This design comes from an exercise in tuning for small area on the open sky130 flow, not from production work.
The RTL was checked by simulation tests, not by an equivalence proof against the original design.
The series may have gaps, and a smaller design here may also do less where the tests do not look.
Power and IR drop assume default switching activity.

$ cat flow/constraint.sdc
create_clock -name core_clock -period 6.5 [get_ports {clk}]
set_input_delay 1.3000 -clock core_clock [delete_from_list [all_inputs] [get_ports {clk}]]
set_output_delay 1.3000 -clock core_clock [all_outputs]
set_load 0.01 [all_outputs]
$ cat flow/design.v
`timescale 1ns / 1ps
module one_bit_comparator(prev_less, prev_greater, prev_eq, a, b,
                          this_less, this_greater, this_eq);
	input prev_less, prev_greater, prev_eq, a, b;
	output this_less, this_greater, this_eq;
	wire this_less, this_greater, this_eq;
	assign this_less = prev_less | (prev_eq & ~a & b);
	assign this_greater = prev_greater | (prev_eq & a & ~b);
	assign this_eq = prev_eq & ((~a & ~b) | (a & b));
endmodule
module comp( A,B,out
    );
	 input [15:0] A,B;
    output wire [15:0] out;
	 wire less, greater, equality;
	 wire [14:0] less_array;
	 wire [14:0] greater_array;
	 wire [14:0] equality_array;
	 assign out[15:1] = 0;
	 one_bit_comparator COMP15 (1'b0, 1'b0, 1'b1, A[15], B[15],
						less_array[14], greater_array[14], equality_array[14]);
	 one_bit_comparator COMP14 (less_array[14], greater_array[14], equality_array[14],
						A[14], B[14], less_array[13], greater_array[13], equality_array[13]);
	 one_bit_comparator COMP13 (less_array[13], greater_array[13], equality_array[13],
						A[13], B[13], less_array[12], greater_array[12], equality_array[12]);
	 one_bit_comparator COMP12 (less_array[12], greater_array[12], equality_array[12],
						A[12], B[12], less_array[11], greater_array[11], equality_array[11]);
	 one_bit_comparator COMP11 (less_array[11], greater_array[11], equality_array[11],
						A[11], B[11], less_array[10], greater_array[10], equality_array[10]);
	 one_bit_comparator COMP10 (less_array[10], greater_array[10], equality_array[10],
						A[10], B[10], less_array[9], greater_array[9], equality_array[9]);
	 one_bit_comparator COMP9 (less_array[9], greater_array[9], equality_array[9],
						A[9], B[9], less_array[8], greater_array[8], equality_array[8]);
	 one_bit_comparator COMP8 (less_array[8], greater_array[8], equality_array[8],
						A[8], B[8], less_array[7], greater_array[7], equality_array[7]);
	 one_bit_comparator COMP7 (less_array[7], greater_array[7], equality_array[7],
						A[7], B[7], less_array[6], greater_array[6], equality_array[6]);
	 one_bit_comparator COMP6 (less_array[6], greater_array[6], equality_array[6],
						A[6], B[6], less_array[5], greater_array[5], equality_array[5]);
	 one_bit_comparator COMP5 (less_array[5], greater_array[5], equality_array[5],
						A[5], B[5], less_array[4], greater_array[4], equality_array[4]);
	 one_bit_comparator COMP4 (less_array[4], greater_array[4], equality_array[4],
						A[4], B[4], less_array[3], greater_array[3], equality_array[3]);
	 one_bit_comparator COMP3 (less_array[3], greater_array[3], equality_array[3],
						A[3], B[3], less_array[2], greater_array[2], equality_array[2]);
	 one_bit_comparator COMP2 (less_array[2], greater_array[2], equality_array[2],
						A[2], B[2], less_array[1], greater_array[1], equality_array[1]);
	 one_bit_comparator COMP1 (less_array[1], greater_array[1], equality_array[1],
						A[1], B[1], less_array[0], greater_array[0], equality_array[0]);
	 one_bit_comparator COMP0 (less_array[0], greater_array[0], equality_array[0],
						A[0], B[0], less, greater, equality);	 
    assign out[0]=less;
endmodule
`timescale 1ns / 1ps
module calc_xor(data1,data2,out
    );
	 input [15:0] data1,data2;
	 output wire [15:0]out;
	 assign out[0] = data1[0]^data2[0];
	 assign out[1] = data1[1]^data2[1];
	 assign out[2] = data1[2]^data2[2];
	 assign out[3] = data1[3]^data2[3];
	 assign out[4] = data1[4]^data2[4];
	 assign out[5] = data1[5]^data2[5];
	 assign out[6] = data1[6]^data2[6];
	 assign out[7] = data1[7]^data2[7];
	 assign out[8] = data1[8]^data2[8];
	 assign out[9] = data1[9]^data2[9];
	 assign out[10] = data1[10]^data2[10];
	 assign out[11] = data1[11]^data2[11];
	 assign out[12] = data1[12]^data2[12];
	 assign out[13] = data1[13]^data2[13];
	 assign out[14] = data1[14]^data2[14];
	 assign out[15] = data1[15]^data2[15];
endmodule
`timescale 1ns / 1ps
module right_shift(clk,A,shift,R
    );
        input clk; 
        input [15:0]A;
        input [3:0]shift;
        output [15:0]R;
        reg [15:0]R;
        always@(posedge clk) begin
                if(shift==0) begin
                        R<=A;
                end
                else if(shift==1) begin
                        R[14:0]<=A[15:1];
                        R[15]<=A[15];
                end
                else if(shift==2) begin
                        R[13:0]<=A[15:2];
                        R[15:14]<= {2{A[15]}};
                end
                else if(shift==3) begin
                        R[12:0]<=A[15:3];
                        R[15:13]<={3{A[15]}};
                end
                else if(shift==4) begin
                        R[11:0]<=A[15:4];
                        R[15:12]<={4{A[15]}};
                end
                else if(shift==5) begin
                        R[10:0]<=A[15:5];
                        R[15:11]<={5{A[15]}};
                end
                else if(shift==6) begin
                        R[9:0]<=A[15:6];
                        R[15:10]<={6{A[15]}};
                end
                else if(shift==7) begin
                        R[8:0]<=A[15:7];
                        R[15:9]<={7{A[15]}};
                end
                else if(shift==8) begin
                        R[7:0]<=A[15:8];
                        R[15:8]<={2{A[15]}};
                end
                else if(shift==9) begin
                        R[6:0]<=A[15:9];
                        R[15:7]<={8{A[15]}};
                end
                else if(shift==10) begin
                        R[5:0]<=A[15:10];
                        R[15:6]<={9{A[15]}};
                end
                else if(shift==11) begin
                        R[4:0]<=A[15:11];
                        R[15:5]<={10{A[15]}};
                end
                else if(shift==12) begin
                        R[3:0]<=A[15:12];
                        R[15:4]<={11{A[15]}};
                end
                else if(shift==13) begin
                        R[2:0]<=A[15:13];
                        R[15:3]<={12{A[15]}};
                end
                else if(shift==14) begin
                        R[1:0]<=A[15:14];
                        R[15:2]<={13{A[15]}};
                end
                else if(shift==15) begin
                        R[0]<=A[15];
                        R[15:1]<={14{A[15]}};
                end
        end
endmodule
`timescale 1ns / 1ps
module lcd_driver(line_a, line_b, clk, rst, LCD_RS, LCD_W, LCD_E, databits
    );
    input [127:0] line_a;
    input [127:0] line_b;
    input clk;
    input rst;
    output LCD_E;
    output LCD_W;
    output LCD_RS;
    output reg[3:0] databits;
    reg LCD_E;
    reg LCD_W;
    reg LCD_RS;
    reg [19:0] counter;
    reg [15:0] state;
    always @(posedge clk) begin
      if(rst) begin
        counter<=0;
        state<=0;
        LCD_E<=0;
        LCD_W<=0;
        LCD_RS<=0;
        databits<=0;
      end
      else begin
        if(counter==31) begin
            case(state)
                16'h0000: begin
                    LCD_E<=0;
                end
                16'h0001: begin
                    LCD_RS<=0;
                    LCD_W<=0;
                    databits <= 4'b0011;
                end
                16'h0002: begin
                    LCD_E<=1;
                end
                16'h0003: begin
                    LCD_E<=0;
                end
                16'h0004: begin
                    LCD_RS<=0;
                    LCD_W<=0;
                    databits <= 4'b0011;
                end
                16'h0005: begin
                    LCD_E<=1;
                end
                16'h0006: begin
                    LCD_E<=0;
                end
                16'h0007: begin
                    LCD_RS<=0;
                    LCD_W<=0;
                    databits <= 4'b0011;
                end
                16'h0008: begin
                    LCD_E<=1;
                end
                16'h0009: begin
                    LCD_E<=0;
                end
                16'h000A: begin
                    LCD_RS<=0;
                    LCD_W<=0;
                    databits <= 4'b0010;
                end
                16'h000B: begin
                    LCD_E<=1;
                end
                16'h000C: begin
                    LCD_E<=0;
                end
                16'h000D: begin
                    LCD_RS<=0;
                    LCD_W<=0;
                    databits <= 4'b0010;
                end
                16'h000E: begin
                    LCD_E<=1;
                end
                16'h000F: begin
                    LCD_E<=0;
                end
                16'h0010: begin
                    LCD_RS<=0;
                    LCD_W<=0;
                    databits <= 4'b1000;
                end
                16'h0011: begin
                    LCD_E<=1;
                end
                16'h0012: begin
                    LCD_E<=0;
                end
                16'h0013: begin
                    LCD_RS<=0;
                    LCD_W<=0;
                    databits <= 4'b0000;
                end
                16'h0014: begin
                    LCD_E<=1;
                end
                16'h0015: begin
                    LCD_E<=0;
                end
                16'h0016: begin
                    LCD_RS<=0;
                    LCD_W<=0;
                    databits <= 4'b0110;
                end
                16'h0017: begin
                    LCD_E<=1;
                end
                16'h0018: begin
                    LCD_E<=0;
                end
                16'h0019: begin
                    LCD_RS<=0;
                    LCD_W<=0;
                    databits <= 4'b0000;
                end
                16'h001A: begin
                    LCD_E<=1;
                end
                16'h001B: begin
                    LCD_E<=0;
                end
                16'h001C: begin
                    LCD_RS<=0;
                    LCD_W<=0;
                    databits <= 4'b1100;
                end
                16'h001D: begin
                    LCD_E<=1;
                end               
                16'h001E: begin
                    LCD_E<=0;
                end
                16'h001F: begin
                    LCD_RS<=0;
                    LCD_W<=0;
                    databits <= 4'b0000;
                end
                16'h0020: begin
                    LCD_E<=1;
                end
                16'h0021: begin
                    LCD_E<=0;
                end
                16'h0022: begin
                    LCD_RS<=0;
                    LCD_W<=0;
                    databits <= 4'b0001;
                end
                16'h0023: begin
                    LCD_E<=1;
                end     
                16'h0024: begin
                    LCD_E<=0;
                end
                16'h0025: begin
                    LCD_RS<=0;
                    LCD_W<=0;
                    databits <= 4'b1000;
                end
                16'h0026: begin
                    LCD_E<=1;
                end
                16'h0027: begin
                    LCD_E<=0;
                end
                16'h0028: begin
                    LCD_RS<=0;
                    LCD_W<=0;
                    databits <= 4'b0000;
                end
                16'h0029: begin
                    LCD_E<=1;
                end                
                16'h002A: begin
                    LCD_E<=0;
                end
                16'h002B: begin
                    LCD_RS<=1;
                    LCD_W<=0;
                    databits <= line_a[127:124];
                end
                16'h002C: begin
                    LCD_E<=1;
                end
                16'h002D: begin
                    LCD_E<=0;
                end
                16'h002E: begin
                    LCD_RS<=1;
                    LCD_W<=0;
                    databits <= line_a[123:120];
                end
                16'h002F: begin
                    LCD_E<=1;
                end
                16'h0030: begin
                    LCD_E<=0;
                end
                16'h0031: begin
                    LCD_RS<=1;
                    LCD_W<=0;
                    databits <= line_a[119:116];
                end
                16'h0032: begin
                    LCD_E<=1;
                end
                16'h0033: begin
                    LCD_E<=0;
                end
                16'h0034: begin
                    LCD_RS<=1;
                    LCD_W<=0;
                    databits <= line_a[115:112];
                end
                16'h0035: begin
                    LCD_E<=1;
                end
                16'h0036: begin
                    LCD_E<=0;
                end
                16'h0037: begin
                    LCD_RS<=1;
                    LCD_W<=0;
                    databits <= line_a[111:108];
                end
                16'h0038: begin
                    LCD_E<=1;
                end
                16'h0039: begin
                    LCD_E<=0;
                end
                16'h003A: begin
                    LCD_RS<=1;
                    LCD_W<=0;
                    databits <= line_a[107:104];
                end
                16'h003B: begin
                    LCD_E<=1;
                end
                16'h003C: begin
                    LCD_E<=0;
                end
                16'h003D: begin
                    LCD_RS<=1;
                    LCD_W<=0;
                    databits <= line_a[103:100];
                end
                16'h003E: begin
                    LCD_E<=1;
                end
                16'h003F: begin
                    LCD_E<=0;
                end
                16'h0040: begin
                    LCD_RS<=1;
                    LCD_W<=0;
                    databits <= line_a[99:96];
                end
                16'h0041: begin
                    LCD_E<=1;
                end  
                16'h0042: begin
                    LCD_E<=0;
                end
                16'h0043: begin
                    LCD_RS<=1;
                    LCD_W<=0;
                    databits <= line_a[95:92];
                end
                16'h0044: begin
                    LCD_E<=1;
                end
                16'h0045: begin
                    LCD_E<=0;
                end
                16'h0046: begin
                    LCD_RS<=1;
                    LCD_W<=0;
                    databits <= line_a[91:88];
                end
                16'h0047: begin
                    LCD_E<=1;
                end 
                16'h0048: begin
                    LCD_E<=0;
                end
                16'h0049: begin
                    LCD_RS<=1;
                    LCD_W<=0;
                    databits <= line_a[87:84];
                end
                16'h004A: begin
                    LCD_E<=1;
                end
                16'h004B: begin
                    LCD_E<=0;
                end
                16'h004C: begin
                    LCD_RS<=1;
                    LCD_W<=0;
                    databits <= line_a[83:80];
                end
                16'h004D: begin
                    LCD_E<=1;
                end 
                16'h004E: begin
                    LCD_E<=0;
                end
                16'h004F: begin
                    LCD_RS<=1;
                    LCD_W<=0;
                    databits <= line_a[79:76];
                end
                16'h0050: begin
                    LCD_E<=1;
                end
                16'h0051: begin
                    LCD_E<=0;
                end
                16'h0052: begin
                    LCD_RS<=1;
                    LCD_W<=0;
                    databits <= line_a[75:72];
                end
                16'h0053: begin
                    LCD_E<=1;
                end 
                16'h0054: begin
                    LCD_E<=0;
                end
                16'h0055: begin
                    LCD_RS<=1;
                    LCD_W<=0;
                    databits <= line_a[71:68];
                end
                16'h0056: begin
                    LCD_E<=1;
                end
                16'h0057: begin
                    LCD_E<=0;
                end
                16'h0058: begin
                    LCD_RS<=1;
                    LCD_W<=0;
                    databits <= line_a[67:64];
                end
                16'h0059: begin
                    LCD_E<=1;
                end 
                16'h005A: begin
                    LCD_E<=0;
                end
                16'h005B: begin
                    LCD_RS<=1;
                    LCD_W<=0;
                    databits <= line_a[63:60];
                end
                16'h005C: begin
                    LCD_E<=1;
                end
                16'h005D: begin
                    LCD_E<=0;
                end
                16'h005E: begin
                    LCD_RS<=1;
                    LCD_W<=0;
                    databits <= line_a[59:56];
                end
                16'h005F: begin
                    LCD_E<=1;
                end 
                16'h0060: begin
                    LCD_E<=0;
                end
                16'h0061: begin
                    LCD_RS<=1;
                    LCD_W<=0;
                    databits <= line_a[55:52];
                end
                16'h0062: begin
                    LCD_E<=1;
                end
                16'h0063: begin
                    LCD_E<=0;
                end
                16'h0064: begin
                    LCD_RS<=1;
                    LCD_W<=0;
                    databits <= line_a[51:48];
                end
                16'h0065: begin
                    LCD_E<=1;
                end 
                16'h0066: begin
                    LCD_E<=0;
                end
                16'h0067: begin
                    LCD_RS<=1;
                    LCD_W<=0;
                    databits <= line_a[47:44];
                end
                16'h0068: begin
                    LCD_E<=1;
                end
                16'h0069: begin
                    LCD_E<=0;
                end
                16'h006A: begin
                    LCD_RS<=1;
                    LCD_W<=0;
                    databits <= line_a[43:40];
                end
                16'h006B: begin
                    LCD_E<=1;
                end 
                16'h006C: begin
                    LCD_E<=0;
                end
                16'h006D: begin
                    LCD_RS<=1;
                    LCD_W<=0;
                    databits <= line_a[39:36];
                end
                16'h006E: begin
                    LCD_E<=1;
                end
                16'h006F: begin
                    LCD_E<=0;
                end
                16'h0070: begin
                    LCD_RS<=1;
                    LCD_W<=0;
                    databits <= line_a[35:32];
                end
                16'h0071: begin
                    LCD_E<=1;
                end
                16'h0072: begin
                    LCD_E<=0;
                end
                16'h0073: begin
                    LCD_RS<=1;
                    LCD_W<=0;
                    databits <= line_a[31:28];
                end
                16'h0074: begin
                    LCD_E<=1;
                end
                16'h0075: begin
                    LCD_E<=0;
                end
                16'h0076: begin
                    LCD_RS<=1;
                    LCD_W<=0;
                    databits <= line_a[27:24];
                end
                16'h0077: begin
                    LCD_E<=1;
                end
                16'h0078: begin
                    LCD_E<=0;
                end
                16'h0079: begin
                    LCD_RS<=1;
                    LCD_W<=0;
                    databits <= line_a[23:20];
                end
                16'h007A: begin
                    LCD_E<=1;
                end
                16'h007B: begin
                    LCD_E<=0;
                end
                16'h007C: begin
                    LCD_RS<=1;
                    LCD_W<=0;
                    databits <= line_a[19:16];
                end
                16'h007D: begin
                    LCD_E<=1;
                end
                16'h007E: begin
                    LCD_E<=0;
                end
                16'h007F: begin
                    LCD_RS<=1;
                    LCD_W<=0;
                    databits <= line_a[15:12];
                end
                16'h0080: begin
                    LCD_E<=1;
                end
                16'h0081: begin
                    LCD_E<=0;
                end
                16'h0082: begin
                    LCD_RS<=1;
                    LCD_W<=0;
                    databits <= line_a[11:8];
                end
                16'h0083: begin
                    LCD_E<=1;
                end
                16'h0084: begin
                    LCD_E<=0;
                end
                16'h0085: begin
                    LCD_RS<=1;
                    LCD_W<=0;
                    databits <= line_a[7:4];
                end
                16'h0086: begin
                    LCD_E<=1;
                end
                16'h0087: begin
                    LCD_E<=0;
                end
                16'h0088: begin
                    LCD_RS<=1;
                    LCD_W<=0;
                    databits <= line_a[3:0];
                end
                16'h0089: begin
                    LCD_E<=1;
                end
                16'h008A: begin
                    LCD_E<=0;
                end
                16'h008B: begin
                    LCD_RS<=0;
                    LCD_W<=0;
                    databits <= 4'b1100;
                end
                16'h008C: begin
                    LCD_E<=1;
                end
                16'h008D: begin
                    LCD_E<=0;
                end
                16'h008E: begin
                    LCD_RS<=0;
                    LCD_W<=0;
                    databits <= 4'b0000;
                end
                16'h008F: begin
                    LCD_E<=1;
                end      
                16'h0090: begin
                    LCD_E<=0;
                end
                16'h0091: begin
                    LCD_RS<=1;
                    LCD_W<=0;
                    databits <= line_b[127:124];
                end
                16'h0092: begin
                    LCD_E<=1;
                end
                16'h0093: begin
                    LCD_E<=0;
                end
                16'h0094: begin
                    LCD_RS<=1;
                    LCD_W<=0;
                    databits <= line_b[123:120];
                end
                16'h0095: begin
                    LCD_E<=1;
                end
                16'h0096: begin
                    LCD_E<=0;
                end
                16'h0097: begin
                    LCD_RS<=1;
                    LCD_W<=0;
                    databits <= line_b[119:116];
                end
                16'h0098: begin
                    LCD_E<=1;
                end
                16'h0099: begin
                    LCD_E<=0;
                end
                16'h009A: begin
                    LCD_RS<=1;
                    LCD_W<=0;
                    databits <= line_b[115:112];
                end
                16'h009B: begin
                    LCD_E<=1;
                end
                16'h009C: begin
                    LCD_E<=0;
                end
                16'h009D: begin
                    LCD_RS<=1;
                    LCD_W<=0;
                    databits <= line_b[111:108];
                end
                16'h009E: begin
                    LCD_E<=1;
                end
                16'h009F: begin
                    LCD_E<=0;
                end
                16'h00A0: begin
                    LCD_RS<=1;
                    LCD_W<=0;
                    databits <= line_b[107:104];
                end
                16'h00A1: begin
                    LCD_E<=1;
                end
                16'h00A2: begin
                    LCD_E<=0;
                end
                16'h00A3: begin
                    LCD_RS<=1;
                    LCD_W<=0;
                    databits <= line_b[103:100];
                end
                16'h00A4: begin
                    LCD_E<=1;
                end
                16'h00A5: begin
                    LCD_E<=0;
                end
                16'h00A6: begin
                    LCD_RS<=1;
                    LCD_W<=0;
                    databits <= line_b[99:96];
                end
                16'h00A7: begin
                    LCD_E<=1;
                end  
                16'h00A8: begin
                    LCD_E<=0;
                end
                16'h00A9: begin
                    LCD_RS<=1;
                    LCD_W<=0;
                    databits <= line_b[95:92];
                end
                16'h00AA: begin
                    LCD_E<=1;
                end
                16'h00AB: begin
                    LCD_E<=0;
                end
                16'h00AC: begin
                    LCD_RS<=1;
                    LCD_W<=0;
                    databits <= line_b[91:88];
                end
                16'h00AD: begin
                    LCD_E<=1;
                end 
                16'h00AE: begin
                    LCD_E<=0;
                end
                16'h00AF: begin
                    LCD_RS<=1;
                    LCD_W<=0;
                    databits <= line_b[87:84];
                end
                16'h00B0: begin
                    LCD_E<=1;
                end
                16'h00B1: begin
                    LCD_E<=0;
                end
                16'h00B2: begin
                    LCD_RS<=1;
                    LCD_W<=0;
                    databits <= line_b[83:80];
                end
                16'h00B3: begin
                    LCD_E<=1;
                end 
                16'h00B4: begin
                    LCD_E<=0;
                end
                16'h00B5: begin
                    LCD_RS<=1;
                    LCD_W<=0;
                    databits <= line_b[79:76];
                end
                16'h00B6: begin
                    LCD_E<=1;
                end
                16'h00B7: begin
                    LCD_E<=0;
                end
                16'h00B8: begin
                    LCD_RS<=1;
                    LCD_W<=0;
                    databits <= line_b[75:72];
                end
                16'h00B9: begin
                    LCD_E<=1;
                end 
                16'h00BA: begin
                    LCD_E<=0;
                end
                16'h00BB: begin
                    LCD_RS<=1;
                    LCD_W<=0;
                    databits <= line_b[71:68];
                end
                16'h00BC: begin
                    LCD_E<=1;
                end
                16'h00BD: begin
                    LCD_E<=0;
                end
                16'h00BE: begin
                    LCD_RS<=1;
                    LCD_W<=0;
                    databits <= line_b[67:64];
                end
                16'h00BF: begin
                    LCD_E<=1;
                end 
                16'h00C0: begin
                    LCD_E<=0;
                end
                16'h00C1: begin
                    LCD_RS<=1;
                    LCD_W<=0;
                    databits <= line_b[63:60];
                end
                16'h00C2: begin
                    LCD_E<=1;
                end
                16'h00C3: begin
                    LCD_E<=0;
                end
                16'h00C4: begin
                    LCD_RS<=1;
                    LCD_W<=0;
                    databits <= line_b[59:56];
                end
                16'h00C5: begin
                    LCD_E<=1;
                end 
                16'h00C6: begin
                    LCD_E<=0;
                end
                16'h00C7: begin
                    LCD_RS<=1;
                    LCD_W<=0;
                    databits <= line_b[55:52];
                end
                16'h00C8: begin
                    LCD_E<=1;
                end
                16'h00C9: begin
                    LCD_E<=0;
                end
                16'h00CA: begin
                    LCD_RS<=1;
                    LCD_W<=0;
                    databits <= line_b[51:48];
                end
                16'h00CB: begin
                    LCD_E<=1;
                end 
                16'h00CC: begin
                    LCD_E<=0;
                end
                16'h00CD: begin
                    LCD_RS<=1;
                    LCD_W<=0;
                    databits <= line_b[47:44];
                end
                16'h00CE: begin
                    LCD_E<=1;
                end
                16'h00CF: begin
                    LCD_E<=0;
                end
                16'h00D0: begin
                    LCD_RS<=1;
                    LCD_W<=0;
                    databits <= line_b[43:40];
                end
                16'h00D1: begin
                    LCD_E<=1;
                end 
                16'h00D2: begin
                    LCD_E<=0;
                end
                16'h00D3: begin
                    LCD_RS<=1;
                    LCD_W<=0;
                    databits <= line_b[39:36];
                end
                16'h00D4: begin
                    LCD_E<=1;
                end
                16'h00D5: begin
                    LCD_E<=0;
                end
                16'h00D6: begin
                    LCD_RS<=1;
                    LCD_W<=0;
                    databits <= line_b[35:32];
                end
                16'h00D7: begin
                    LCD_E<=1;
                end
                16'h00D8: begin
                    LCD_E<=0;
                end
                16'h00D9: begin
                    LCD_RS<=1;
                    LCD_W<=0;
                    databits <= line_b[31:28];
                end
                16'h00DA: begin
                    LCD_E<=1;
                end
                16'h00DB: begin
                    LCD_E<=0;
                end
                16'h00DC: begin
                    LCD_RS<=1;
                    LCD_W<=0;
                    databits <= line_b[27:24];
                end
                16'h00DD: begin
                    LCD_E<=1;
                end
                16'h00DE: begin
                    LCD_E<=0;
                end
                16'h00DF: begin
                    LCD_RS<=1;
                    LCD_W<=0;
                    databits <= line_b[23:20];
                end
                16'h00E0: begin
                    LCD_E<=1;
                end
                16'h00E1: begin
                    LCD_E<=0;
                end
                16'h00E2: begin
                    LCD_RS<=1;
                    LCD_W<=0;
                    databits <= line_b[19:16];
                end
                16'h00E3: begin
                    LCD_E<=1;
                end
                16'h00E4: begin
                    LCD_E<=0;
                end
                16'h00E5: begin
                    LCD_RS<=1;
                    LCD_W<=0;
                    databits <= line_b[15:12];
                end
                16'h00E6: begin
                    LCD_E<=1;
                end
                16'h00E7: begin
                    LCD_E<=0;
                end
                16'h00E8: begin
                    LCD_RS<=1;
                    LCD_W<=0;
                    databits <= line_b[11:8];
                end
                16'h00E9: begin
                    LCD_E<=1;
                end
                16'h00EA: begin
                    LCD_E<=0;
                end
                16'h00EB: begin
                    LCD_RS<=1;
                    LCD_W<=0;
                    databits <= line_b[7:4];
                end
                16'h00EC: begin
                    LCD_E<=1;
                end
                16'h00ED: begin
                    LCD_E<=0;
                end
                16'h00EE: begin
                    LCD_RS<=1;
                    LCD_W<=0;
                    databits <= line_b[3:0];
                end
                16'h00EF: begin
                    LCD_E<=1;
                end
					 endcase
            if(state == 16'h00EF) begin
					state <= 0;
				end
				else begin
					state<=state+1;
				end  
            counter<=0;
        end
        else begin
            counter <=counter+1;
        end
      end
    end
endmodule
`timescale 1ns / 1ps
module calc_interface(bits,clk,rst,rot,reset,line1,line2
    );
        input [3:0]bits;
        input clk,rst,rot,reset;
        output [127:0]line1;
        output [127:0]line2;
        reg [127:0]line1;
        reg [127:0]line2;
        reg prev;
        reg [4:0]state;
        reg [3:0]count;
        reg [15:0]r_data1;
        reg [15:0]r_data2;
        reg [15:0]w_data;
        reg [4:0]r_addr1;
        reg [4:0]r_addr2;
        reg [4:0]w_addr;
        reg [3:0]shift;
        reg [15:0]mem_block[0:31];
        wire [15:0]comp_res;
		  wire [15:0]xor_res;
        wire [15:0]s_result;
        integer k;
        always@(posedge clk) begin
            if(rst) begin
                prev<=1;
                state<=0;
                count<=0;
                r_data1<=0;
                r_data2<=0;
                w_data<=0;
                r_addr1<=0;
                r_addr2<=0;
                w_addr<=0;
                shift<=0;
                line1<=0;
                line2<=0;
                for(k=0;k<32;k=k+1) mem_block[k]<=0;
            end
            else begin
                prev<=rot;
                if(reset==1) begin
                        count<=0;
                        state<=0;
                end
                if(prev==0 & rot==1) begin
                        if(state==0) begin
                                if(bits[2:0]==0) begin
                                        state<=1;
                                end
                                else if(bits[2:0]==1) begin
                                        state<=2;
                                end
                                else if(bits[2:0]==2) begin
                                        state<=3;
                                end
                                else if(bits[2:0]==3) begin
                                        state<=4;
                                end
                                else if(bits[2:0]==4) begin
                                        state<=5;
                                end
                                else if(bits[2:0]==5) begin
                                        state<=6;
                                end
                                else if(bits[2:0]==6) begin
                                        state<=7;
                                end
                                else if(bits[2:0]==7) begin
                                        state<=8;
                                end
                        end
                        else if(state==1) begin
                                if(count==0) begin
                                        w_addr[3:0]<=bits[3:0];
                                        count<=1;
                                end
                                else if(count==1) begin
                                        w_addr[4]<=bits[0];
                                        count<=2;
                                end
                                else if(count==2) begin
                                        w_data[3:0]<=bits[3:0];
                                        count<=3;
                                end
                                else if(count==3) begin
                                        w_data[7:4]<=bits[3:0];
                                        count<=4;
                                end
                                else if(count==4) begin
                                        w_data[11:8]<=bits[3:0];
                                        count<=5;
                                end
                                else if(count==5) begin
                                        w_data[15:12]<=bits[3:0];
                                        count<=0;
                                        state<=9;
                                end
                        end
                        else if(state==2) begin
                                if(count==0) begin
                                        r_addr1[3:0]<=bits[3:0];
                                        count<=1;
                                end
                                if(count==1) begin
                                        r_addr1[4]<=bits[0];
                                        count<=0;
                                        state<=10;
                                end
                        end
                        else if(state==3) begin
                                if(count==0) begin
                                        r_addr1[3:0]<=bits[3:0];
                                        count<=1;
                                end
                                if(count==1) begin
                                        r_addr1[4]<=bits[0];
                                        count<=2;
                                end
                                if(count==2) begin
                                        r_addr2[3:0]<=bits[3:0];
                                        count<=3;
                                end
                                if(count==3) begin
                                        r_addr2[4]<=bits[0];
                                        count<=0;
                                        state<=11;
                                end
                        end
                        else if(state==4) begin
                                if(count==0) begin
                                        r_addr1[3:0]<=bits[3:0];
                                        count<=1;
                                end
                                if(count==1) begin
                                        r_addr1[4]<=bits[0];
                                        count<=2;
                                end
                                if(count==2) begin
                                        w_addr[3:0]<=bits[3:0];
                                        count<=3;
                                end
                                if(count==3) begin
                                        w_addr[4]<=bits[0];
                                        count<=4;
                                end
                                if(count==4) begin
                                        w_data[3:0]<=bits[3:0];
                                        count<=5;
                                end
                                if(count==5) begin
                                        w_data[7:4]<=bits[3:0];
                                        count<=6;
                                end
                                if(count==6) begin
                                        w_data[11:8]<=bits[3:0];
                                        count<=7;
                                end
                                if(count==7) begin
                                        w_data[15:12]<=bits[3:0];
                                        count<=0;
                                        state<=12;
                                end
                        end
                        else if(state==5) begin
                                if(count==0) begin
                                        r_addr1[3:0]<=bits[3:0];
                                        count<=1;
                                end
                                if(count==1) begin
                                        r_addr1[4]<=bits[0];
                                        count<=2;
                                end
                                if(count==2) begin
                                        r_addr2[3:0]<=bits[3:0];
                                        count<=3;
                                end
                                if(count==3) begin
                                        r_addr2[4]<=bits[0];
                                        count<=4;
                                end
                                if(count==4) begin
                                        w_addr[3:0]<=bits[3:0];
                                        count<=5;
                                end
                                if(count==5) begin
                                        w_addr[4]<=bits[0];
                                        count<=6;
                                end
                                if(count==6) begin
                                        w_data[3:0]<=bits[3:0];
                                        count<=7;
                                end
                                if(count==7) begin
                                        w_data[7:4]<=bits[3:0];
                                        count<=8;
                                end
                                if(count==8) begin
                                        w_data[11:8]<=bits[3:0];
                                        count<=9;
                                end
                                if(count==9) begin
                                        w_data[15:12]<=bits[3:0];
                                        count<=0;
                                        state<=13;
                                end
                        end
                        else if(state==6) begin
                                if(count==0) begin
                                        r_addr1[3:0]<=bits[3:0];
                                        count<=1;
                                end
                                if(count==1) begin
                                        r_addr1[4]<=bits[0];
                                        count<=2;
                                end
                                if(count==2) begin
                                        r_addr2[3:0]<=bits[3:0];
                                        count<=3;
                                end
                                if(count==3) begin
                                        r_addr2[4]<=bits[0];
                                        count<=4;
                                end
                                if(count==4) begin
                                        w_addr[3:0]<=bits[3:0];
                                        count<=5;
                                end
                                if(count==5) begin
                                        w_addr[4]<=bits[0];
                                        count<=0;
                                        state<=14;
                                end
                        end
                        else if(state==7) begin
                                if(count==0) begin
                                        r_addr1[3:0]<=bits[3:0];
                                        count<=1;
                                end
                                if(count==1) begin
                                        r_addr1[4]<=bits[0];
                                        count<=2;
                                end
                                if(count==2) begin
                                        r_addr2[3:0]<=bits[3:0];
                                        count<=3;
                                end
                                if(count==3) begin
                                        r_addr2[4]<=bits[0];
                                        count<=4;
                                end
                                if(count==4) begin
                                        w_addr[3:0]<=bits[3:0];
                                        count<=5;
                                end
                                if(count==5) begin
                                        w_addr[4]<=bits[0];
                                        count<=0;
                                        state<=15;
                                end
                        end
                        else if(state==8) begin
                                if(count==0) begin
                                        r_addr1[3:0]<=bits[3:0];
                                        count<=1;
                                end
                                if(count==1) begin
                                        r_addr1[4]<=bits[0];
                                        count<=2;
                                end
                                if(count==2) begin
                                        w_addr[3:0]<=bits[3:0];
                                        count<=3;
                                end
                                if(count==3) begin
                                        w_addr[4]<=bits[0];
                                        count<=4;
                                end
                                if(count==4) begin
                                        shift[3:0]<=bits[3:0];
                                        count<=0;
                                        state<=16;
                                end
                        end
                        else if(state==9) begin
                                mem_block[w_addr]<=w_data;
                                state<=17;
                        end
                        else if(state==10) begin
                                r_data1<=mem_block[r_addr1];
                                state<=18;
                        end
                        else if(state==11) begin
                                r_data1<=mem_block[r_addr1];
                                r_data2<=mem_block[r_addr2];
                                state<=19;
                        end
                        else if(state==12) begin
                                r_data1<=mem_block[r_addr1];
                                mem_block[w_addr]<=w_data;
                                state<=20;
                        end
                        else if(state==13) begin
                                r_data1<=mem_block[r_addr1];
                                r_data2<=mem_block[r_addr2];
                                mem_block[w_addr]<=w_data;
                                state<=21;
                        end
                        else if(state==14) begin
                                r_data1<=mem_block[r_addr1];
                                r_data2<=mem_block[r_addr2];
                                state<=22;
                        end
                        else if(state==15) begin
                                r_data1<=mem_block[r_addr1];
                                r_data2<=mem_block[r_addr2];
                                state<=23;
                        end
                        else if(state==16) begin
                                r_data1<=mem_block[r_addr1];
                                state<=24;
                        end
                        else if(state==17) begin
                                line1[127:40]<=88'h3030303030303030303030;
                                line1[39:32]<=w_addr[4]?8'b00110001:8'b00110000;
                                line1[31:24]<=w_addr[3]?8'b00110001:8'b00110000;
                                line1[23:16]<=w_addr[2]?8'b00110001:8'b00110000;
                                line1[15:8]<=w_addr[1]?8'b00110001:8'b00110000;
                                line1[7:0]<=w_addr[0]?8'b00110001:8'b00110000;
                                line2[127:120]<=w_data[15]?8'b00110001:8'b00110000;
                                line2[119:112]<=w_data[14]?8'b00110001:8'b00110000;
                                line2[111:104]<=w_data[13]?8'b00110001:8'b00110000;
                                line2[103:96]<=w_data[12]?8'b00110001:8'b00110000;
                                line2[95:88]<=w_data[11]?8'b00110001:8'b00110000;
                                line2[87:80]<=w_data[10]?8'b00110001:8'b00110000;
                                line2[79:72]<=w_data[9]?8'b00110001:8'b00110000;
                                line2[71:64]<=w_data[8]?8'b00110001:8'b00110000;
                                line2[63:56]<=w_data[7]?8'b00110001:8'b00110000;
                                line2[55:48]<=w_data[6]?8'b00110001:8'b00110000;
                                line2[47:40]<=w_data[5]?8'b00110001:8'b00110000;
                                line2[39:32]<=w_data[4]?8'b00110001:8'b00110000;
                                line2[31:24]<=w_data[3]?8'b00110001:8'b00110000;
                                line2[23:16]<=w_data[2]?8'b00110001:8'b00110000;
                                line2[15:8]<=w_data[1]?8'b00110001:8'b00110000;
                                line2[7:0]<=w_data[0]?8'b00110001:8'b00110000;
                                state<=0;
                        end
                        else if(state==18) begin
                                line1[127:40]<=88'h3030303030303030303030;
                                line1[39:32]<=r_addr1[4]?8'b00110001:8'b00110000;
                                line1[31:24]<=r_addr1[3]?8'b00110001:8'b00110000;
                                line1[23:16]<=r_addr1[2]?8'b00110001:8'b00110000;
                                line1[15:8]<=r_addr1[1]?8'b00110001:8'b00110000;
                                line1[7:0]<=r_addr1[0]?8'b00110001:8'b00110000;
                                line2[127:120]<=r_data1[15]?8'b00110001:8'b00110000;
                                line2[119:112]<=r_data1[14]?8'b00110001:8'b00110000;
                                line2[111:104]<=r_data1[13]?8'b00110001:8'b00110000;
                                line2[103:96]<=r_data1[12]?8'b00110001:8'b00110000;
                                line2[95:88]<=r_data1[11]?8'b00110001:8'b00110000;
                                line2[87:80]<=r_data1[10]?8'b00110001:8'b00110000;
                                line2[79:72]<=r_data1[9]?8'b00110001:8'b00110000;
                                line2[71:64]<=r_data1[8]?8'b00110001:8'b00110000;
                                line2[63:56]<=r_data1[7]?8'b00110001:8'b00110000;
                                line2[55:48]<=r_data1[6]?8'b00110001:8'b00110000;
                                line2[47:40]<=r_data1[5]?8'b00110001:8'b00110000;
                                line2[39:32]<=r_data1[4]?8'b00110001:8'b00110000;
                                line2[31:24]<=r_data1[3]?8'b00110001:8'b00110000;
                                line2[23:16]<=r_data1[2]?8'b00110001:8'b00110000;
                                line2[15:8]<=r_data1[1]?8'b00110001:8'b00110000;
                                line2[7:0]<=r_data1[0]?8'b00110001:8'b00110000;
                                state<=0;
                        end
                        else if(state==19) begin
                                line1[127:120]<=r_data1[15]?8'b00110001:8'b00110000;
                                line1[119:112]<=r_data1[14]?8'b00110001:8'b00110000;
                                line1[111:104]<=r_data1[13]?8'b00110001:8'b00110000;
                                line1[103:96]<=r_data1[12]?8'b00110001:8'b00110000;
                                line1[95:88]<=r_data1[11]?8'b00110001:8'b00110000;
                                line1[87:80]<=r_data1[10]?8'b00110001:8'b00110000;
                                line1[79:72]<=r_data1[9]?8'b00110001:8'b00110000;
                                line1[71:64]<=r_data1[8]?8'b00110001:8'b00110000;
                                line1[63:56]<=r_data1[7]?8'b00110001:8'b00110000;
                                line1[55:48]<=r_data1[6]?8'b00110001:8'b00110000;
                                line1[47:40]<=r_data1[5]?8'b00110001:8'b00110000;
                                line1[39:32]<=r_data1[4]?8'b00110001:8'b00110000;
                                line1[31:24]<=r_data1[3]?8'b00110001:8'b00110000;
                                line1[23:16]<=r_data1[2]?8'b00110001:8'b00110000;
                                line1[15:8]<=r_data1[1]?8'b00110001:8'b00110000;
                                line1[7:0]<=r_data1[0]?8'b00110001:8'b00110000;
                                line2[127:120]<=r_data2[15]?8'b00110001:8'b00110000;
                                line2[119:112]<=r_data2[14]?8'b00110001:8'b00110000;
                                line2[111:104]<=r_data2[13]?8'b00110001:8'b00110000;
                                line2[103:96]<=r_data2[12]?8'b00110001:8'b00110000;
                                line2[95:88]<=r_data2[11]?8'b00110001:8'b00110000;
                                line2[87:80]<=r_data2[10]?8'b00110001:8'b00110000;
                                line2[79:72]<=r_data2[9]?8'b00110001:8'b00110000;
                                line2[71:64]<=r_data2[8]?8'b00110001:8'b00110000;
                                line2[63:56]<=r_data2[7]?8'b00110001:8'b00110000;
                                line2[55:48]<=r_data2[6]?8'b00110001:8'b00110000;
                                line2[47:40]<=r_data2[5]?8'b00110001:8'b00110000;
                                line2[39:32]<=r_data2[4]?8'b00110001:8'b00110000;
                                line2[31:24]<=r_data2[3]?8'b00110001:8'b00110000;
                                line2[23:16]<=r_data2[2]?8'b00110001:8'b00110000;
                                line2[15:8]<=r_data2[1]?8'b00110001:8'b00110000;
                                line2[7:0]<=r_data2[0]?8'b00110001:8'b00110000;
                                state<=0;
                        end
                        else if(state==20) begin
                                line1[127:40]<=88'h3030303030303030303030;
                                line1[39:32]<=r_addr1[4]?8'b00110001:8'b00110000;
                                line1[31:24]<=r_addr1[3]?8'b00110001:8'b00110000;
                                line1[23:16]<=r_addr1[2]?8'b00110001:8'b00110000;
                                line1[15:8]<=r_addr1[1]?8'b00110001:8'b00110000;
                                line1[7:0]<=r_addr1[0]?8'b00110001:8'b00110000;
                                line2[127:120]<=r_data1[15]?8'b00110001:8'b00110000;
                                line2[119:112]<=r_data1[14]?8'b00110001:8'b00110000;
                                line2[111:104]<=r_data1[13]?8'b00110001:8'b00110000;
                                line2[103:96]<=r_data1[12]?8'b00110001:8'b00110000;
                                line2[95:88]<=r_data1[11]?8'b00110001:8'b00110000;
                                line2[87:80]<=r_data1[10]?8'b00110001:8'b00110000;
                                line2[79:72]<=r_data1[9]?8'b00110001:8'b00110000;
                                line2[71:64]<=r_data1[8]?8'b00110001:8'b00110000;
                                line2[63:56]<=r_data1[7]?8'b00110001:8'b00110000;
                                line2[55:48]<=r_data1[6]?8'b00110001:8'b00110000;
                                line2[47:40]<=r_data1[5]?8'b00110001:8'b00110000;
                                line2[39:32]<=r_data1[4]?8'b00110001:8'b00110000;
                                line2[31:24]<=r_data1[3]?8'b00110001:8'b00110000;
                                line2[23:16]<=r_data1[2]?8'b00110001:8'b00110000;
                                line2[15:8]<=r_data1[1]?8'b00110001:8'b00110000;
                                line2[7:0]<=r_data1[0]?8'b00110001:8'b00110000;
                                state<=0;
                        end
                        else if(state==21) begin
                                line1[127:120]<=r_data1[15]?8'b00110001:8'b00110000;
                                line1[119:112]<=r_data1[14]?8'b00110001:8'b00110000;
                                line1[111:104]<=r_data1[13]?8'b00110001:8'b00110000;
                                line1[103:96]<=r_data1[12]?8'b00110001:8'b00110000;
                                line1[95:88]<=r_data1[11]?8'b00110001:8'b00110000;
                                line1[87:80]<=r_data1[10]?8'b00110001:8'b00110000;
                                line1[79:72]<=r_data1[9]?8'b00110001:8'b00110000;
                                line1[71:64]<=r_data1[8]?8'b00110001:8'b00110000;
                                line1[63:56]<=r_data1[7]?8'b00110001:8'b00110000;
                                line1[55:48]<=r_data1[6]?8'b00110001:8'b00110000;
                                line1[47:40]<=r_data1[5]?8'b00110001:8'b00110000;
                                line1[39:32]<=r_data1[4]?8'b00110001:8'b00110000;
                                line1[31:24]<=r_data1[3]?8'b00110001:8'b00110000;
                                line1[23:16]<=r_data1[2]?8'b00110001:8'b00110000;
                                line1[15:8]<=r_data1[1]?8'b00110001:8'b00110000;
                                line1[7:0]<=r_data1[0]?8'b00110001:8'b00110000;
                                line2[127:120]<=r_data2[15]?8'b00110001:8'b00110000;
                                line2[119:112]<=r_data2[14]?8'b00110001:8'b00110000;
                                line2[111:104]<=r_data2[13]?8'b00110001:8'b00110000;
                                line2[103:96]<=r_data2[12]?8'b00110001:8'b00110000;
                                line2[95:88]<=r_data2[11]?8'b00110001:8'b00110000;
                                line2[87:80]<=r_data2[10]?8'b00110001:8'b00110000;
                                line2[79:72]<=r_data2[9]?8'b00110001:8'b00110000;
                                line2[71:64]<=r_data2[8]?8'b00110001:8'b00110000;
                                line2[63:56]<=r_data2[7]?8'b00110001:8'b00110000;
                                line2[55:48]<=r_data2[6]?8'b00110001:8'b00110000;
                                line2[47:40]<=r_data2[5]?8'b00110001:8'b00110000;
                                line2[39:32]<=r_data2[4]?8'b00110001:8'b00110000;
                                line2[31:24]<=r_data2[3]?8'b00110001:8'b00110000;
                                line2[23:16]<=r_data2[2]?8'b00110001:8'b00110000;
                                line2[15:8]<=r_data2[1]?8'b00110001:8'b00110000;
                                line2[7:0]<=r_data2[0]?8'b00110001:8'b00110000;
                                state<=0;
                        end
                        else if(state==22) begin
                                mem_block[w_addr]<=comp_res;
                                line1[127:40]<=88'h3030303030303030303030;
                                line1[39:32]<=w_addr[4]?8'b00110001:8'b00110000;
                                line1[31:24]<=w_addr[3]?8'b00110001:8'b00110000;
                                line1[23:16]<=w_addr[2]?8'b00110001:8'b00110000;
                                line1[15:8]<=w_addr[1]?8'b00110001:8'b00110000;
                                line1[7:0]<=w_addr[0]?8'b00110001:8'b00110000;
                                line2[127:120]<=comp_res[15]?8'b00110001:8'b00110000;
                                line2[119:112]<=comp_res[14]?8'b00110001:8'b00110000;
                                line2[111:104]<=comp_res[13]?8'b00110001:8'b00110000;
                                line2[103:96]<=comp_res[12]?8'b00110001:8'b00110000;
                                line2[95:88]<=comp_res[11]?8'b00110001:8'b00110000;
                                line2[87:80]<=comp_res[10]?8'b00110001:8'b00110000;
                                line2[79:72]<=comp_res[9]?8'b00110001:8'b00110000;
                                line2[71:64]<=comp_res[8]?8'b00110001:8'b00110000;
                                line2[63:56]<=comp_res[7]?8'b00110001:8'b00110000;
                                line2[55:48]<=comp_res[6]?8'b00110001:8'b00110000;
                                line2[47:40]<=comp_res[5]?8'b00110001:8'b00110000;
                                line2[39:32]<=comp_res[4]?8'b00110001:8'b00110000;
                                line2[31:24]<=comp_res[3]?8'b00110001:8'b00110000;
                                line2[23:16]<=comp_res[2]?8'b00110001:8'b00110000;
                                line2[15:8]<=comp_res[1]?8'b00110001:8'b00110000;
                                line2[7:0]<=comp_res[0]?8'b00110001:8'b00110000;
                                state<=0;
                        end
                        else if(state==23) begin
                                mem_block[w_addr]<=xor_res;
                                line1[127:40]<=88'h3030303030303030303030;
                                line1[39:32]<=w_addr[4]?8'b00110001:8'b00110000;
                                line1[31:24]<=w_addr[3]?8'b00110001:8'b00110000;
                                line1[23:16]<=w_addr[2]?8'b00110001:8'b00110000;
                                line1[15:8]<=w_addr[1]?8'b00110001:8'b00110000;
                                line1[7:0]<=w_addr[0]?8'b00110001:8'b00110000;
                                line2[127:120]<=xor_res[15]?8'b00110001:8'b00110000;
                                line2[119:112]<=xor_res[14]?8'b00110001:8'b00110000;
                                line2[111:104]<=xor_res[13]?8'b00110001:8'b00110000;
                                line2[103:96]<=xor_res[12]?8'b00110001:8'b00110000;
                                line2[95:88]<=xor_res[11]?8'b00110001:8'b00110000;
                                line2[87:80]<=xor_res[10]?8'b00110001:8'b00110000;
                                line2[79:72]<=xor_res[9]?8'b00110001:8'b00110000;
                                line2[71:64]<=xor_res[8]?8'b00110001:8'b00110000;
                                line2[63:56]<=xor_res[7]?8'b00110001:8'b00110000;
                                line2[55:48]<=xor_res[6]?8'b00110001:8'b00110000;
                                line2[47:40]<=xor_res[5]?8'b00110001:8'b00110000;
                                line2[39:32]<=xor_res[4]?8'b00110001:8'b00110000;
                                line2[31:24]<=xor_res[3]?8'b00110001:8'b00110000;
                                line2[23:16]<=xor_res[2]?8'b00110001:8'b00110000;
                                line2[15:8]<=xor_res[1]?8'b00110001:8'b00110000;
                                line2[7:0]<=xor_res[0]?8'b00110001:8'b00110000;
                                state<=0;
                        end
                        else if(state==24) begin
                                mem_block[w_addr]<=s_result;
                                line1[127:40]<=88'h3030303030303030303030;
                                line1[39:32]<=w_addr[4]?8'b00110001:8'b00110000;
                                line1[31:24]<=w_addr[3]?8'b00110001:8'b00110000;
                                line1[23:16]<=w_addr[2]?8'b00110001:8'b00110000;
                                line1[15:8]<=w_addr[1]?8'b00110001:8'b00110000;
                                line1[7:0]<=w_addr[0]?8'b00110001:8'b00110000;
                                line2[127:120]<=s_result[15]?8'b00110001:8'b00110000;
                                line2[119:112]<=s_result[14]?8'b00110001:8'b00110000;
                                line2[111:104]<=s_result[13]?8'b00110001:8'b00110000;
                                line2[103:96]<=s_result[12]?8'b00110001:8'b00110000;
                                line2[95:88]<=s_result[11]?8'b00110001:8'b00110000;
                                line2[87:80]<=s_result[10]?8'b00110001:8'b00110000;
                                line2[79:72]<=s_result[9]?8'b00110001:8'b00110000;
                                line2[71:64]<=s_result[8]?8'b00110001:8'b00110000;
                                line2[63:56]<=s_result[7]?8'b00110001:8'b00110000;
                                line2[55:48]<=s_result[6]?8'b00110001:8'b00110000;
                                line2[47:40]<=s_result[5]?8'b00110001:8'b00110000;
                                line2[39:32]<=s_result[4]?8'b00110001:8'b00110000;
                                line2[31:24]<=s_result[3]?8'b00110001:8'b00110000;
                                line2[23:16]<=s_result[2]?8'b00110001:8'b00110000;
                                line2[15:8]<=s_result[1]?8'b00110001:8'b00110000;
                                line2[7:0]<=s_result[0]?8'b00110001:8'b00110000;
                                state<=0;
                        end
                end
        end
            end
        comp  COMP(r_data1,r_data2,comp_res); 
		  calc_xor C_XOR(r_data1,r_data2,xor_res);
        right_shift RIGHT(clk,r_data1,shift,s_result);
endmodule
`timescale 1ns / 1ps
module detector(clk,rst,rot_a,rot_b,rot
    );
        input clk,rst,rot_a,rot_b;
        output rot;
        reg rot;
        always@(posedge clk) begin
                if(rst) begin
                        rot <= 1'b0;
                end
                else if(rot_a==1'b1 & rot_b==1'b1) begin
                        rot <= 1'b1;
                end
                else if(rot_a==1'b0 & rot_b==1'b0)      begin
                        rot <= 1'b0;
                end
        end
endmodule
`timescale 1ns / 1ps
module top(bits,clk,rst,rot_a,rot_b,reset,lcd_rs,lcd_w,lcd_e,databits
    );
        input [3:0]bits;
        input clk,rot_a,rot_b,reset;
        input rst;  
        output lcd_rs,lcd_w,lcd_e;
        output [3:0]databits;
        wire lcd_rs,lcd_w,lcd_e;
        wire [3:0]databits;
        wire rot;
        wire [127:0]line1;
        wire [127:0]line2;
        detector D0(clk,rst,rot_a,rot_b,rot);
        calc_interface I0(bits,clk,rst,rot,reset,line1,line2);
        lcd_driver L0(line1,line2,clk,rst,lcd_rs,lcd_w,lcd_e,databits);
endmodule
$ cat flow/config.mk
export PLATFORM = sky130hd
export DESIGN_NAME = top
export DESIGN_NICKNAME = top
export VERILOG_FILES = /design/flow/design.v
export SDC_FILE = /design/flow/constraint.sdc
export NUM_CORES = 4
export LEC_CHECK = 0
export CAP_MARGIN = 20
export CORE_MARGIN = 2
export CORE_UTILIZATION = 40
export SLEW_MARGIN = 20
$ cat flow/run.sh
#!/bin/bash
# synth_recipe.tcl (not shown) runs the flow's synth.tcl, then flattens the netlist and writes it again
# the make line also repeats each setting of config.mk as NAME=value (left out here)
make -C /OpenROAD-flow-scripts/flow DESIGN_CONFIG=/design/flow/config.mk WORK_HOME=/design/flow/orfs CLKGATE_MAP_FILE= SYNTH_SCRIPT=/design/flow/synth_recipe.tcl finish
==> run_results.csv, run 1 <==
group,metric,value,unit
outcome,outcome,"no timing/DRC/antenna violations",
final_layout,nNonClkInverters,36,
cts,tritoncts_clock_tree,"yes",
setup_path,critical_path_capture_point_type,"flop",
route,met2_routed_wl,53.48,mm
route,drt_drc_violations_left,0,
global_route,overall_track_demand_over_capacity_in_global_routing,0.2465,
final_layout,flops_and_latches,691,
route,number_of_vias_after_detailed_routing,28490,
final_layout,nonClkBufAreaFrac,0.01650,
final_layout,top_area_cell_class,"registers",
global_route,gr-usage-met3,0.05624,
placed_design,place.detailed.hpwl,81.73,mm
global_route,grt_max_degree,95,
pwr,pwr-share-seq,0.511,
cts,ctsHoldBuffers,0,
cts,cts.sinks,691,
global_route,grt_pass1_vias,26760,
final_layout,multi_input_area_share,0.4300,
sta,worst_slack,2.085,ns
setup_path,reg2regPathDepth,8,
setup_path,cp_data_arrival_time,4.70,ns
placed_design,pre_cts_slack,1.897,ns
yosys,synth_flop_cell,"edfxtp_1",
floorplan,die-width,314.9,microns
setup_path,critPathRequiredTime,6.79,ns
global_route,use_met1,0.3592,
worst_hold_path,beginning_of_the_worst_hold_path,"I0.line1[88]$_SDFFE_PP0P_",
cts,cts.clk_slew.worst_paths,0.06,ns
setup_path,critPathMaxStageDelay,0.89,ns
setup_path,worst_setup_path_start_kind,"flop",
final_layout,post-route-cell-area,42240,sq um
route,met1Wirelength,49.82,mm
yosys,netlist_top_cells_count,"746 x nor2_1, 528 x edfxtp_1, 322 x mux4_2",
setup_path,timing_worst_setup_path_type,"flop to flop",
placed_design,post_dp_cell_area,39690,sq um
sta,period_needed,4.415,ns
final_layout,area.share.sequential,0.4531,
final_layout,area_delta_synth_final,9.230,%
floorplan,core_area,96280,sq um
cts,root_buffer,"clkbuf_16",
yosys,number_of_enable_type_register_cells_in_the_synthesized_netlist,528,
yosys,netlist-cell-type-count,95,
setup_path,r2r-end,"I0.mem_block[7][12]$_SDFFCE_PN0P_",
final_layout,final.clkbuf_count,101,
global_route,wire_length_of_the_first_global_routing_pass,181.5,mm
yosys,syn_area_per_cell,11.63,sq um
pwr,p_leak,13.08,nW
route,avgViaCountPerCell,6.320,
yosys,synth_sequential_area_ratio,0.4944,
setup_path,crit_path_cell_trace,"buf_4 -> nor2_1 -> nor3_1 -> a22oi_1 -> nor3_1 -> and3_1 -> nand2_1 -> nand2b_1",
yosys,ys_seq_elements,691,
yosys,synth_cells,3324,
sta,tightest_slew,1.130,ns
floorplan,starting_density,0.4017,
setup_path,slowest_stage,"and3_1",
final_layout,final.fill_count,8811,
final_layout,most-common-layout-cells,"745 x nor2_1, 528 x edfxtp_1, 322 x mux4_2",
floorplan,die_y,314.9,microns
worst_hold_path,hold_path_depth,2,
pwr,share_comb_of_total_power,0.034,
floorplan,floorplan.die_area,99190,sq um
setup_path,crit_path_end,"I0.mem_block[7][12]$_SDFFCE_PN0P_",
yosys,synthesis.yosys.warnings,4,
setup_path,path_common_cell,"nor3_1",
floorplan,placementRows,114,
final_layout,antenna_cells_inserted,1,
route,detail_route.first_pass.iterations,6,
setup_path,rr_startpoint,"I0.state[0]$_SDFF_PP0_",
sta,timing.final.hold_violations,0,
global_route,global_route.peak_usage_layer,"met2",
yosys,synthMostInstantiatedCell,"nor2_1",
worst_hold_path,hold_path.class,"flop to flop",
global_route,grt_antenna_before_repair,6,
yosys,synthDominantCellAreaShare,0.4100,
route,wire_length_on_met3,14.13,mm
final_layout,drive_gt1_frac,0.1749,
cts,post_cts_resized,0,
setup_path,critical_path_cell_count,8,
cts,cts_htree_levels,3,
cts,clockBufferDepth,3,
pwr,netSwitchingPower,0.002162,W
pwr,worst_ir_drop_vdd,0.1761,mV
final_layout,num-nets-final,3189,
route,antenna_violating_nets_post_route,0,
yosys,synthDominantAreaCellType,"edfxtp_1",
floorplan,tapcell.inserted,1276,
route,drt-total-wl,122.3,mm
pwr,power,0.009675,W
yosys,asyncSetResetFlopFracSynth,0,
route,routed_wire_length_per_instance,27.12,microns
cts,cts_setup_buffers,0,
sta,timing.final.crit_share,0.6793,
sta,timing.final.max_slew_violations,0,
final_layout,final-seq-area,19140,sq um
final_layout,multi_input_area,18160,sq um
route,top_layer,"met5",
placed_design,post-place-cells,4368,
-- run 1: cells by family (layout without fill, tap and decap cells) --
group                      after synthesis  after routing  synth area share
and+or+nand+nor                       1298           1298            0.1536
DFF                                    691            691            0.4944
AOI/OAI and AO/OA                      502            502           0.08642
muxes                                  413            413            0.2112
buffers and inverters                  364            256           0.04125
xor gates and xnor gates                46             46           0.01042
adders and majority gates                8              8          0.002523
other                                    2             18         0.0001942
-- run 1: flip-flops by register name, summed over array words and instances (netlist names), 5 cells and up, named ones only --
register	cells
I0.r_data1	16
I0.w_addr	5
I0.w_data	16
I0.line2	17
L0.state	16
I0.line1	16
L0.counter	20
I0.r_addr1	5
I0.RIGHT.R	16
I0.mem_block	512
I0.state	5
I0.r_data2	16
I0.r_addr2	5
-- run 1: power by group through the flow --
stage / Sequential [W] / Combinational, W / Clock [W]
global placement: 0.00503 / 0.000314 / 0
floorplan: 0.00499 / 0.000212 / 0
finish: 0.00495 / 0.000327 / 0.00440
detailed placement: 0.00504 / 0.000317 / 0
global route: 0.00496 / 0.000340 / 0.00462
CTS: 0.00495 / 0.000318 / 0.00444
run_1/floorplan.png
Scale bar: 100 microns. Pins as bars on the die edge.
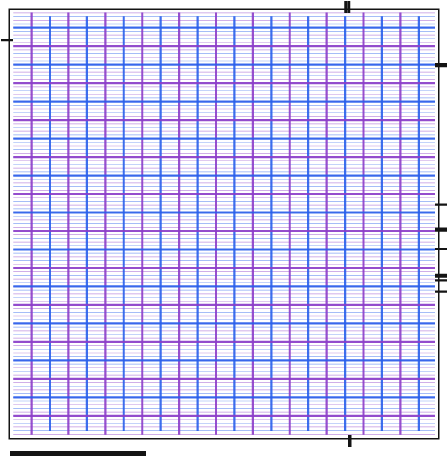
net	color
VSS	purple
VDD	blue
rows	114
signal pins	16
met1 rails	115
met5 straps	22

run_1/class_map.png
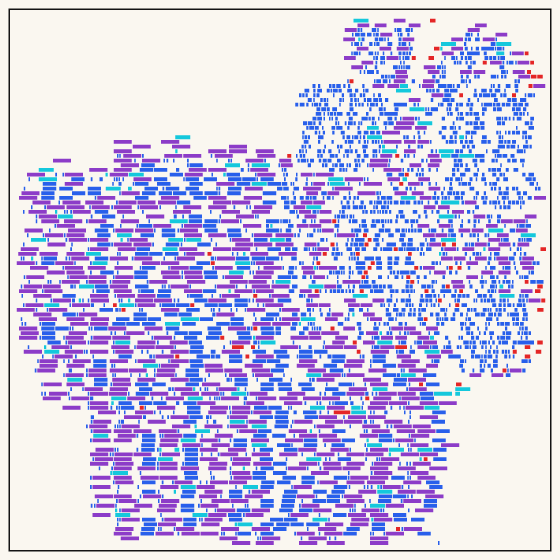
class	color	cells	share of their area
remaining logic cells	blue	2320	45%
remaining buffers and delay cells	red	82	1.7%
clock drivers and dummy loads	cyan	138	6.2%
sequential cells	purple	691	47%

run_1/clock_wires.png
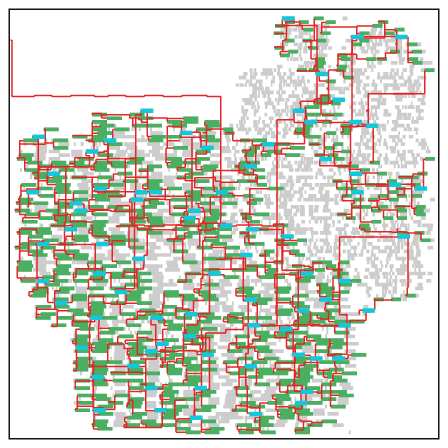
[clock-net drivers] cyan | count: 78
[flip-flops] green | count: 691
[clock wires] red | length: 9260 microns
flops lie	all over the die
routed clock nets	79
Clk pwr share: 0.455
Final Skew: 0.05851 ns
insertion delay of the later-clocked pin in the worst-skew pair: 0.68 ns
reported clock group power: 0.00440 W

--- run 2 (changed files replaced; the others as in run 1) ---
==> flow/design.v <==
module comp(A,B,lt);
        input [15:0] A,B;
        output lt;
        assign lt = A < B;
endmodule
module calc_xor(data1,data2,out);
        input [15:0] data1,data2;
        output [15:0] out;
        assign out = data1 ^ data2;
endmodule
module right_shift(A,shift,R);
        input [15:0] A;
        input [3:0] shift;
        output [15:0] R;
        wire [15:0] lo = A >> shift;
        wire [15:0] fill = ~(16'hffff >> shift);
        wire [15:0] mask = (shift == 4'd8) ? 16'h0300 : shift[3] ? 16'h7fff : 16'hffff;
        assign R = lo | (fill & mask & {16{A[15]}});
endmodule
module lcd_driver(l1,l2,shown,clk,rst,LCD_RS,LCD_W,LCD_E,databits);
    input [15:0] l1, l2;
    input shown, clk, rst;
    output reg LCD_E, LCD_RS;
    output LCD_W;
    output reg [3:0] databits;
    assign LCD_W = 1'b0;
    reg [4:0] counter;
    reg [1:0] sub;
    reg [6:0] nib;
    reg [3:0] cmd;
    reg iscmd, hi, bitv;
    wire [6:0] k1 = nib - 7'd14;
    wire [6:0] k2 = nib - 7'd48;
    always @* begin
        iscmd = 1'b1; cmd = 4'h0; hi = 1'b0; bitv = 1'b0;
        case (nib)
          7'd0: cmd = 4'h3; 7'd1: cmd = 4'h3; 7'd2: cmd = 4'h3; 7'd3: cmd = 4'h2;
          7'd4: cmd = 4'h2; 7'd5: cmd = 4'h8; 7'd6: cmd = 4'h0; 7'd7: cmd = 4'h6;
          7'd8: cmd = 4'h0; 7'd9: cmd = 4'hC; 7'd10: cmd = 4'h0; 7'd11: cmd = 4'h1;
          7'd12: cmd = 4'h8; 7'd13: cmd = 4'h0; 7'd46: cmd = 4'hC; 7'd47: cmd = 4'h0;
          default: iscmd = 1'b0;
        endcase
        if (nib < 7'd48) begin hi = ~k1[0]; bitv = l1[~k1[4:1]]; end
        else begin hi = ~k2[0]; bitv = l2[~k2[4:1]]; end
    end
    always @(posedge clk) begin
      if (rst) begin
        counter <= 0; sub <= 0; nib <= 0;
        LCD_E <= 0; LCD_RS <= 0; databits <= 0;
      end else begin
        counter <= counter + 1'b1;
        if (counter == 5'd31) begin
            if (sub == 2'd0) LCD_E <= 1'b0;
            if (sub == 2'd2) LCD_E <= 1'b1;
            if (sub == 2'd1) begin
                LCD_RS <= ~iscmd;
                databits <= iscmd ? cmd : hi ? {2'b00, shown, shown} : {3'b000, bitv};
            end
            if (sub == 2'd2) begin
                sub <= 2'd0;
                nib <= (nib == 7'd79) ? 7'd0 : nib + 1'b1;
            end else sub <= sub + 1'b1;
        end
      end
    end
endmodule
module calc_interface(bits,clk,rst,rot,reset,l1,l2,shown);
        input [3:0]bits;
        input clk,rst,rot,reset;
        output reg [15:0] l1, l2;
        output reg shown;
        reg prev;
        reg [4:0]state;
        reg [3:0]count;
        reg [15:0]w_data;
        reg [4:0]r_addr1, r_addr2, w_addr;
        reg [3:0]shift;
        reg [15:0] rb;
        reg [15:0] mem [0:31];
        wire click = ~prev & rot;
        wire [15:0] ra = mem[click ? r_addr1 : r_addr2];
        wire [15:0] cmp_res, xor_res, s_res;
        comp C0(ra, rb, cmp_res[0]);
        assign cmp_res[15:1] = 15'd0;
        calc_xor X0(ra, rb, xor_res);
        right_shift S0(ra, shift, s_res);
        always@(posedge clk) rb <= ra;
        reg [15:0] n1, n2;
        always @* begin
            n1 = {11'd0, w_addr};
            n2 = w_data;
            case (state)
              5'd18, 5'd20: begin n1 = {11'd0, r_addr1}; n2 = ra; end
              5'd19, 5'd21: begin n1 = ra; n2 = rb; end
              5'd22: n2 = cmp_res;
              5'd23: n2 = xor_res;
              5'd24: n2 = s_res;
              default: ;
            endcase
        end
        wire disp = click & (state >= 5'd17);
        always @(posedge clk) begin
            if (rst) begin l1 <= 0; l2 <= 0; shown <= 0; end
            else if (disp) begin l1 <= n1; l2 <= n2; shown <= 1'b1; end
        end
        wire we = (click & ((state == 5'd9) | (state >= 5'd22))) |
                  ((click | reset) & ((state == 5'd20) | (state == 5'd21)));
        wire [15:0] wd = (state >= 5'd22) ? n2 : w_data;
        integer k;
        always @(posedge clk) begin
            for (k = 0; k < 32; k = k + 1)
                if (rst | (we & (w_addr == k))) mem[k] <= rst ? 16'd0 : wd;
        end
        always@(posedge clk) begin
            if(rst) begin
                prev<=1; state<=0; count<=0; w_data<=0;
                r_addr1<=0; r_addr2<=0; w_addr<=0; shift<=0;
            end
            else begin
                prev<=rot;
                if(reset) begin count<=0; state<=0; end
                if(click) begin
                    case (state)
                      5'd0: state <= {2'b00, bits[2:0]} + 5'd1;
                      5'd1: case (count)
                              4'd0: begin w_addr[3:0]<=bits; count<=1; end
                              4'd1: begin w_addr[4]<=bits[0]; count<=2; end
                              4'd2: begin w_data[3:0]<=bits; count<=3; end
                              4'd3: begin w_data[7:4]<=bits; count<=4; end
                              4'd4: begin w_data[11:8]<=bits; count<=5; end
                              4'd5: begin w_data[15:12]<=bits; count<=0; state<=9; end
                              default: ;
                            endcase
                      5'd2: case (count)
                              4'd0: begin r_addr1[3:0]<=bits; count<=1; end
                              4'd1: begin r_addr1[4]<=bits[0]; count<=0; state<=10; end
                              default: ;
                            endcase
                      5'd3: case (count)
                              4'd0: begin r_addr1[3:0]<=bits; count<=1; end
                              4'd1: begin r_addr1[4]<=bits[0]; count<=2; end
                              4'd2: begin r_addr2[3:0]<=bits; count<=3; end
                              4'd3: begin r_addr2[4]<=bits[0]; count<=0; state<=11; end
                              default: ;
                            endcase
                      5'd4: case (count)
                              4'd0: begin r_addr1[3:0]<=bits; count<=1; end
                              4'd1: begin r_addr1[4]<=bits[0]; count<=2; end
                              4'd2: begin w_addr[3:0]<=bits; count<=3; end
                              4'd3: begin w_addr[4]<=bits[0]; count<=4; end
                              4'd4: begin w_data[3:0]<=bits; count<=5; end
                              4'd5: begin w_data[7:4]<=bits; count<=6; end
                              4'd6: begin w_data[11:8]<=bits; count<=7; end
                              4'd7: begin w_data[15:12]<=bits; count<=0; state<=12; end
                              default: ;
                            endcase
                      5'd5: case (count)
                              4'd0: begin r_addr1[3:0]<=bits; count<=1; end
                              4'd1: begin r_addr1[4]<=bits[0]; count<=2; end
                              4'd2: begin r_addr2[3:0]<=bits; count<=3; end
                              4'd3: begin r_addr2[4]<=bits[0]; count<=4; end
                              4'd4: begin w_addr[3:0]<=bits; count<=5; end
                              4'd5: begin w_addr[4]<=bits[0]; count<=6; end
                              4'd6: begin w_data[3:0]<=bits; count<=7; end
                              4'd7: begin w_data[7:4]<=bits; count<=8; end
                              4'd8: begin w_data[11:8]<=bits; count<=9; end
                              4'd9: begin w_data[15:12]<=bits; count<=0; state<=13; end
                              default: ;
                            endcase
                      5'd6, 5'd7: case (count)
                              4'd0: begin r_addr1[3:0]<=bits; count<=1; end
                              4'd1: begin r_addr1[4]<=bits[0]; count<=2; end
                              4'd2: begin r_addr2[3:0]<=bits; count<=3; end
                              4'd3: begin r_addr2[4]<=bits[0]; count<=4; end
                              4'd4: begin w_addr[3:0]<=bits; count<=5; end
                              4'd5: begin w_addr[4]<=bits[0]; count<=0; state<=state+5'd8; end
                              default: ;
                            endcase
                      5'd8: case (count)
                              4'd0: begin r_addr1[3:0]<=bits; count<=1; end
                              4'd1: begin r_addr1[4]<=bits[0]; count<=2; end
                              4'd2: begin w_addr[3:0]<=bits; count<=3; end
                              4'd3: begin w_addr[4]<=bits[0]; count<=4; end
                              4'd4: begin shift<=bits; count<=0; state<=16; end
                              default: ;
                            endcase
                      default: state <= (state >= 5'd17) ? 5'd0 : state + 5'd8;
                    endcase
                end
            end
        end
endmodule
module detector(clk,rst,rot_a,rot_b,rot);
        input clk,rst,rot_a,rot_b;
        output reg rot;
        always@(posedge clk) begin
                if(rst) rot <= 1'b0;
                else if(rot_a & rot_b) rot <= 1'b1;
                else if(~rot_a & ~rot_b) rot <= 1'b0;
        end
endmodule
module top(bits,clk,rst,rot_a,rot_b,reset,lcd_rs,lcd_w,lcd_e,databits);
        input [3:0]bits;
        input clk,rot_a,rot_b,reset;
        input rst;  
        output lcd_rs,lcd_w,lcd_e;
        output [3:0]databits;
        wire rot;
        wire [15:0] l1, l2;
        wire shown;
        detector D0(clk,rst,rot_a,rot_b,rot);
        calc_interface I0(bits,clk,rst,rot,reset,l1,l2,shown);
        lcd_driver L0(l1,l2,shown,clk,rst,lcd_rs,lcd_w,lcd_e,databits);
endmodule
==> flow/config.mk <==
export PLATFORM = sky130hd
export DESIGN_NAME = top
export DESIGN_NICKNAME = top
export VERILOG_FILES = /design/flow/design.v
export SDC_FILE = /design/flow/constraint.sdc
export NUM_CORES = 4
export LEC_CHECK = 0
export ABC_AREA = 1
export CAP_MARGIN = 20
export CORE_MARGIN = 2
export CORE_UTILIZATION = 55
export SLEW_MARGIN = 20
run_2/cts.png
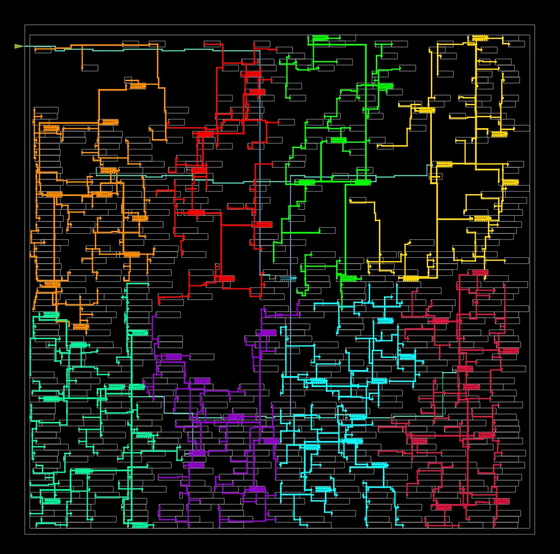
Clock Sinks: 632
CTS HTree Levels: 3
total clock buffers created by CTS: 67

run_2/clock_wires.png
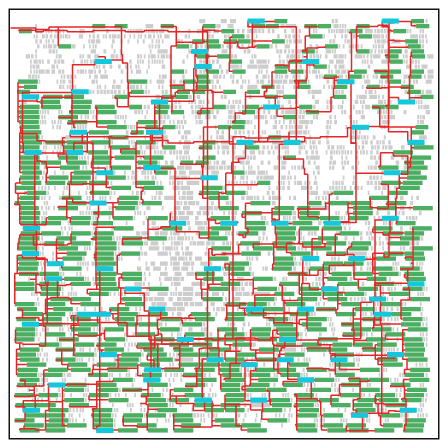
[clock wires] red | length: 7530 microns
[clock-net drivers] cyan | count: 67
[flip-flops] green | count: 632
flops lie	all over the die
routed clock nets	68

run_2/class_map.png
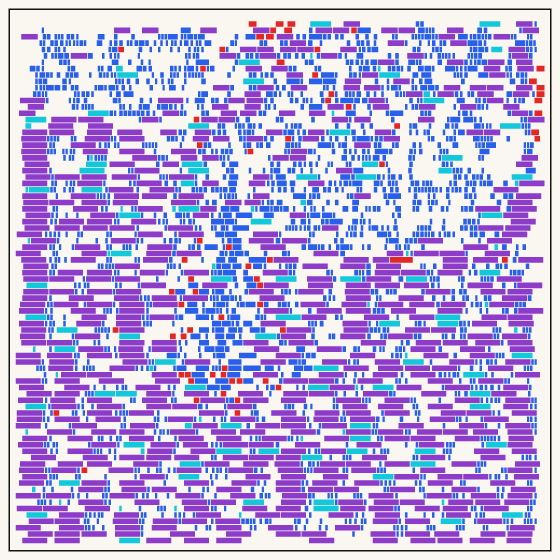
class	color	cells	share of their area
remaining logic cells	blue	2125	33%
remaining buffers and delay cells	red	67	1.8%
clock drivers and dummy loads	cyan	119	7.2%
sequential cells	purple	632	58%
cell area after layout: 31660 sq um
register share of the cell area: 0.5616
core area: 50380 sq um
cell row count: 82

==> run_results.csv, run 2 <==
group,metric,value,unit
outcome,outcome,"no timing/DRC/antenna violations",
route,top_layer,"met4",
route,routed_wire_length_per_instance,22.76,microns
sta,timing.final.hold_violations,0,
yosys,netlist_top_cells_count,"873 x nand2_1, 512 x edfxtp_1, 294 x nor2_1",
pwr,share_comb_of_total_power,0.064,
cts,clockBufferDepth,3,
floorplan,starting_density,0.5595,
setup_path,slowest_stage,"nor2_2",
route,wire_length_on_met3,7.327,mm
pwr,worst_ir_drop_vdd,0.2425,mV
worst_hold_path,hold_path_depth,1,
sta,timing.final.crit_share,0.8105,
route,drt-total-wl,82.28,mm
setup_path,cp_data_arrival_time,5.57,ns
setup_path,reg2regPathDepth,23,
setup_path,timing_worst_setup_path_type,"flop to flop",
global_route,gr-usage-met3,0.05459,
yosys,asyncSetResetFlopFracSynth,0,
cts,root_buffer,"clkbuf_16",
floorplan,floorplan.die_area,53070,sq um
cts,post_cts_resized,0,
setup_path,path_common_cell,"nand2_1",
yosys,synth_cells,2859,
floorplan,die-width,230.4,microns
setup_path,worst_setup_path_start_kind,"flop",
global_route,use_met1,0.4551,
pwr,powerComb,0.000572,W
floorplan,die_y,230.4,microns
final_layout,num-nets-final,2930,
setup_path,crit_path_cell_trace,"nand2_4 -> nand2_1 -> nand2_2 -> nor2_4 -> nand2_4 -> nor2_2 -> nand2_1 -> nand4_1 -> nor2_1 -> nand4_1 -> o21ai_0 -> ha_1 -> o21bai_1 -> nand3_1 -> a2111oi_0 -> o21ai_0 -> o211ai_1 -> a21oi_1 -> nor4_1 -> nand2_1 -> nand2_1 -> a21oi_2 -> buf_4",
yosys,synth_sequential_area_ratio,0.6307,
yosys,synthDominantAreaCellType,"edfxtp_1",
sta,tightest_slew,1.119,ns
pwr,seq_power,0.00455,W
yosys,syn_area_per_cell,9.858,sq um
setup_path,critPathRequiredTime,6.80,ns
pwr,power.group.top,"registers",
route,antenna_violating_nets_post_route,0,
final_layout,most-common-layout-cells,"873 x nand2_1, 512 x edfxtp_1, 294 x nor2_1",
final_layout,drive_gt1_frac,0.09956,
placed_design,post_dp_cell_area,29420,sq um
setup_path,critPathMaxStageDelay,0.68,ns
cts,clk_latency,0.62,ns
pwr,netSwitchingPower,0.002063,W
yosys,netlist-cell-type-count,57,
yosys,synthesis.yosys.warnings,4,
final_layout,largest_reg_flops,512,
worst_hold_path,hold_path.class,"flop to flop",
sta,worst_slack,1.232,ns
placed_design,post-place-cells,3494,
yosys,synth_flop_cell,"edfxtp_1",
sta,timing.final.max_slew_violations,0,
pwr,pwr-share-seq,0.506,
global_route,overall_track_demand_over_capacity_in_global_routing,0.3135,
pwr,clk_pwr_share,0.430,
global_route,grt_antenna_before_repair,4,
setup_path,critical_path_cell_count,23,
final_layout,final.fill_count,4127,
global_route,grt_pass1_vias,19760,
final_layout,area_delta_synth_final,12.32,%
run 2: worst paths after layout:
path | endpoint | slack, ns | start
setup / recovery | I0.mem[27][0]$_DFFE_PP_ | 1.23 | D0.rot$_SDFFE_PP0P_
hold / removal | L0.counter[0]$_SDFF_PP0_ | 0.45 | L0.counter[0]$_SDFF_PP0_
setup reg to reg | I0.mem[27][0]$_DFFE_PP_ | 1.23 | D0.rot$_SDFFE_PP0P_
hold reg to reg | L0.counter[0]$_SDFF_PP0_ | 0.45 | L0.counter[0]$_SDFF_PP0_
run 2: kinds of logic after synthesis:
group	share of synthesized area
AO/OA/AOI/OAI	0.08017
flip-flops	0.6307
adder cells (fa/ha/maj)	0.01243
multiplexers	0.0007103
XOR/XNOR	0.001554
buffers and inverters	0.04417
other	0.0001331
AND/OR/NAND/NOR	0.2301
run 2: layout make-up:
cell class	instances	area [sq um]	area share
multi-input combinational	1936	9564	0.3021
clock inverter	35	391.6	0.01237
clock buffer	84	1814	0.05731
sequential	632	17780	0.5616
tap	672	840.8	0.02656
timing repair buffer	67	558.0	0.01763
inverter	189	710.7	0.02245
==> run 3, diff against run 2 <==
--- a/flow/design.v
+++ b/flow/design.v
@@ -19,5 +19,6 @@
 endmodule
-module lcd_driver(l1,l2,shown,clk,rst,LCD_RS,LCD_W,LCD_E,databits);
+module lcd_driver(l1,l2,shown,clk,rst,ph,LCD_RS,LCD_W,LCD_E,databits);
     input [15:0] l1, l2;
     input shown, clk, rst;
+    output [1:0] ph;
     output reg LCD_E, LCD_RS;
@@ -27,2 +28,3 @@
     reg [4:0] counter;
+    assign ph = counter[1:0];
     reg [1:0] sub;
@@ -66,5 +68,6 @@
 endmodule
-module calc_interface(bits,clk,rst,rot,reset,l1,l2,shown);
+module calc_interface(bits,clk,rst,rot,reset,ph,l1,l2,shown);
         input [3:0]bits;
         input clk,rst,rot,reset;
+        input [1:0] ph;
         output reg [15:0] l1, l2;
@@ -77,6 +80,43 @@
         reg [3:0]shift;
-        reg [15:0] rb;
-        reg [15:0] mem [0:31];
         wire click = ~prev & rot;
-        wire [15:0] ra = mem[click ? r_addr1 : r_addr2];
+        reg [15:0] word [0:31];
+        reg clr;                  
+        reg wact, wsel;           
+        reg [1:0] wcnt;
+        wire trig_a = (click & (state == 5'd9)) |
+                      ((click | reset) & ((state == 5'd20) | (state == 5'd21)));
+        wire trig_b = click & (state >= 5'd22);
+        wire wr = trig_a | wact;
+        wire [15:0] wsrc = (wsel & ~trig_a) ? l2 : w_data;
+        wire [3:0] wnib = (rst | clr) ? 4'd0 : wsrc[{ph, 2'b00} +: 4];
+        integer k;
+        always @(posedge clk) begin
+            for (k = 0; k < 32; k = k + 1)
+                word[k] <= {((rst | clr | (wr & (w_addr == k))) ? wnib : word[k][3:0]), word[k][15:4]};
+        end
+        always @(posedge clk) begin
+            if (rst) begin clr <= 1'b1; wact <= 1'b0; wsel <= 1'b0; wcnt <= 2'd0; end
+            else begin
+                if (ph == 2'd3) clr <= 1'b0;
+                if (trig_a) begin wact <= 1'b1; wsel <= 1'b0; wcnt <= 2'd2; end
+                else if (trig_b) begin wact <= 1'b1; wsel <= 1'b1; wcnt <= 2'd3; end
+                else if (wact) begin
+                    if (wcnt == 2'd0) wact <= 1'b0;
+                    wcnt <= wcnt - 1'b1;
+                end
+            end
+        end
+        wire [3:0] a_cur = word[r_addr1][3:0];
+        wire [3:0] b_cur = word[r_addr2][3:0];
+        reg [11:0] a_cap, b_cap;
+        always @(posedge clk) begin
+            a_cap <= {a_cur, a_cap[11:4]};
+            b_cap <= {b_cur, b_cap[11:4]};
+        end
+        wire [15:0] a_raw = {a_cur, a_cap};
+        wire [15:0] b_raw = {b_cur, b_cap};
+        wire [31:0] a_dbl = {a_raw, a_raw} << {ph, 2'b00};
+        wire [31:0] b_dbl = {b_raw, b_raw} << {ph, 2'b00};
+        wire [15:0] ra = a_dbl[27:12];
+        wire [15:0] rb = b_dbl[27:12];
         wire [15:0] cmp_res, xor_res, s_res;
@@ -86,3 +126,2 @@
         right_shift S0(ra, shift, s_res);
-        always@(posedge clk) rb <= ra;
         reg [15:0] n1, n2;
@@ -104,10 +143,2 @@
             else if (disp) begin l1 <= n1; l2 <= n2; shown <= 1'b1; end
-        end
-        wire we = (click & ((state == 5'd9) | (state >= 5'd22))) |
-                  ((click | reset) & ((state == 5'd20) | (state == 5'd21)));
-        wire [15:0] wd = (state >= 5'd22) ? n2 : w_data;
-        integer k;
-        always @(posedge clk) begin
-            for (k = 0; k < 32; k = k + 1)
-                if (rst | (we & (w_addr == k))) mem[k] <= rst ? 16'd0 : wd;
         end
@@ -211,4 +242,5 @@
         detector D0(clk,rst,rot_a,rot_b,rot);
-        calc_interface I0(bits,clk,rst,rot,reset,l1,l2,shown);
-        lcd_driver L0(l1,l2,shown,clk,rst,lcd_rs,lcd_w,lcd_e,databits);
-endmodule
+        wire [1:0] ph;
+        calc_interface I0(bits,clk,rst,rot,reset,ph,l1,l2,shown);
+        lcd_driver L0(l1,l2,shown,clk,rst,ph,lcd_rs,lcd_w,lcd_e,databits);
+endmodule
--- a/flow/config.mk
+++ b/flow/config.mk
@@ -11,2 +11,5 @@
 export CORE_UTILIZATION = 55
+export CTS_BUF_LIST = sky130_fd_sc_hd__clkbuf_16
+export CTS_CLUSTER_DIAMETER = 100
+export CTS_CLUSTER_SIZE = 30
 export SLEW_MARGIN = 20
run_3/clock_wires.png
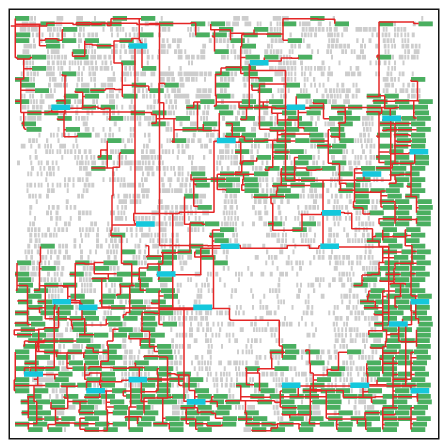
[clock-net drivers] cyan | count: 25
[clock wires] red | length: 5790 microns
[flip-flops] green | count: 645
routed clock nets	26
reported clock group power: 0.00189 W
insertion delay of the later-clocked pin in the worst-skew pair: 0.61 ns
Final Skew: 0.04238 ns

run_3/layers.png
Scale bar: 50 microns.
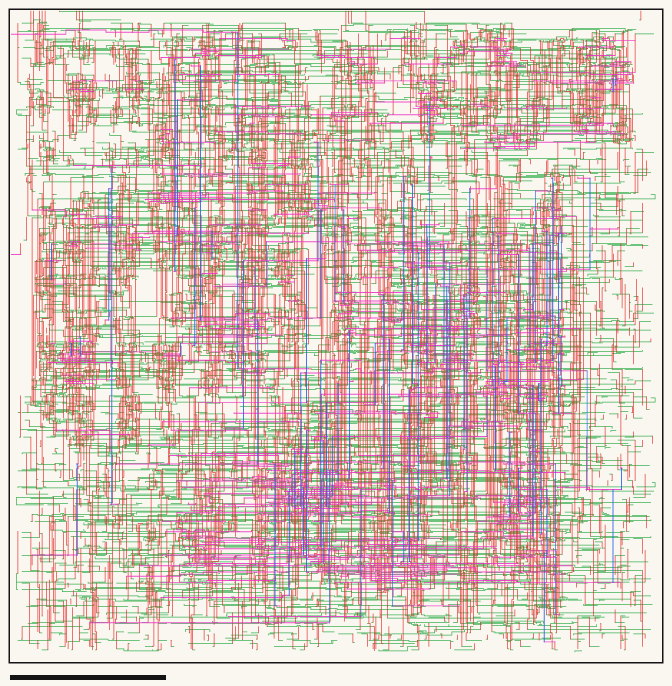
layer	color	wire length
M2	red	32.1 mm
M4	blue	3340 microns
M1	green	33.3 mm
M3	magenta	6760 microns
per-cell routed wire length: 22.59 microns
overall track demand over capacity in global routing: 0.3376
drt total wl: 75.49 mm

run_3/cts.png
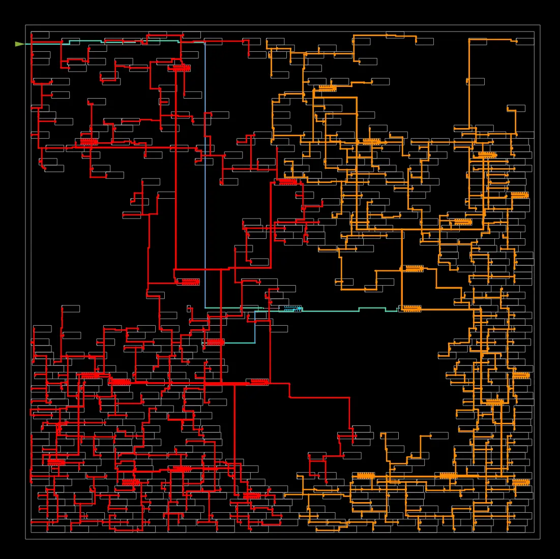
Clock Sinks: 645
CTS root buffer: clkbuf_16
CTS HTree Levels: 1
sequential cell count: 645

==> run_results.csv, run 3 <==
group,metric,value,unit
setup_path,critPathRequiredTime,7.04,ns
setup_path,rr_startpoint,"I0.r_addr1[0]$_SDFFE_PP0P_",
yosys,post_synth_fa_ha_maj_area_fraction,0.01563,
pwr,seq_power,0.00401,W
final_layout,drive_gt1_frac,0.04317,
worst_hold_path,holdPathEnd,"I0.word[27][7]$_DFF_P_",
yosys,fraction_of_the_mapped_netlist_area_in_simple_logic_gates,0.2290,
floorplan,die_y,209.4,microns
worst_hold_path,beginning_of_the_worst_hold_path,"I0.word[27][11]$_DFF_P_",
pwr,share_comb_of_total_power,0.058,
yosys,synth_flop_cell,"dfxtp_1",
pwr,clk_pwr_share,0.301,
yosys,synthesis.yosys.warnings,4,
floorplan,floorplan.die_area,43860,sq um
setup_path,path_common_cell,"nand2_1",
setup_path,r2r-end,"I0.l2[0]$_SDFFE_PP0P_",
final_layout,multiInputCombCellCount,1809,
pwr,worst_ir_drop_vdd,0.3155,mV
floorplan,starting_density,0.5558,
route,antenna_violating_nets_post_route,0,
yosys,asyncSetResetFlopFracSynth,0,
final_layout,multi_input_area_share,0.3630,
cts,cts_buffers,25,
pwr,power.group.top,"registers",
yosys,syn_area_per_cell,8.204,sq um
final_layout,final-seq-area,12910,sq um
sta,timing.final.hold_violations,0,
final_layout,area_delta_synth_final,5.795,%
setup_path,worst_setup_path_start_kind,"flop",
sta,timing.final.crit_share,0.6858,
setup_path,cp_data_arrival_time,4.99,ns
yosys,synthDominantAreaCellType,"dfxtp_1",
pwr,netSwitchingPower,0.001425,W
floorplan,placementRows,75,
placed_design,post_dp_cell_area,23880,sq um
final_layout,nNonClkInverters,282,
final_layout,final.clkbuf_count,25,
setup_path,setup.worst_path.start,"I0.r_addr1[0]$_SDFFE_PP0P_",
yosys,synth_sequential_area_ratio,0.5564,
final_layout,num-nets-final,2840,
pwr,powerComb,0.000361,W
final_layout,most-common-layout-cells,"646 x nand2_1, 643 x dfxtp_1, 272 x inv_1",
outcome,outcome,"no timing/DRC/antenna violations",
yosys,synthXorXnorAreaFrac,0.002264,
pwr,pwr-share-seq,0.641,
floorplan,die-width,209.4,microns
cts,post_cts_resized,0,
yosys,post_synth_mux_area_share,0.01741,
final_layout,final.fill_count,3803,
final_layout,nonClkBufAreaFrac,0.01315,
sta,timing.final.max_slew_violations,0,
global_route,grt_antenna_before_repair,0,
yosys,synth_top_family_by_area,"simple AND/OR/NAND/NOR gates",
final_layout,area.share.sequential,0.5260,
sta,worst_slack,2.042,ns
yosys,compound_cell_area_share_of_the_yosys_netlist,0.1170,
final_layout,clock_cell_area_share,0.02731,
sta,tightest_slew,1.311,ns
yosys,netlist-cell-type-count,48,
floorplan,tapcell.inserted,539,
setup_path,slowest_stage,"nor2_1",
setup_path,critical_path_cell_count,25,
==> run 3: changes by cell type after synthesis, moves of 21 or more <==
cell,before,now
dfxtp_1,120,645
nor2_1,294,252
mux2_2,0,27
nor2_4,22,0
o31ai_1,29,3
nand4_1,12,67
edfxtp_1,512,0
inv_1,176,271
a21oi_1,128,100
o21ai_0,131,223
buf_4,23,2
o22ai_1,10,49
nand2_1,873,646
==> run 3: metal layers <==
metal / vias to the layer above / GRT usage / routed length, microns
li1: 9228 / - / -
met1: 9238 / 0.4864 / 33260
met2: 1050 / 0.5146 / 32130
met3: 194 / 0.05043 / 6755
met4: 0 / 0.1266 / 3338
met5: - / 0 / 0
==> run 3: cell families after synthesis <==
logic type / Yosys count
AOI/OAI and AO/OA: 478
xor gates and xnor gates: 6
adders and majority gates: 29
buffers and inverters: 375
DFF: 645
muxes: 37
other: 1
and+or+nand+nor: 1258
==> run 3: stage by stage <==
step                      hold slack, ns  power (W)
final                             0.3151   0.006262
after global routing              0.3321   0.006456
after CTS                         0.3205   0.006281
after detailed placement          0.3121   0.004455
after global placement            0.3097   0.004451
after floorplan                   0.3096   0.004333
==> run 4, diff against run 3 <==
--- a/flow/config.mk
+++ b/flow/config.mk
@@ -11,5 +11,2 @@
 export CORE_UTILIZATION = 55
-export CTS_BUF_LIST = sky130_fd_sc_hd__clkbuf_16
-export CTS_CLUSTER_DIAMETER = 100
-export CTS_CLUSTER_SIZE = 30
 export SLEW_MARGIN = 20
run_4/cts.png
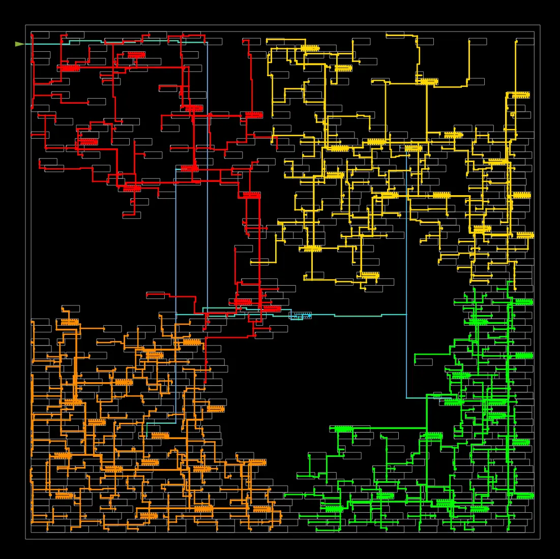
CTS HTree Levels: 2
total clock buffers created by CTS: 60

run_4/class_map.png
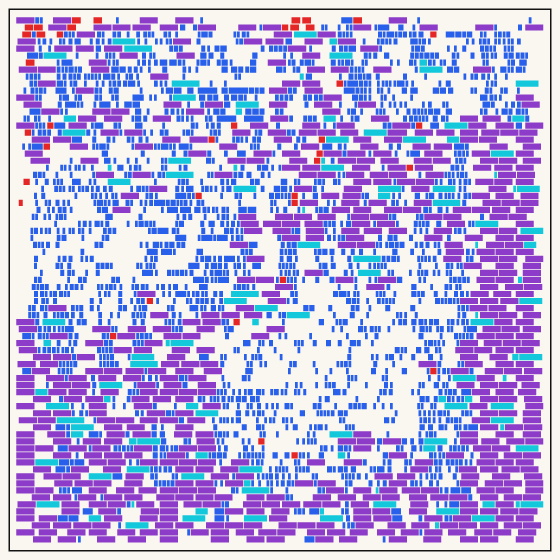
class	color	cells	share of their area
remaining buffers and delay cells	red	39	1.3%
sequential cells	purple	645	51%
clock drivers and dummy loads	cyan	113	8.5%
remaining logic cells	blue	2091	39%
fraction of the core area covered by cells at the end of the flow: 0.6234
register share of the cell area: 0.4961
core area: 41760 sq um

run_4/clock_wires.png
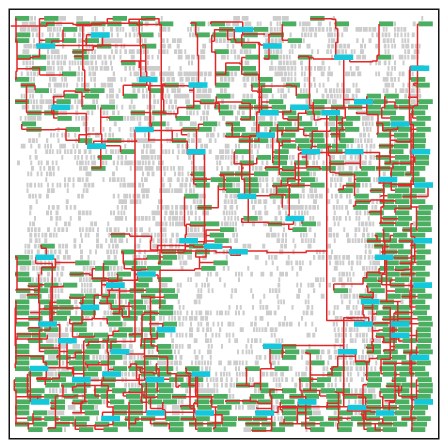
[flip-flops] green | count: 645
[clock wires] red | length: 6870 microns
[clock-net drivers] cyan | count: 60
flops lie	all over the die
routed clock nets	61
Final Skew: 0.03890 ns
reported clock group power: 0.00373 W
Clk pwr share: 0.460

==> run_results.csv, run 4 <==
group,metric,value,unit
floorplan,starting_density,0.5558,
yosys,yosys-top-cells-area,"dfxtp_1 56%, nand2_1 10%, nand3_1 5.0%",
final_layout,most-common-layout-cells,"646 x nand2_1, 643 x dfxtp_1, 271 x inv_1",
yosys,synth_sequential_area_ratio,0.5564,
cts,clk_latency,0.65,ns
route,detail_route.iter0.violations,2478,
sta,tightest_slew,1.057,ns
setup_path,slowest_stage,"nor2_1",
placed_design,pre_cts_slack,1.810,ns
setup_path,timing_worst_setup_path_type,"flop to flop",
global_route,overall_track_demand_over_capacity_in_global_routing,0.3502,
pwr,power,0.008106,W
setup_path,worst_setup_path_start_kind,"flop",
cts,root_buffer,"clkbuf_16",
cts,cts.clk_slew.worst_paths,0.06,ns
floorplan,die_y,209.4,microns
sta,worst_slack,2.034,ns
pwr,cell_internal_pwr,0.006284,W
yosys,ys_seq_elements,645,
setup_path,cp_data_arrival_time,5.02,ns
yosys,synthesis.yosys.warnings,4,
yosys,number_of_enable_type_register_cells_in_the_synthesized_netlist,0,
global_route,grt_max_degree,58,
setup_path,reg2regPathDepth,25,
pwr,switching_share,0.2248,
setup_path,reg2reg_slack,2.03,ns
route,routed_wire_length_per_instance,22.66,microns
placed_design,gp_routability_congestion,1.064,
final_layout,final.fill_count,3618,
sta,max_slew_margin,0.2911,
setup_path,path_common_cell,"nand2_1",
setup_path,path_max_fanout,6,
sta,timing.final.hold_violations,0,
yosys,asyncSetResetFlopFracSynth,0,
final_layout,post-route-cell-area,26030,sq um
floorplan,ios,16,
sta,timing.final.crit_share,0.6871,
setup_path,r2r-end,"I0.l2[0]$_SDFFE_PP0P_",
worst_hold_path,beginning_of_the_worst_hold_path,"I0.word[1][12]$_DFF_P_",
outcome,outcome,"no timing/DRC/antenna violations",
sta,holdWs,0.3001,ns
setup_path,worst-path-buf-inv,1,
setup_path,setup.worst_path.start,"I0.r_addr1[0]$_SDFFE_PP0P_",
setup_path,rr_startpoint,"I0.r_addr1[0]$_SDFFE_PP0P_",
route,detail_route.first_pass.iterations,6,
final_layout,layoutNonFillerInstCount,3428,
placed_design,post-place-cells,3314,
worst_hold_path,holdPathEnd,"I0.word[1][8]$_DFF_P_",
setup_path,critPathMaxStageDelay,0.50,ns
sta,fmax,0.2239,GHz
pwr,seq_power,0.00402,W
sta,timing.final.max_slew_violations,0,
floorplan,floorplan.die_area,43860,sq um
pwr,powerComb,0.000362,W
route,number_of_vias_after_detailed_routing,20090,
pwr,pwr-share-seq,0.495,
worst_hold_path,hold_path.class,"flop to flop",
final_layout,drive_gt1_frac,0.06960,
global_route,wire_length_of_the_first_global_routing_pass,115.2,mm
route,antenna_violating_nets_post_route,0,
floorplan,die-width,209.4,microns
route,avgViaCountPerCell,5.861,
pwr,power.group.top,"registers",
final_layout,register_with_the_most_flip_flops,"I0.word",
cts,cts.sinks,645,
cts,post_cts_resized,0,
yosys,syn-cell-area,23210,sq um
yosys,netlist_top_cells_count,"646 x nand2_1, 645 x dfxtp_1, 271 x inv_1",
yosys,synthMostInstantiatedCell,"nand2_1",
pwr,p_leak,10.45,nW
final_layout,largest_reg_flops,512,
final_layout,area_delta_synth_final,12.17,%
cts,cts_setup_buffers,0,
placed_design,place.port_buffers,14,
final_layout,num-nets-final,2875,
final_layout,final_common_cell,"nand2_1",
pwr,share_comb_of_total_power,0.045,
pwr,netSwitchingPower,0.001822,W
setup_path,cp_top_family,"simple AND/OR/NAND/NOR gates",
yosys,syn_area_per_cell,8.204,sq um
sta,setup-violations-final,0,
setup_path,critPathRequiredTime,7.05,ns
pwr,worst_ir_drop_vdd,0.2735,mV
yosys,synthDominantAreaCellType,"dfxtp_1",
sta,total_negative_slack,0,ns
yosys,netlist-cell-type-count,48,
worst_hold_path,hold_path_depth,0,
setup_path,critical_path_capture_point_type,"flop",
placed_design,post_dp_cell_area,23880,sq um
job,maxCapViolCount,0,
cts,ctsHoldBuffers,0,
sta,period_needed,4.466,ns
sta,rsz0062_at_grt,"no",
global_route,grt-ovfl-total,0,
yosys,synth_flop_cell,"dfxtp_1",
floorplan,placementRows,75,
yosys,synthDominantCellAreaShare,0.5564,
route,drt_drc_violations_left,0,
yosys,synth_cells,2829,
route,drt-total-wl,77.68,mm
setup_path,critical_path_cell_count,25,
cts,clockBufferDepth,3,
global_route,grt_pass1_vias,18870,
global_route,grt_antenna_before_repair,2,
## run 4: cells by family after synthesis
| kind of cell | Yosys count | synth area share |
|---|---|---|
| flip-flops | 645 | 0.5564 |
| buffers and inverters | 375 | 0.06211 |
| XOR/XNOR | 6 | 0.002264 |
| AND/OR/NAND/NOR | 1258 | 0.2290 |
| AO/OA/AOI/OAI | 478 | 0.1170 |
| multiplexers | 37 | 0.01741 |
| adder cells (fa/ha/maj) | 29 | 0.01563 |
| other | 1 | 0.0001616 |
## run 4: cell type report
type / instances / area (sq um) / share of cell area
antenna: 1 / 2.502 / 0.00009613
clock buffer: 81 / 1720 / 0.06609
clock inverter: 32 / 424.2 / 0.01629
inverter: 282 / 1059 / 0.04066
multi-input combinational: 1809 / 8915 / 0.3424
sequential: 645 / 12910 / 0.4961
tap: 539 / 674.4 / 0.02591
timing repair buffer: 39 / 322.8 / 0.01240
## run 4: metal layers
layer,share of wire,track usage
met1,0.43,0.4835
met2,0.44,0.5386
met3,0.090,0.06928
met4,0.042,0.1461
met5,0,0
==> run 5, diff against run 4 <==
--- a/flow/config.mk
+++ b/flow/config.mk
@@ -11,2 +11,5 @@
 export CORE_UTILIZATION = 55
+export CTS_BUF_LIST = sky130_fd_sc_hd__clkbuf_8
+export CTS_CLUSTER_DIAMETER = 60
+export CTS_CLUSTER_SIZE = 20
 export SLEW_MARGIN = 20
run_5/class_map.png
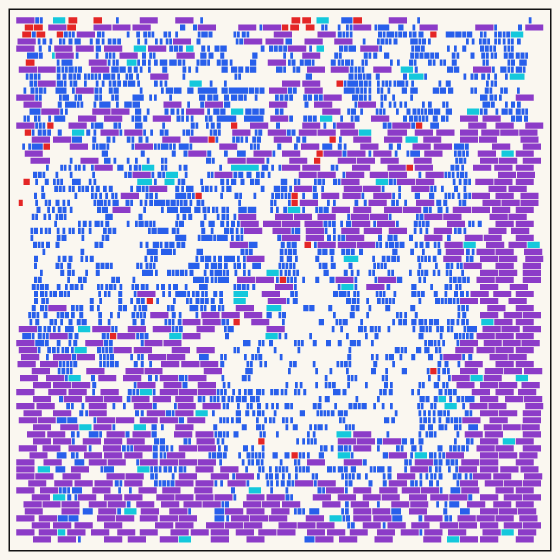
class	color	cells	share of their area
remaining buffers and delay cells	red	40	1.4%
sequential cells	purple	645	54%
remaining logic cells	blue	2091	41%
clock drivers and dummy loads	cyan	62	3.5%
cell row count: 75
register share of the cell area: 0.5220
cell area after layout: 24740 sq um
fraction of the core area covered by cells at the end of the flow: 0.5925

run_5/cts.png
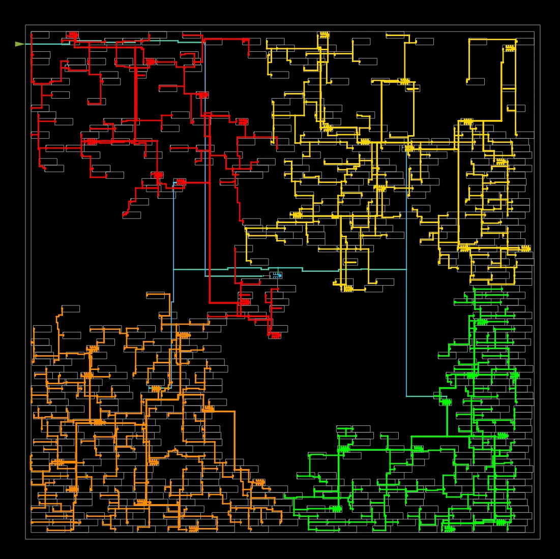
total clock buffers created by CTS: 45
CTS root buffer: clkbuf_8

run_5/clock_wires.png
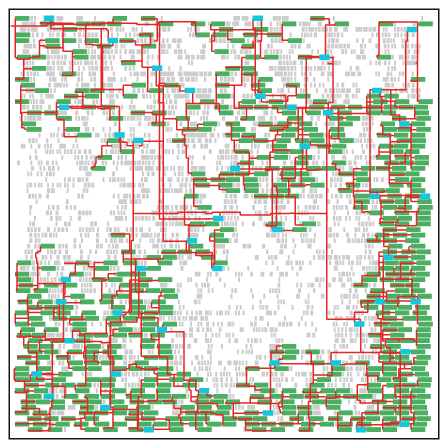
[clock-net drivers] cyan | count: 45
[flip-flops] green | count: 645
[clock wires] red | length: 6260 microns
routed clock nets	46

==> run_results.csv, run 5 <==
group,metric,value,unit
route,drt-total-wl,75.47,mm
setup_path,rr_startpoint,"I0.r_addr1[0]$_SDFFE_PP0P_",
final_layout,layoutNonFillerInstCount,3377,
yosys,fraction_of_the_mapped_netlist_area_in_simple_logic_gates,0.2290,
setup_path,timing_worst_setup_path_type,"flop to flop",
outcome,outcome,"no timing/DRC/antenna violations",
pwr,cell_internal_pwr,0.004850,W
yosys,synthesis.yosys.warnings,4,
final_layout,num-nets-final,2861,
sta,timing.final.max_slew_violations,0,
floorplan,floorplan.die_area,43860,sq um
sta,max_slew_margin,0.3144,
pwr,seq_power,0.00401,W
yosys,ys_seq_elements,645,
yosys,synthDominantAreaCellType,"dfxtp_1",
yosys,synthMostInstantiatedCell,"nand2_1",
route,number_of_vias_after_detailed_routing,19800,
global_route,wire_length_of_the_first_global_routing_pass,111.9,mm
route,routed_wire_length_per_instance,22.35,microns
setup_path,critPathRequiredTime,7.11,ns
floorplan,die_y,209.4,microns
pwr,worst_ir_drop_vdd,0.2508,mV
placed_design,place.port_buffers,14,
sta,timing.final.crit_share,0.6949,
pwr,share_comb_of_total_power,0.056,
yosys,synth_cells,2829,
setup_path,cp_data_arrival_time,5.13,ns
final_layout,multi_input_area,8912,sq um
worst_hold_path,hold_path.class,"flop to flop",
final_layout,most-common-layout-cells,"646 x nand2_1, 643 x dfxtp_1, 272 x inv_1",
route,antenna_violating_nets_post_route,0,
cts,cts_htree_levels,2,
yosys,netlist-cell-type-count,48,
yosys,synth_sequential_area_ratio,0.5564,
cts,clockBufferDepth,3,
yosys,post_synth_mux_area_share,0.01741,
global_route,grt_antenna_before_repair,1,
setup_path,setup.worst_path.start,"I0.r_addr1[0]$_SDFFE_PP0P_",
pwr,netSwitchingPower,0.001592,W
placed_design,gp_routability_congestion,1.064,
yosys,syn-cell-area,23210,sq um
yosys,yosys-top-cells-area,"dfxtp_1 56%, nand2_1 10%, nand3_1 5.0%",
run 5: worst max-delay path: cells and delay by family (launching register included):
kind	cells	cell delay [ns]
AO/OA/AOI/OAI	6	0.70
flip-flops	1	0.39
buffers and inverters	1	0.12
adder cells (fa/ha/maj)	1	0.26
AND/OR/NAND/NOR	17	2.91
run 5: final timing paths:
check / end / cells past startpoint
worst max-delay path: I0.l2[0]$_SDFFE_PP0P_ / 25
worst max register to register: I0.l2[0]$_SDFFE_PP0P_ / 25
worst min register to register: I0.word[22][10]$_DFF_P_ / 0
worst min-delay path: I0.word[22][10]$_DFF_P_ / 0
run 5: cell type report:
type	count	area share
clock buffers	47	0.02614
repair buffers	40	0.01335
clock inverters	15	0.008293
inverters	282	0.04278
well taps	539	0.02726
multi-input cells	1809	0.3602
flip-flops and latches	645	0.5220
run 5: routing by layer:
layer  GRT usage  share of wire  up-vias
li1            -              -     9279
met4      0.1357          0.043        0
met5           0              0        -
met2      0.5175           0.43     1034
met1      0.4858           0.44     9299
met3     0.05432          0.091      186
==> run 6: a larger rewrite; changed files in full <==
==> flow/design.v <==
module comp(A,B,lt);
        input [15:0] A,B;
        output lt;
        assign lt = A < B;
endmodule
module calc_xor(data1,data2,out);
        input [15:0] data1,data2;
        output [15:0] out;
        assign out = data1 ^ data2;
endmodule
module right_shift(A,shift,R);
        input [15:0] A;
        input [3:0] shift;
        output [15:0] R;
        wire [15:0] lo = A >> shift;
        wire [15:0] fill = ~(16'hffff >> shift);
        wire [15:0] mask = (shift == 4'd8) ? 16'h0300 : shift[3] ? 16'h7fff : 16'hffff;
        assign R = lo | (fill & mask & {16{A[15]}});
endmodule
module lcd_driver(l1,l2,shown,clk,rst,ph,LCD_RS,LCD_W,LCD_E,databits);
    input [15:0] l1, l2;
    input shown, clk, rst;
    output [1:0] ph;
    output reg LCD_E, LCD_RS;
    output LCD_W;
    output reg [3:0] databits;
    assign LCD_W = 1'b0;
    reg [4:0] counter;
    reg [1:0] sub;
    reg [6:0] m;
    assign ph = counter[1:0];
    wire ischar = m[5];
    wire [31:0] lbits = {l2, l1};
    wire bitv = lbits[{m[6], ~m[4:1]}];
    reg [3:0] cmd;
    always @* begin
        case ({m[6], m[3:0]})
          5'd0, 5'd1, 5'd2: cmd = 4'h3;
          5'd3, 5'd4: cmd = 4'h2;
          5'd5, 5'd12: cmd = 4'h8;
          5'd7: cmd = 4'h6;
          5'd9: cmd = 4'hC;
          5'd11: cmd = 4'h1;
          5'd16: cmd = 4'hC;
          default: cmd = 4'h0;
        endcase
    end
    wire [6:0] m_next = (m == 7'd13) ? 7'd32 : (m == 7'd65) ? 7'd96 : m + 1'b1;
    always @(posedge clk) begin
      if (rst) begin
        counter <= 0; sub <= 0; m <= 0;
        LCD_E <= 0; LCD_RS <= 0; databits <= 0;
      end else begin
        counter <= counter + 1'b1;
        if (counter == 5'd31) begin
            if (sub == 2'd0) LCD_E <= 1'b0;
            if (sub == 2'd2) LCD_E <= 1'b1;
            if (sub == 2'd1) begin
                LCD_RS <= ischar;
                databits <= ~ischar ? cmd : m[0] ? {3'b000, bitv & shown} : {2'b00, shown, shown};
            end
            if (sub == 2'd2) begin
                sub <= 2'd0;
                m <= m_next;
            end else sub <= sub + 1'b1;
        end
      end
    end
endmodule
module calc_interface(bits,clk,rst,rot,reset,ph,l1,l2,shown);
        input [3:0]bits;
        input clk,rst,rot,reset;
        input [1:0] ph;
        output reg [15:0] l1, l2;
        output reg shown;
        reg prev;
        reg [1:0] phs;
        reg [2:0] op;
        reg [3:0] count;
        reg [15:0] w_data;
        reg [4:0] r_addr1, r_addr2, w_addr;
        reg [3:0] shift;
        wire click = ~prev & rot;
        wire idle = (phs == 2'd0), opnd = (phs == 2'd1), exec = (phs == 2'd2), disp = (phs == 2'd3);
        reg [15:0] word [0:31];
        reg clr;                  
        reg wact, wsel;           
        reg [1:0] wcnt;
        wire trig_a = (click & exec & (op == 3'd0)) |
                      ((click | reset) & disp & ((op == 3'd3) | (op == 3'd4)));
        wire trig_b = click & disp & (op >= 3'd5);
        wire wr = trig_a | wact;
        wire [15:0] wsrc = (wsel & ~trig_a) ? l2 : w_data;
        wire [3:0] wnib = (rst | clr) ? 4'd0 : wsrc[{ph, 2'b00} +: 4];
        integer k;
        always @(posedge clk) begin
            for (k = 0; k < 32; k = k + 1)
                word[k] <= {((rst | clr | (wr & (w_addr == k))) ? wnib : word[k][3:0]), word[k][15:4]};
        end
        always @(posedge clk) begin
            if (rst) begin clr <= 1'b1; wact <= 1'b0; wsel <= 1'b0; wcnt <= 2'd0; end
            else begin
                if (ph == 2'd3) clr <= 1'b0;
                if (trig_a) begin wact <= 1'b1; wsel <= 1'b0; wcnt <= 2'd2; end
                else if (trig_b) begin wact <= 1'b1; wsel <= 1'b1; wcnt <= 2'd3; end
                else if (wact) begin
                    if (wcnt == 2'd0) wact <= 1'b0;
                    wcnt <= wcnt - 1'b1;
                end
            end
        end
        wire selb = (exec | disp) & ((op == 3'd2) | (op == 3'd4) | (op == 3'd5) | (op == 3'd6));
        wire [3:0] cur = word[selb ? r_addr2 : r_addr1][3:0];
        reg [15:0] a_hold;
        reg [11:0] b_cap;
        always @(posedge clk) begin
            if (~selb) a_hold[{ph, 2'b00} +: 4] <= cur;
            b_cap <= {cur, b_cap[11:4]};
        end
        reg [15:0] ra;
        always @* begin
            ra = a_hold;
            if (~selb) ra[{ph, 2'b00} +: 4] = cur;
        end
        wire [15:0] b_raw = {cur, b_cap};
        wire [31:0] b_dbl = {b_raw, b_raw} << {ph, 2'b00};
        wire [15:0] rb = b_dbl[27:12];
        wire [15:0] cmp_res, xor_res, s_res;
        comp C0(ra, rb, cmp_res[0]);
        assign cmp_res[15:1] = 15'd0;
        calc_xor X0(ra, rb, xor_res);
        right_shift S0(ra, shift, s_res);
        reg [15:0] n1, n2;
        always @* begin
            n1 = {11'd0, w_addr};
            n2 = w_data;
            case (op)
              3'd1, 3'd3: begin n1 = {11'd0, r_addr1}; n2 = ra; end
              3'd2, 3'd4: begin n1 = ra; n2 = rb; end
              3'd5: n2 = cmp_res;
              3'd6: n2 = xor_res;
              3'd7: n2 = s_res;
              default: ;
            endcase
        end
        wire show = click & disp;
        always @(posedge clk) begin
            if (show) begin l1 <= n1; l2 <= n2; end
            if (rst) shown <= 1'b0; else if (show) shown <= 1'b1;
        end
        reg f_r1lo, f_r1hi, f_r2lo, f_r2hi, f_wlo, f_whi, f_sh, fin;
        reg [3:0] f_d;    
        reg valid;
        always @* begin
            {f_r1lo, f_r1hi, f_r2lo, f_r2hi, f_wlo, f_whi, f_sh, fin} = 8'd0;
            f_d = 4'd0; valid = 1'b1;
            case (op)
              3'd0: case (count)
                      4'd0: f_wlo = 1'b1; 4'd1: f_whi = 1'b1;
                      4'd2: f_d[0] = 1'b1; 4'd3: f_d[1] = 1'b1; 4'd4: f_d[2] = 1'b1;
                      4'd5: begin f_d[3] = 1'b1; fin = 1'b1; end
                      default: valid = 1'b0;
                    endcase
              3'd1: case (count)
                      4'd0: f_r1lo = 1'b1;
                      4'd1: begin f_r1hi = 1'b1; fin = 1'b1; end
                      default: valid = 1'b0;
                    endcase
              3'd2: case (count)
                      4'd0: f_r1lo = 1'b1; 4'd1: f_r1hi = 1'b1; 4'd2: f_r2lo = 1'b1;
                      4'd3: begin f_r2hi = 1'b1; fin = 1'b1; end
                      default: valid = 1'b0;
                    endcase
              3'd3: case (count)
                      4'd0: f_r1lo = 1'b1; 4'd1: f_r1hi = 1'b1;
                      4'd2: f_wlo = 1'b1; 4'd3: f_whi = 1'b1;
                      4'd4: f_d[0] = 1'b1; 4'd5: f_d[1] = 1'b1; 4'd6: f_d[2] = 1'b1;
                      4'd7: begin f_d[3] = 1'b1; fin = 1'b1; end
                      default: valid = 1'b0;
                    endcase
              3'd4: case (count)
                      4'd0: f_r1lo = 1'b1; 4'd1: f_r1hi = 1'b1;
                      4'd2: f_r2lo = 1'b1; 4'd3: f_r2hi = 1'b1;
                      4'd4: f_wlo = 1'b1; 4'd5: f_whi = 1'b1;
                      4'd6: f_d[0] = 1'b1; 4'd7: f_d[1] = 1'b1; 4'd8: f_d[2] = 1'b1;
                      4'd9: begin f_d[3] = 1'b1; fin = 1'b1; end
                      default: valid = 1'b0;
                    endcase
              3'd5, 3'd6: case (count)
                      4'd0: f_r1lo = 1'b1; 4'd1: f_r1hi = 1'b1;
                      4'd2: f_r2lo = 1'b1; 4'd3: f_r2hi = 1'b1;
                      4'd4: f_wlo = 1'b1;
                      4'd5: begin f_whi = 1'b1; fin = 1'b1; end
                      default: valid = 1'b0;
                    endcase
              default: case (count)
                      4'd0: f_r1lo = 1'b1; 4'd1: f_r1hi = 1'b1;
                      4'd2: f_wlo = 1'b1; 4'd3: f_whi = 1'b1;
                      4'd4: begin f_sh = 1'b1; fin = 1'b1; end
                      default: valid = 1'b0;
                    endcase
            endcase
        end
        wire oc = click & opnd;           
        wire [3:0] bz = bits & {4{~rst}};
        wire ld_r1lo = rst | (oc & f_r1lo), ld_r1hi = rst | (oc & f_r1hi);
        wire ld_r2lo = rst | (oc & f_r2lo), ld_r2hi = rst | (oc & f_r2hi);
        wire ld_wlo = rst | (oc & f_wlo), ld_whi = rst | (oc & f_whi);
        wire [3:0] ld_d = {4{rst}} | ({4{oc}} & f_d);
        always @(posedge clk) begin
            if (ld_r1lo) r_addr1[3:0] <= bz;
            if (ld_r1hi) r_addr1[4] <= bz[0];
            if (ld_r2lo) r_addr2[3:0] <= bz;
            if (ld_r2hi) r_addr2[4] <= bz[0];
            if (ld_wlo) w_addr[3:0] <= bz;
            if (ld_whi) w_addr[4] <= bz[0];
            if (ld_d[0]) w_data[3:0] <= bz;
            if (ld_d[1]) w_data[7:4] <= bz;
            if (ld_d[2]) w_data[11:8] <= bz;
            if (ld_d[3]) w_data[15:12] <= bz;
            if (oc & f_sh) shift <= bits;   
        end
        always @(posedge clk) begin
            if (rst) begin
                prev <= 1'b1; phs <= 2'd0; count <= 4'd0;
            end else begin
                prev <= rot;
                if (reset) begin count <= 4'd0; phs <= 2'd0; end
                if (click) begin
                    if (idle) begin phs <= 2'd1; op <= bits[2:0]; end
                    else if (opnd) begin
                        if (valid) begin
                            count <= fin ? 4'd0 : count + 4'd1;
                            if (fin) phs <= 2'd2;
                        end
                    end
                    else if (exec) phs <= 2'd3;
                    else phs <= 2'd0;
                end
            end
        end
endmodule
module detector(clk,rst,rot_a,rot_b,rot);
        input clk,rst,rot_a,rot_b;
        output reg rot;
        always@(posedge clk) begin
                if(rst) rot <= 1'b0;
                else if(rot_a & rot_b) rot <= 1'b1;
                else if(~rot_a & ~rot_b) rot <= 1'b0;
        end
endmodule
module top(bits,clk,rst,rot_a,rot_b,reset,lcd_rs,lcd_w,lcd_e,databits);
        input [3:0]bits;
        input clk,rot_a,rot_b,reset;
        input rst;  
        output lcd_rs,lcd_w,lcd_e;
        output [3:0]databits;
        wire rot;
        wire [15:0] l1, l2;
        wire shown;
        detector D0(clk,rst,rot_a,rot_b,rot);
        wire [1:0] ph;
        calc_interface I0(bits,clk,rst,rot,reset,ph,l1,l2,shown);
        lcd_driver L0(l1,l2,shown,clk,rst,ph,lcd_rs,lcd_w,lcd_e,databits);
endmodule
==> flow/config.mk <==
export PLATFORM = sky130hd
export DESIGN_NAME = top
export DESIGN_NICKNAME = top
export VERILOG_FILES = /design/flow/design.v
export SDC_FILE = /design/flow/constraint.sdc
export NUM_CORES = 4
export LEC_CHECK = 0
export ABC_AREA = 1
export CAP_MARGIN = 20
export CORE_MARGIN = 2
export CORE_UTILIZATION = 70
export CTS_BUF_LIST = sky130_fd_sc_hd__clkbuf_16
export CTS_CLUSTER_DIAMETER = 100
export CTS_CLUSTER_SIZE = 30
export SLEW_MARGIN = 20
run_6/floorplan.png
Scale bar: 50 microns. Pins as bars on the die edge.
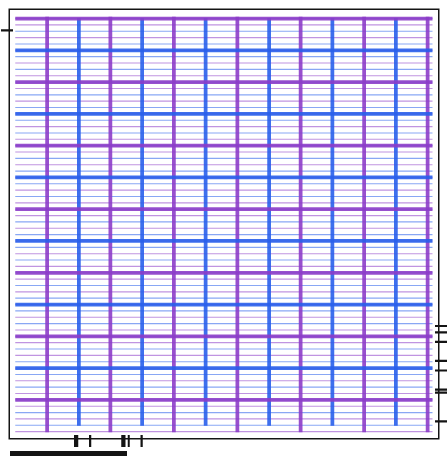
net	color
VSS	purple
VDD	blue
met1 rails	66
met5 straps	13
signal pins	16
met4 straps	13
rows	65
width of the chip: 183.2 microns
core area: 31560 sq um
Max IR drop VDD: 0.2986 mV
die span in y: 183.2 microns

run_6/cts.png
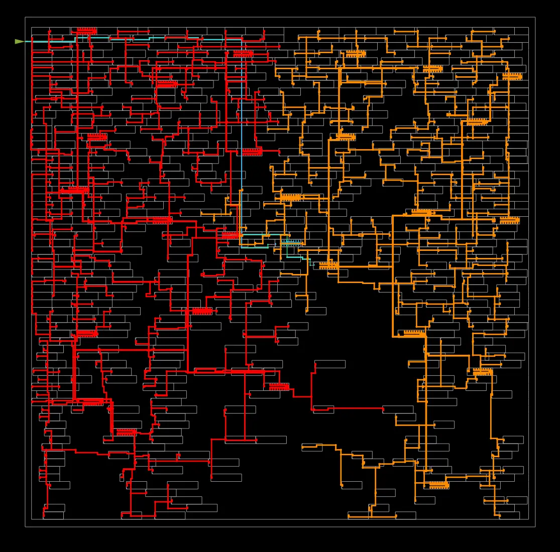
sequential cell count: 667
CTS HTree Levels: 1
Clock Sinks: 667
CTS root buffer: clkbuf_16
total clock buffers created by CTS: 26

run_6/layers.png
Scale bar: 50 microns.
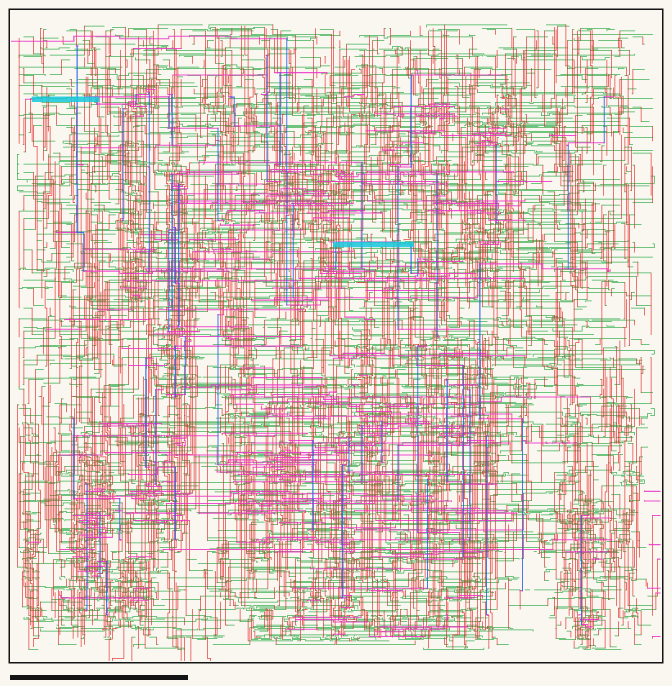
layer	color	wire length
M5	cyan	38.6 microns
M1	green	23.9 mm
M4	blue	1480 microns
M2	red	25.3 mm
M3	magenta	4630 microns
per-cell routed wire length: 21.48 microns
drt total wl: 55.30 mm
overall track demand over capacity in global routing: 0.3289

==> run_results.csv, run 6 <==
group,metric,value,unit
yosys,asyncSetResetFlopFracSynth,0,
yosys,synth_sequential_area_ratio,0.6253,
pwr,powerComb,0.000435,W
yosys,ys_seq_elements,667,
setup_path,cp_top_family,"simple AND/OR/NAND/NOR gates",
global_route,gr-usage-met2,0.5256,
pwr,clk_pwr_share,0.292,
setup_path,worst-path-buf-inv,1,
final_layout,largest_reg_flops,512,
placed_design,place.port_buffers,14,
setup_path,cp_data_arrival_time,5.45,ns
sta,fmax,0.1966,GHz
cts,clk_latency,0.59,ns
yosys,netlist-cell-type-count,58,
global_route,grt_antenna_before_repair,2,
route,wire_length_on_met3,4.629,mm
pwr,share_comb_of_total_power,0.065,
global_route,grt_pass1_vias,15020,
setup_path,timing_worst_setup_path_type,"flop to flop",
sta,max_slew_margin,0.2401,
yosys,synth_cells,2199,
floorplan,placementRows,65,
yosys,synthMostInstantiatedCell,"dfxtp_1",
pwr,seq_power,0.00432,W
worst_hold_path,hold_path.class,"flop to flop",
cts,cts_setup_buffers,0,
sta,timing.final.max_slew_violations,0,
setup_path,path_max_fanout,29,
yosys,syn_area_per_cell,10.22,sq um
global_route,gr-usage-met3,0.04607,
global_route,grt-ovfl-total,0,
global_route,global_route.peak_usage_layer,"met2",
setup_path,worst_setup_path_start_kind,"flop",
setup_path,critical_path_cell_count,31,
global_route,grt_max_degree,41,
yosys,synthesis.yosys.warnings,4,
yosys,synthXorXnorAreaFrac,0.0007794,
floorplan,floorplan.die_area,33550,sq um
setup_path,critPathMaxStageDelay,0.65,ns
setup_path,critPathRequiredTime,6.86,ns
pwr,cell_internal_pwr,0.005158,W
setup_path,rr_startpoint,"I0.op[2]$_DFFE_PP_",
route,met2_routed_wl,25.29,mm
final_layout,final.fill_count,2195,
setup_path,reg2reg_slack,1.41,ns
placed_design,gp_routability_congestion,0.9837,
cts,ctsHoldBuffers,0,
pwr,netSwitchingPower,0.001556,W
setup_path,r2r-end,"I0.l2[0]$_DFFE_PP_",
final_layout,register_with_the_most_flip_flops,"I0.word",
final_layout,final_common_cell,"dfxtp_1",
worst_hold_path,hold_path_depth,0,
placed_design,pre_cts_slack,1.316,ns
yosys,number_of_enable_type_register_cells_in_the_synthesized_netlist,70,
setup_path,reg2regPathDepth,31,
setup_path,setup.worst_path.start,"I0.op[2]$_DFFE_PP_",
global_route,wire_length_of_the_first_global_routing_pass,85.19,mm
sta,rsz0062_at_grt,"no",
cts,clockBufferDepth,3,
yosys,synthDominantAreaCellType,"dfxtp_1",
pwr,p_leak,9.831,nW
cts,tritoncts_clock_tree,"yes",
worst_hold_path,holdPathEnd,"I0.word[12][8]$_DFF_P_",
global_route,use_met1,0.4717,
yosys,post_synth_mux_area_share,0.06302,
yosys,syn-cell-area,22470,sq um
pwr,p_clk,0.00196,W
pwr,pwr-share-seq,0.643,
floorplan,starting_density,0.7122,
sta,setup-violations-final,0,
sta,tightest_slew,1.140,ns
route,antenna_violating_nets_post_route,0,
yosys,synth_flop_cell,"dfxtp_1",
setup_path,crit_path_end,"I0.l2[0]$_DFFE_PP_",
route,top_layer,"met5",
route,met1Wirelength,23.87,mm
yosys,yosys-top-cells-area,"dfxtp_1 53%, edfxtp_1 9.4%, mux2_2 6.2%",
yosys,fraction_of_the_mapped_netlist_area_in_simple_logic_gates,0.1758,
sta,timing.final.crit_share,0.7824,
cts,post_cts_resized,0,
setup_path,critical_path_capture_point_type,"flop",
final_layout,num-nets-final,2206,
sta,period_needed,5.086,ns
sta,worst_slack,1.414,ns
sta,total_negative_slack,0,ns
outcome,outcome,"no timing/DRC/antenna violations",
route,number_of_vias_after_detailed_routing,15500,
pwr,power.group.top,"registers",
pwr,switching_share,0.2318,
final_layout,most-common-layout-cells,"597 x dfxtp_1, 339 x nand2_1, 216 x nand3_1",
setup_path,path_common_cell,"nand2_1",
==> run 6: cell count changes after synthesis, moves of 17 or more <==
cell,before,now
a21oi_1,100,52
dfxtp_1,645,597
edfxtp_1,0,70
inv_1,271,145
mux2_2,27,124
nand2_1,646,339
nand2_2,1,21
nand4_1,67,41
nor2_1,252,200
nor2_4,0,17
o21ai_0,223,93
o22ai_1,49,11
==> run 6: final cells by class <==
class | instances | area, sq um | share of cell area
tap | 402 | 503.0 | 0.02132
clock inverter | 9 | 51.30 | 0.002174
inverter | 157 | 589.3 | 0.02498
multi-input combinational | 1286 | 7430 | 0.3149
sequential | 667 | 14050 | 0.5957
clock buffer | 27 | 675.6 | 0.02864
timing repair buffer | 26 | 290.3 | 0.01230
==> run 6: metrics by stage <==
step                      area [sq um]    util  std cells
after global routing             23590  0.7477       2574
final                            23590  0.7477       2574
after detailed placement         22780  0.7220       2535
after global placement           22780  0.7220       2535
after floorplan                  22470       -       2199
after CTS                        23510  0.7450       2571
==> run 6: worst register-to-register path: cells and delay by family, from the launching register on <==
family          cells  cell delay [ns]
simple gates       19             2.79
compound gates     10             1.13
flops               1             0.49
buf+inv             1             0.11
fa+ha+maj           1             0.37
==> run 7, diff against run 6 <==
--- a/flow/config.mk
+++ b/flow/config.mk
@@ -10,3 +10,3 @@
 export CORE_MARGIN = 2
-export CORE_UTILIZATION = 70
+export CORE_UTILIZATION = 55
 export CTS_BUF_LIST = sky130_fd_sc_hd__clkbuf_16
run_7/clock_wires.png
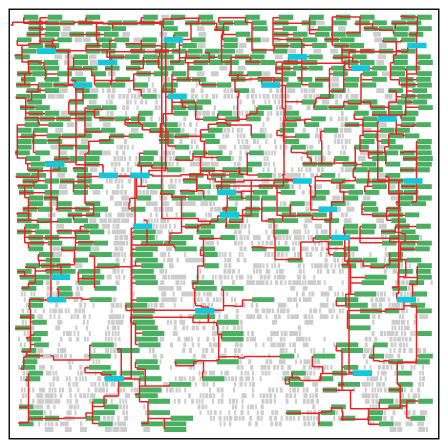
[clock-net drivers] cyan | count: 26
[clock wires] red | length: 6010 microns
[flip-flops] green | count: 667
flops lie	all over the die
Clk pwr share: 0.293
insertion delay of the later-clocked pin in the worst-skew pair: 0.60 ns

run_7/cts.png
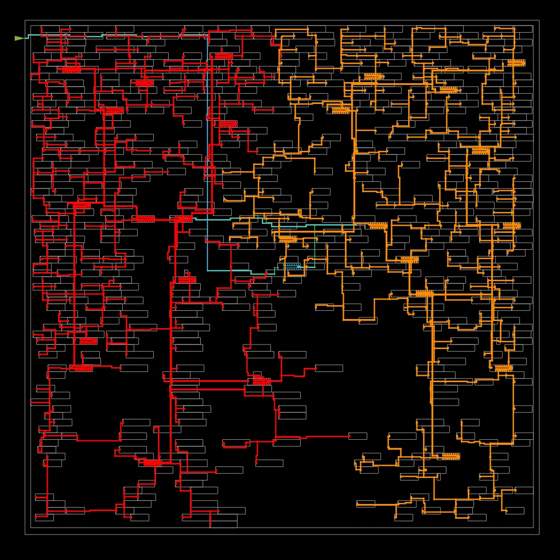

run_7/floorplan.png
Scale bar: 50 microns. Pins as bars on the die edge.
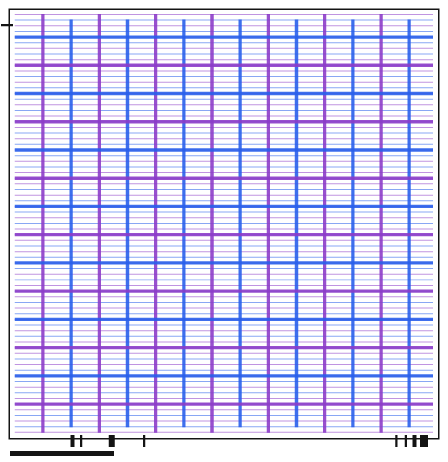
net	color
VDD	blue
VSS	purple
met5 straps	14
rows	74

==> run_results.csv, run 7 <==
group,metric,value,unit
setup_path,reg2regPathDepth,30,
setup_path,critical_path_cell_count,30,
setup_path,critical_path_capture_point_type,"flop",
setup_path,worst_setup_path_start_kind,"flop",
sta,total_negative_slack,0,ns
sta,timing.final.crit_share,0.7781,
cts,root_buffer,"clkbuf_16",
setup_path,rr_startpoint,"I0.op[1]$_DFFE_PP_",
setup_path,cp_data_arrival_time,5.42,ns
pwr,seq_power,0.00431,W
pwr,pwr-share-seq,0.641,
worst_hold_path,hold_path_depth,0,
cts,cts_htree_levels,1,
global_route,grt_antenna_before_repair,0,
yosys,number_of_enable_type_register_cells_in_the_synthesized_netlist,70,
final_layout,most-common-layout-cells,"597 x dfxtp_1, 339 x nand2_1, 216 x nand3_1",
final_layout,register_with_the_most_flip_flops,"I0.word",
global_route,use_met1,0.3986,
route,drt-total-wl,55.29,mm
pwr,netSwitchingPower,0.001547,W
global_route,wire_length_of_the_first_global_routing_pass,84.23,mm
worst_hold_path,holdPathEnd,"I0.word[10][1]$_DFF_P_",
cts,cts.sinks,667,
cts,ctsHoldBuffers,0,
cts,clockBufferDepth,3,
setup_path,timing_worst_setup_path_type,"flop to flop",
final_layout,largest_reg_flops,512,
setup_path,path_common_cell,"nand2_1",
cts,post_cts_resized,0,
yosys,netlist-cell-type-count,58,
setup_path,critPathMaxStageDelay,0.68,ns
global_route,grt_max_degree,40,
floorplan,die-width,206.1,microns
final_layout,final_common_cell,"dfxtp_1",
cts,cts_buffers,26,
setup_path,path_max_fanout,32,
placed_design,post-place-cells,2670,
route,top_layer,"met4",
global_route,gr-usage-met2,0.3963,
global_route,overall_track_demand_over_capacity_in_global_routing,0.2613,
pwr,cell_internal_pwr,0.005176,W
yosys,synth_flop_cell,"dfxtp_1",
outcome,outcome,"no timing/DRC/antenna violations",
placed_design,gp_routability_congestion,0.9335,
floorplan,core_area,40550,sq um
yosys,synth_sequential_area_ratio,0.6253,
run 7: kinds of logic (layout without fill, tap and decap cells):
| logic type | Yosys count | after routing | synth area share |
|---|---|---|---|
| AOI/OAI and AO/OA | 253 | 253 | 0.06937 |
| xor gates and xnor gates | 2 | 2 | 0.0007796 |
| adders and majority gates | 33 | 33 | 0.01837 |
| buffers and inverters | 246 | 220 | 0.04721 |
| DFF | 667 | 667 | 0.6253 |
| muxes | 126 | 126 | 0.06302 |
| other | 1 | 1 | 0.0001669 |
| and+or+nand+nor | 871 | 871 | 0.1758 |
run 7: stage by stage:
step	total power (W)	hold WS, ns	setup slack, ns	cell area, sq um	utilization
final	0.006723	0.3285	1.442	23780	0.5865
after global placement	0.004833	0.3096	1.748	22970	0.5664
after floorplan	0.004691	0.3096	2.796	22470	-
after CTS	0.006759	0.3281	1.530	23760	0.5858
after detailed placement	0.004837	0.3121	1.569	23020	0.5677
after global routing	0.006954	0.3337	0.9898	23780	0.5865
run 7: layout make-up:
class	instances	area, sq um
timing repair buffer	29	312.8
fill	3534	16770
tap	532	665.6
clock buffer	27	675.6
clock inverter	7	57.56
inverter	157	589.3
sequential	667	14050
multi-input combinational	1286	7430
==> run 8, diff against run 7 <==
--- a/flow/design.v
+++ b/flow/design.v
@@ -34,15 +34,8 @@
     wire bitv = lbits[{m[6], ~m[4:1]}];
-    reg [3:0] cmd;
-    always @* begin
-        case ({m[6], m[3:0]})
-          5'd0, 5'd1, 5'd2: cmd = 4'h3;
-          5'd3, 5'd4: cmd = 4'h2;
-          5'd5, 5'd12: cmd = 4'h8;
-          5'd7: cmd = 4'h6;
-          5'd9: cmd = 4'hC;
-          5'd11: cmd = 4'h1;
-          5'd16: cmd = 4'hC;
-          default: cmd = 4'h0;
-        endcase
-    end
+    wire [3:0] ci = m[3:0];
+    wire [3:0] cmd;
+    assign cmd[3] = m[6] ? (ci == 4'd0) : ((ci == 4'd5) | (ci == 4'd9) | (ci == 4'd12));
+    assign cmd[2] = m[6] ? (ci == 4'd0) : ((ci == 4'd7) | (ci == 4'd9));
+    assign cmd[1] = ~m[6] & ((ci <= 4'd4) | (ci == 4'd7));
+    assign cmd[0] = ~m[6] & ((ci <= 4'd2) | (ci == 4'd11));
     wire [6:0] m_next = (m == 7'd13) ? 7'd32 : (m == 7'd65) ? 7'd96 : m + 1'b1;
@@ -150,55 +143,19 @@
         end
-        reg f_r1lo, f_r1hi, f_r2lo, f_r2hi, f_wlo, f_whi, f_sh, fin;
-        reg [3:0] f_d;    
-        reg valid;
-        always @* begin
-            {f_r1lo, f_r1hi, f_r2lo, f_r2hi, f_wlo, f_whi, f_sh, fin} = 8'd0;
-            f_d = 4'd0; valid = 1'b1;
-            case (op)
-              3'd0: case (count)
-                      4'd0: f_wlo = 1'b1; 4'd1: f_whi = 1'b1;
-                      4'd2: f_d[0] = 1'b1; 4'd3: f_d[1] = 1'b1; 4'd4: f_d[2] = 1'b1;
-                      4'd5: begin f_d[3] = 1'b1; fin = 1'b1; end
-                      default: valid = 1'b0;
-                    endcase
-              3'd1: case (count)
-                      4'd0: f_r1lo = 1'b1;
-                      4'd1: begin f_r1hi = 1'b1; fin = 1'b1; end
-                      default: valid = 1'b0;
-                    endcase
-              3'd2: case (count)
-                      4'd0: f_r1lo = 1'b1; 4'd1: f_r1hi = 1'b1; 4'd2: f_r2lo = 1'b1;
-                      4'd3: begin f_r2hi = 1'b1; fin = 1'b1; end
-                      default: valid = 1'b0;
-                    endcase
-              3'd3: case (count)
-                      4'd0: f_r1lo = 1'b1; 4'd1: f_r1hi = 1'b1;
-                      4'd2: f_wlo = 1'b1; 4'd3: f_whi = 1'b1;
-                      4'd4: f_d[0] = 1'b1; 4'd5: f_d[1] = 1'b1; 4'd6: f_d[2] = 1'b1;
-                      4'd7: begin f_d[3] = 1'b1; fin = 1'b1; end
-                      default: valid = 1'b0;
-                    endcase
-              3'd4: case (count)
-                      4'd0: f_r1lo = 1'b1; 4'd1: f_r1hi = 1'b1;
-                      4'd2: f_r2lo = 1'b1; 4'd3: f_r2hi = 1'b1;
-                      4'd4: f_wlo = 1'b1; 4'd5: f_whi = 1'b1;
-                      4'd6: f_d[0] = 1'b1; 4'd7: f_d[1] = 1'b1; 4'd8: f_d[2] = 1'b1;
-                      4'd9: begin f_d[3] = 1'b1; fin = 1'b1; end
-                      default: valid = 1'b0;
-                    endcase
-              3'd5, 3'd6: case (count)
-                      4'd0: f_r1lo = 1'b1; 4'd1: f_r1hi = 1'b1;
-                      4'd2: f_r2lo = 1'b1; 4'd3: f_r2hi = 1'b1;
-                      4'd4: f_wlo = 1'b1;
-                      4'd5: begin f_whi = 1'b1; fin = 1'b1; end
-                      default: valid = 1'b0;
-                    endcase
-              default: case (count)
-                      4'd0: f_r1lo = 1'b1; 4'd1: f_r1hi = 1'b1;
-                      4'd2: f_wlo = 1'b1; 4'd3: f_whi = 1'b1;
-                      4'd4: begin f_sh = 1'b1; fin = 1'b1; end
-                      default: valid = 1'b0;
-                    endcase
-            endcase
-        end
+        wire c0 = (count == 4'd0), c1 = (count == 4'd1), c2 = (count == 4'd2), c3 = (count == 4'd3),
+             c4 = (count == 4'd4), c5 = (count == 4'd5), c6 = (count == 4'd6), c7 = (count == 4'd7),
+             c8 = (count == 4'd8), c9 = (count == 4'd9);
+        wire o0 = (op == 3'd0), o1 = (op == 3'd1), o2 = (op == 3'd2), o3 = (op == 3'd3),
+             o4 = (op == 3'd4), o56 = (op == 3'd5) | (op == 3'd6), o7 = (op == 3'd7);
+        wire f_r1lo = ~o0 & c0;
+        wire f_r1hi = ~o0 & c1;
+        wire f_r2lo = (o2 | o4 | o56) & c2;
+        wire f_r2hi = (o2 | o4 | o56) & c3;
+        wire f_wlo = (o0 & c0) | ((o3 | o7) & c2) | ((o4 | o56) & c4);
+        wire f_whi = (o0 & c1) | ((o3 | o7) & c3) | ((o4 | o56) & c5);
+        wire f_sh = o7 & c4;
+        wire [3:0] f_d = o0 ? {c5, c4, c3, c2} : o3 ? {c7, c6, c5, c4} : o4 ? {c9, c8, c7, c6} : 4'd0;
+        wire fin = (o0 & c5) | (o1 & c1) | (o2 & c3) | (o3 & c7) | (o4 & c9) | (o56 & c5) | (o7 & c4);
+        wire valid = (o0 & (count <= 4'd5)) | (o1 & (count <= 4'd1)) | (o2 & (count <= 4'd3)) |
+                     (o3 & (count <= 4'd7)) | (o4 & (count <= 4'd9)) | (o56 & (count <= 4'd5)) |
+                     (o7 & (count <= 4'd4));
         wire oc = click & opnd;           
--- a/flow/config.mk
+++ b/flow/config.mk
@@ -12,3 +12,3 @@
 export CTS_BUF_LIST = sky130_fd_sc_hd__clkbuf_16
-export CTS_CLUSTER_DIAMETER = 100
+export CTS_CLUSTER_DIAMETER = 60
 export CTS_CLUSTER_SIZE = 30
run_8/class_map.png
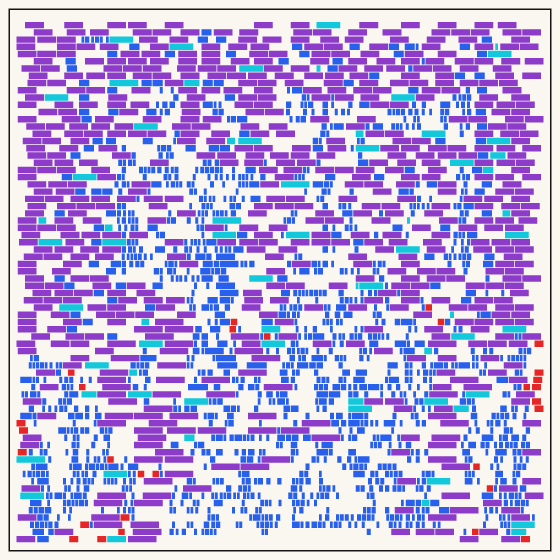
class	color	cells	share of their area
remaining buffers and delay cells	red	29	1.1%
sequential cells	purple	644	59%
clock drivers and dummy loads	cyan	65	5.7%
remaining logic cells	blue	1420	34%
cell row count: 72
cell area after layout: 23660 sq um
register share of the cell area: 0.5745
fraction of the core area covered by cells at the end of the flow: 0.6093

run_8/cts.png
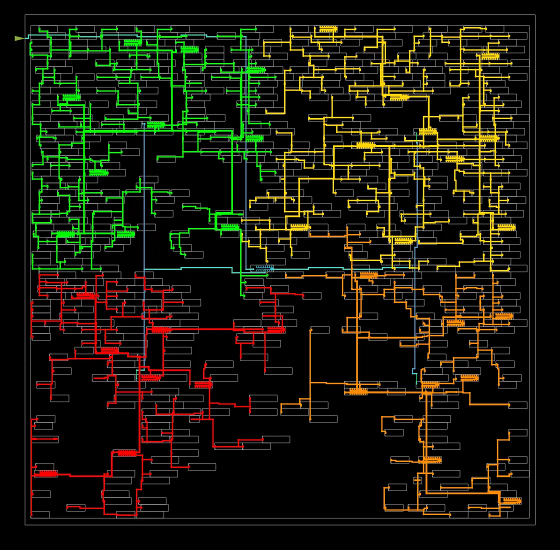
CTS HTree Levels: 2
Clock Sinks: 644

run_8/layers.png
Scale bar: 50 microns.
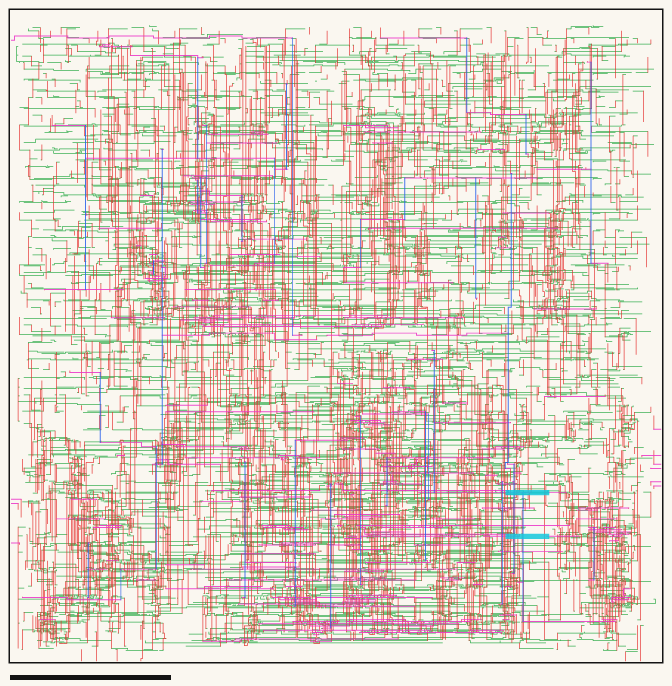
layer	color	wire length
M3	magenta	3500 microns
M5	cyan	23.9 microns
M4	blue	1230 microns
M2	red	22.7 mm
M1	green	25.1 mm

==> run_results.csv, run 8 <==
group,metric,value,unit
global_route,grt_antenna_before_repair,2,
pwr,netSwitchingPower,0.001789,W
setup_path,timing_worst_setup_path_type,"flop to flop",
yosys,post_synth_mux_area_share,0.06292,
floorplan,die-width,202.9,microns
yosys,compound_cell_area_share_of_the_yosys_netlist,0.06810,
final_layout,final-seq-area,13590,sq um
final_layout,nonClkBufAreaFrac,0.01068,
placed_design,gp_routability_congestion,0.9453,
pwr,seq_power,0.00417,W
pwr,clk_pwr_share,0.368,
global_route,overall_track_demand_over_capacity_in_global_routing,0.2592,
floorplan,tapcell.inserted,518,
placed_design,post_dp_cell_area,22350,sq um
setup_path,critical_path_capture_point_type,"flop",
outcome,outcome,"no timing/DRC/antenna violations",
global_route,wire_length_of_the_first_global_routing_pass,81.81,mm
route,drt-total-wl,52.62,mm
setup_path,cp_data_arrival_time,5.26,ns
sta,total_negative_slack,0,ns
yosys,synth_top_family_by_area,"simple AND/OR/NAND/NOR gates",
final_layout,clock_cell_area_share,0.05521,
cts,clockBufferDepth,3,
final_layout,most-common-layout-cells,"574 x dfxtp_1, 373 x nand2_1, 199 x nand3_1",
final_layout,multi_input_area,7254,sq um
sta,holdWs,0.2995,ns
final_layout,layout.non_clock_buffers,29,
final_layout,register_with_the_most_flip_flops,"I0.word",
setup_path,rr_startpoint,"I0.op[1]$_DFFE_PP_",
cts,post_cts_resized,0,
yosys,fraction_of_the_mapped_netlist_area_in_simple_logic_gates,0.1802,
floorplan,core_area,38830,sq um
final_layout,final.fill_count,3296,
final_layout,flops_and_latches,644,
pwr,cell_internal_pwr,0.005468,W
global_route,gr-usage-met2,0.3898,
cts,ctsHoldBuffers,0,
final_layout,largest_reg_flops,512,
pwr,pwr-share-seq,0.575,
yosys,netlist-cell-type-count,57,
==> run 8: changes by cell type after synthesis, sizes merged, moves of 5 or more <==
cell	change
inv	+5
nand3	-19
nand4	+7
a21oi	+12
mux2	-6
buf	-13
nor2	-40
dfxtp	-23
or2	+6
o221ai	-8
nand2	+30
o21ai	-8
==> run 8: per-stage QoR <==
step	power (W)	worst slack (ns)	util	cells
final	0.007257	1.551	0.6093	2676
after global routing	0.007530	1.147	0.6093	2676
after CTS	0.007309	1.643	0.6093	2676
after detailed placement	0.004672	1.667	0.5757	2611
after global placement	0.004666	1.786	0.5756	2611
after floorplan	0.004531	2.832	-	2141
==> run 8: worst max-delay path, stage by stage (launching register included) <==
cell	delay (ns)
edfxtp_1	0.52
inv_2	0.13
nand2_1	0.09
nand2_1	0.20
nand3_1	0.12
nand2_1	0.18
nand2_1	0.19
nor2_1	0.66
nand3_1	0.14
nand2_1	0.15
nor2_1	0.09
nand2_1	0.11
nor2_1	0.06
nand3_1	0.16
nand2_2	0.12
o21ai_0	0.26
o21ai_0	0.18
ha_1	0.38
nand4_1	0.09
o221ai_1	0.19
nor3b_1	0.20
o21ai_0	0.10
o2111ai_1	0.09
nand4_1	0.12
inv_1	0.08
a21oi_1	0.06
==> run 9, diff against run 8 <==
--- a/flow/config.mk
+++ b/flow/config.mk
@@ -12,4 +12,4 @@
 export CTS_BUF_LIST = sky130_fd_sc_hd__clkbuf_16
-export CTS_CLUSTER_DIAMETER = 60
-export CTS_CLUSTER_SIZE = 30
+export CTS_CLUSTER_DIAMETER = 100
+export CTS_CLUSTER_SIZE = 24
 export SLEW_MARGIN = 20
run_9/class_map.png
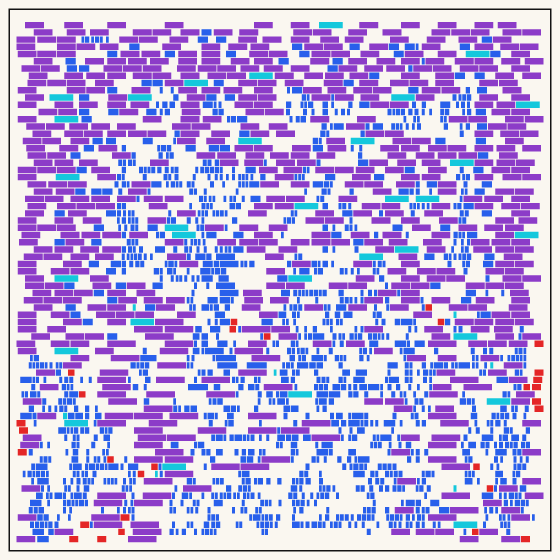
class	color	cells	share of their area
sequential cells	purple	644	60%
clock drivers and dummy loads	cyan	38	3.6%
remaining buffers and delay cells	red	29	1.1%
remaining logic cells	blue	1420	35%

run_9/clock_wires.png
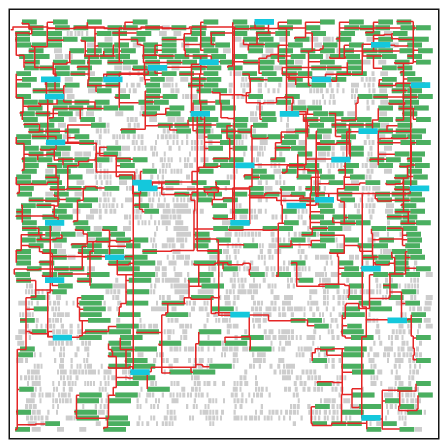
[flip-flops] green | count: 644
[clock-net drivers] cyan | count: 30
[clock wires] red | length: 6030 microns
routed clock nets	31
flops lie	all over the die
insertion delay of the later-clocked pin in the worst-skew pair: 0.62 ns
reported clock group power: 0.00201 W
Clk pwr share: 0.305

run_9/layers.png
Scale bar: 50 microns.
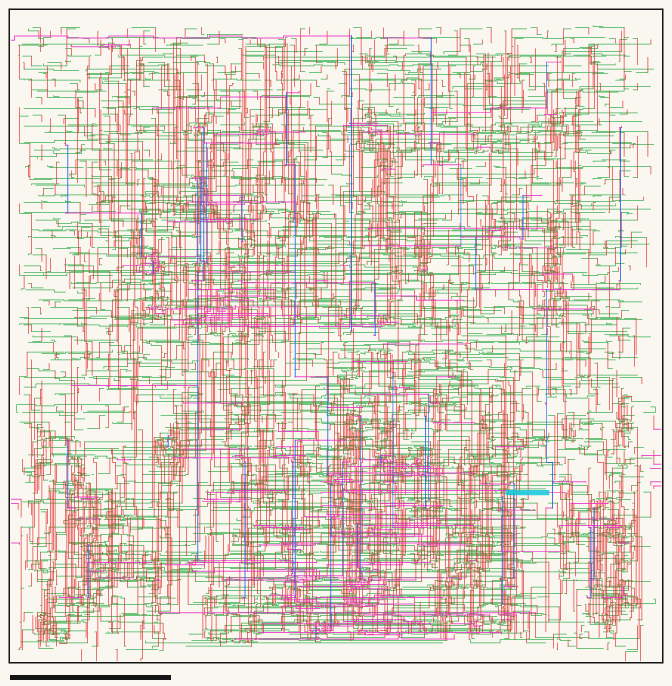
layer	color	wire length
M3	magenta	3470 microns
M5	cyan	12.0 microns
M4	blue	1270 microns
M2	red	22.7 mm
M1	green	24.9 mm

==> run_results.csv, run 9 <==
group,metric,value,unit
pwr,worst_ir_drop_vdd,0.2795,mV
pwr,switching_share,0.2274,
floorplan,ios,16,
route,detail_route.first_pass.iterations,5,
final_layout,post-route-cell-area,23160,sq um
cts,cts_buffers,30,
job,maxCapViolCount,0,
pwr,power,0.006599,W
yosys,synthesis.yosys.warnings,4,
yosys,fraction_of_the_mapped_netlist_area_in_simple_logic_gates,0.1802,
yosys,syn_area_per_cell,10.16,sq um
pwr,cell_internal_pwr,0.005098,W
placed_design,post_dp_cell_area,22350,sq um
pwr,share_comb_of_total_power,0.063,
sta,max_slew_margin,0.2967,
cts,cts_htree_levels,1,
yosys,post_synth_fa_ha_maj_area_fraction,0.01840,
global_route,grt_max_degree,41,
floorplan,starting_density,0.5603,
worst_hold_path,hold_path.class,"flop to flop",
final_layout,drive_gt1_frac,0.1107,
global_route,grt_antenna_before_repair,1,
setup_path,critPathRequiredTime,6.88,ns
placed_design,pre_cts_slack,1.667,ns
yosys,synth_sequential_area_ratio,0.6248,
route,avgViaCountPerCell,5.507,
final_layout,layoutNonFillerInstCount,2649,
global_route,wire_length_of_the_first_global_routing_pass,81.13,mm
setup_path,path_max_fanout,11,
global_route,overall_track_demand_over_capacity_in_global_routing,0.2553,
pwr,pwr-share-seq,0.632,
setup_path,cp_top_family,"simple AND/OR/NAND/NOR gates",
sta,holdWs,0.3158,ns
final_layout,largest_reg_flops,512,
yosys,synth_cells,2141,
sta,timing.final.crit_share,0.7520,
cts,root_buffer,"clkbuf_16",
pwr,seq_power,0.00417,W
setup_path,critPathMaxStageDelay,0.65,ns
setup_path,path_common_cell,"nand2_1",
yosys,synth_top_family_by_area,"simple AND/OR/NAND/NOR gates",
setup_path,cp_data_arrival_time,5.27,ns
yosys,synthDominantAreaCellType,"dfxtp_1",
placed_design,place.port_buffers,14,
yosys,post_synth_mux_area_share,0.06292,
sta,period_needed,4.888,ns
route,drt-total-wl,52.28,mm
sta,setup-violations-final,0,
floorplan,die-width,202.9,microns
sta,tightest_slew,1.055,ns
route,antenna_violating_nets_post_route,0,
placed_design,post-place-cells,2611,
route,number_of_vias_after_detailed_routing,14590,
cts,post_cts_resized,0,
final_layout,most-common-layout-cells,"574 x dfxtp_1, 373 x nand2_1, 199 x nand3_1",
setup_path,worst-path-buf-inv,2,
pwr,power.group.top,"registers",
cts,cts_setup_buffers,0,
setup_path,critical_path_capture_point_type,"flop",
sta,worst_slack,1.612,ns
pwr,power.density_cell_area,285.0,nW/um^2
yosys,netlist_top_cells_count,"574 x dfxtp_1, 374 x nand2_1, 199 x nand3_1",
cts,ctsHoldBuffers,0,
final_layout,fraction_of_the_core_area_covered_by_cells_at_the_end_of_the_flow,0.5964,
placed_design,place.detailed.hpwl,37.22,mm
pwr,netSwitchingPower,0.001501,W
yosys,yosys-top-cells-area,"dfxtp_1 53%, edfxtp_1 9.7%, nand2_1 6.5%",
yosys,synth_flop_cell,"dfxtp_1",
final_layout,register_with_the_most_flip_flops,"I0.word",
setup_path,worst_setup_path_start_kind,"flop",
outcome,outcome,"no timing/DRC/antenna violations",
yosys,syn-cell-area,21750,sq um
floorplan,floorplan.die_area,41160,sq um
yosys,compound_cell_area_share_of_the_yosys_netlist,0.06810,
sta,fmax,0.2046,GHz
route,detail_route.iter0.violations,1439,
yosys,netlist-cell-type-count,57,
cts,cts.clk_slew.worst_paths,0.11,ns
yosys,ys_seq_elements,644,
final_layout,area_delta_synth_final,6.442,%
yosys,asyncSetResetFlopFracSynth,0,
cts,tritoncts_clock_tree,"yes",
route,drt_drc_violations_left,0,
placed_design,gp_routability_congestion,0.9453,
sta,timing.final.max_slew_violations,0,
sta,total_negative_slack,0,ns
floorplan,placementRows,72,
setup_path,slowest_stage,"nor2_1",
pwr,powerComb,0.000415,W
final_layout,num-nets-final,2166,
floorplan,core_area,38830,sq um
setup_path,timing_worst_setup_path_type,"flop to flop",
cts,clockBufferDepth,3,
cts,cts.sinks,644,
-- run 9: cell counts after synthesis --
Identical to the previous run, type by type.
-- run 9: layer usage --
metal | wire length, microns | track usage | share of wire | vias to the layer above
met4 | 1266 | 0.06700 | 0.024 | 2
met1 | 24860 | 0.3767 | 0.48 | 6900
met5 | 11 | 0 | 0.00021 | -
li1 | - | - | - | 7124
met3 | 3470 | 0.04157 | 0.066 | 91
met2 | 22670 | 0.3907 | 0.43 | 471
-- run 9: path summary, 6_finish.rpt --
path	from	end	slack, ns	cells after the start
min reg2reg	I0.word[26][11]$_DFF_P_	I0.word[26][7]$_DFF_P_	0.32	0
min	I0.word[26][11]$_DFF_P_	I0.word[26][7]$_DFF_P_	0.32	0
max reg2reg	I0.op[1]$_DFFE_PP_	I0.l2[0]$_DFFE_PP_	1.61	25
max	I0.op[1]$_DFFE_PP_	I0.l2[0]$_DFFE_PP_	1.61	25
-- run 9: area by class of cell --
cell class	count	area (sq um)
Clock buffer	31	775.7
Clock inverter	7	27.53
Fill cell	3351	15670
Inverter	161	604.3
Multi-Input combinational cell	1259	7254
Sequential cell	644	13590
Tap cell	518	648.1
Timing Repair Buffer	29	252.7
==> run 10, diff against run 9 <==
--- a/flow/design.v
+++ b/flow/design.v
@@ -3,3 +3,9 @@
         output lt;
-        assign lt = A < B;
+        wire [16:0] c;
+        assign c[0] = 1'b0;
+        genvar i;
+        generate for (i = 0; i < 16; i = i + 1) begin : g
+            assign c[i+1] = (~A[i] & B[i]) | (~A[i] & c[i]) | (B[i] & c[i]);
+        end endgenerate
+        assign lt = c[16];
 endmodule
@@ -10,10 +16,15 @@
 endmodule
-module right_shift(A,shift,R);
-        input [15:0] A;
+module right_shift(X,shift,a15,R);
+        input [15:0] X;
         input [3:0] shift;
+        input a15;
         output [15:0] R;
-        wire [15:0] lo = A >> shift;
-        wire [15:0] fill = ~(16'hffff >> shift);
-        wire [15:0] mask = (shift == 4'd8) ? 16'h0300 : shift[3] ? 16'h7fff : 16'hffff;
-        assign R = lo | (fill & mask & {16{A[15]}});
+        wire [3:0] top = {shift[3] | shift[2], shift[3], shift[3] & shift[2], 1'b0};   
+        wire [15:0] xs = {top[3] ? {4{a15}} : X[15:12], top[2] ? {4{a15}} : X[11:8],
+                          top[1] ? {4{a15}} : X[7:4], X[3:0]};
+        wire s = xs[15];
+        wire [15:0] asr = shift[1] ? (shift[0] ? {{3{s}}, xs[15:3]} : {{2{s}}, xs[15:2]})
+                                   : (shift[0] ? {s, xs[15:1]} : xs);
+        wire [15:0] z = (shift == 4'd8) ? 16'hfc00 : shift[3] ? 16'h8000 : 16'h0000;
+        assign R = asr & ~z;
 endmodule
@@ -106,16 +117,18 @@
         wire [3:0] cur = word[selb ? r_addr2 : r_addr1][3:0];
-        reg [15:0] a_hold;
-        reg [11:0] b_cap;
-        always @(posedge clk) begin
-            if (~selb) a_hold[{ph, 2'b00} +: 4] <= cur;
-            b_cap <= {cur, b_cap[11:4]};
-        end
-        reg [15:0] ra;
+        wire [1:0] noff = ((op == 3'd7) & ~idle) ? shift[3:2] : 2'd0;
+        wire [1:0] q = ph - noff;
+        reg [15:0] a_hold, b_hold;
+        always @(posedge clk) begin
+            if (~selb) a_hold[{q, 2'b00} +: 4] <= cur;
+            if (selb) b_hold[{ph, 2'b00} +: 4] <= cur;
+        end
+        reg [15:0] ra, rb;
         always @* begin
             ra = a_hold;
-            if (~selb) ra[{ph, 2'b00} +: 4] = cur;
-        end
-        wire [15:0] b_raw = {cur, b_cap};
-        wire [31:0] b_dbl = {b_raw, b_raw} << {ph, 2'b00};
-        wire [15:0] rb = b_dbl[27:12];
+            if (~selb) ra[{q, 2'b00} +: 4] = cur;
+            rb = b_hold;
+            if (selb) rb[{ph, 2'b00} +: 4] = cur;
+        end
+        wire [1:0] s3 = 2'd3 - noff;      
+        wire a15 = ra[{s3, 2'b11}];
         wire [15:0] cmp_res, xor_res, s_res;
@@ -124,3 +137,3 @@
         calc_xor X0(ra, rb, xor_res);
-        right_shift S0(ra, shift, s_res);
+        right_shift S0(ra, shift, a15, s_res);
         reg [15:0] n1, n2;
--- a/flow/config.mk
+++ b/flow/config.mk
@@ -11,3 +11,3 @@
 export CORE_UTILIZATION = 55
-export CTS_BUF_LIST = sky130_fd_sc_hd__clkbuf_16
+export CTS_BUF_LIST = sky130_fd_sc_hd__clkbuf_8 sky130_fd_sc_hd__clkbuf_16
 export CTS_CLUSTER_DIAMETER = 100
run_10/floorplan.png
Scale bar: 50 microns. Pins as bars on the die edge.
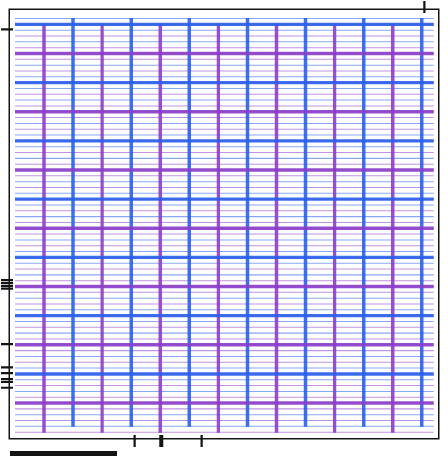
net	color
VDD	blue
VSS	purple
met5 straps	14
signal pins	16
met1 rails	72
met4 straps	14
rows	71
Max IR drop VDD: 0.2918 mV
die span in y: 199.8 microns
width of the chip: 199.8 microns
core area: 37760 sq um

run_10/cts.png
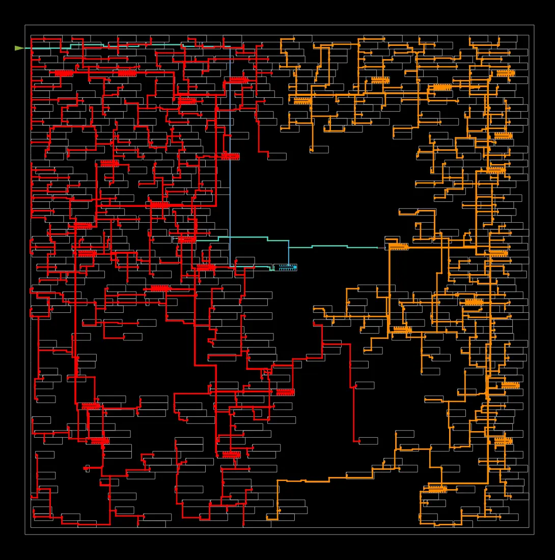
total clock buffers created by CTS: 30
sequential cell count: 648
Clock Sinks: 648
CTS HTree Levels: 1

run_10/layers.png
Scale bar: 50 microns.
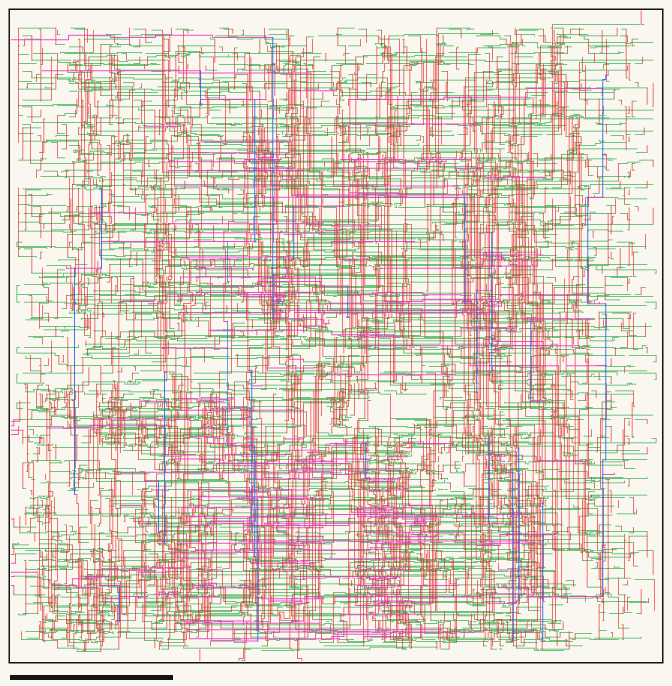
layer	color	wire length
M1	green	27.4 mm
M4	blue	988 microns
M2	red	22.5 mm
M3	magenta	4370 microns
drt total wl: 55.33 mm
number of vias after detailed routing: 15000
per-cell routed wire length: 20.06 microns
overall track demand over capacity in global routing: 0.2794

==> run_results.csv, run 10 <==
group,metric,value,unit
route,wire_length_on_met3,4.374,mm
sta,period_needed,5.695,ns
final_layout,register_with_the_most_flip_flops,"I0.word",
sta,setup-violations-final,0,
sta,tightest_slew,1.119,ns
setup_path,worst-path-buf-inv,2,
yosys,synthesis.yosys.warnings,4,
final_layout,area.share.sequential,0.6055,
sta,timing.final.max_slew_violations,0,
worst_hold_path,hold_path.class,"flop to flop",
final_layout,final.fill_count,3321,
placed_design,gp_routability_congestion,0.9602,
placed_design,post-place-cells,2720,
yosys,yosys-top-cells-area,"dfxtp_1 55%, edfxtp_1 10%, nand2_1 9.7%",
pwr,share_comb_of_total_power,0.053,
setup_path,worst_setup_path_start_kind,"flop",
worst_hold_path,beginning_of_the_worst_hold_path,"I0.word[19][6]$_DFF_P_",
worst_hold_path,hold_path_depth,0,
setup_path,reg2regPathDepth,50,
final_layout,nNonClkInverters,222,
final_layout,fraction_of_the_core_area_covered_by_cells_at_the_end_of_the_flow,0.5981,
cts,ctsHoldBuffers,0,
pwr,switching_share,0.2230,
yosys,netlist_top_cells_count,"578 x dfxtp_1, 545 x nand2_1, 216 x inv_1",
setup_path,setup.worst_path.start,"I0.op[1]$_DFFE_PP_",
pwr,netSwitchingPower,0.001456,W
final_layout,most-common-layout-cells,"578 x dfxtp_1, 545 x nand2_1, 223 x inv_1",
placed_design,place.detailed.hpwl,40.58,mm
route,met2_routed_wl,22.53,mm
route,met1Wirelength,27.44,mm
final_layout,num-nets-final,2288,
global_route,wire_length_of_the_first_global_routing_pass,83.26,mm
cts,cts_setup_buffers,0,
route,top_layer,"met4",
outcome,outcome,"no timing/DRC/antenna violations",
pwr,power,0.006528,W
global_route,use_met1,0.4455,
sta,holdWs,0.3242,ns
route,avgViaCountPerCell,5.438,
cts,cts.clk_slew.worst_paths,0.11,ns
setup_path,critPathMaxStageDelay,0.61,ns
yosys,synth_flop_cell,"dfxtp_1",
pwr,p_clk,0.00198,W
pwr,pwr-share-seq,0.644,
pwr,cell_internal_pwr,0.005072,W
yosys,ys_seq_elements,648,
sta,total_negative_slack,0,ns
final_layout,area_delta_synth_final,7.065,%
yosys,synth_sequential_area_ratio,0.6482,
sta,fmax,0.1756,GHz
floorplan,floorplan.die_area,39930,sq um
setup_path,timing_worst_setup_path_type,"flop to flop",
route,drt_drc_violations_left,0,
final_layout,largest_reg_flops,512,
final_layout,post-route-cell-area,22580,sq um
global_route,grt_antenna_before_repair,1,
final_layout,multiInputCombCellCount,1312,
sta,timing.final.crit_share,0.8761,
route,detail_route.iter0.violations,1429,
yosys,asyncSetResetFlopFracSynth,0,
yosys,syn-cell-area,21090,sq um
global_route,grt_max_degree,47,
setup_path,reg2reg_slack,0.81,ns
pwr,clk_pwr_share,0.304,
job,maxCapViolCount,0,
floorplan,ios,16,
placed_design,pre_cts_slack,0.8335,ns
global_route,gr-usage-met2,0.4003,
pwr,power.density_cell_area,289.1,nW/um^2
setup_path,rr_startpoint,"I0.op[1]$_DFFE_PP_",
final_layout,layout.non_clock_buffers,27,
placed_design,post_dp_cell_area,21780,sq um
cts,clk_latency,0.61,ns
sta,max_slew_margin,0.2512,
yosys,syn_area_per_cell,9.425,sq um
setup_path,slowest_stage,"a211oi_1",
-- run 10: cell types whose count changed after synthesis, moves of 31 or more --
cell,change
nand4_1,-31
nand2_1,+171
nand3_1,-80
inv_1,+65
o21ai_0,+95
mux2_2,-110
-- run 10: worst max path at each step --
stage / endpoint / slack (ns) / cells past startpoint
after floorplan: I0.l2[0]$_DFFE_PP_ / 1.91 / 48
after global placement: I0.l2[0]$_DFFE_PP_ / 0.96 / 51
after detailed placement: I0.l2[0]$_DFFE_PP_ / 0.83 / 51
after CTS: I0.l2[0]$_DFFE_PP_ / 0.79 / 51
after global routing: I0.l2[0]$_DFFE_PP_ / 0.11 / 51
final: I0.l2[0]$_DFFE_PP_ / 0.81 / 50
-- run 10: repair_timing --
action                                  CTS  global route
endpoints found under the setup margin    0             1
resized for setup                         0             2
hold endpoints to repair                  0             0
-- run 10: logic make-up after synthesis --
group | count (synthesis) | synth area share
and+or+nand+nor | 903 | 0.1753
DFF | 648 | 0.6482
AOI/OAI and AO/OA | 354 | 0.09556
buffers and inverters | 278 | 0.05030
adders and majority gates | 38 | 0.02254
muxes | 12 | 0.006169
xor gates and xnor gates | 4 | 0.001661
other | 1 | 0.0001778
==> run 11, diff against run 10 <==
--- a/flow/config.mk
+++ b/flow/config.mk
@@ -11,3 +11,3 @@
 export CORE_UTILIZATION = 55
-export CTS_BUF_LIST = sky130_fd_sc_hd__clkbuf_8 sky130_fd_sc_hd__clkbuf_16
+export CTS_BUF_LIST = sky130_fd_sc_hd__clkbuf_16
 export CTS_CLUSTER_DIAMETER = 100
run_11/class_map.png
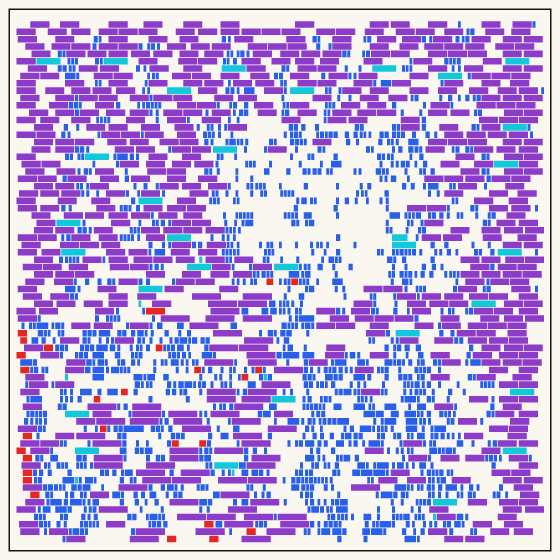
class	color	cells	share of their area
remaining buffers and delay cells	red	27	1.1%
sequential cells	purple	648	62%
remaining logic cells	blue	1534	33%
clock drivers and dummy loads	cyan	38	3.6%
fraction of the core area covered by cells at the end of the flow: 0.5981
register share of the cell area: 0.6055
cell row count: 71
cell area after layout: 22580 sq um

run_11/clock_wires.png
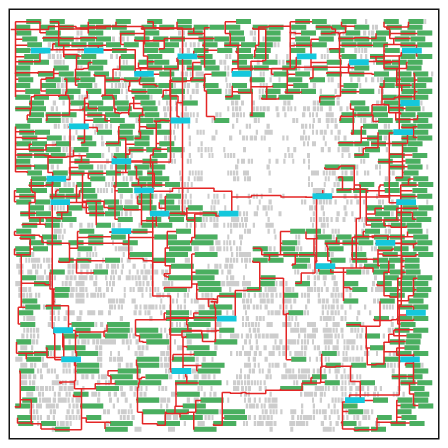
[clock-net drivers] cyan | count: 30
[flip-flops] green | count: 648
[clock wires] red | length: 5670 microns
routed clock nets	31
Final Skew: 0.03986 ns
insertion delay of the later-clocked pin in the worst-skew pair: 0.61 ns

==> run_results.csv, run 11 <==
group,metric,value,unit
route,number_of_vias_after_detailed_routing,15000,
final_layout,final.fill_count,3321,
pwr,clk_pwr_share,0.304,
yosys,synthesis.yosys.warnings,4,
setup_path,slowest_stage,"a211oi_1",
placed_design,post_dp_cell_area,21780,sq um
cts,cts_setup_buffers,0,
floorplan,die-width,199.8,microns
cts,cts.sinks,648,
floorplan,core_area,37760,sq um
yosys,asyncSetResetFlopFracSynth,0,
pwr,netSwitchingPower,0.001456,W
final_layout,most-common-layout-cells,"578 x dfxtp_1, 545 x nand2_1, 223 x inv_1",
pwr,pwr-share-seq,0.644,
setup_path,worst_setup_path_start_kind,"flop",
sta,timing.final.max_slew_violations,0,
job,maxCapViolCount,0,
final_layout,flops_and_latches,648,
pwr,worst_ir_drop_vdd,0.2918,mV
global_route,grt_max_degree,47,
sta,period_needed,5.695,ns
sta,setup-violations-final,0,
yosys,syn_area_per_cell,9.425,sq um
pwr,power.density_cell_area,289.1,nW/um^2
sta,fmax,0.1756,GHz
route,detail_route.iter0.violations,1429,
yosys,syn-cell-area,21090,sq um
pwr,p_clk,0.00198,W
final_layout,register_with_the_most_flip_flops,"I0.word",
placed_design,gp_routability_congestion,0.9602,
final_layout,final.clkbuf_count,30,
final_layout,multiInputCombCellCount,1312,
yosys,synth_sequential_area_ratio,0.6482,
setup_path,worst-path-buf-inv,2,
yosys,synthXorXnorAreaFrac,0.001661,
floorplan,floorplan.die_area,39930,sq um
route,routed_wire_length_per_instance,20.06,microns
sta,tightest_slew,1.119,ns
yosys,compound_cell_area_share_of_the_yosys_netlist,0.09556,
final_layout,num-nets-final,2288,
setup_path,timing_worst_setup_path_type,"flop to flop",
sta,holdWs,0.3242,ns
sta,max_slew_margin,0.2512,
final_layout,nNonClkInverters,222,
cts,cts.clk_slew.worst_paths,0.11,ns
global_route,grt_antenna_before_repair,1,
sta,timing.final.crit_share,0.8761,
placed_design,place.detailed.hpwl,40.58,mm
route,detail_route.first_pass.iterations,5,
final_layout,layout.non_clock_buffers,27,
sta,total_negative_slack,0,ns
yosys,synth_top_family_by_area,"simple AND/OR/NAND/NOR gates",
floorplan,ios,16,
yosys,ys_seq_elements,648,
placed_design,post-place-cells,2720,
pwr,share_comb_of_total_power,0.053,
route,drt-total-wl,55.33,mm
cts,post_cts_resized,0,
final_layout,largest_reg_flops,512,
cts,cts_buffers,30,
cts,cts_htree_levels,1,
yosys,fraction_of_the_mapped_netlist_area_in_simple_logic_gates,0.1753,
yosys,yosys-top-cells-area,"dfxtp_1 55%, edfxtp_1 10%, nand2_1 9.7%",
outcome,outcome,"no timing/DRC/antenna violations",
yosys,post_synth_fa_ha_maj_area_fraction,0.02254,
pwr,switching_share,0.2230,
pwr,cell_internal_pwr,0.005072,W
placed_design,pre_cts_slack,0.8335,ns
yosys,synth_flop_cell,"dfxtp_1",
cts,ctsHoldBuffers,0,
final_layout,area_delta_synth_final,7.065,%
route,avgViaCountPerCell,5.438,
==> run 11: cell counts in the layout (fill, tap and decap cells not counted) <==
No cell type changed its count.
==> run 11: metrics by stage <==
stage / util / total power (W)
2_1_floorplan: - / 0.004492
3_3_place_gp: 0.5769 / 0.004624
3_5_place_dp: 0.5769 / 0.004629
4_1_cts: 0.5979 / 0.006566
5_1_grt: 0.5981 / 0.006756
6_report: 0.5981 / 0.006528
==> run 11: metal layers <==
metal	track usage	up-vias	share of wire
met5	0	-	0
met4	0.05185	0	0.018
met3	0.04368	71	0.079
met2	0.4003	549	0.41
met1	0.4455	7135	0.50
li1	-	7244	-
==> run 11: final timing paths <==
| kind | startpoint | to | slack, ns | cells after the start |
|---|---|---|---|---|
| worst min-delay path | I0.word[19][6]$_DFF_P_ | I0.word[19][2]$_DFF_P_ | 0.32 | 0 |
| worst max-delay path | I0.op[1]$_DFFE_PP_ | I0.l2[0]$_DFFE_PP_ | 0.81 | 50 |
| worst max register to register | I0.op[1]$_DFFE_PP_ | I0.l2[0]$_DFFE_PP_ | 0.81 | 50 |
| worst min register to register | I0.word[19][6]$_DFF_P_ | I0.word[19][2]$_DFF_P_ | 0.32 | 0 |
==> run 12, diff against run 11 <==
--- a/flow/config.mk
+++ b/flow/config.mk
@@ -11,5 +11,6 @@
 export CORE_UTILIZATION = 55
-export CTS_BUF_LIST = sky130_fd_sc_hd__clkbuf_16
+export CTS_BUF_LIST = sky130_fd_sc_hd__clkbuf_8
 export CTS_CLUSTER_DIAMETER = 100
-export CTS_CLUSTER_SIZE = 24
+export CTS_CLUSTER_SIZE = 16
+export GPL_TIMING_DRIVEN = 0
 export SLEW_MARGIN = 20
run_12/layers.png
Scale bar: 50 microns.
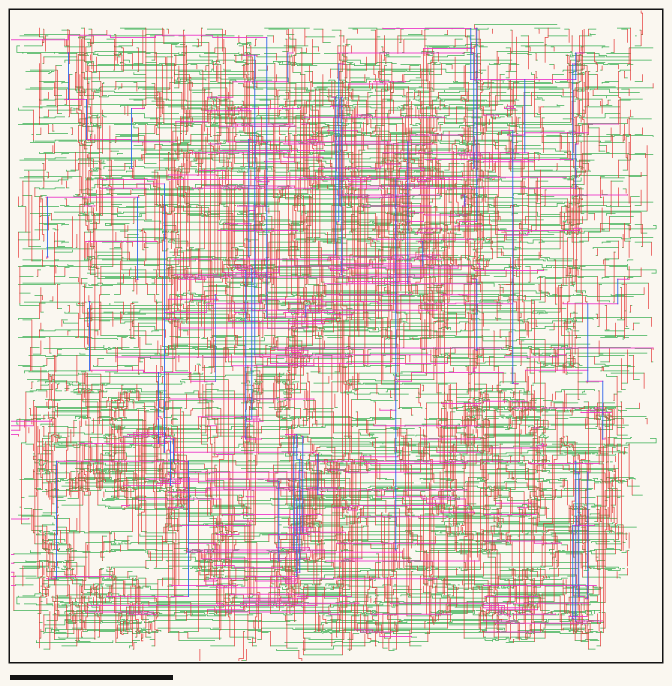
layer	color	wire length
M1	green	28.1 mm
M2	red	23.0 mm
M3	magenta	5000 microns
M4	blue	1630 microns

run_12/class_map.png
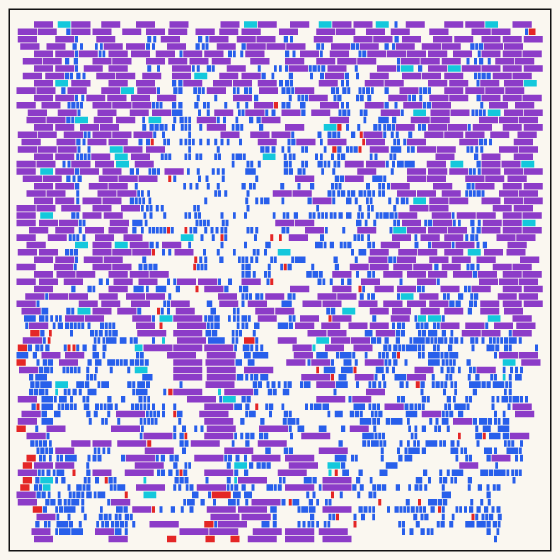
class	color	cells	share of their area
sequential cells	purple	648	62%
remaining buffers and delay cells	red	70	1.7%
clock drivers and dummy loads	cyan	58	3.2%
remaining logic cells	blue	1534	33%

run_12/cts.png
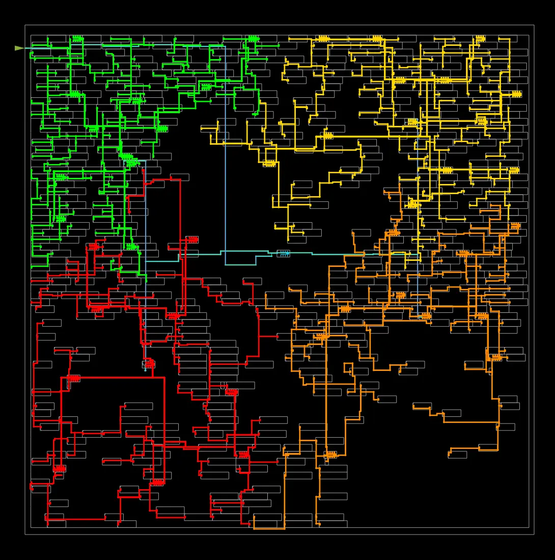
CTS HTree Levels: 2
CTS root buffer: clkbuf_8
total clock buffers created by CTS: 46

==> run_results.csv, run 12 <==
group,metric,value,unit
route,drt-total-wl,57.74,mm
route,avgViaCountPerCell,5.414,
pwr,p_clk,0.00187,W
pwr,worst_ir_drop_vdd,0.2425,mV
final_layout,fraction_of_the_core_area_covered_by_cells_at_the_end_of_the_flow,0.5990,
final_layout,most-common-layout-cells,"578 x dfxtp_1, 545 x nand2_1, 224 x inv_1",
route,number_of_vias_after_detailed_routing,15280,
final_layout,largest_reg_flops,512,
job,maxCapViolCount,0,
pwr,cell_internal_pwr,0.004905,W
worst_hold_path,beginning_of_the_worst_hold_path,"I0.word[29][7]$_DFF_P_",
yosys,syn-cell-area,21090,sq um
setup_path,timing_worst_setup_path_type,"flop to flop",
yosys,compound_cell_area_share_of_the_yosys_netlist,0.09556,
final_layout,post-route-cell-area,22620,sq um
yosys,synth_flop_cell,"dfxtp_1",
setup_path,crit_path_end,"I0.l2[0]$_DFFE_PP_",
cts,post_cts_resized,0,
final_layout,final.fill_count,3314,
outcome,outcome,"no timing/DRC/antenna violations",
final_layout,area_delta_synth_final,7.219,%
worst_hold_path,hold_path_depth,0,
route,detail_route.iter0.violations,1665,
floorplan,die-width,199.8,microns
sta,timing.final.crit_share,0.9165,
setup_path,setup.worst_path.start,"I0.op[2]$_DFFE_PP_",
sta,period_needed,5.957,ns
sta,fin_skew,0.05177,ns
yosys,synthXorXnorAreaFrac,0.001661,
cts,cts_setup_buffers,0,
sta,timing.final.max_slew_violations,0,
floorplan,ios,16,
setup_path,critical_path_cell_count,53,
placed_design,post_dp_cell_area,21890,sq um
final_layout,num-nets-final,2347,
setup_path,slowest_stage,"nor2_1",
placed_design,post-place-cells,2763,
yosys,post_synth_fa_ha_maj_area_fraction,0.02254,
cts,cts.sinks,648,
pwr,pwr-share-seq,0.652,
cts,cts.clk_slew.worst_paths,0.11,ns
sta,setup-violations-final,0,
yosys,asyncSetResetFlopFracSynth,0,
sta,holdWs,0.2889,ns
floorplan,floorplan.die_area,39930,sq um
cts,ctsHoldBuffers,0,
setup_path,worst_setup_path_start_kind,"flop",
sta,tightest_slew,1.026,ns
global_route,grt_max_degree,28,
route,detail_route.first_pass.iterations,6,
yosys,ys_seq_elements,648,
setup_path,r2r-end,"I0.l2[0]$_DFFE_PP_",
-- run 12: kinds of logic (layout without fill, tap and decap cells) --
kind of cell	count (synthesis)	in the layout
mux	12	12
other cells	1	2
compound gates	354	354
flops	648	648
simple gates	903	903
xor+xnor	4	4
fa+ha+maj	38	38
buf+inv	278	350
-- run 12: worst register-to-register path: cells and delay by family (launching register included) --
family                   cells  cell delay [ns]
AND/OR/NAND/NOR             44             4.04
adder cells (fa/ha/maj)      1             0.25
buffers and inverters        6             0.87
AO/OA/AOI/OAI                2             0.19
flip-flops                   1             0.34
-- run 12: metal layers --
metal,vias up,part of all wire,GRT usage
li1,7347,-,-
met1,7195,0.49,0.4520
met2,626,0.40,0.4113
met3,111,0.087,0.05612
met4,0,0.028,0.09026
met5,-,0,0
-- run 12: layout make-up --
class,instances,area (sq um),share of cell area
sequential,648,13670,0.6046
multi-input combinational,1312,6385,0.2823
inverter,222,833.3,0.03685
clock buffer,47,646.9,0.02860
tap,511,639.4,0.02827
buffer,56,229.0,0.01012
timing repair buffer,14,150.1,0.006639
clock inverter,11,56.30,0.002490
antenna,1,2.502,0.0001107
==> run 13, diff against run 12 <==
--- a/flow/config.mk
+++ b/flow/config.mk
@@ -14,3 +14,2 @@
 export CTS_CLUSTER_SIZE = 16
-export GPL_TIMING_DRIVEN = 0
 export SLEW_MARGIN = 20
run_13/clock_wires.png
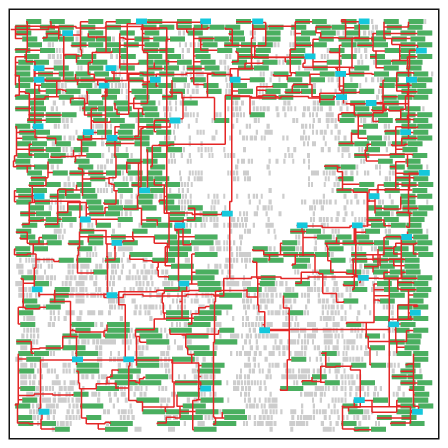
[flip-flops] green | count: 648
[clock wires] red | length: 6340 microns
[clock-net drivers] cyan | count: 46
flops lie	all over the die
routed clock nets	47

run_13/layers.png
Scale bar: 50 microns.
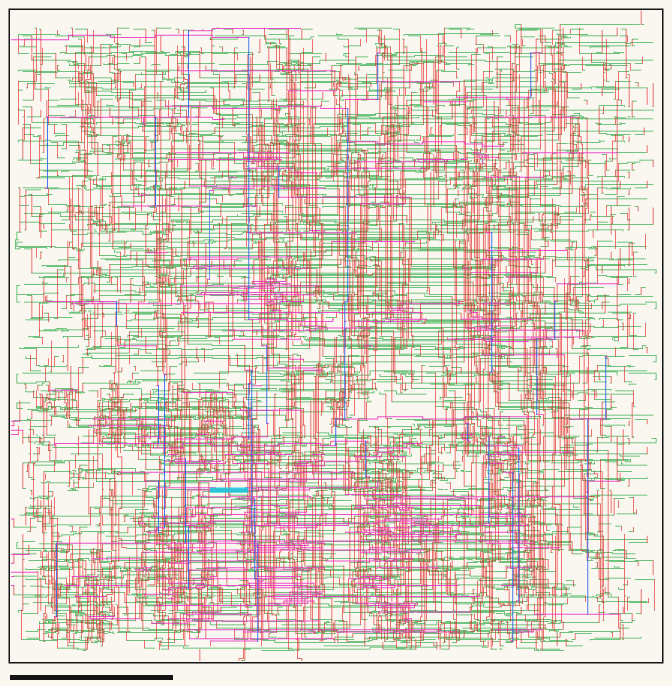
layer	color	wire length
M2	red	22.5 mm
M1	green	27.5 mm
M4	blue	929 microns
M3	magenta	4770 microns
M5	cyan	10.1 microns

run_13/cts.png
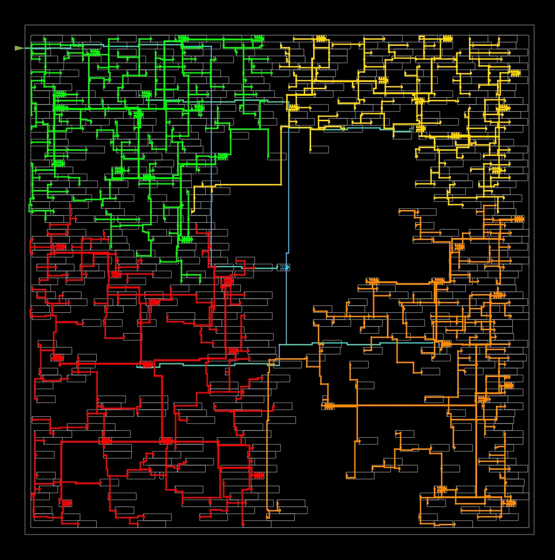

==> run_results.csv, run 13 <==
group,metric,value,unit
outcome,outcome,"no timing/DRC/antenna violations",
pwr,power.group.top,"registers",
cts,cts_setup_buffers,0,
final_layout,post-route-cell-area,22480,sq um
yosys,syn_area_per_cell,9.425,sq um
sta,fin_skew,0.06575,ns
yosys,ys_seq_elements,648,
global_route,grt-ovfl-total,0,
cts,root_buffer,"clkbuf_8",
cts,ctsHoldBuffers,0,
final_layout,multiInputCombCellCount,1312,
final_layout,clock_cell_area_share,0.03078,
final_layout,final.fill_count,3368,
yosys,syn-cell-area,21090,sq um
final_layout,most-common-layout-cells,"578 x dfxtp_1, 545 x nand2_1, 222 x inv_1",
pwr,cell_internal_pwr,0.004890,W
final_layout,multi_input_area,6389,sq um
yosys,asyncSetResetFlopFracSynth,0,
sta,setup-violations-final,0,
setup_path,timing_worst_setup_path_type,"flop to flop",
yosys,synthDominantCellAreaShare,0.5486,
final_layout,final.clkbuf_count,46,
pwr,clk_pwr_share,0.288,
yosys,yosys-top-cells-area,"dfxtp_1 55%, edfxtp_1 10%, nand2_1 9.7%",
sta,rsz0062_at_grt,"no",
route,antenna_violating_nets_post_route,0,
floorplan,floorplan.die_area,39930,sq um
pwr,p_clk,0.00184,W
route,detail_route.iter0.violations,1486,
final_layout,final_common_cell,"dfxtp_1",
final_layout,top_area_cell_class,"registers",
route,number_of_vias_after_detailed_routing,14950,
placed_design,place.detailed.hpwl,40.58,mm
final_layout,nonClkBufAreaFrac,0.01113,
yosys,netlist_top_cells_count,"578 x dfxtp_1, 545 x nand2_1, 216 x inv_1",
floorplan,ios,16,
final_layout,final-seq-area,13670,sq um
final_layout,area.share.sequential,0.6083,
placed_design,post-place-cells,2720,
global_route,wire_length_of_the_first_global_routing_pass,83.81,mm
setup_path,cp_data_arrival_time,6.20,ns
cts,cts_buffers,46,
pwr,p_leak,9.260,nW
placed_design,post_dp_cell_area,21780,sq um
final_layout,register_with_the_most_flip_flops,"I0.word",
worst_hold_path,beginning_of_the_worst_hold_path,"I0.word[20][10]$_DFF_P_",
pwr,pwr-share-seq,0.658,
yosys,synth_flop_cell,"dfxtp_1",
route,detail_route.first_pass.iterations,7,
yosys,synth_sequential_area_ratio,0.6482,
floorplan,die-width,199.8,microns
sta,timing.final.hold_violations,0,
sta,period_needed,5.781,ns
sta,tightest_slew,1.049,ns
final_layout,nNonClkInverters,222,
final_layout,num-nets-final,2304,
setup_path,critPathMaxStageDelay,0.59,ns
cts,cts.clk_slew.worst_paths,0.12,ns
setup_path,setup.worst_path.start,"I0.op[1]$_DFFE_PP_",
setup_path,slowest_stage,"nor2_2",
cts,cts_htree_levels,2,
sta,timing.final.max_slew_violations,0,
setup_path,path_common_cell,"nand2_1",
final_layout,antenna_cells_inserted,0,
final_layout,layoutNonFillerInstCount,2777,
global_route,grt_max_degree,47,
pwr,power.density_cell_area,284.2,nW/um^2
job,maxCapViolCount,0,
placed_design,gp_routability_congestion,0.9602,
floorplan,tapcell.inserted,511,
final_layout,flops_and_latches,648,
yosys,number_of_enable_type_register_cells_in_the_synthesized_netlist,70,
pwr,worst_ir_drop_vdd,0.2559,mV
sta,max_slew_margin,0.2984,
route,drt-total-wl,55.71,mm
sta,worst_slack,0.7186,ns
pwr,netSwitchingPower,0.001499,W
pwr,seq_power,0.00420,W
sta,timing.final.crit_share,0.8894,
final_layout,multi_input_area_share,0.2842,
global_route,grt_antenna_before_repair,2,
final_layout,area_delta_synth_final,6.561,%
pwr,powerComb,0.000345,W
pwr,switching_share,0.2345,
cts,cts.sinks,648,
route,avgViaCountPerCell,5.385,
pwr,share_comb_of_total_power,0.054,
worst_hold_path,hold_path.class,"flop to flop",
sta,fmax,0.1730,GHz
final_layout,largest_reg_flops,512,
final_layout,layout.non_clock_buffers,27,
setup_path,worst_setup_path_start_kind,"flop",
global_route,grt_pass1_vias,13820,
floorplan,core_area,37760,sq um
cts,post_cts_resized,0,
-- run 13: metal layers --
metal	vias to the layer above	track usage	routed length, microns
met5	-	0	10
met4	2	0.06118	928
met3	75	0.06132	4765
met2	570	0.4023	22460
met1	7043	0.4433	27540
li1	7264	-	-
-- run 13: cell families (layout without fill, tap and decap cells) --
family | after synthesis | after routing | share of synthesized area
xor+xnor | 4 | 4 | 0.001661
fa+ha+maj | 38 | 38 | 0.02254
buf+inv | 278 | 306 | 0.05030
compound gates | 354 | 354 | 0.09556
simple gates | 903 | 903 | 0.1753
mux | 12 | 12 | 0.006169
other cells | 1 | 1 | 0.0001778
flops | 648 | 648 | 0.6482
-- run 13: per-stage QoR --
step,hold WS [ns],util
after floorplan,0.3096,-
after global placement,0.3095,0.5769
after detailed placement,0.3121,0.5769
after CTS,0.3083,0.5952
after global routing,0.3262,0.5953
final,0.2990,0.5953
-- run 13: worst paths after layout --
kind,cells past startpoint,slack [ns],to
setup / recovery,51,0.72,I0.l2[0]$_DFFE_PP_
hold / removal,0,0.30,I0.word[20][6]$_DFF_P_
setup reg to reg,51,0.72,I0.l2[0]$_DFFE_PP_
hold reg to reg,0,0.30,I0.word[20][6]$_DFF_P_
==> run 14, diff against run 13 <==
--- a/flow/config.mk
+++ b/flow/config.mk
@@ -8,3 +8,3 @@
 export ABC_AREA = 1
-export CAP_MARGIN = 20
+export CAP_MARGIN = 5
 export CORE_MARGIN = 2
@@ -14,2 +14,2 @@
 export CTS_CLUSTER_SIZE = 16
-export SLEW_MARGIN = 20
+export SLEW_MARGIN = 5
run_14/class_map.png
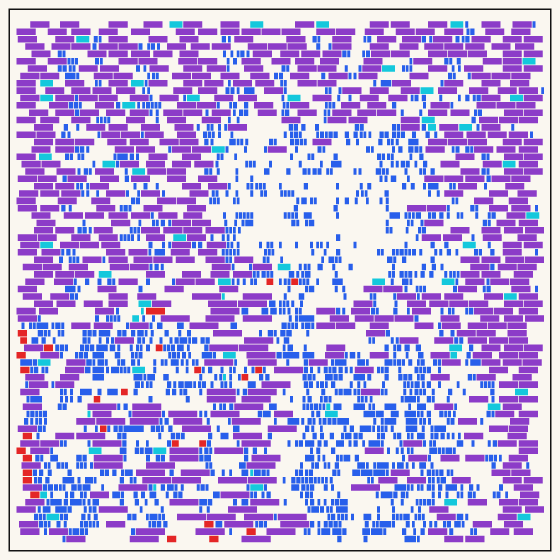
class	color	cells	share of their area
remaining logic cells	blue	1534	33%
sequential cells	purple	648	63%
remaining buffers and delay cells	red	27	1.1%
clock drivers and dummy loads	cyan	57	3.2%
fraction of the core area covered by cells at the end of the flow: 0.5953
register share of the cell area: 0.6083

==> run_results.csv, run 14 <==
group,metric,value,unit
outcome,outcome,"no timing/DRC/antenna violations",
route,detail_route.first_pass.iterations,7,
pwr,share_comb_of_total_power,0.054,
cts,cts_setup_buffers,0,
sta,worst_slack,0.7186,ns
floorplan,die-width,199.8,microns
sta,timing.final.hold_violations,0,
final_layout,area_delta_synth_final,6.561,%
global_route,gr-usage-met2,0.4023,
final_layout,largest_reg_flops,512,
pwr,clk_pwr_share,0.288,
sta,fin_skew,0.06575,ns
sta,fmax,0.1730,GHz
global_route,grt_pass1_vias,13820,
worst_hold_path,hold_path.class,"flop to flop",
route,met1Wirelength,27.54,mm
setup_path,reg2regPathDepth,51,
pwr,pwr-share-seq,0.658,
setup_path,cp_data_arrival_time,6.20,ns
route,top_layer,"met5",
final_layout,layoutNonFillerInstCount,2777,
sta,holdWs,0.2990,ns
global_route,gr-usage-met3,0.06132,
yosys,asyncSetResetFlopFracSynth,0,
setup_path,r2r-end,"I0.l2[0]$_DFFE_PP_",
route,detail_route.iter0.violations,1486,
yosys,syn-cell-area,21090,sq um
global_route,global_route.peak_usage_layer,"met1",
placed_design,post-place-cells,2720,
setup_path,timing_worst_setup_path_type,"flop to flop",
global_route,use_met1,0.4433,
placed_design,place.detailed.hpwl,40.58,mm
pwr,power.density_cell_area,284.2,nW/um^2
route,avgViaCountPerCell,5.385,
cts,cts.clk_slew.worst_paths,0.12,ns
cts,ctsHoldBuffers,0,
route,antenna_violating_nets_post_route,0,
sta,rsz0062_at_grt,"no",
yosys,synth_flop_cell,"dfxtp_1",
setup_path,crit_path_end,"I0.l2[0]$_DFFE_PP_",
global_route,wire_length_of_the_first_global_routing_pass,83.81,mm
pwr,powerComb,0.000345,W
yosys,netlist_top_cells_count,"578 x dfxtp_1, 545 x nand2_1, 216 x inv_1",
sta,tightest_slew,1.049,ns
final_layout,most-common-layout-cells,"578 x dfxtp_1, 545 x nand2_1, 222 x inv_1",
placed_design,gp_routability_congestion,0.9602,
final_layout,post-route-cell-area,22480,sq um
route,drt-total-wl,55.71,mm
final_layout,final_common_cell,"dfxtp_1",
route,met2_routed_wl,22.46,mm
setup_path,reg2reg_slack,0.72,ns
pwr,p_clk,0.00184,W
cts,cts_buffers,46,
route,wire_length_on_met3,4.765,mm
final_layout,register_with_the_most_flip_flops,"I0.word",
worst_hold_path,hold_path_depth,0,
floorplan,floorplan.die_area,39930,sq um
job,maxCapViolCount,0,
cts,root_buffer,"clkbuf_8",
setup_path,setup.worst_path.start,"I0.op[1]$_DFFE_PP_",
yosys,ys_seq_elements,648,
route,number_of_vias_after_detailed_routing,14950,
sta,timing.final.max_slew_violations,0,
global_route,grt-ovfl-total,0,
pwr,switching_share,0.2345,
floorplan,core_area,37760,sq um
final_layout,num-nets-final,2304,
worst_hold_path,beginning_of_the_worst_hold_path,"I0.word[20][10]$_DFF_P_",
yosys,yosys-top-cells-area,"dfxtp_1 55%, edfxtp_1 10%, nand2_1 9.7%",
sta,max_slew_margin,0.2984,
yosys,number_of_enable_type_register_cells_in_the_synthesized_netlist,70,
cts,cts.sinks,648,
placed_design,post_dp_cell_area,21780,sq um
pwr,cell_internal_pwr,0.004890,W
sta,timing.final.crit_share,0.8894,
yosys,syn_area_per_cell,9.425,sq um
setup_path,slowest_stage,"nor2_2",
run 14: cell counts in the layout (fill, tap and decap cells not counted):
Identical to the previous run, type by type.
run 14: final cells by class:
type                            instances  area (sq um)
Fill cell                            3368         15280
Sequential cell                       648         13670
Multi-Input combinational cell       1312          6389
Inverter                              222         833.3
Tap cell                              511         639.4
Clock buffer                           46         633.1
Timing Repair Buffer                   27         250.2
Clock inverter                         11         58.81
run 14: logic make-up after synthesis:
kind of cell / synth area share
AO/OA/AOI/OAI: 0.09556
other: 0.0001778
XOR/XNOR: 0.001661
flip-flops: 0.6482
adder cells (fa/ha/maj): 0.02254
buffers and inverters: 0.05030
multiplexers: 0.006169
AND/OR/NAND/NOR: 0.1753
run 14: repair_timing:
action / CTS / global route
setup endpoints to repair: 0 / 1
resized for setup: 0 / 1
endpoints found under the hold margin: 0 / 0
run 14: worst max-delay path, delay by kind of cell (launching register included):
| kind | cells | cell delay, ns |
|---|---|---|
| AO/OA/AOI/OAI | 2 | 0.18 |
| adder cells (fa/ha/maj) | 1 | 0.23 |
| buffers and inverters | 3 | 0.51 |
| flip-flops | 1 | 0.46 |
| AND/OR/NAND/NOR | 45 | 4.14 |
==> run 15, diff against run 14 <==
--- a/flow/config.mk
+++ b/flow/config.mk
@@ -8,5 +8,5 @@
 export ABC_AREA = 1
-export CAP_MARGIN = 5
+export CAP_MARGIN = 20
 export CORE_MARGIN = 2
-export CORE_UTILIZATION = 55
+export CORE_UTILIZATION = 70
 export CTS_BUF_LIST = sky130_fd_sc_hd__clkbuf_8
@@ -14,2 +14,3 @@
 export CTS_CLUSTER_SIZE = 16
-export SLEW_MARGIN = 5
+export PLACE_DENSITY = 0.75
+export SLEW_MARGIN = 20
run_15/floorplan.png
Scale bar: 50 microns. Pins as bars on the die edge.
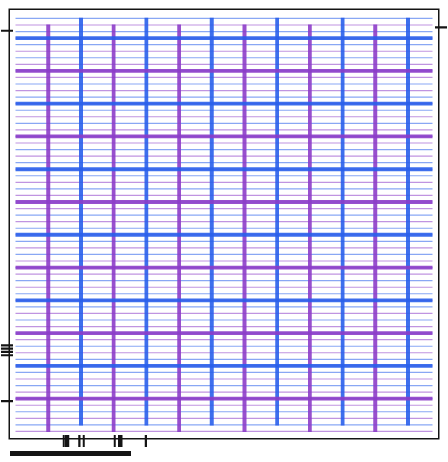
net	color
VSS	purple
VDD	blue
signal pins	16
met4 straps	12
met5 straps	12
rows	63
met1 rails	64

run_15/cts.png
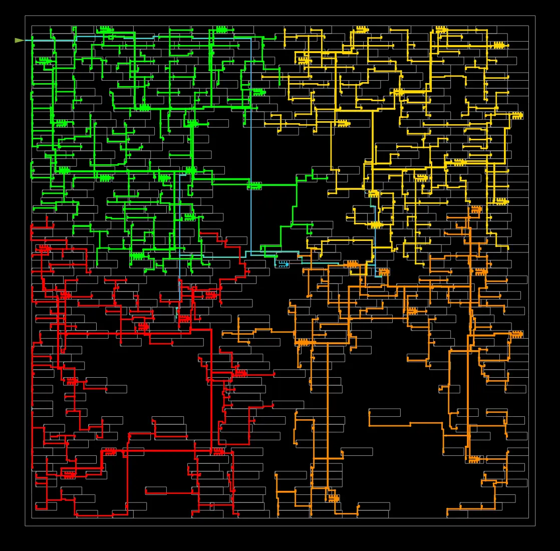

run_15/clock_wires.png
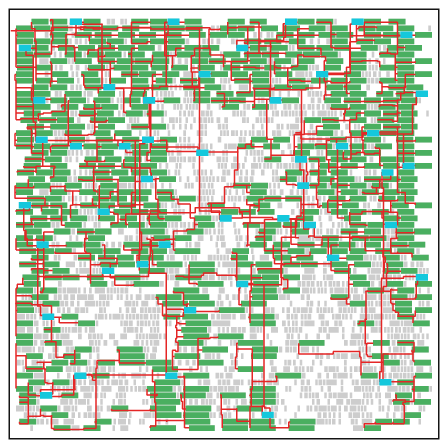
[clock-net drivers] cyan | count: 46
[flip-flops] green | count: 648
[clock wires] red | length: 5740 microns
flops lie	all over the die
routed clock nets	47

==> run_results.csv, run 15 <==
group,metric,value,unit
floorplan,core_area,29640,sq um
yosys,synth_flop_cell,"dfxtp_1",
setup_path,reg2regPathDepth,47,
sta,timing.final.max_slew_violations,0,
setup_path,timing_worst_setup_path_type,"flop to flop",
global_route,wire_length_of_the_first_global_routing_pass,80.41,mm
placed_design,post_dp_cell_area,21640,sq um
cts,cts_buffers,46,
yosys,asyncSetResetFlopFracSynth,0,
pwr,clk_pwr_share,0.287,
yosys,netlist_top_cells_count,"578 x dfxtp_1, 545 x nand2_1, 216 x inv_1",
yosys,yosys-top-cells-area,"dfxtp_1 55%, edfxtp_1 10%, nand2_1 9.7%",
pwr,cell_internal_pwr,0.004897,W
yosys,fraction_of_the_mapped_netlist_area_in_simple_logic_gates,0.1753,
sta,tightest_slew,1.183,ns
sta,rsz0062_at_grt,"no",
cts,ctsHoldBuffers,0,
yosys,synth_top_family_by_area,"simple AND/OR/NAND/NOR gates",
setup_path,worst-path-buf-inv,5,
route,avgViaCountPerCell,5.813,
outcome,outcome,"no timing/DRC/antenna violations",
final_layout,fraction_of_the_core_area_covered_by_cells_at_the_end_of_the_flow,0.7541,
cts,post_cts_resized,0,
yosys,netlist-cell-type-count,56,
pwr,p_clk,0.00183,W
pwr,switching_share,0.2322,
final_layout,multi_input_area,6386,sq um
final_layout,final.fill_count,2092,
yosys,synthXorXnorAreaFrac,0.001661,
route,number_of_vias_after_detailed_routing,15470,
final_layout,register_with_the_most_flip_flops,"I0.word",
placed_design,pre_cts_slack,0.6668,ns
setup_path,cp_data_arrival_time,6.13,ns
sta,worst_slack,0.7340,ns
route,detail_route.iter0.violations,1880,
yosys,post_synth_fa_ha_maj_area_fraction,0.02254,
pwr,share_comb_of_total_power,0.054,
final_layout,largest_reg_flops,512,
yosys,compound_cell_area_share_of_the_yosys_netlist,0.09556,
placed_design,post-place-cells,2602,
global_route,grt-ovfl-total,0,
route,drt-total-wl,52.64,mm
sta,holdWs,0.3097,ns
worst_hold_path,hold_path_depth,0,
yosys,syn-cell-area,21090,sq um
final_layout,post-route-cell-area,22350,sq um
yosys,number_of_enable_type_register_cells_in_the_synthesized_netlist,70,
cts,clk_latency,0.63,ns
cts,cts.sinks,648,
sta,timing.final.crit_share,0.8871,
worst_hold_path,hold_path.class,"flop to flop",
cts,cts.clk_slew.worst_paths,0.11,ns
setup_path,cp_top_family,"simple AND/OR/NAND/NOR gates",
sta,timing.final.hold_violations,0,
job,maxCapViolCount,0,
yosys,syn_area_per_cell,9.425,sq um
floorplan,floorplan.die_area,31540,sq um
sta,max_slew_margin,0.2114,
global_route,grt_pass1_vias,14540,
setup_path,critical_path_cell_count,47,
setup_path,slowest_stage,"nor2_2",
placed_design,gp_routability_congestion,1.027,
cts,root_buffer,"clkbuf_8",
final_layout,area_delta_synth_final,5.967,%
route,antenna_violating_nets_post_route,0,
placed_design,place.detailed.hpwl,38.35,mm
sta,fin_skew,0.04030,ns
final_layout,most-common-layout-cells,"578 x dfxtp_1, 545 x nand2_1, 225 x inv_1",
pwr,pwr-share-seq,0.659,
## run 15: area by class of cell
class	count	share of cell area
Clock inverter	13	0.003471
Inverter	222	0.03728
Timing Repair Buffer	30	0.01164
Multi-Input combinational cell	1312	0.2857
Clock buffer	46	0.02833
Tap cell	390	0.02183
Sequential cell	648	0.6117
## run 15: worst paths after layout
check	start	slack [ns]	endpoint
min	I0.word[6][11]$_DFF_P_	0.31	I0.word[6][7]$_DFF_P_
max	I0.op[2]$_DFFE_PP_	0.73	I0.l2[0]$_DFFE_PP_
min reg2reg	I0.word[6][11]$_DFF_P_	0.31	I0.word[6][7]$_DFF_P_
max reg2reg	I0.op[2]$_DFFE_PP_	0.73	I0.l2[0]$_DFFE_PP_
## run 15: metal layers
layer  up-vias  track usage  routed length (microns)  share of wire
met3       127      0.08976                     6226           0.12
met4         2       0.1001                     1463          0.028
li1       7257            -                        -              -
met5         -            0                        9        0.00017
met1      7250       0.4969                    22780           0.43
met2       833       0.4837                    22160           0.42
## run 15: kinds of logic after synthesis
| family | count (synthesis) |
|---|---|
| other cells | 1 |
| fa+ha+maj | 38 |
| buf+inv | 278 |
| xor+xnor | 4 |
| mux | 12 |
| simple gates | 903 |
| compound gates | 354 |
| flops | 648 |
==> run 16, diff against run 15 <==
--- a/flow/config.mk
+++ b/flow/config.mk
@@ -10,7 +10,6 @@
 export CORE_MARGIN = 2
-export CORE_UTILIZATION = 70
-export CTS_BUF_LIST = sky130_fd_sc_hd__clkbuf_8
+export CORE_UTILIZATION = 55
+export CTS_BUF_LIST = sky130_fd_sc_hd__clkbuf_4 sky130_fd_sc_hd__clkbuf_8
 export CTS_CLUSTER_DIAMETER = 100
-export CTS_CLUSTER_SIZE = 16
-export PLACE_DENSITY = 0.75
+export CTS_CLUSTER_SIZE = 12
 export SLEW_MARGIN = 20
run_16/clock_wires.png
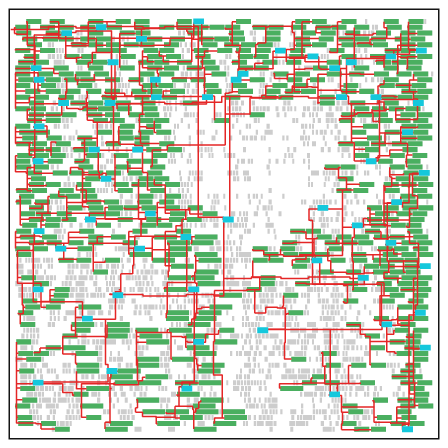
[clock-net drivers] cyan | count: 59
[clock wires] red | length: 6490 microns
[flip-flops] green | count: 648
flops lie	all over the die
routed clock nets	60
reported clock group power: 0.00211 W
Final Skew: 0.07914 ns
insertion delay of the later-clocked pin in the worst-skew pair: 0.72 ns
Clk pwr share: 0.317

run_16/cts.png
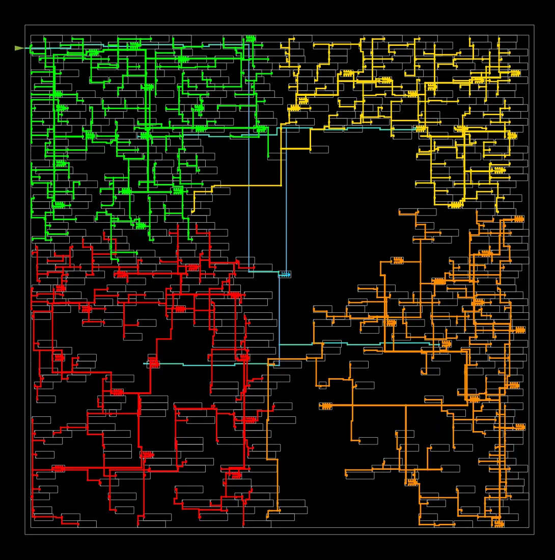
total clock buffers created by CTS: 59

run_16/class_map.png
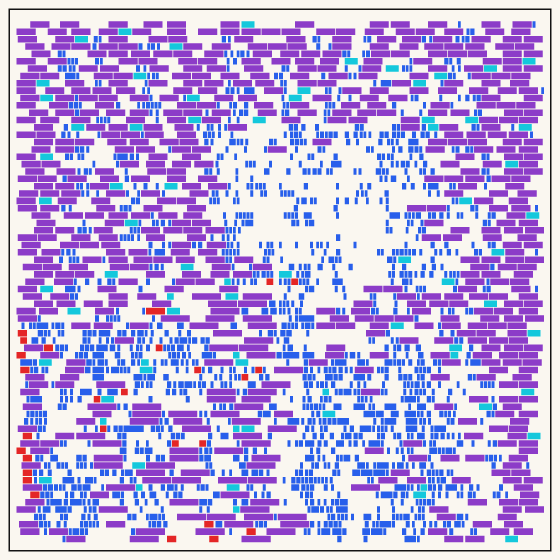
class	color	cells	share of their area
sequential cells	purple	648	62%
remaining logic cells	blue	1534	33%
remaining buffers and delay cells	red	27	1.1%
clock drivers and dummy loads	cyan	71	4.1%

==> run_results.csv, run 16 <==
group,metric,value,unit
final_layout,multi_input_area,6389,sq um
pwr,switching_share,0.2312,
final_layout,register_with_the_most_flip_flops,"I0.word",
route,avgViaCountPerCell,5.429,
floorplan,floorplan.die_area,39930,sq um
sta,timing.final.hold_violations,0,
setup_path,timing_worst_setup_path_type,"flop to flop",
global_route,grt-ovfl-total,0,
pwr,cell_internal_pwr,0.005115,W
cts,cts.sinks,648,
yosys,fraction_of_the_mapped_netlist_area_in_simple_logic_gates,0.1753,
global_route,gr-usage-met2,0.4012,
route,number_of_vias_after_detailed_routing,15150,
placed_design,pre_cts_slack,0.8335,ns
floorplan,tapcell.inserted,511,
global_route,grt_antenna_before_repair,1,
global_route,grt_pass1_vias,13920,
final_layout,post-route-cell-area,22690,sq um
yosys,post_synth_fa_ha_maj_area_fraction,0.02254,
sta,rsz0062_at_grt,"no",
floorplan,core_area,37760,sq um
final_layout,antenna_cells_inserted,0,
yosys,post_synth_mux_area_share,0.006169,
global_route,gr-usage-met3,0.06048,
yosys,netlist-cell-type-count,56,
setup_path,slowest_stage,"nor2_2",
yosys,syn-cell-area,21090,sq um
global_route,use_met1,0.4460,
sta,setup-violations-final,0,
final_layout,area_delta_synth_final,7.587,%
job,maxCapViolCount,0,
placed_design,gp_routability_congestion,0.9602,
sta,timing.final.crit_share,0.9008,
cts,root_buffer,"clkbuf_8",
route,top_layer,"met4",
worst_hold_path,hold_path.class,"flop to flop",
sta,timing.final.max_slew_violations,0,
sta,tightest_slew,1.141,ns
final_layout,nonClkBufAreaFrac,0.01103,
yosys,synthDominantAreaCellType,"dfxtp_1",
yosys,ys_seq_elements,648,
cts,cts.clk_slew.worst_paths,0.09,ns
route,met2_routed_wl,22.46,mm
setup_path,cp_top_family,"simple AND/OR/NAND/NOR gates",
route,detail_route.iter0.violations,1382,
sta,worst_slack,0.6451,ns
final_layout,flops_and_latches,648,
sta,max_slew_margin,0.2365,
yosys,asyncSetResetFlopFracSynth,0,
setup_path,worst-path-buf-inv,3,
final_layout,fraction_of_the_core_area_covered_by_cells_at_the_end_of_the_flow,0.6011,
route,antenna_violating_nets_post_route,0,
sta,holdWs,0.2846,ns
placed_design,place.port_buffers,14,
final_layout,multiInputCombCellCount,1312,
global_route,wire_length_of_the_first_global_routing_pass,84.24,mm
global_route,global_route.peak_usage_layer,"met1",
route,drt-total-wl,56.07,mm
pwr,power,0.006653,W
final_layout,clock_cell_area_share,0.04003,
yosys,compound_cell_area_share_of_the_yosys_netlist,0.09556,
yosys,synth_flop_cell,"dfxtp_1",
final_layout,final.clkbuf_count,68,
final_layout,final.fill_count,3331,
pwr,p_leak,9.369,nW
yosys,synth_top_family_by_area,"simple AND/OR/NAND/NOR gates",
yosys,synth_cells,2238,
final_layout,most-common-layout-cells,"578 x dfxtp_1, 545 x nand2_1, 216 x inv_1",
route,met1Wirelength,27.73,mm
pwr,pwr-share-seq,0.632,
final_layout,area.share.sequential,0.6025,
yosys,syn_area_per_cell,9.425,sq um
pwr,netSwitchingPower,0.001538,W
route,wire_length_on_met3,4.749,mm
placed_design,post_dp_cell_area,21780,sq um
yosys,netlist_top_cells_count,"578 x dfxtp_1, 545 x nand2_1, 216 x inv_1",
final_layout,nNonClkInverters,222,
floorplan,placementRows,71,
pwr,powerComb,0.000345,W
yosys,number_of_enable_type_register_cells_in_the_synthesized_netlist,70,
setup_path,cp_data_arrival_time,6.28,ns
final_layout,top_area_cell_class,"registers",
final_layout,multi_input_area_share,0.2815,
placed_design,place.detailed.hpwl,40.58,mm
yosys,synthXorXnorAreaFrac,0.001661,
placed_design,post-place-cells,2720,
outcome,outcome,"no timing/DRC/antenna violations",
pwr,share_comb_of_total_power,0.052,
final_layout,largest_reg_flops,512,
final_layout,layout.non_clock_buffers,27,
yosys,yosys-top-cells-area,"dfxtp_1 55%, edfxtp_1 10%, nand2_1 9.7%",
==> run 16: cell counts after synthesis <==
Identical to the previous run, type by type.
==> run 16: what timing repair did <==
action / in CTS / in global routing
resized for setup: 0 / 1
endpoints found under the hold margin: 0 / 0
hold buffers: 0 / 0
setup endpoints to repair: 0 / 1
setup buffers: 0 / 0
==> run 16: final timing paths <==
kind | from | end | slack, ns | cells after the start
min | I0.word[24][7]$_DFF_P_ | I0.word[24][3]$_DFF_P_ | 0.28 | 0
max | I0.op[1]$_DFFE_PP_ | I0.l2[0]$_DFFE_PP_ | 0.65 | 51
min reg2reg | I0.word[24][7]$_DFF_P_ | I0.word[24][3]$_DFF_P_ | 0.28 | 0
max reg2reg | I0.op[1]$_DFFE_PP_ | I0.l2[0]$_DFFE_PP_ | 0.65 | 51
==> run 16: logic make-up after synthesis <==
| family | count (synthesis) |
|---|---|
| AND/OR/NAND/NOR | 903 |
| flip-flops | 648 |
| AO/OA/AOI/OAI | 354 |
| buffers and inverters | 278 |
| adder cells (fa/ha/maj) | 38 |
| multiplexers | 12 |
| XOR/XNOR | 4 |
| other | 1 |

==> screenshots <==
Signal wires by layer.
shot_01.png
Scale bar: 50 microns.
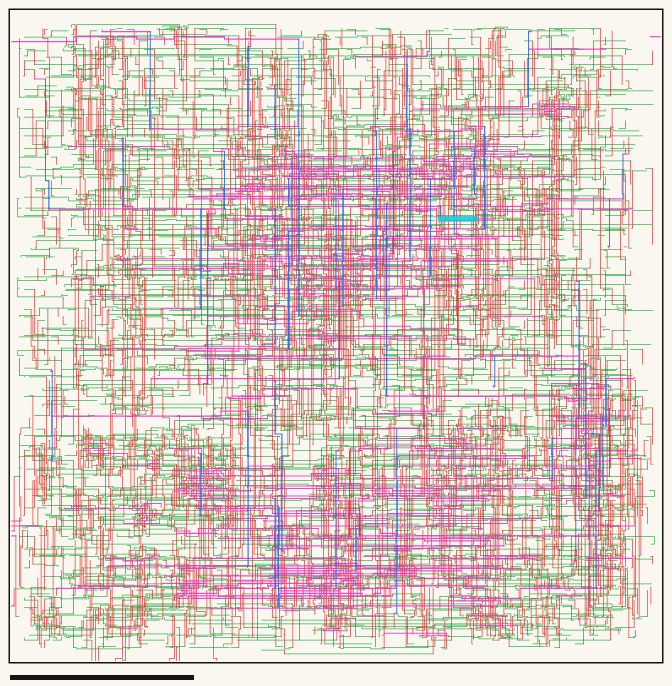
shot_02.png
Scale bar: 100 microns.
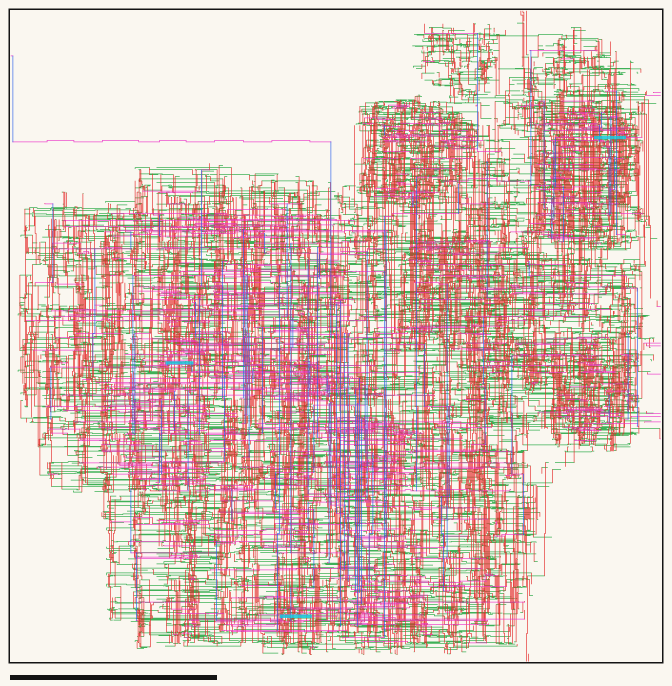
shot_03.png
Scale bar: 50 microns.
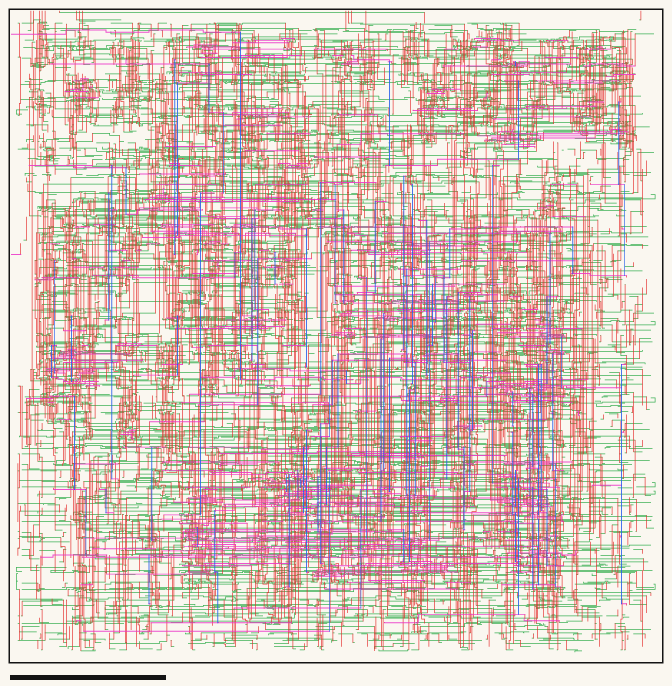
shot_04.png
Scale bar: 50 microns.
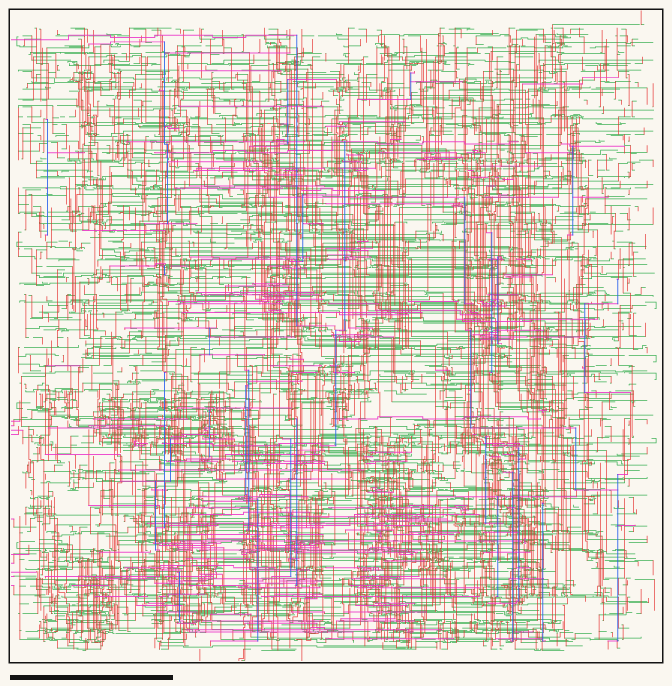
shot_05.png
Scale bar: 50 microns.
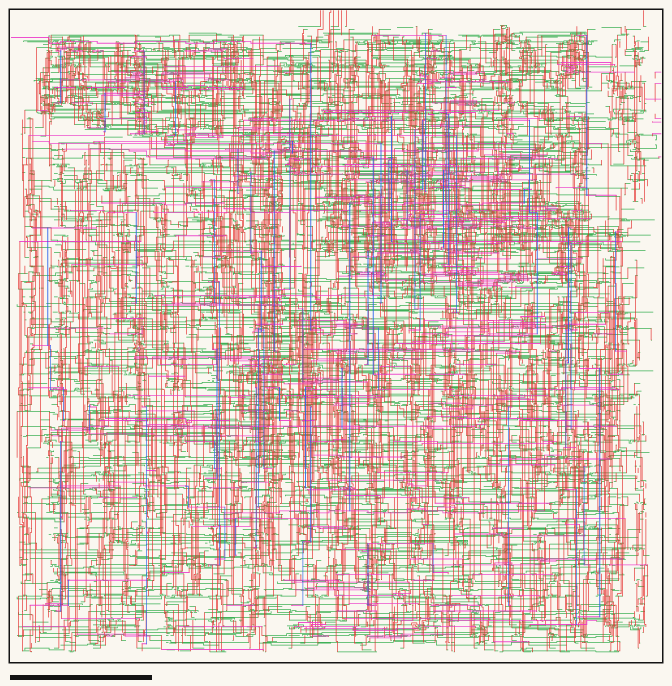
shot_06.png
Scale bar: 50 microns.
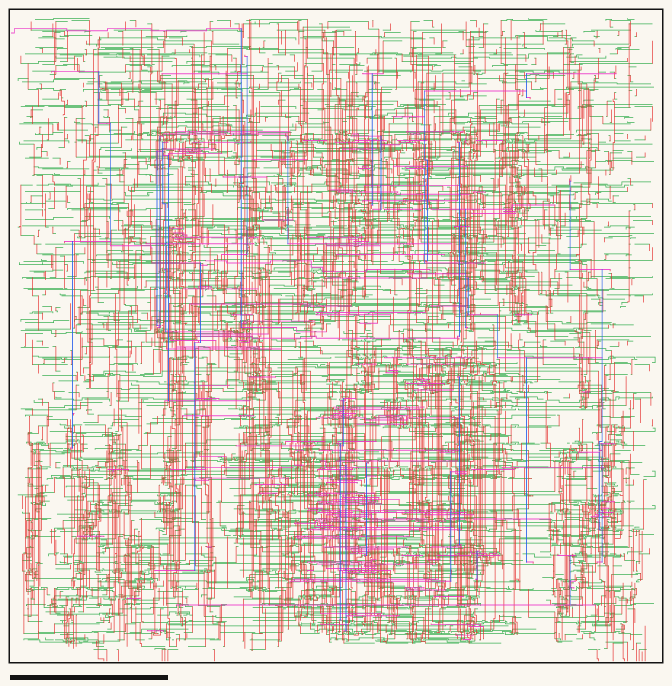
shot_04.png is run 16.
shot_05.png is run 2.
shot_06.png is run 7.
shot_03.png is run 4.
shot_01.png is run 15.
shot_02.png is run 1.
The one with the most wire is shot_02.png.

Key to shot_03.png:
layer	color	wire length
M3	magenta	7020 microns
M2	red	33.8 mm
M4	blue	3260 microns
M1	green	33.6 mm


==> gallery <==
Clock wires, drivers and flops.
panel A
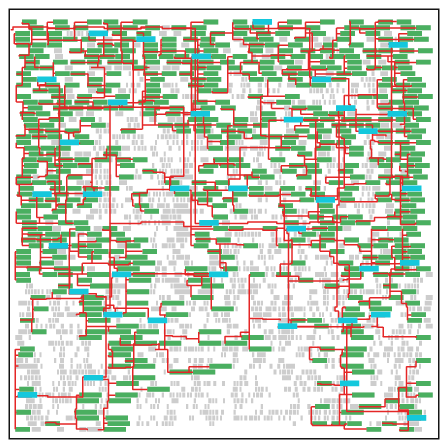
panel B
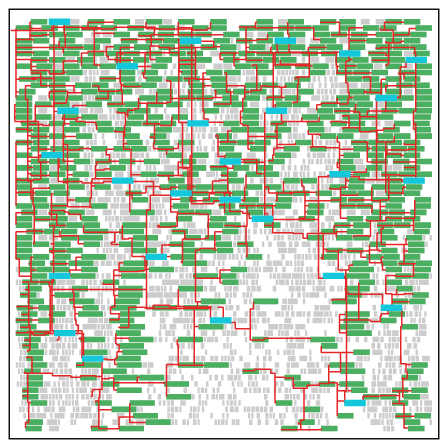
panel C
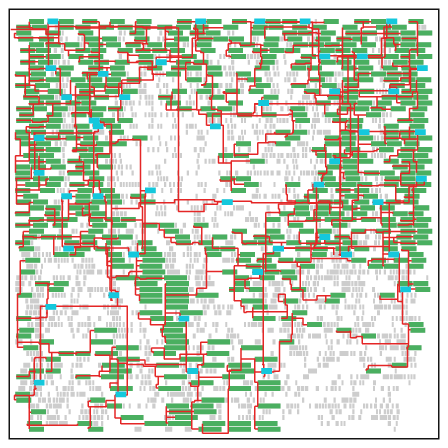
run 6: panel B
run 12: panel C
run 8: panel A

Key to panel C:
[flip-flops] green | count: 648
[clock wires] red | length: 6310 microns
[clock-net drivers] cyan | count: 46
routed clock nets	47

-- afterwards: timing with drivers on the ports --
In the flow no input, the clock included, has a driving cell. The finished layouts below were timed again as built, in two steps.
Step 1 sets driving cells, clkbuf_16 on the clock port and buf_2 on the other inputs (assumed; they add their load-dependent delay and slew).
Step 2 moves the port delays by t, midway between the first and last clock arrival at a register: inputs arrive t later, outputs are due t later. That takes back most of the time a late clock gives input paths.
Three values: no drivers, after step 1, after step 2; two values: the first two.
| run | t (ns) | setup slack, ns | worst hold slack (ns) | clock arrival spread, ns |
|---|---|---|---|---|
| run 1 | 0.713 | 2.085 / 2.085 / 1.767 | 0.452 / 0.452 / 0.452 | 0.058 / 0.059 |
| run 2 | 0.667 | 1.232 / 1.232 / 1.232 | 0.450 / 0.450 / 0.450 | 0.032 / 0.033 |
| run 3 | 0.645 | 2.042 / 2.042 / 1.657 | 0.315 / 0.315 / 0.315 | 0.043 / 0.043 |
| run 4 | 0.699 | 2.034 / 2.034 / 1.616 | 0.300 / 0.300 / 0.300 | 0.040 / 0.039 |
| run 5 | 0.734 | 1.983 / 1.983 / 1.638 | 0.309 / 0.309 / 0.309 | 0.059 / 0.059 |
| run 6 | 0.629 | 1.414 / 1.414 / 1.204 | 0.321 / 0.321 / 0.321 | 0.034 / 0.035 |
| run 7 | 0.642 | 1.442 / 1.442 / 1.442 | 0.328 / 0.328 / 0.328 | 0.024 / 0.024 |
| run 8 | 0.626 | 1.551 / 1.551 / 1.551 | 0.299 / 0.299 / 0.299 | 0.045 / 0.046 |
| run 9 | 0.655 | 1.612 / 1.612 / 1.612 | 0.316 / 0.316 / 0.316 | 0.036 / 0.037 |
| run 10 | 0.648 | 0.805 / 0.805 / 0.805 | 0.324 / 0.324 / 0.324 | 0.039 / 0.040 |
| run 11 | 0.648 | 0.805 / 0.805 / 0.805 | 0.324 / 0.324 / 0.324 | 0.039 / 0.040 |
| run 12 | 0.700 | 0.543 / 0.543 / 0.543 | 0.289 / 0.289 / 0.289 | 0.052 / 0.052 |
| run 13 | 0.707 | 0.719 / 0.719 / 0.719 | 0.299 / 0.299 / 0.299 | 0.066 / 0.066 |
| run 14 | 0.707 | 0.719 / 0.719 / 0.719 | 0.299 / 0.299 / 0.299 | 0.066 / 0.066 |
| run 15 | 0.658 | 0.734 / 0.734 / 0.734 | 0.310 / 0.310 / 0.310 | 0.042 / 0.042 |
| run 16 | 0.732 | 0.645 / 0.645 / 0.645 | 0.285 / 0.285 / 0.285 | 0.079 / 0.079 |
After both steps setup and hold are still met in every run listed. The setup slack of run 4, which loses most, moves by 0.000 ns with the drivers and by -0.418 ns with both steps.
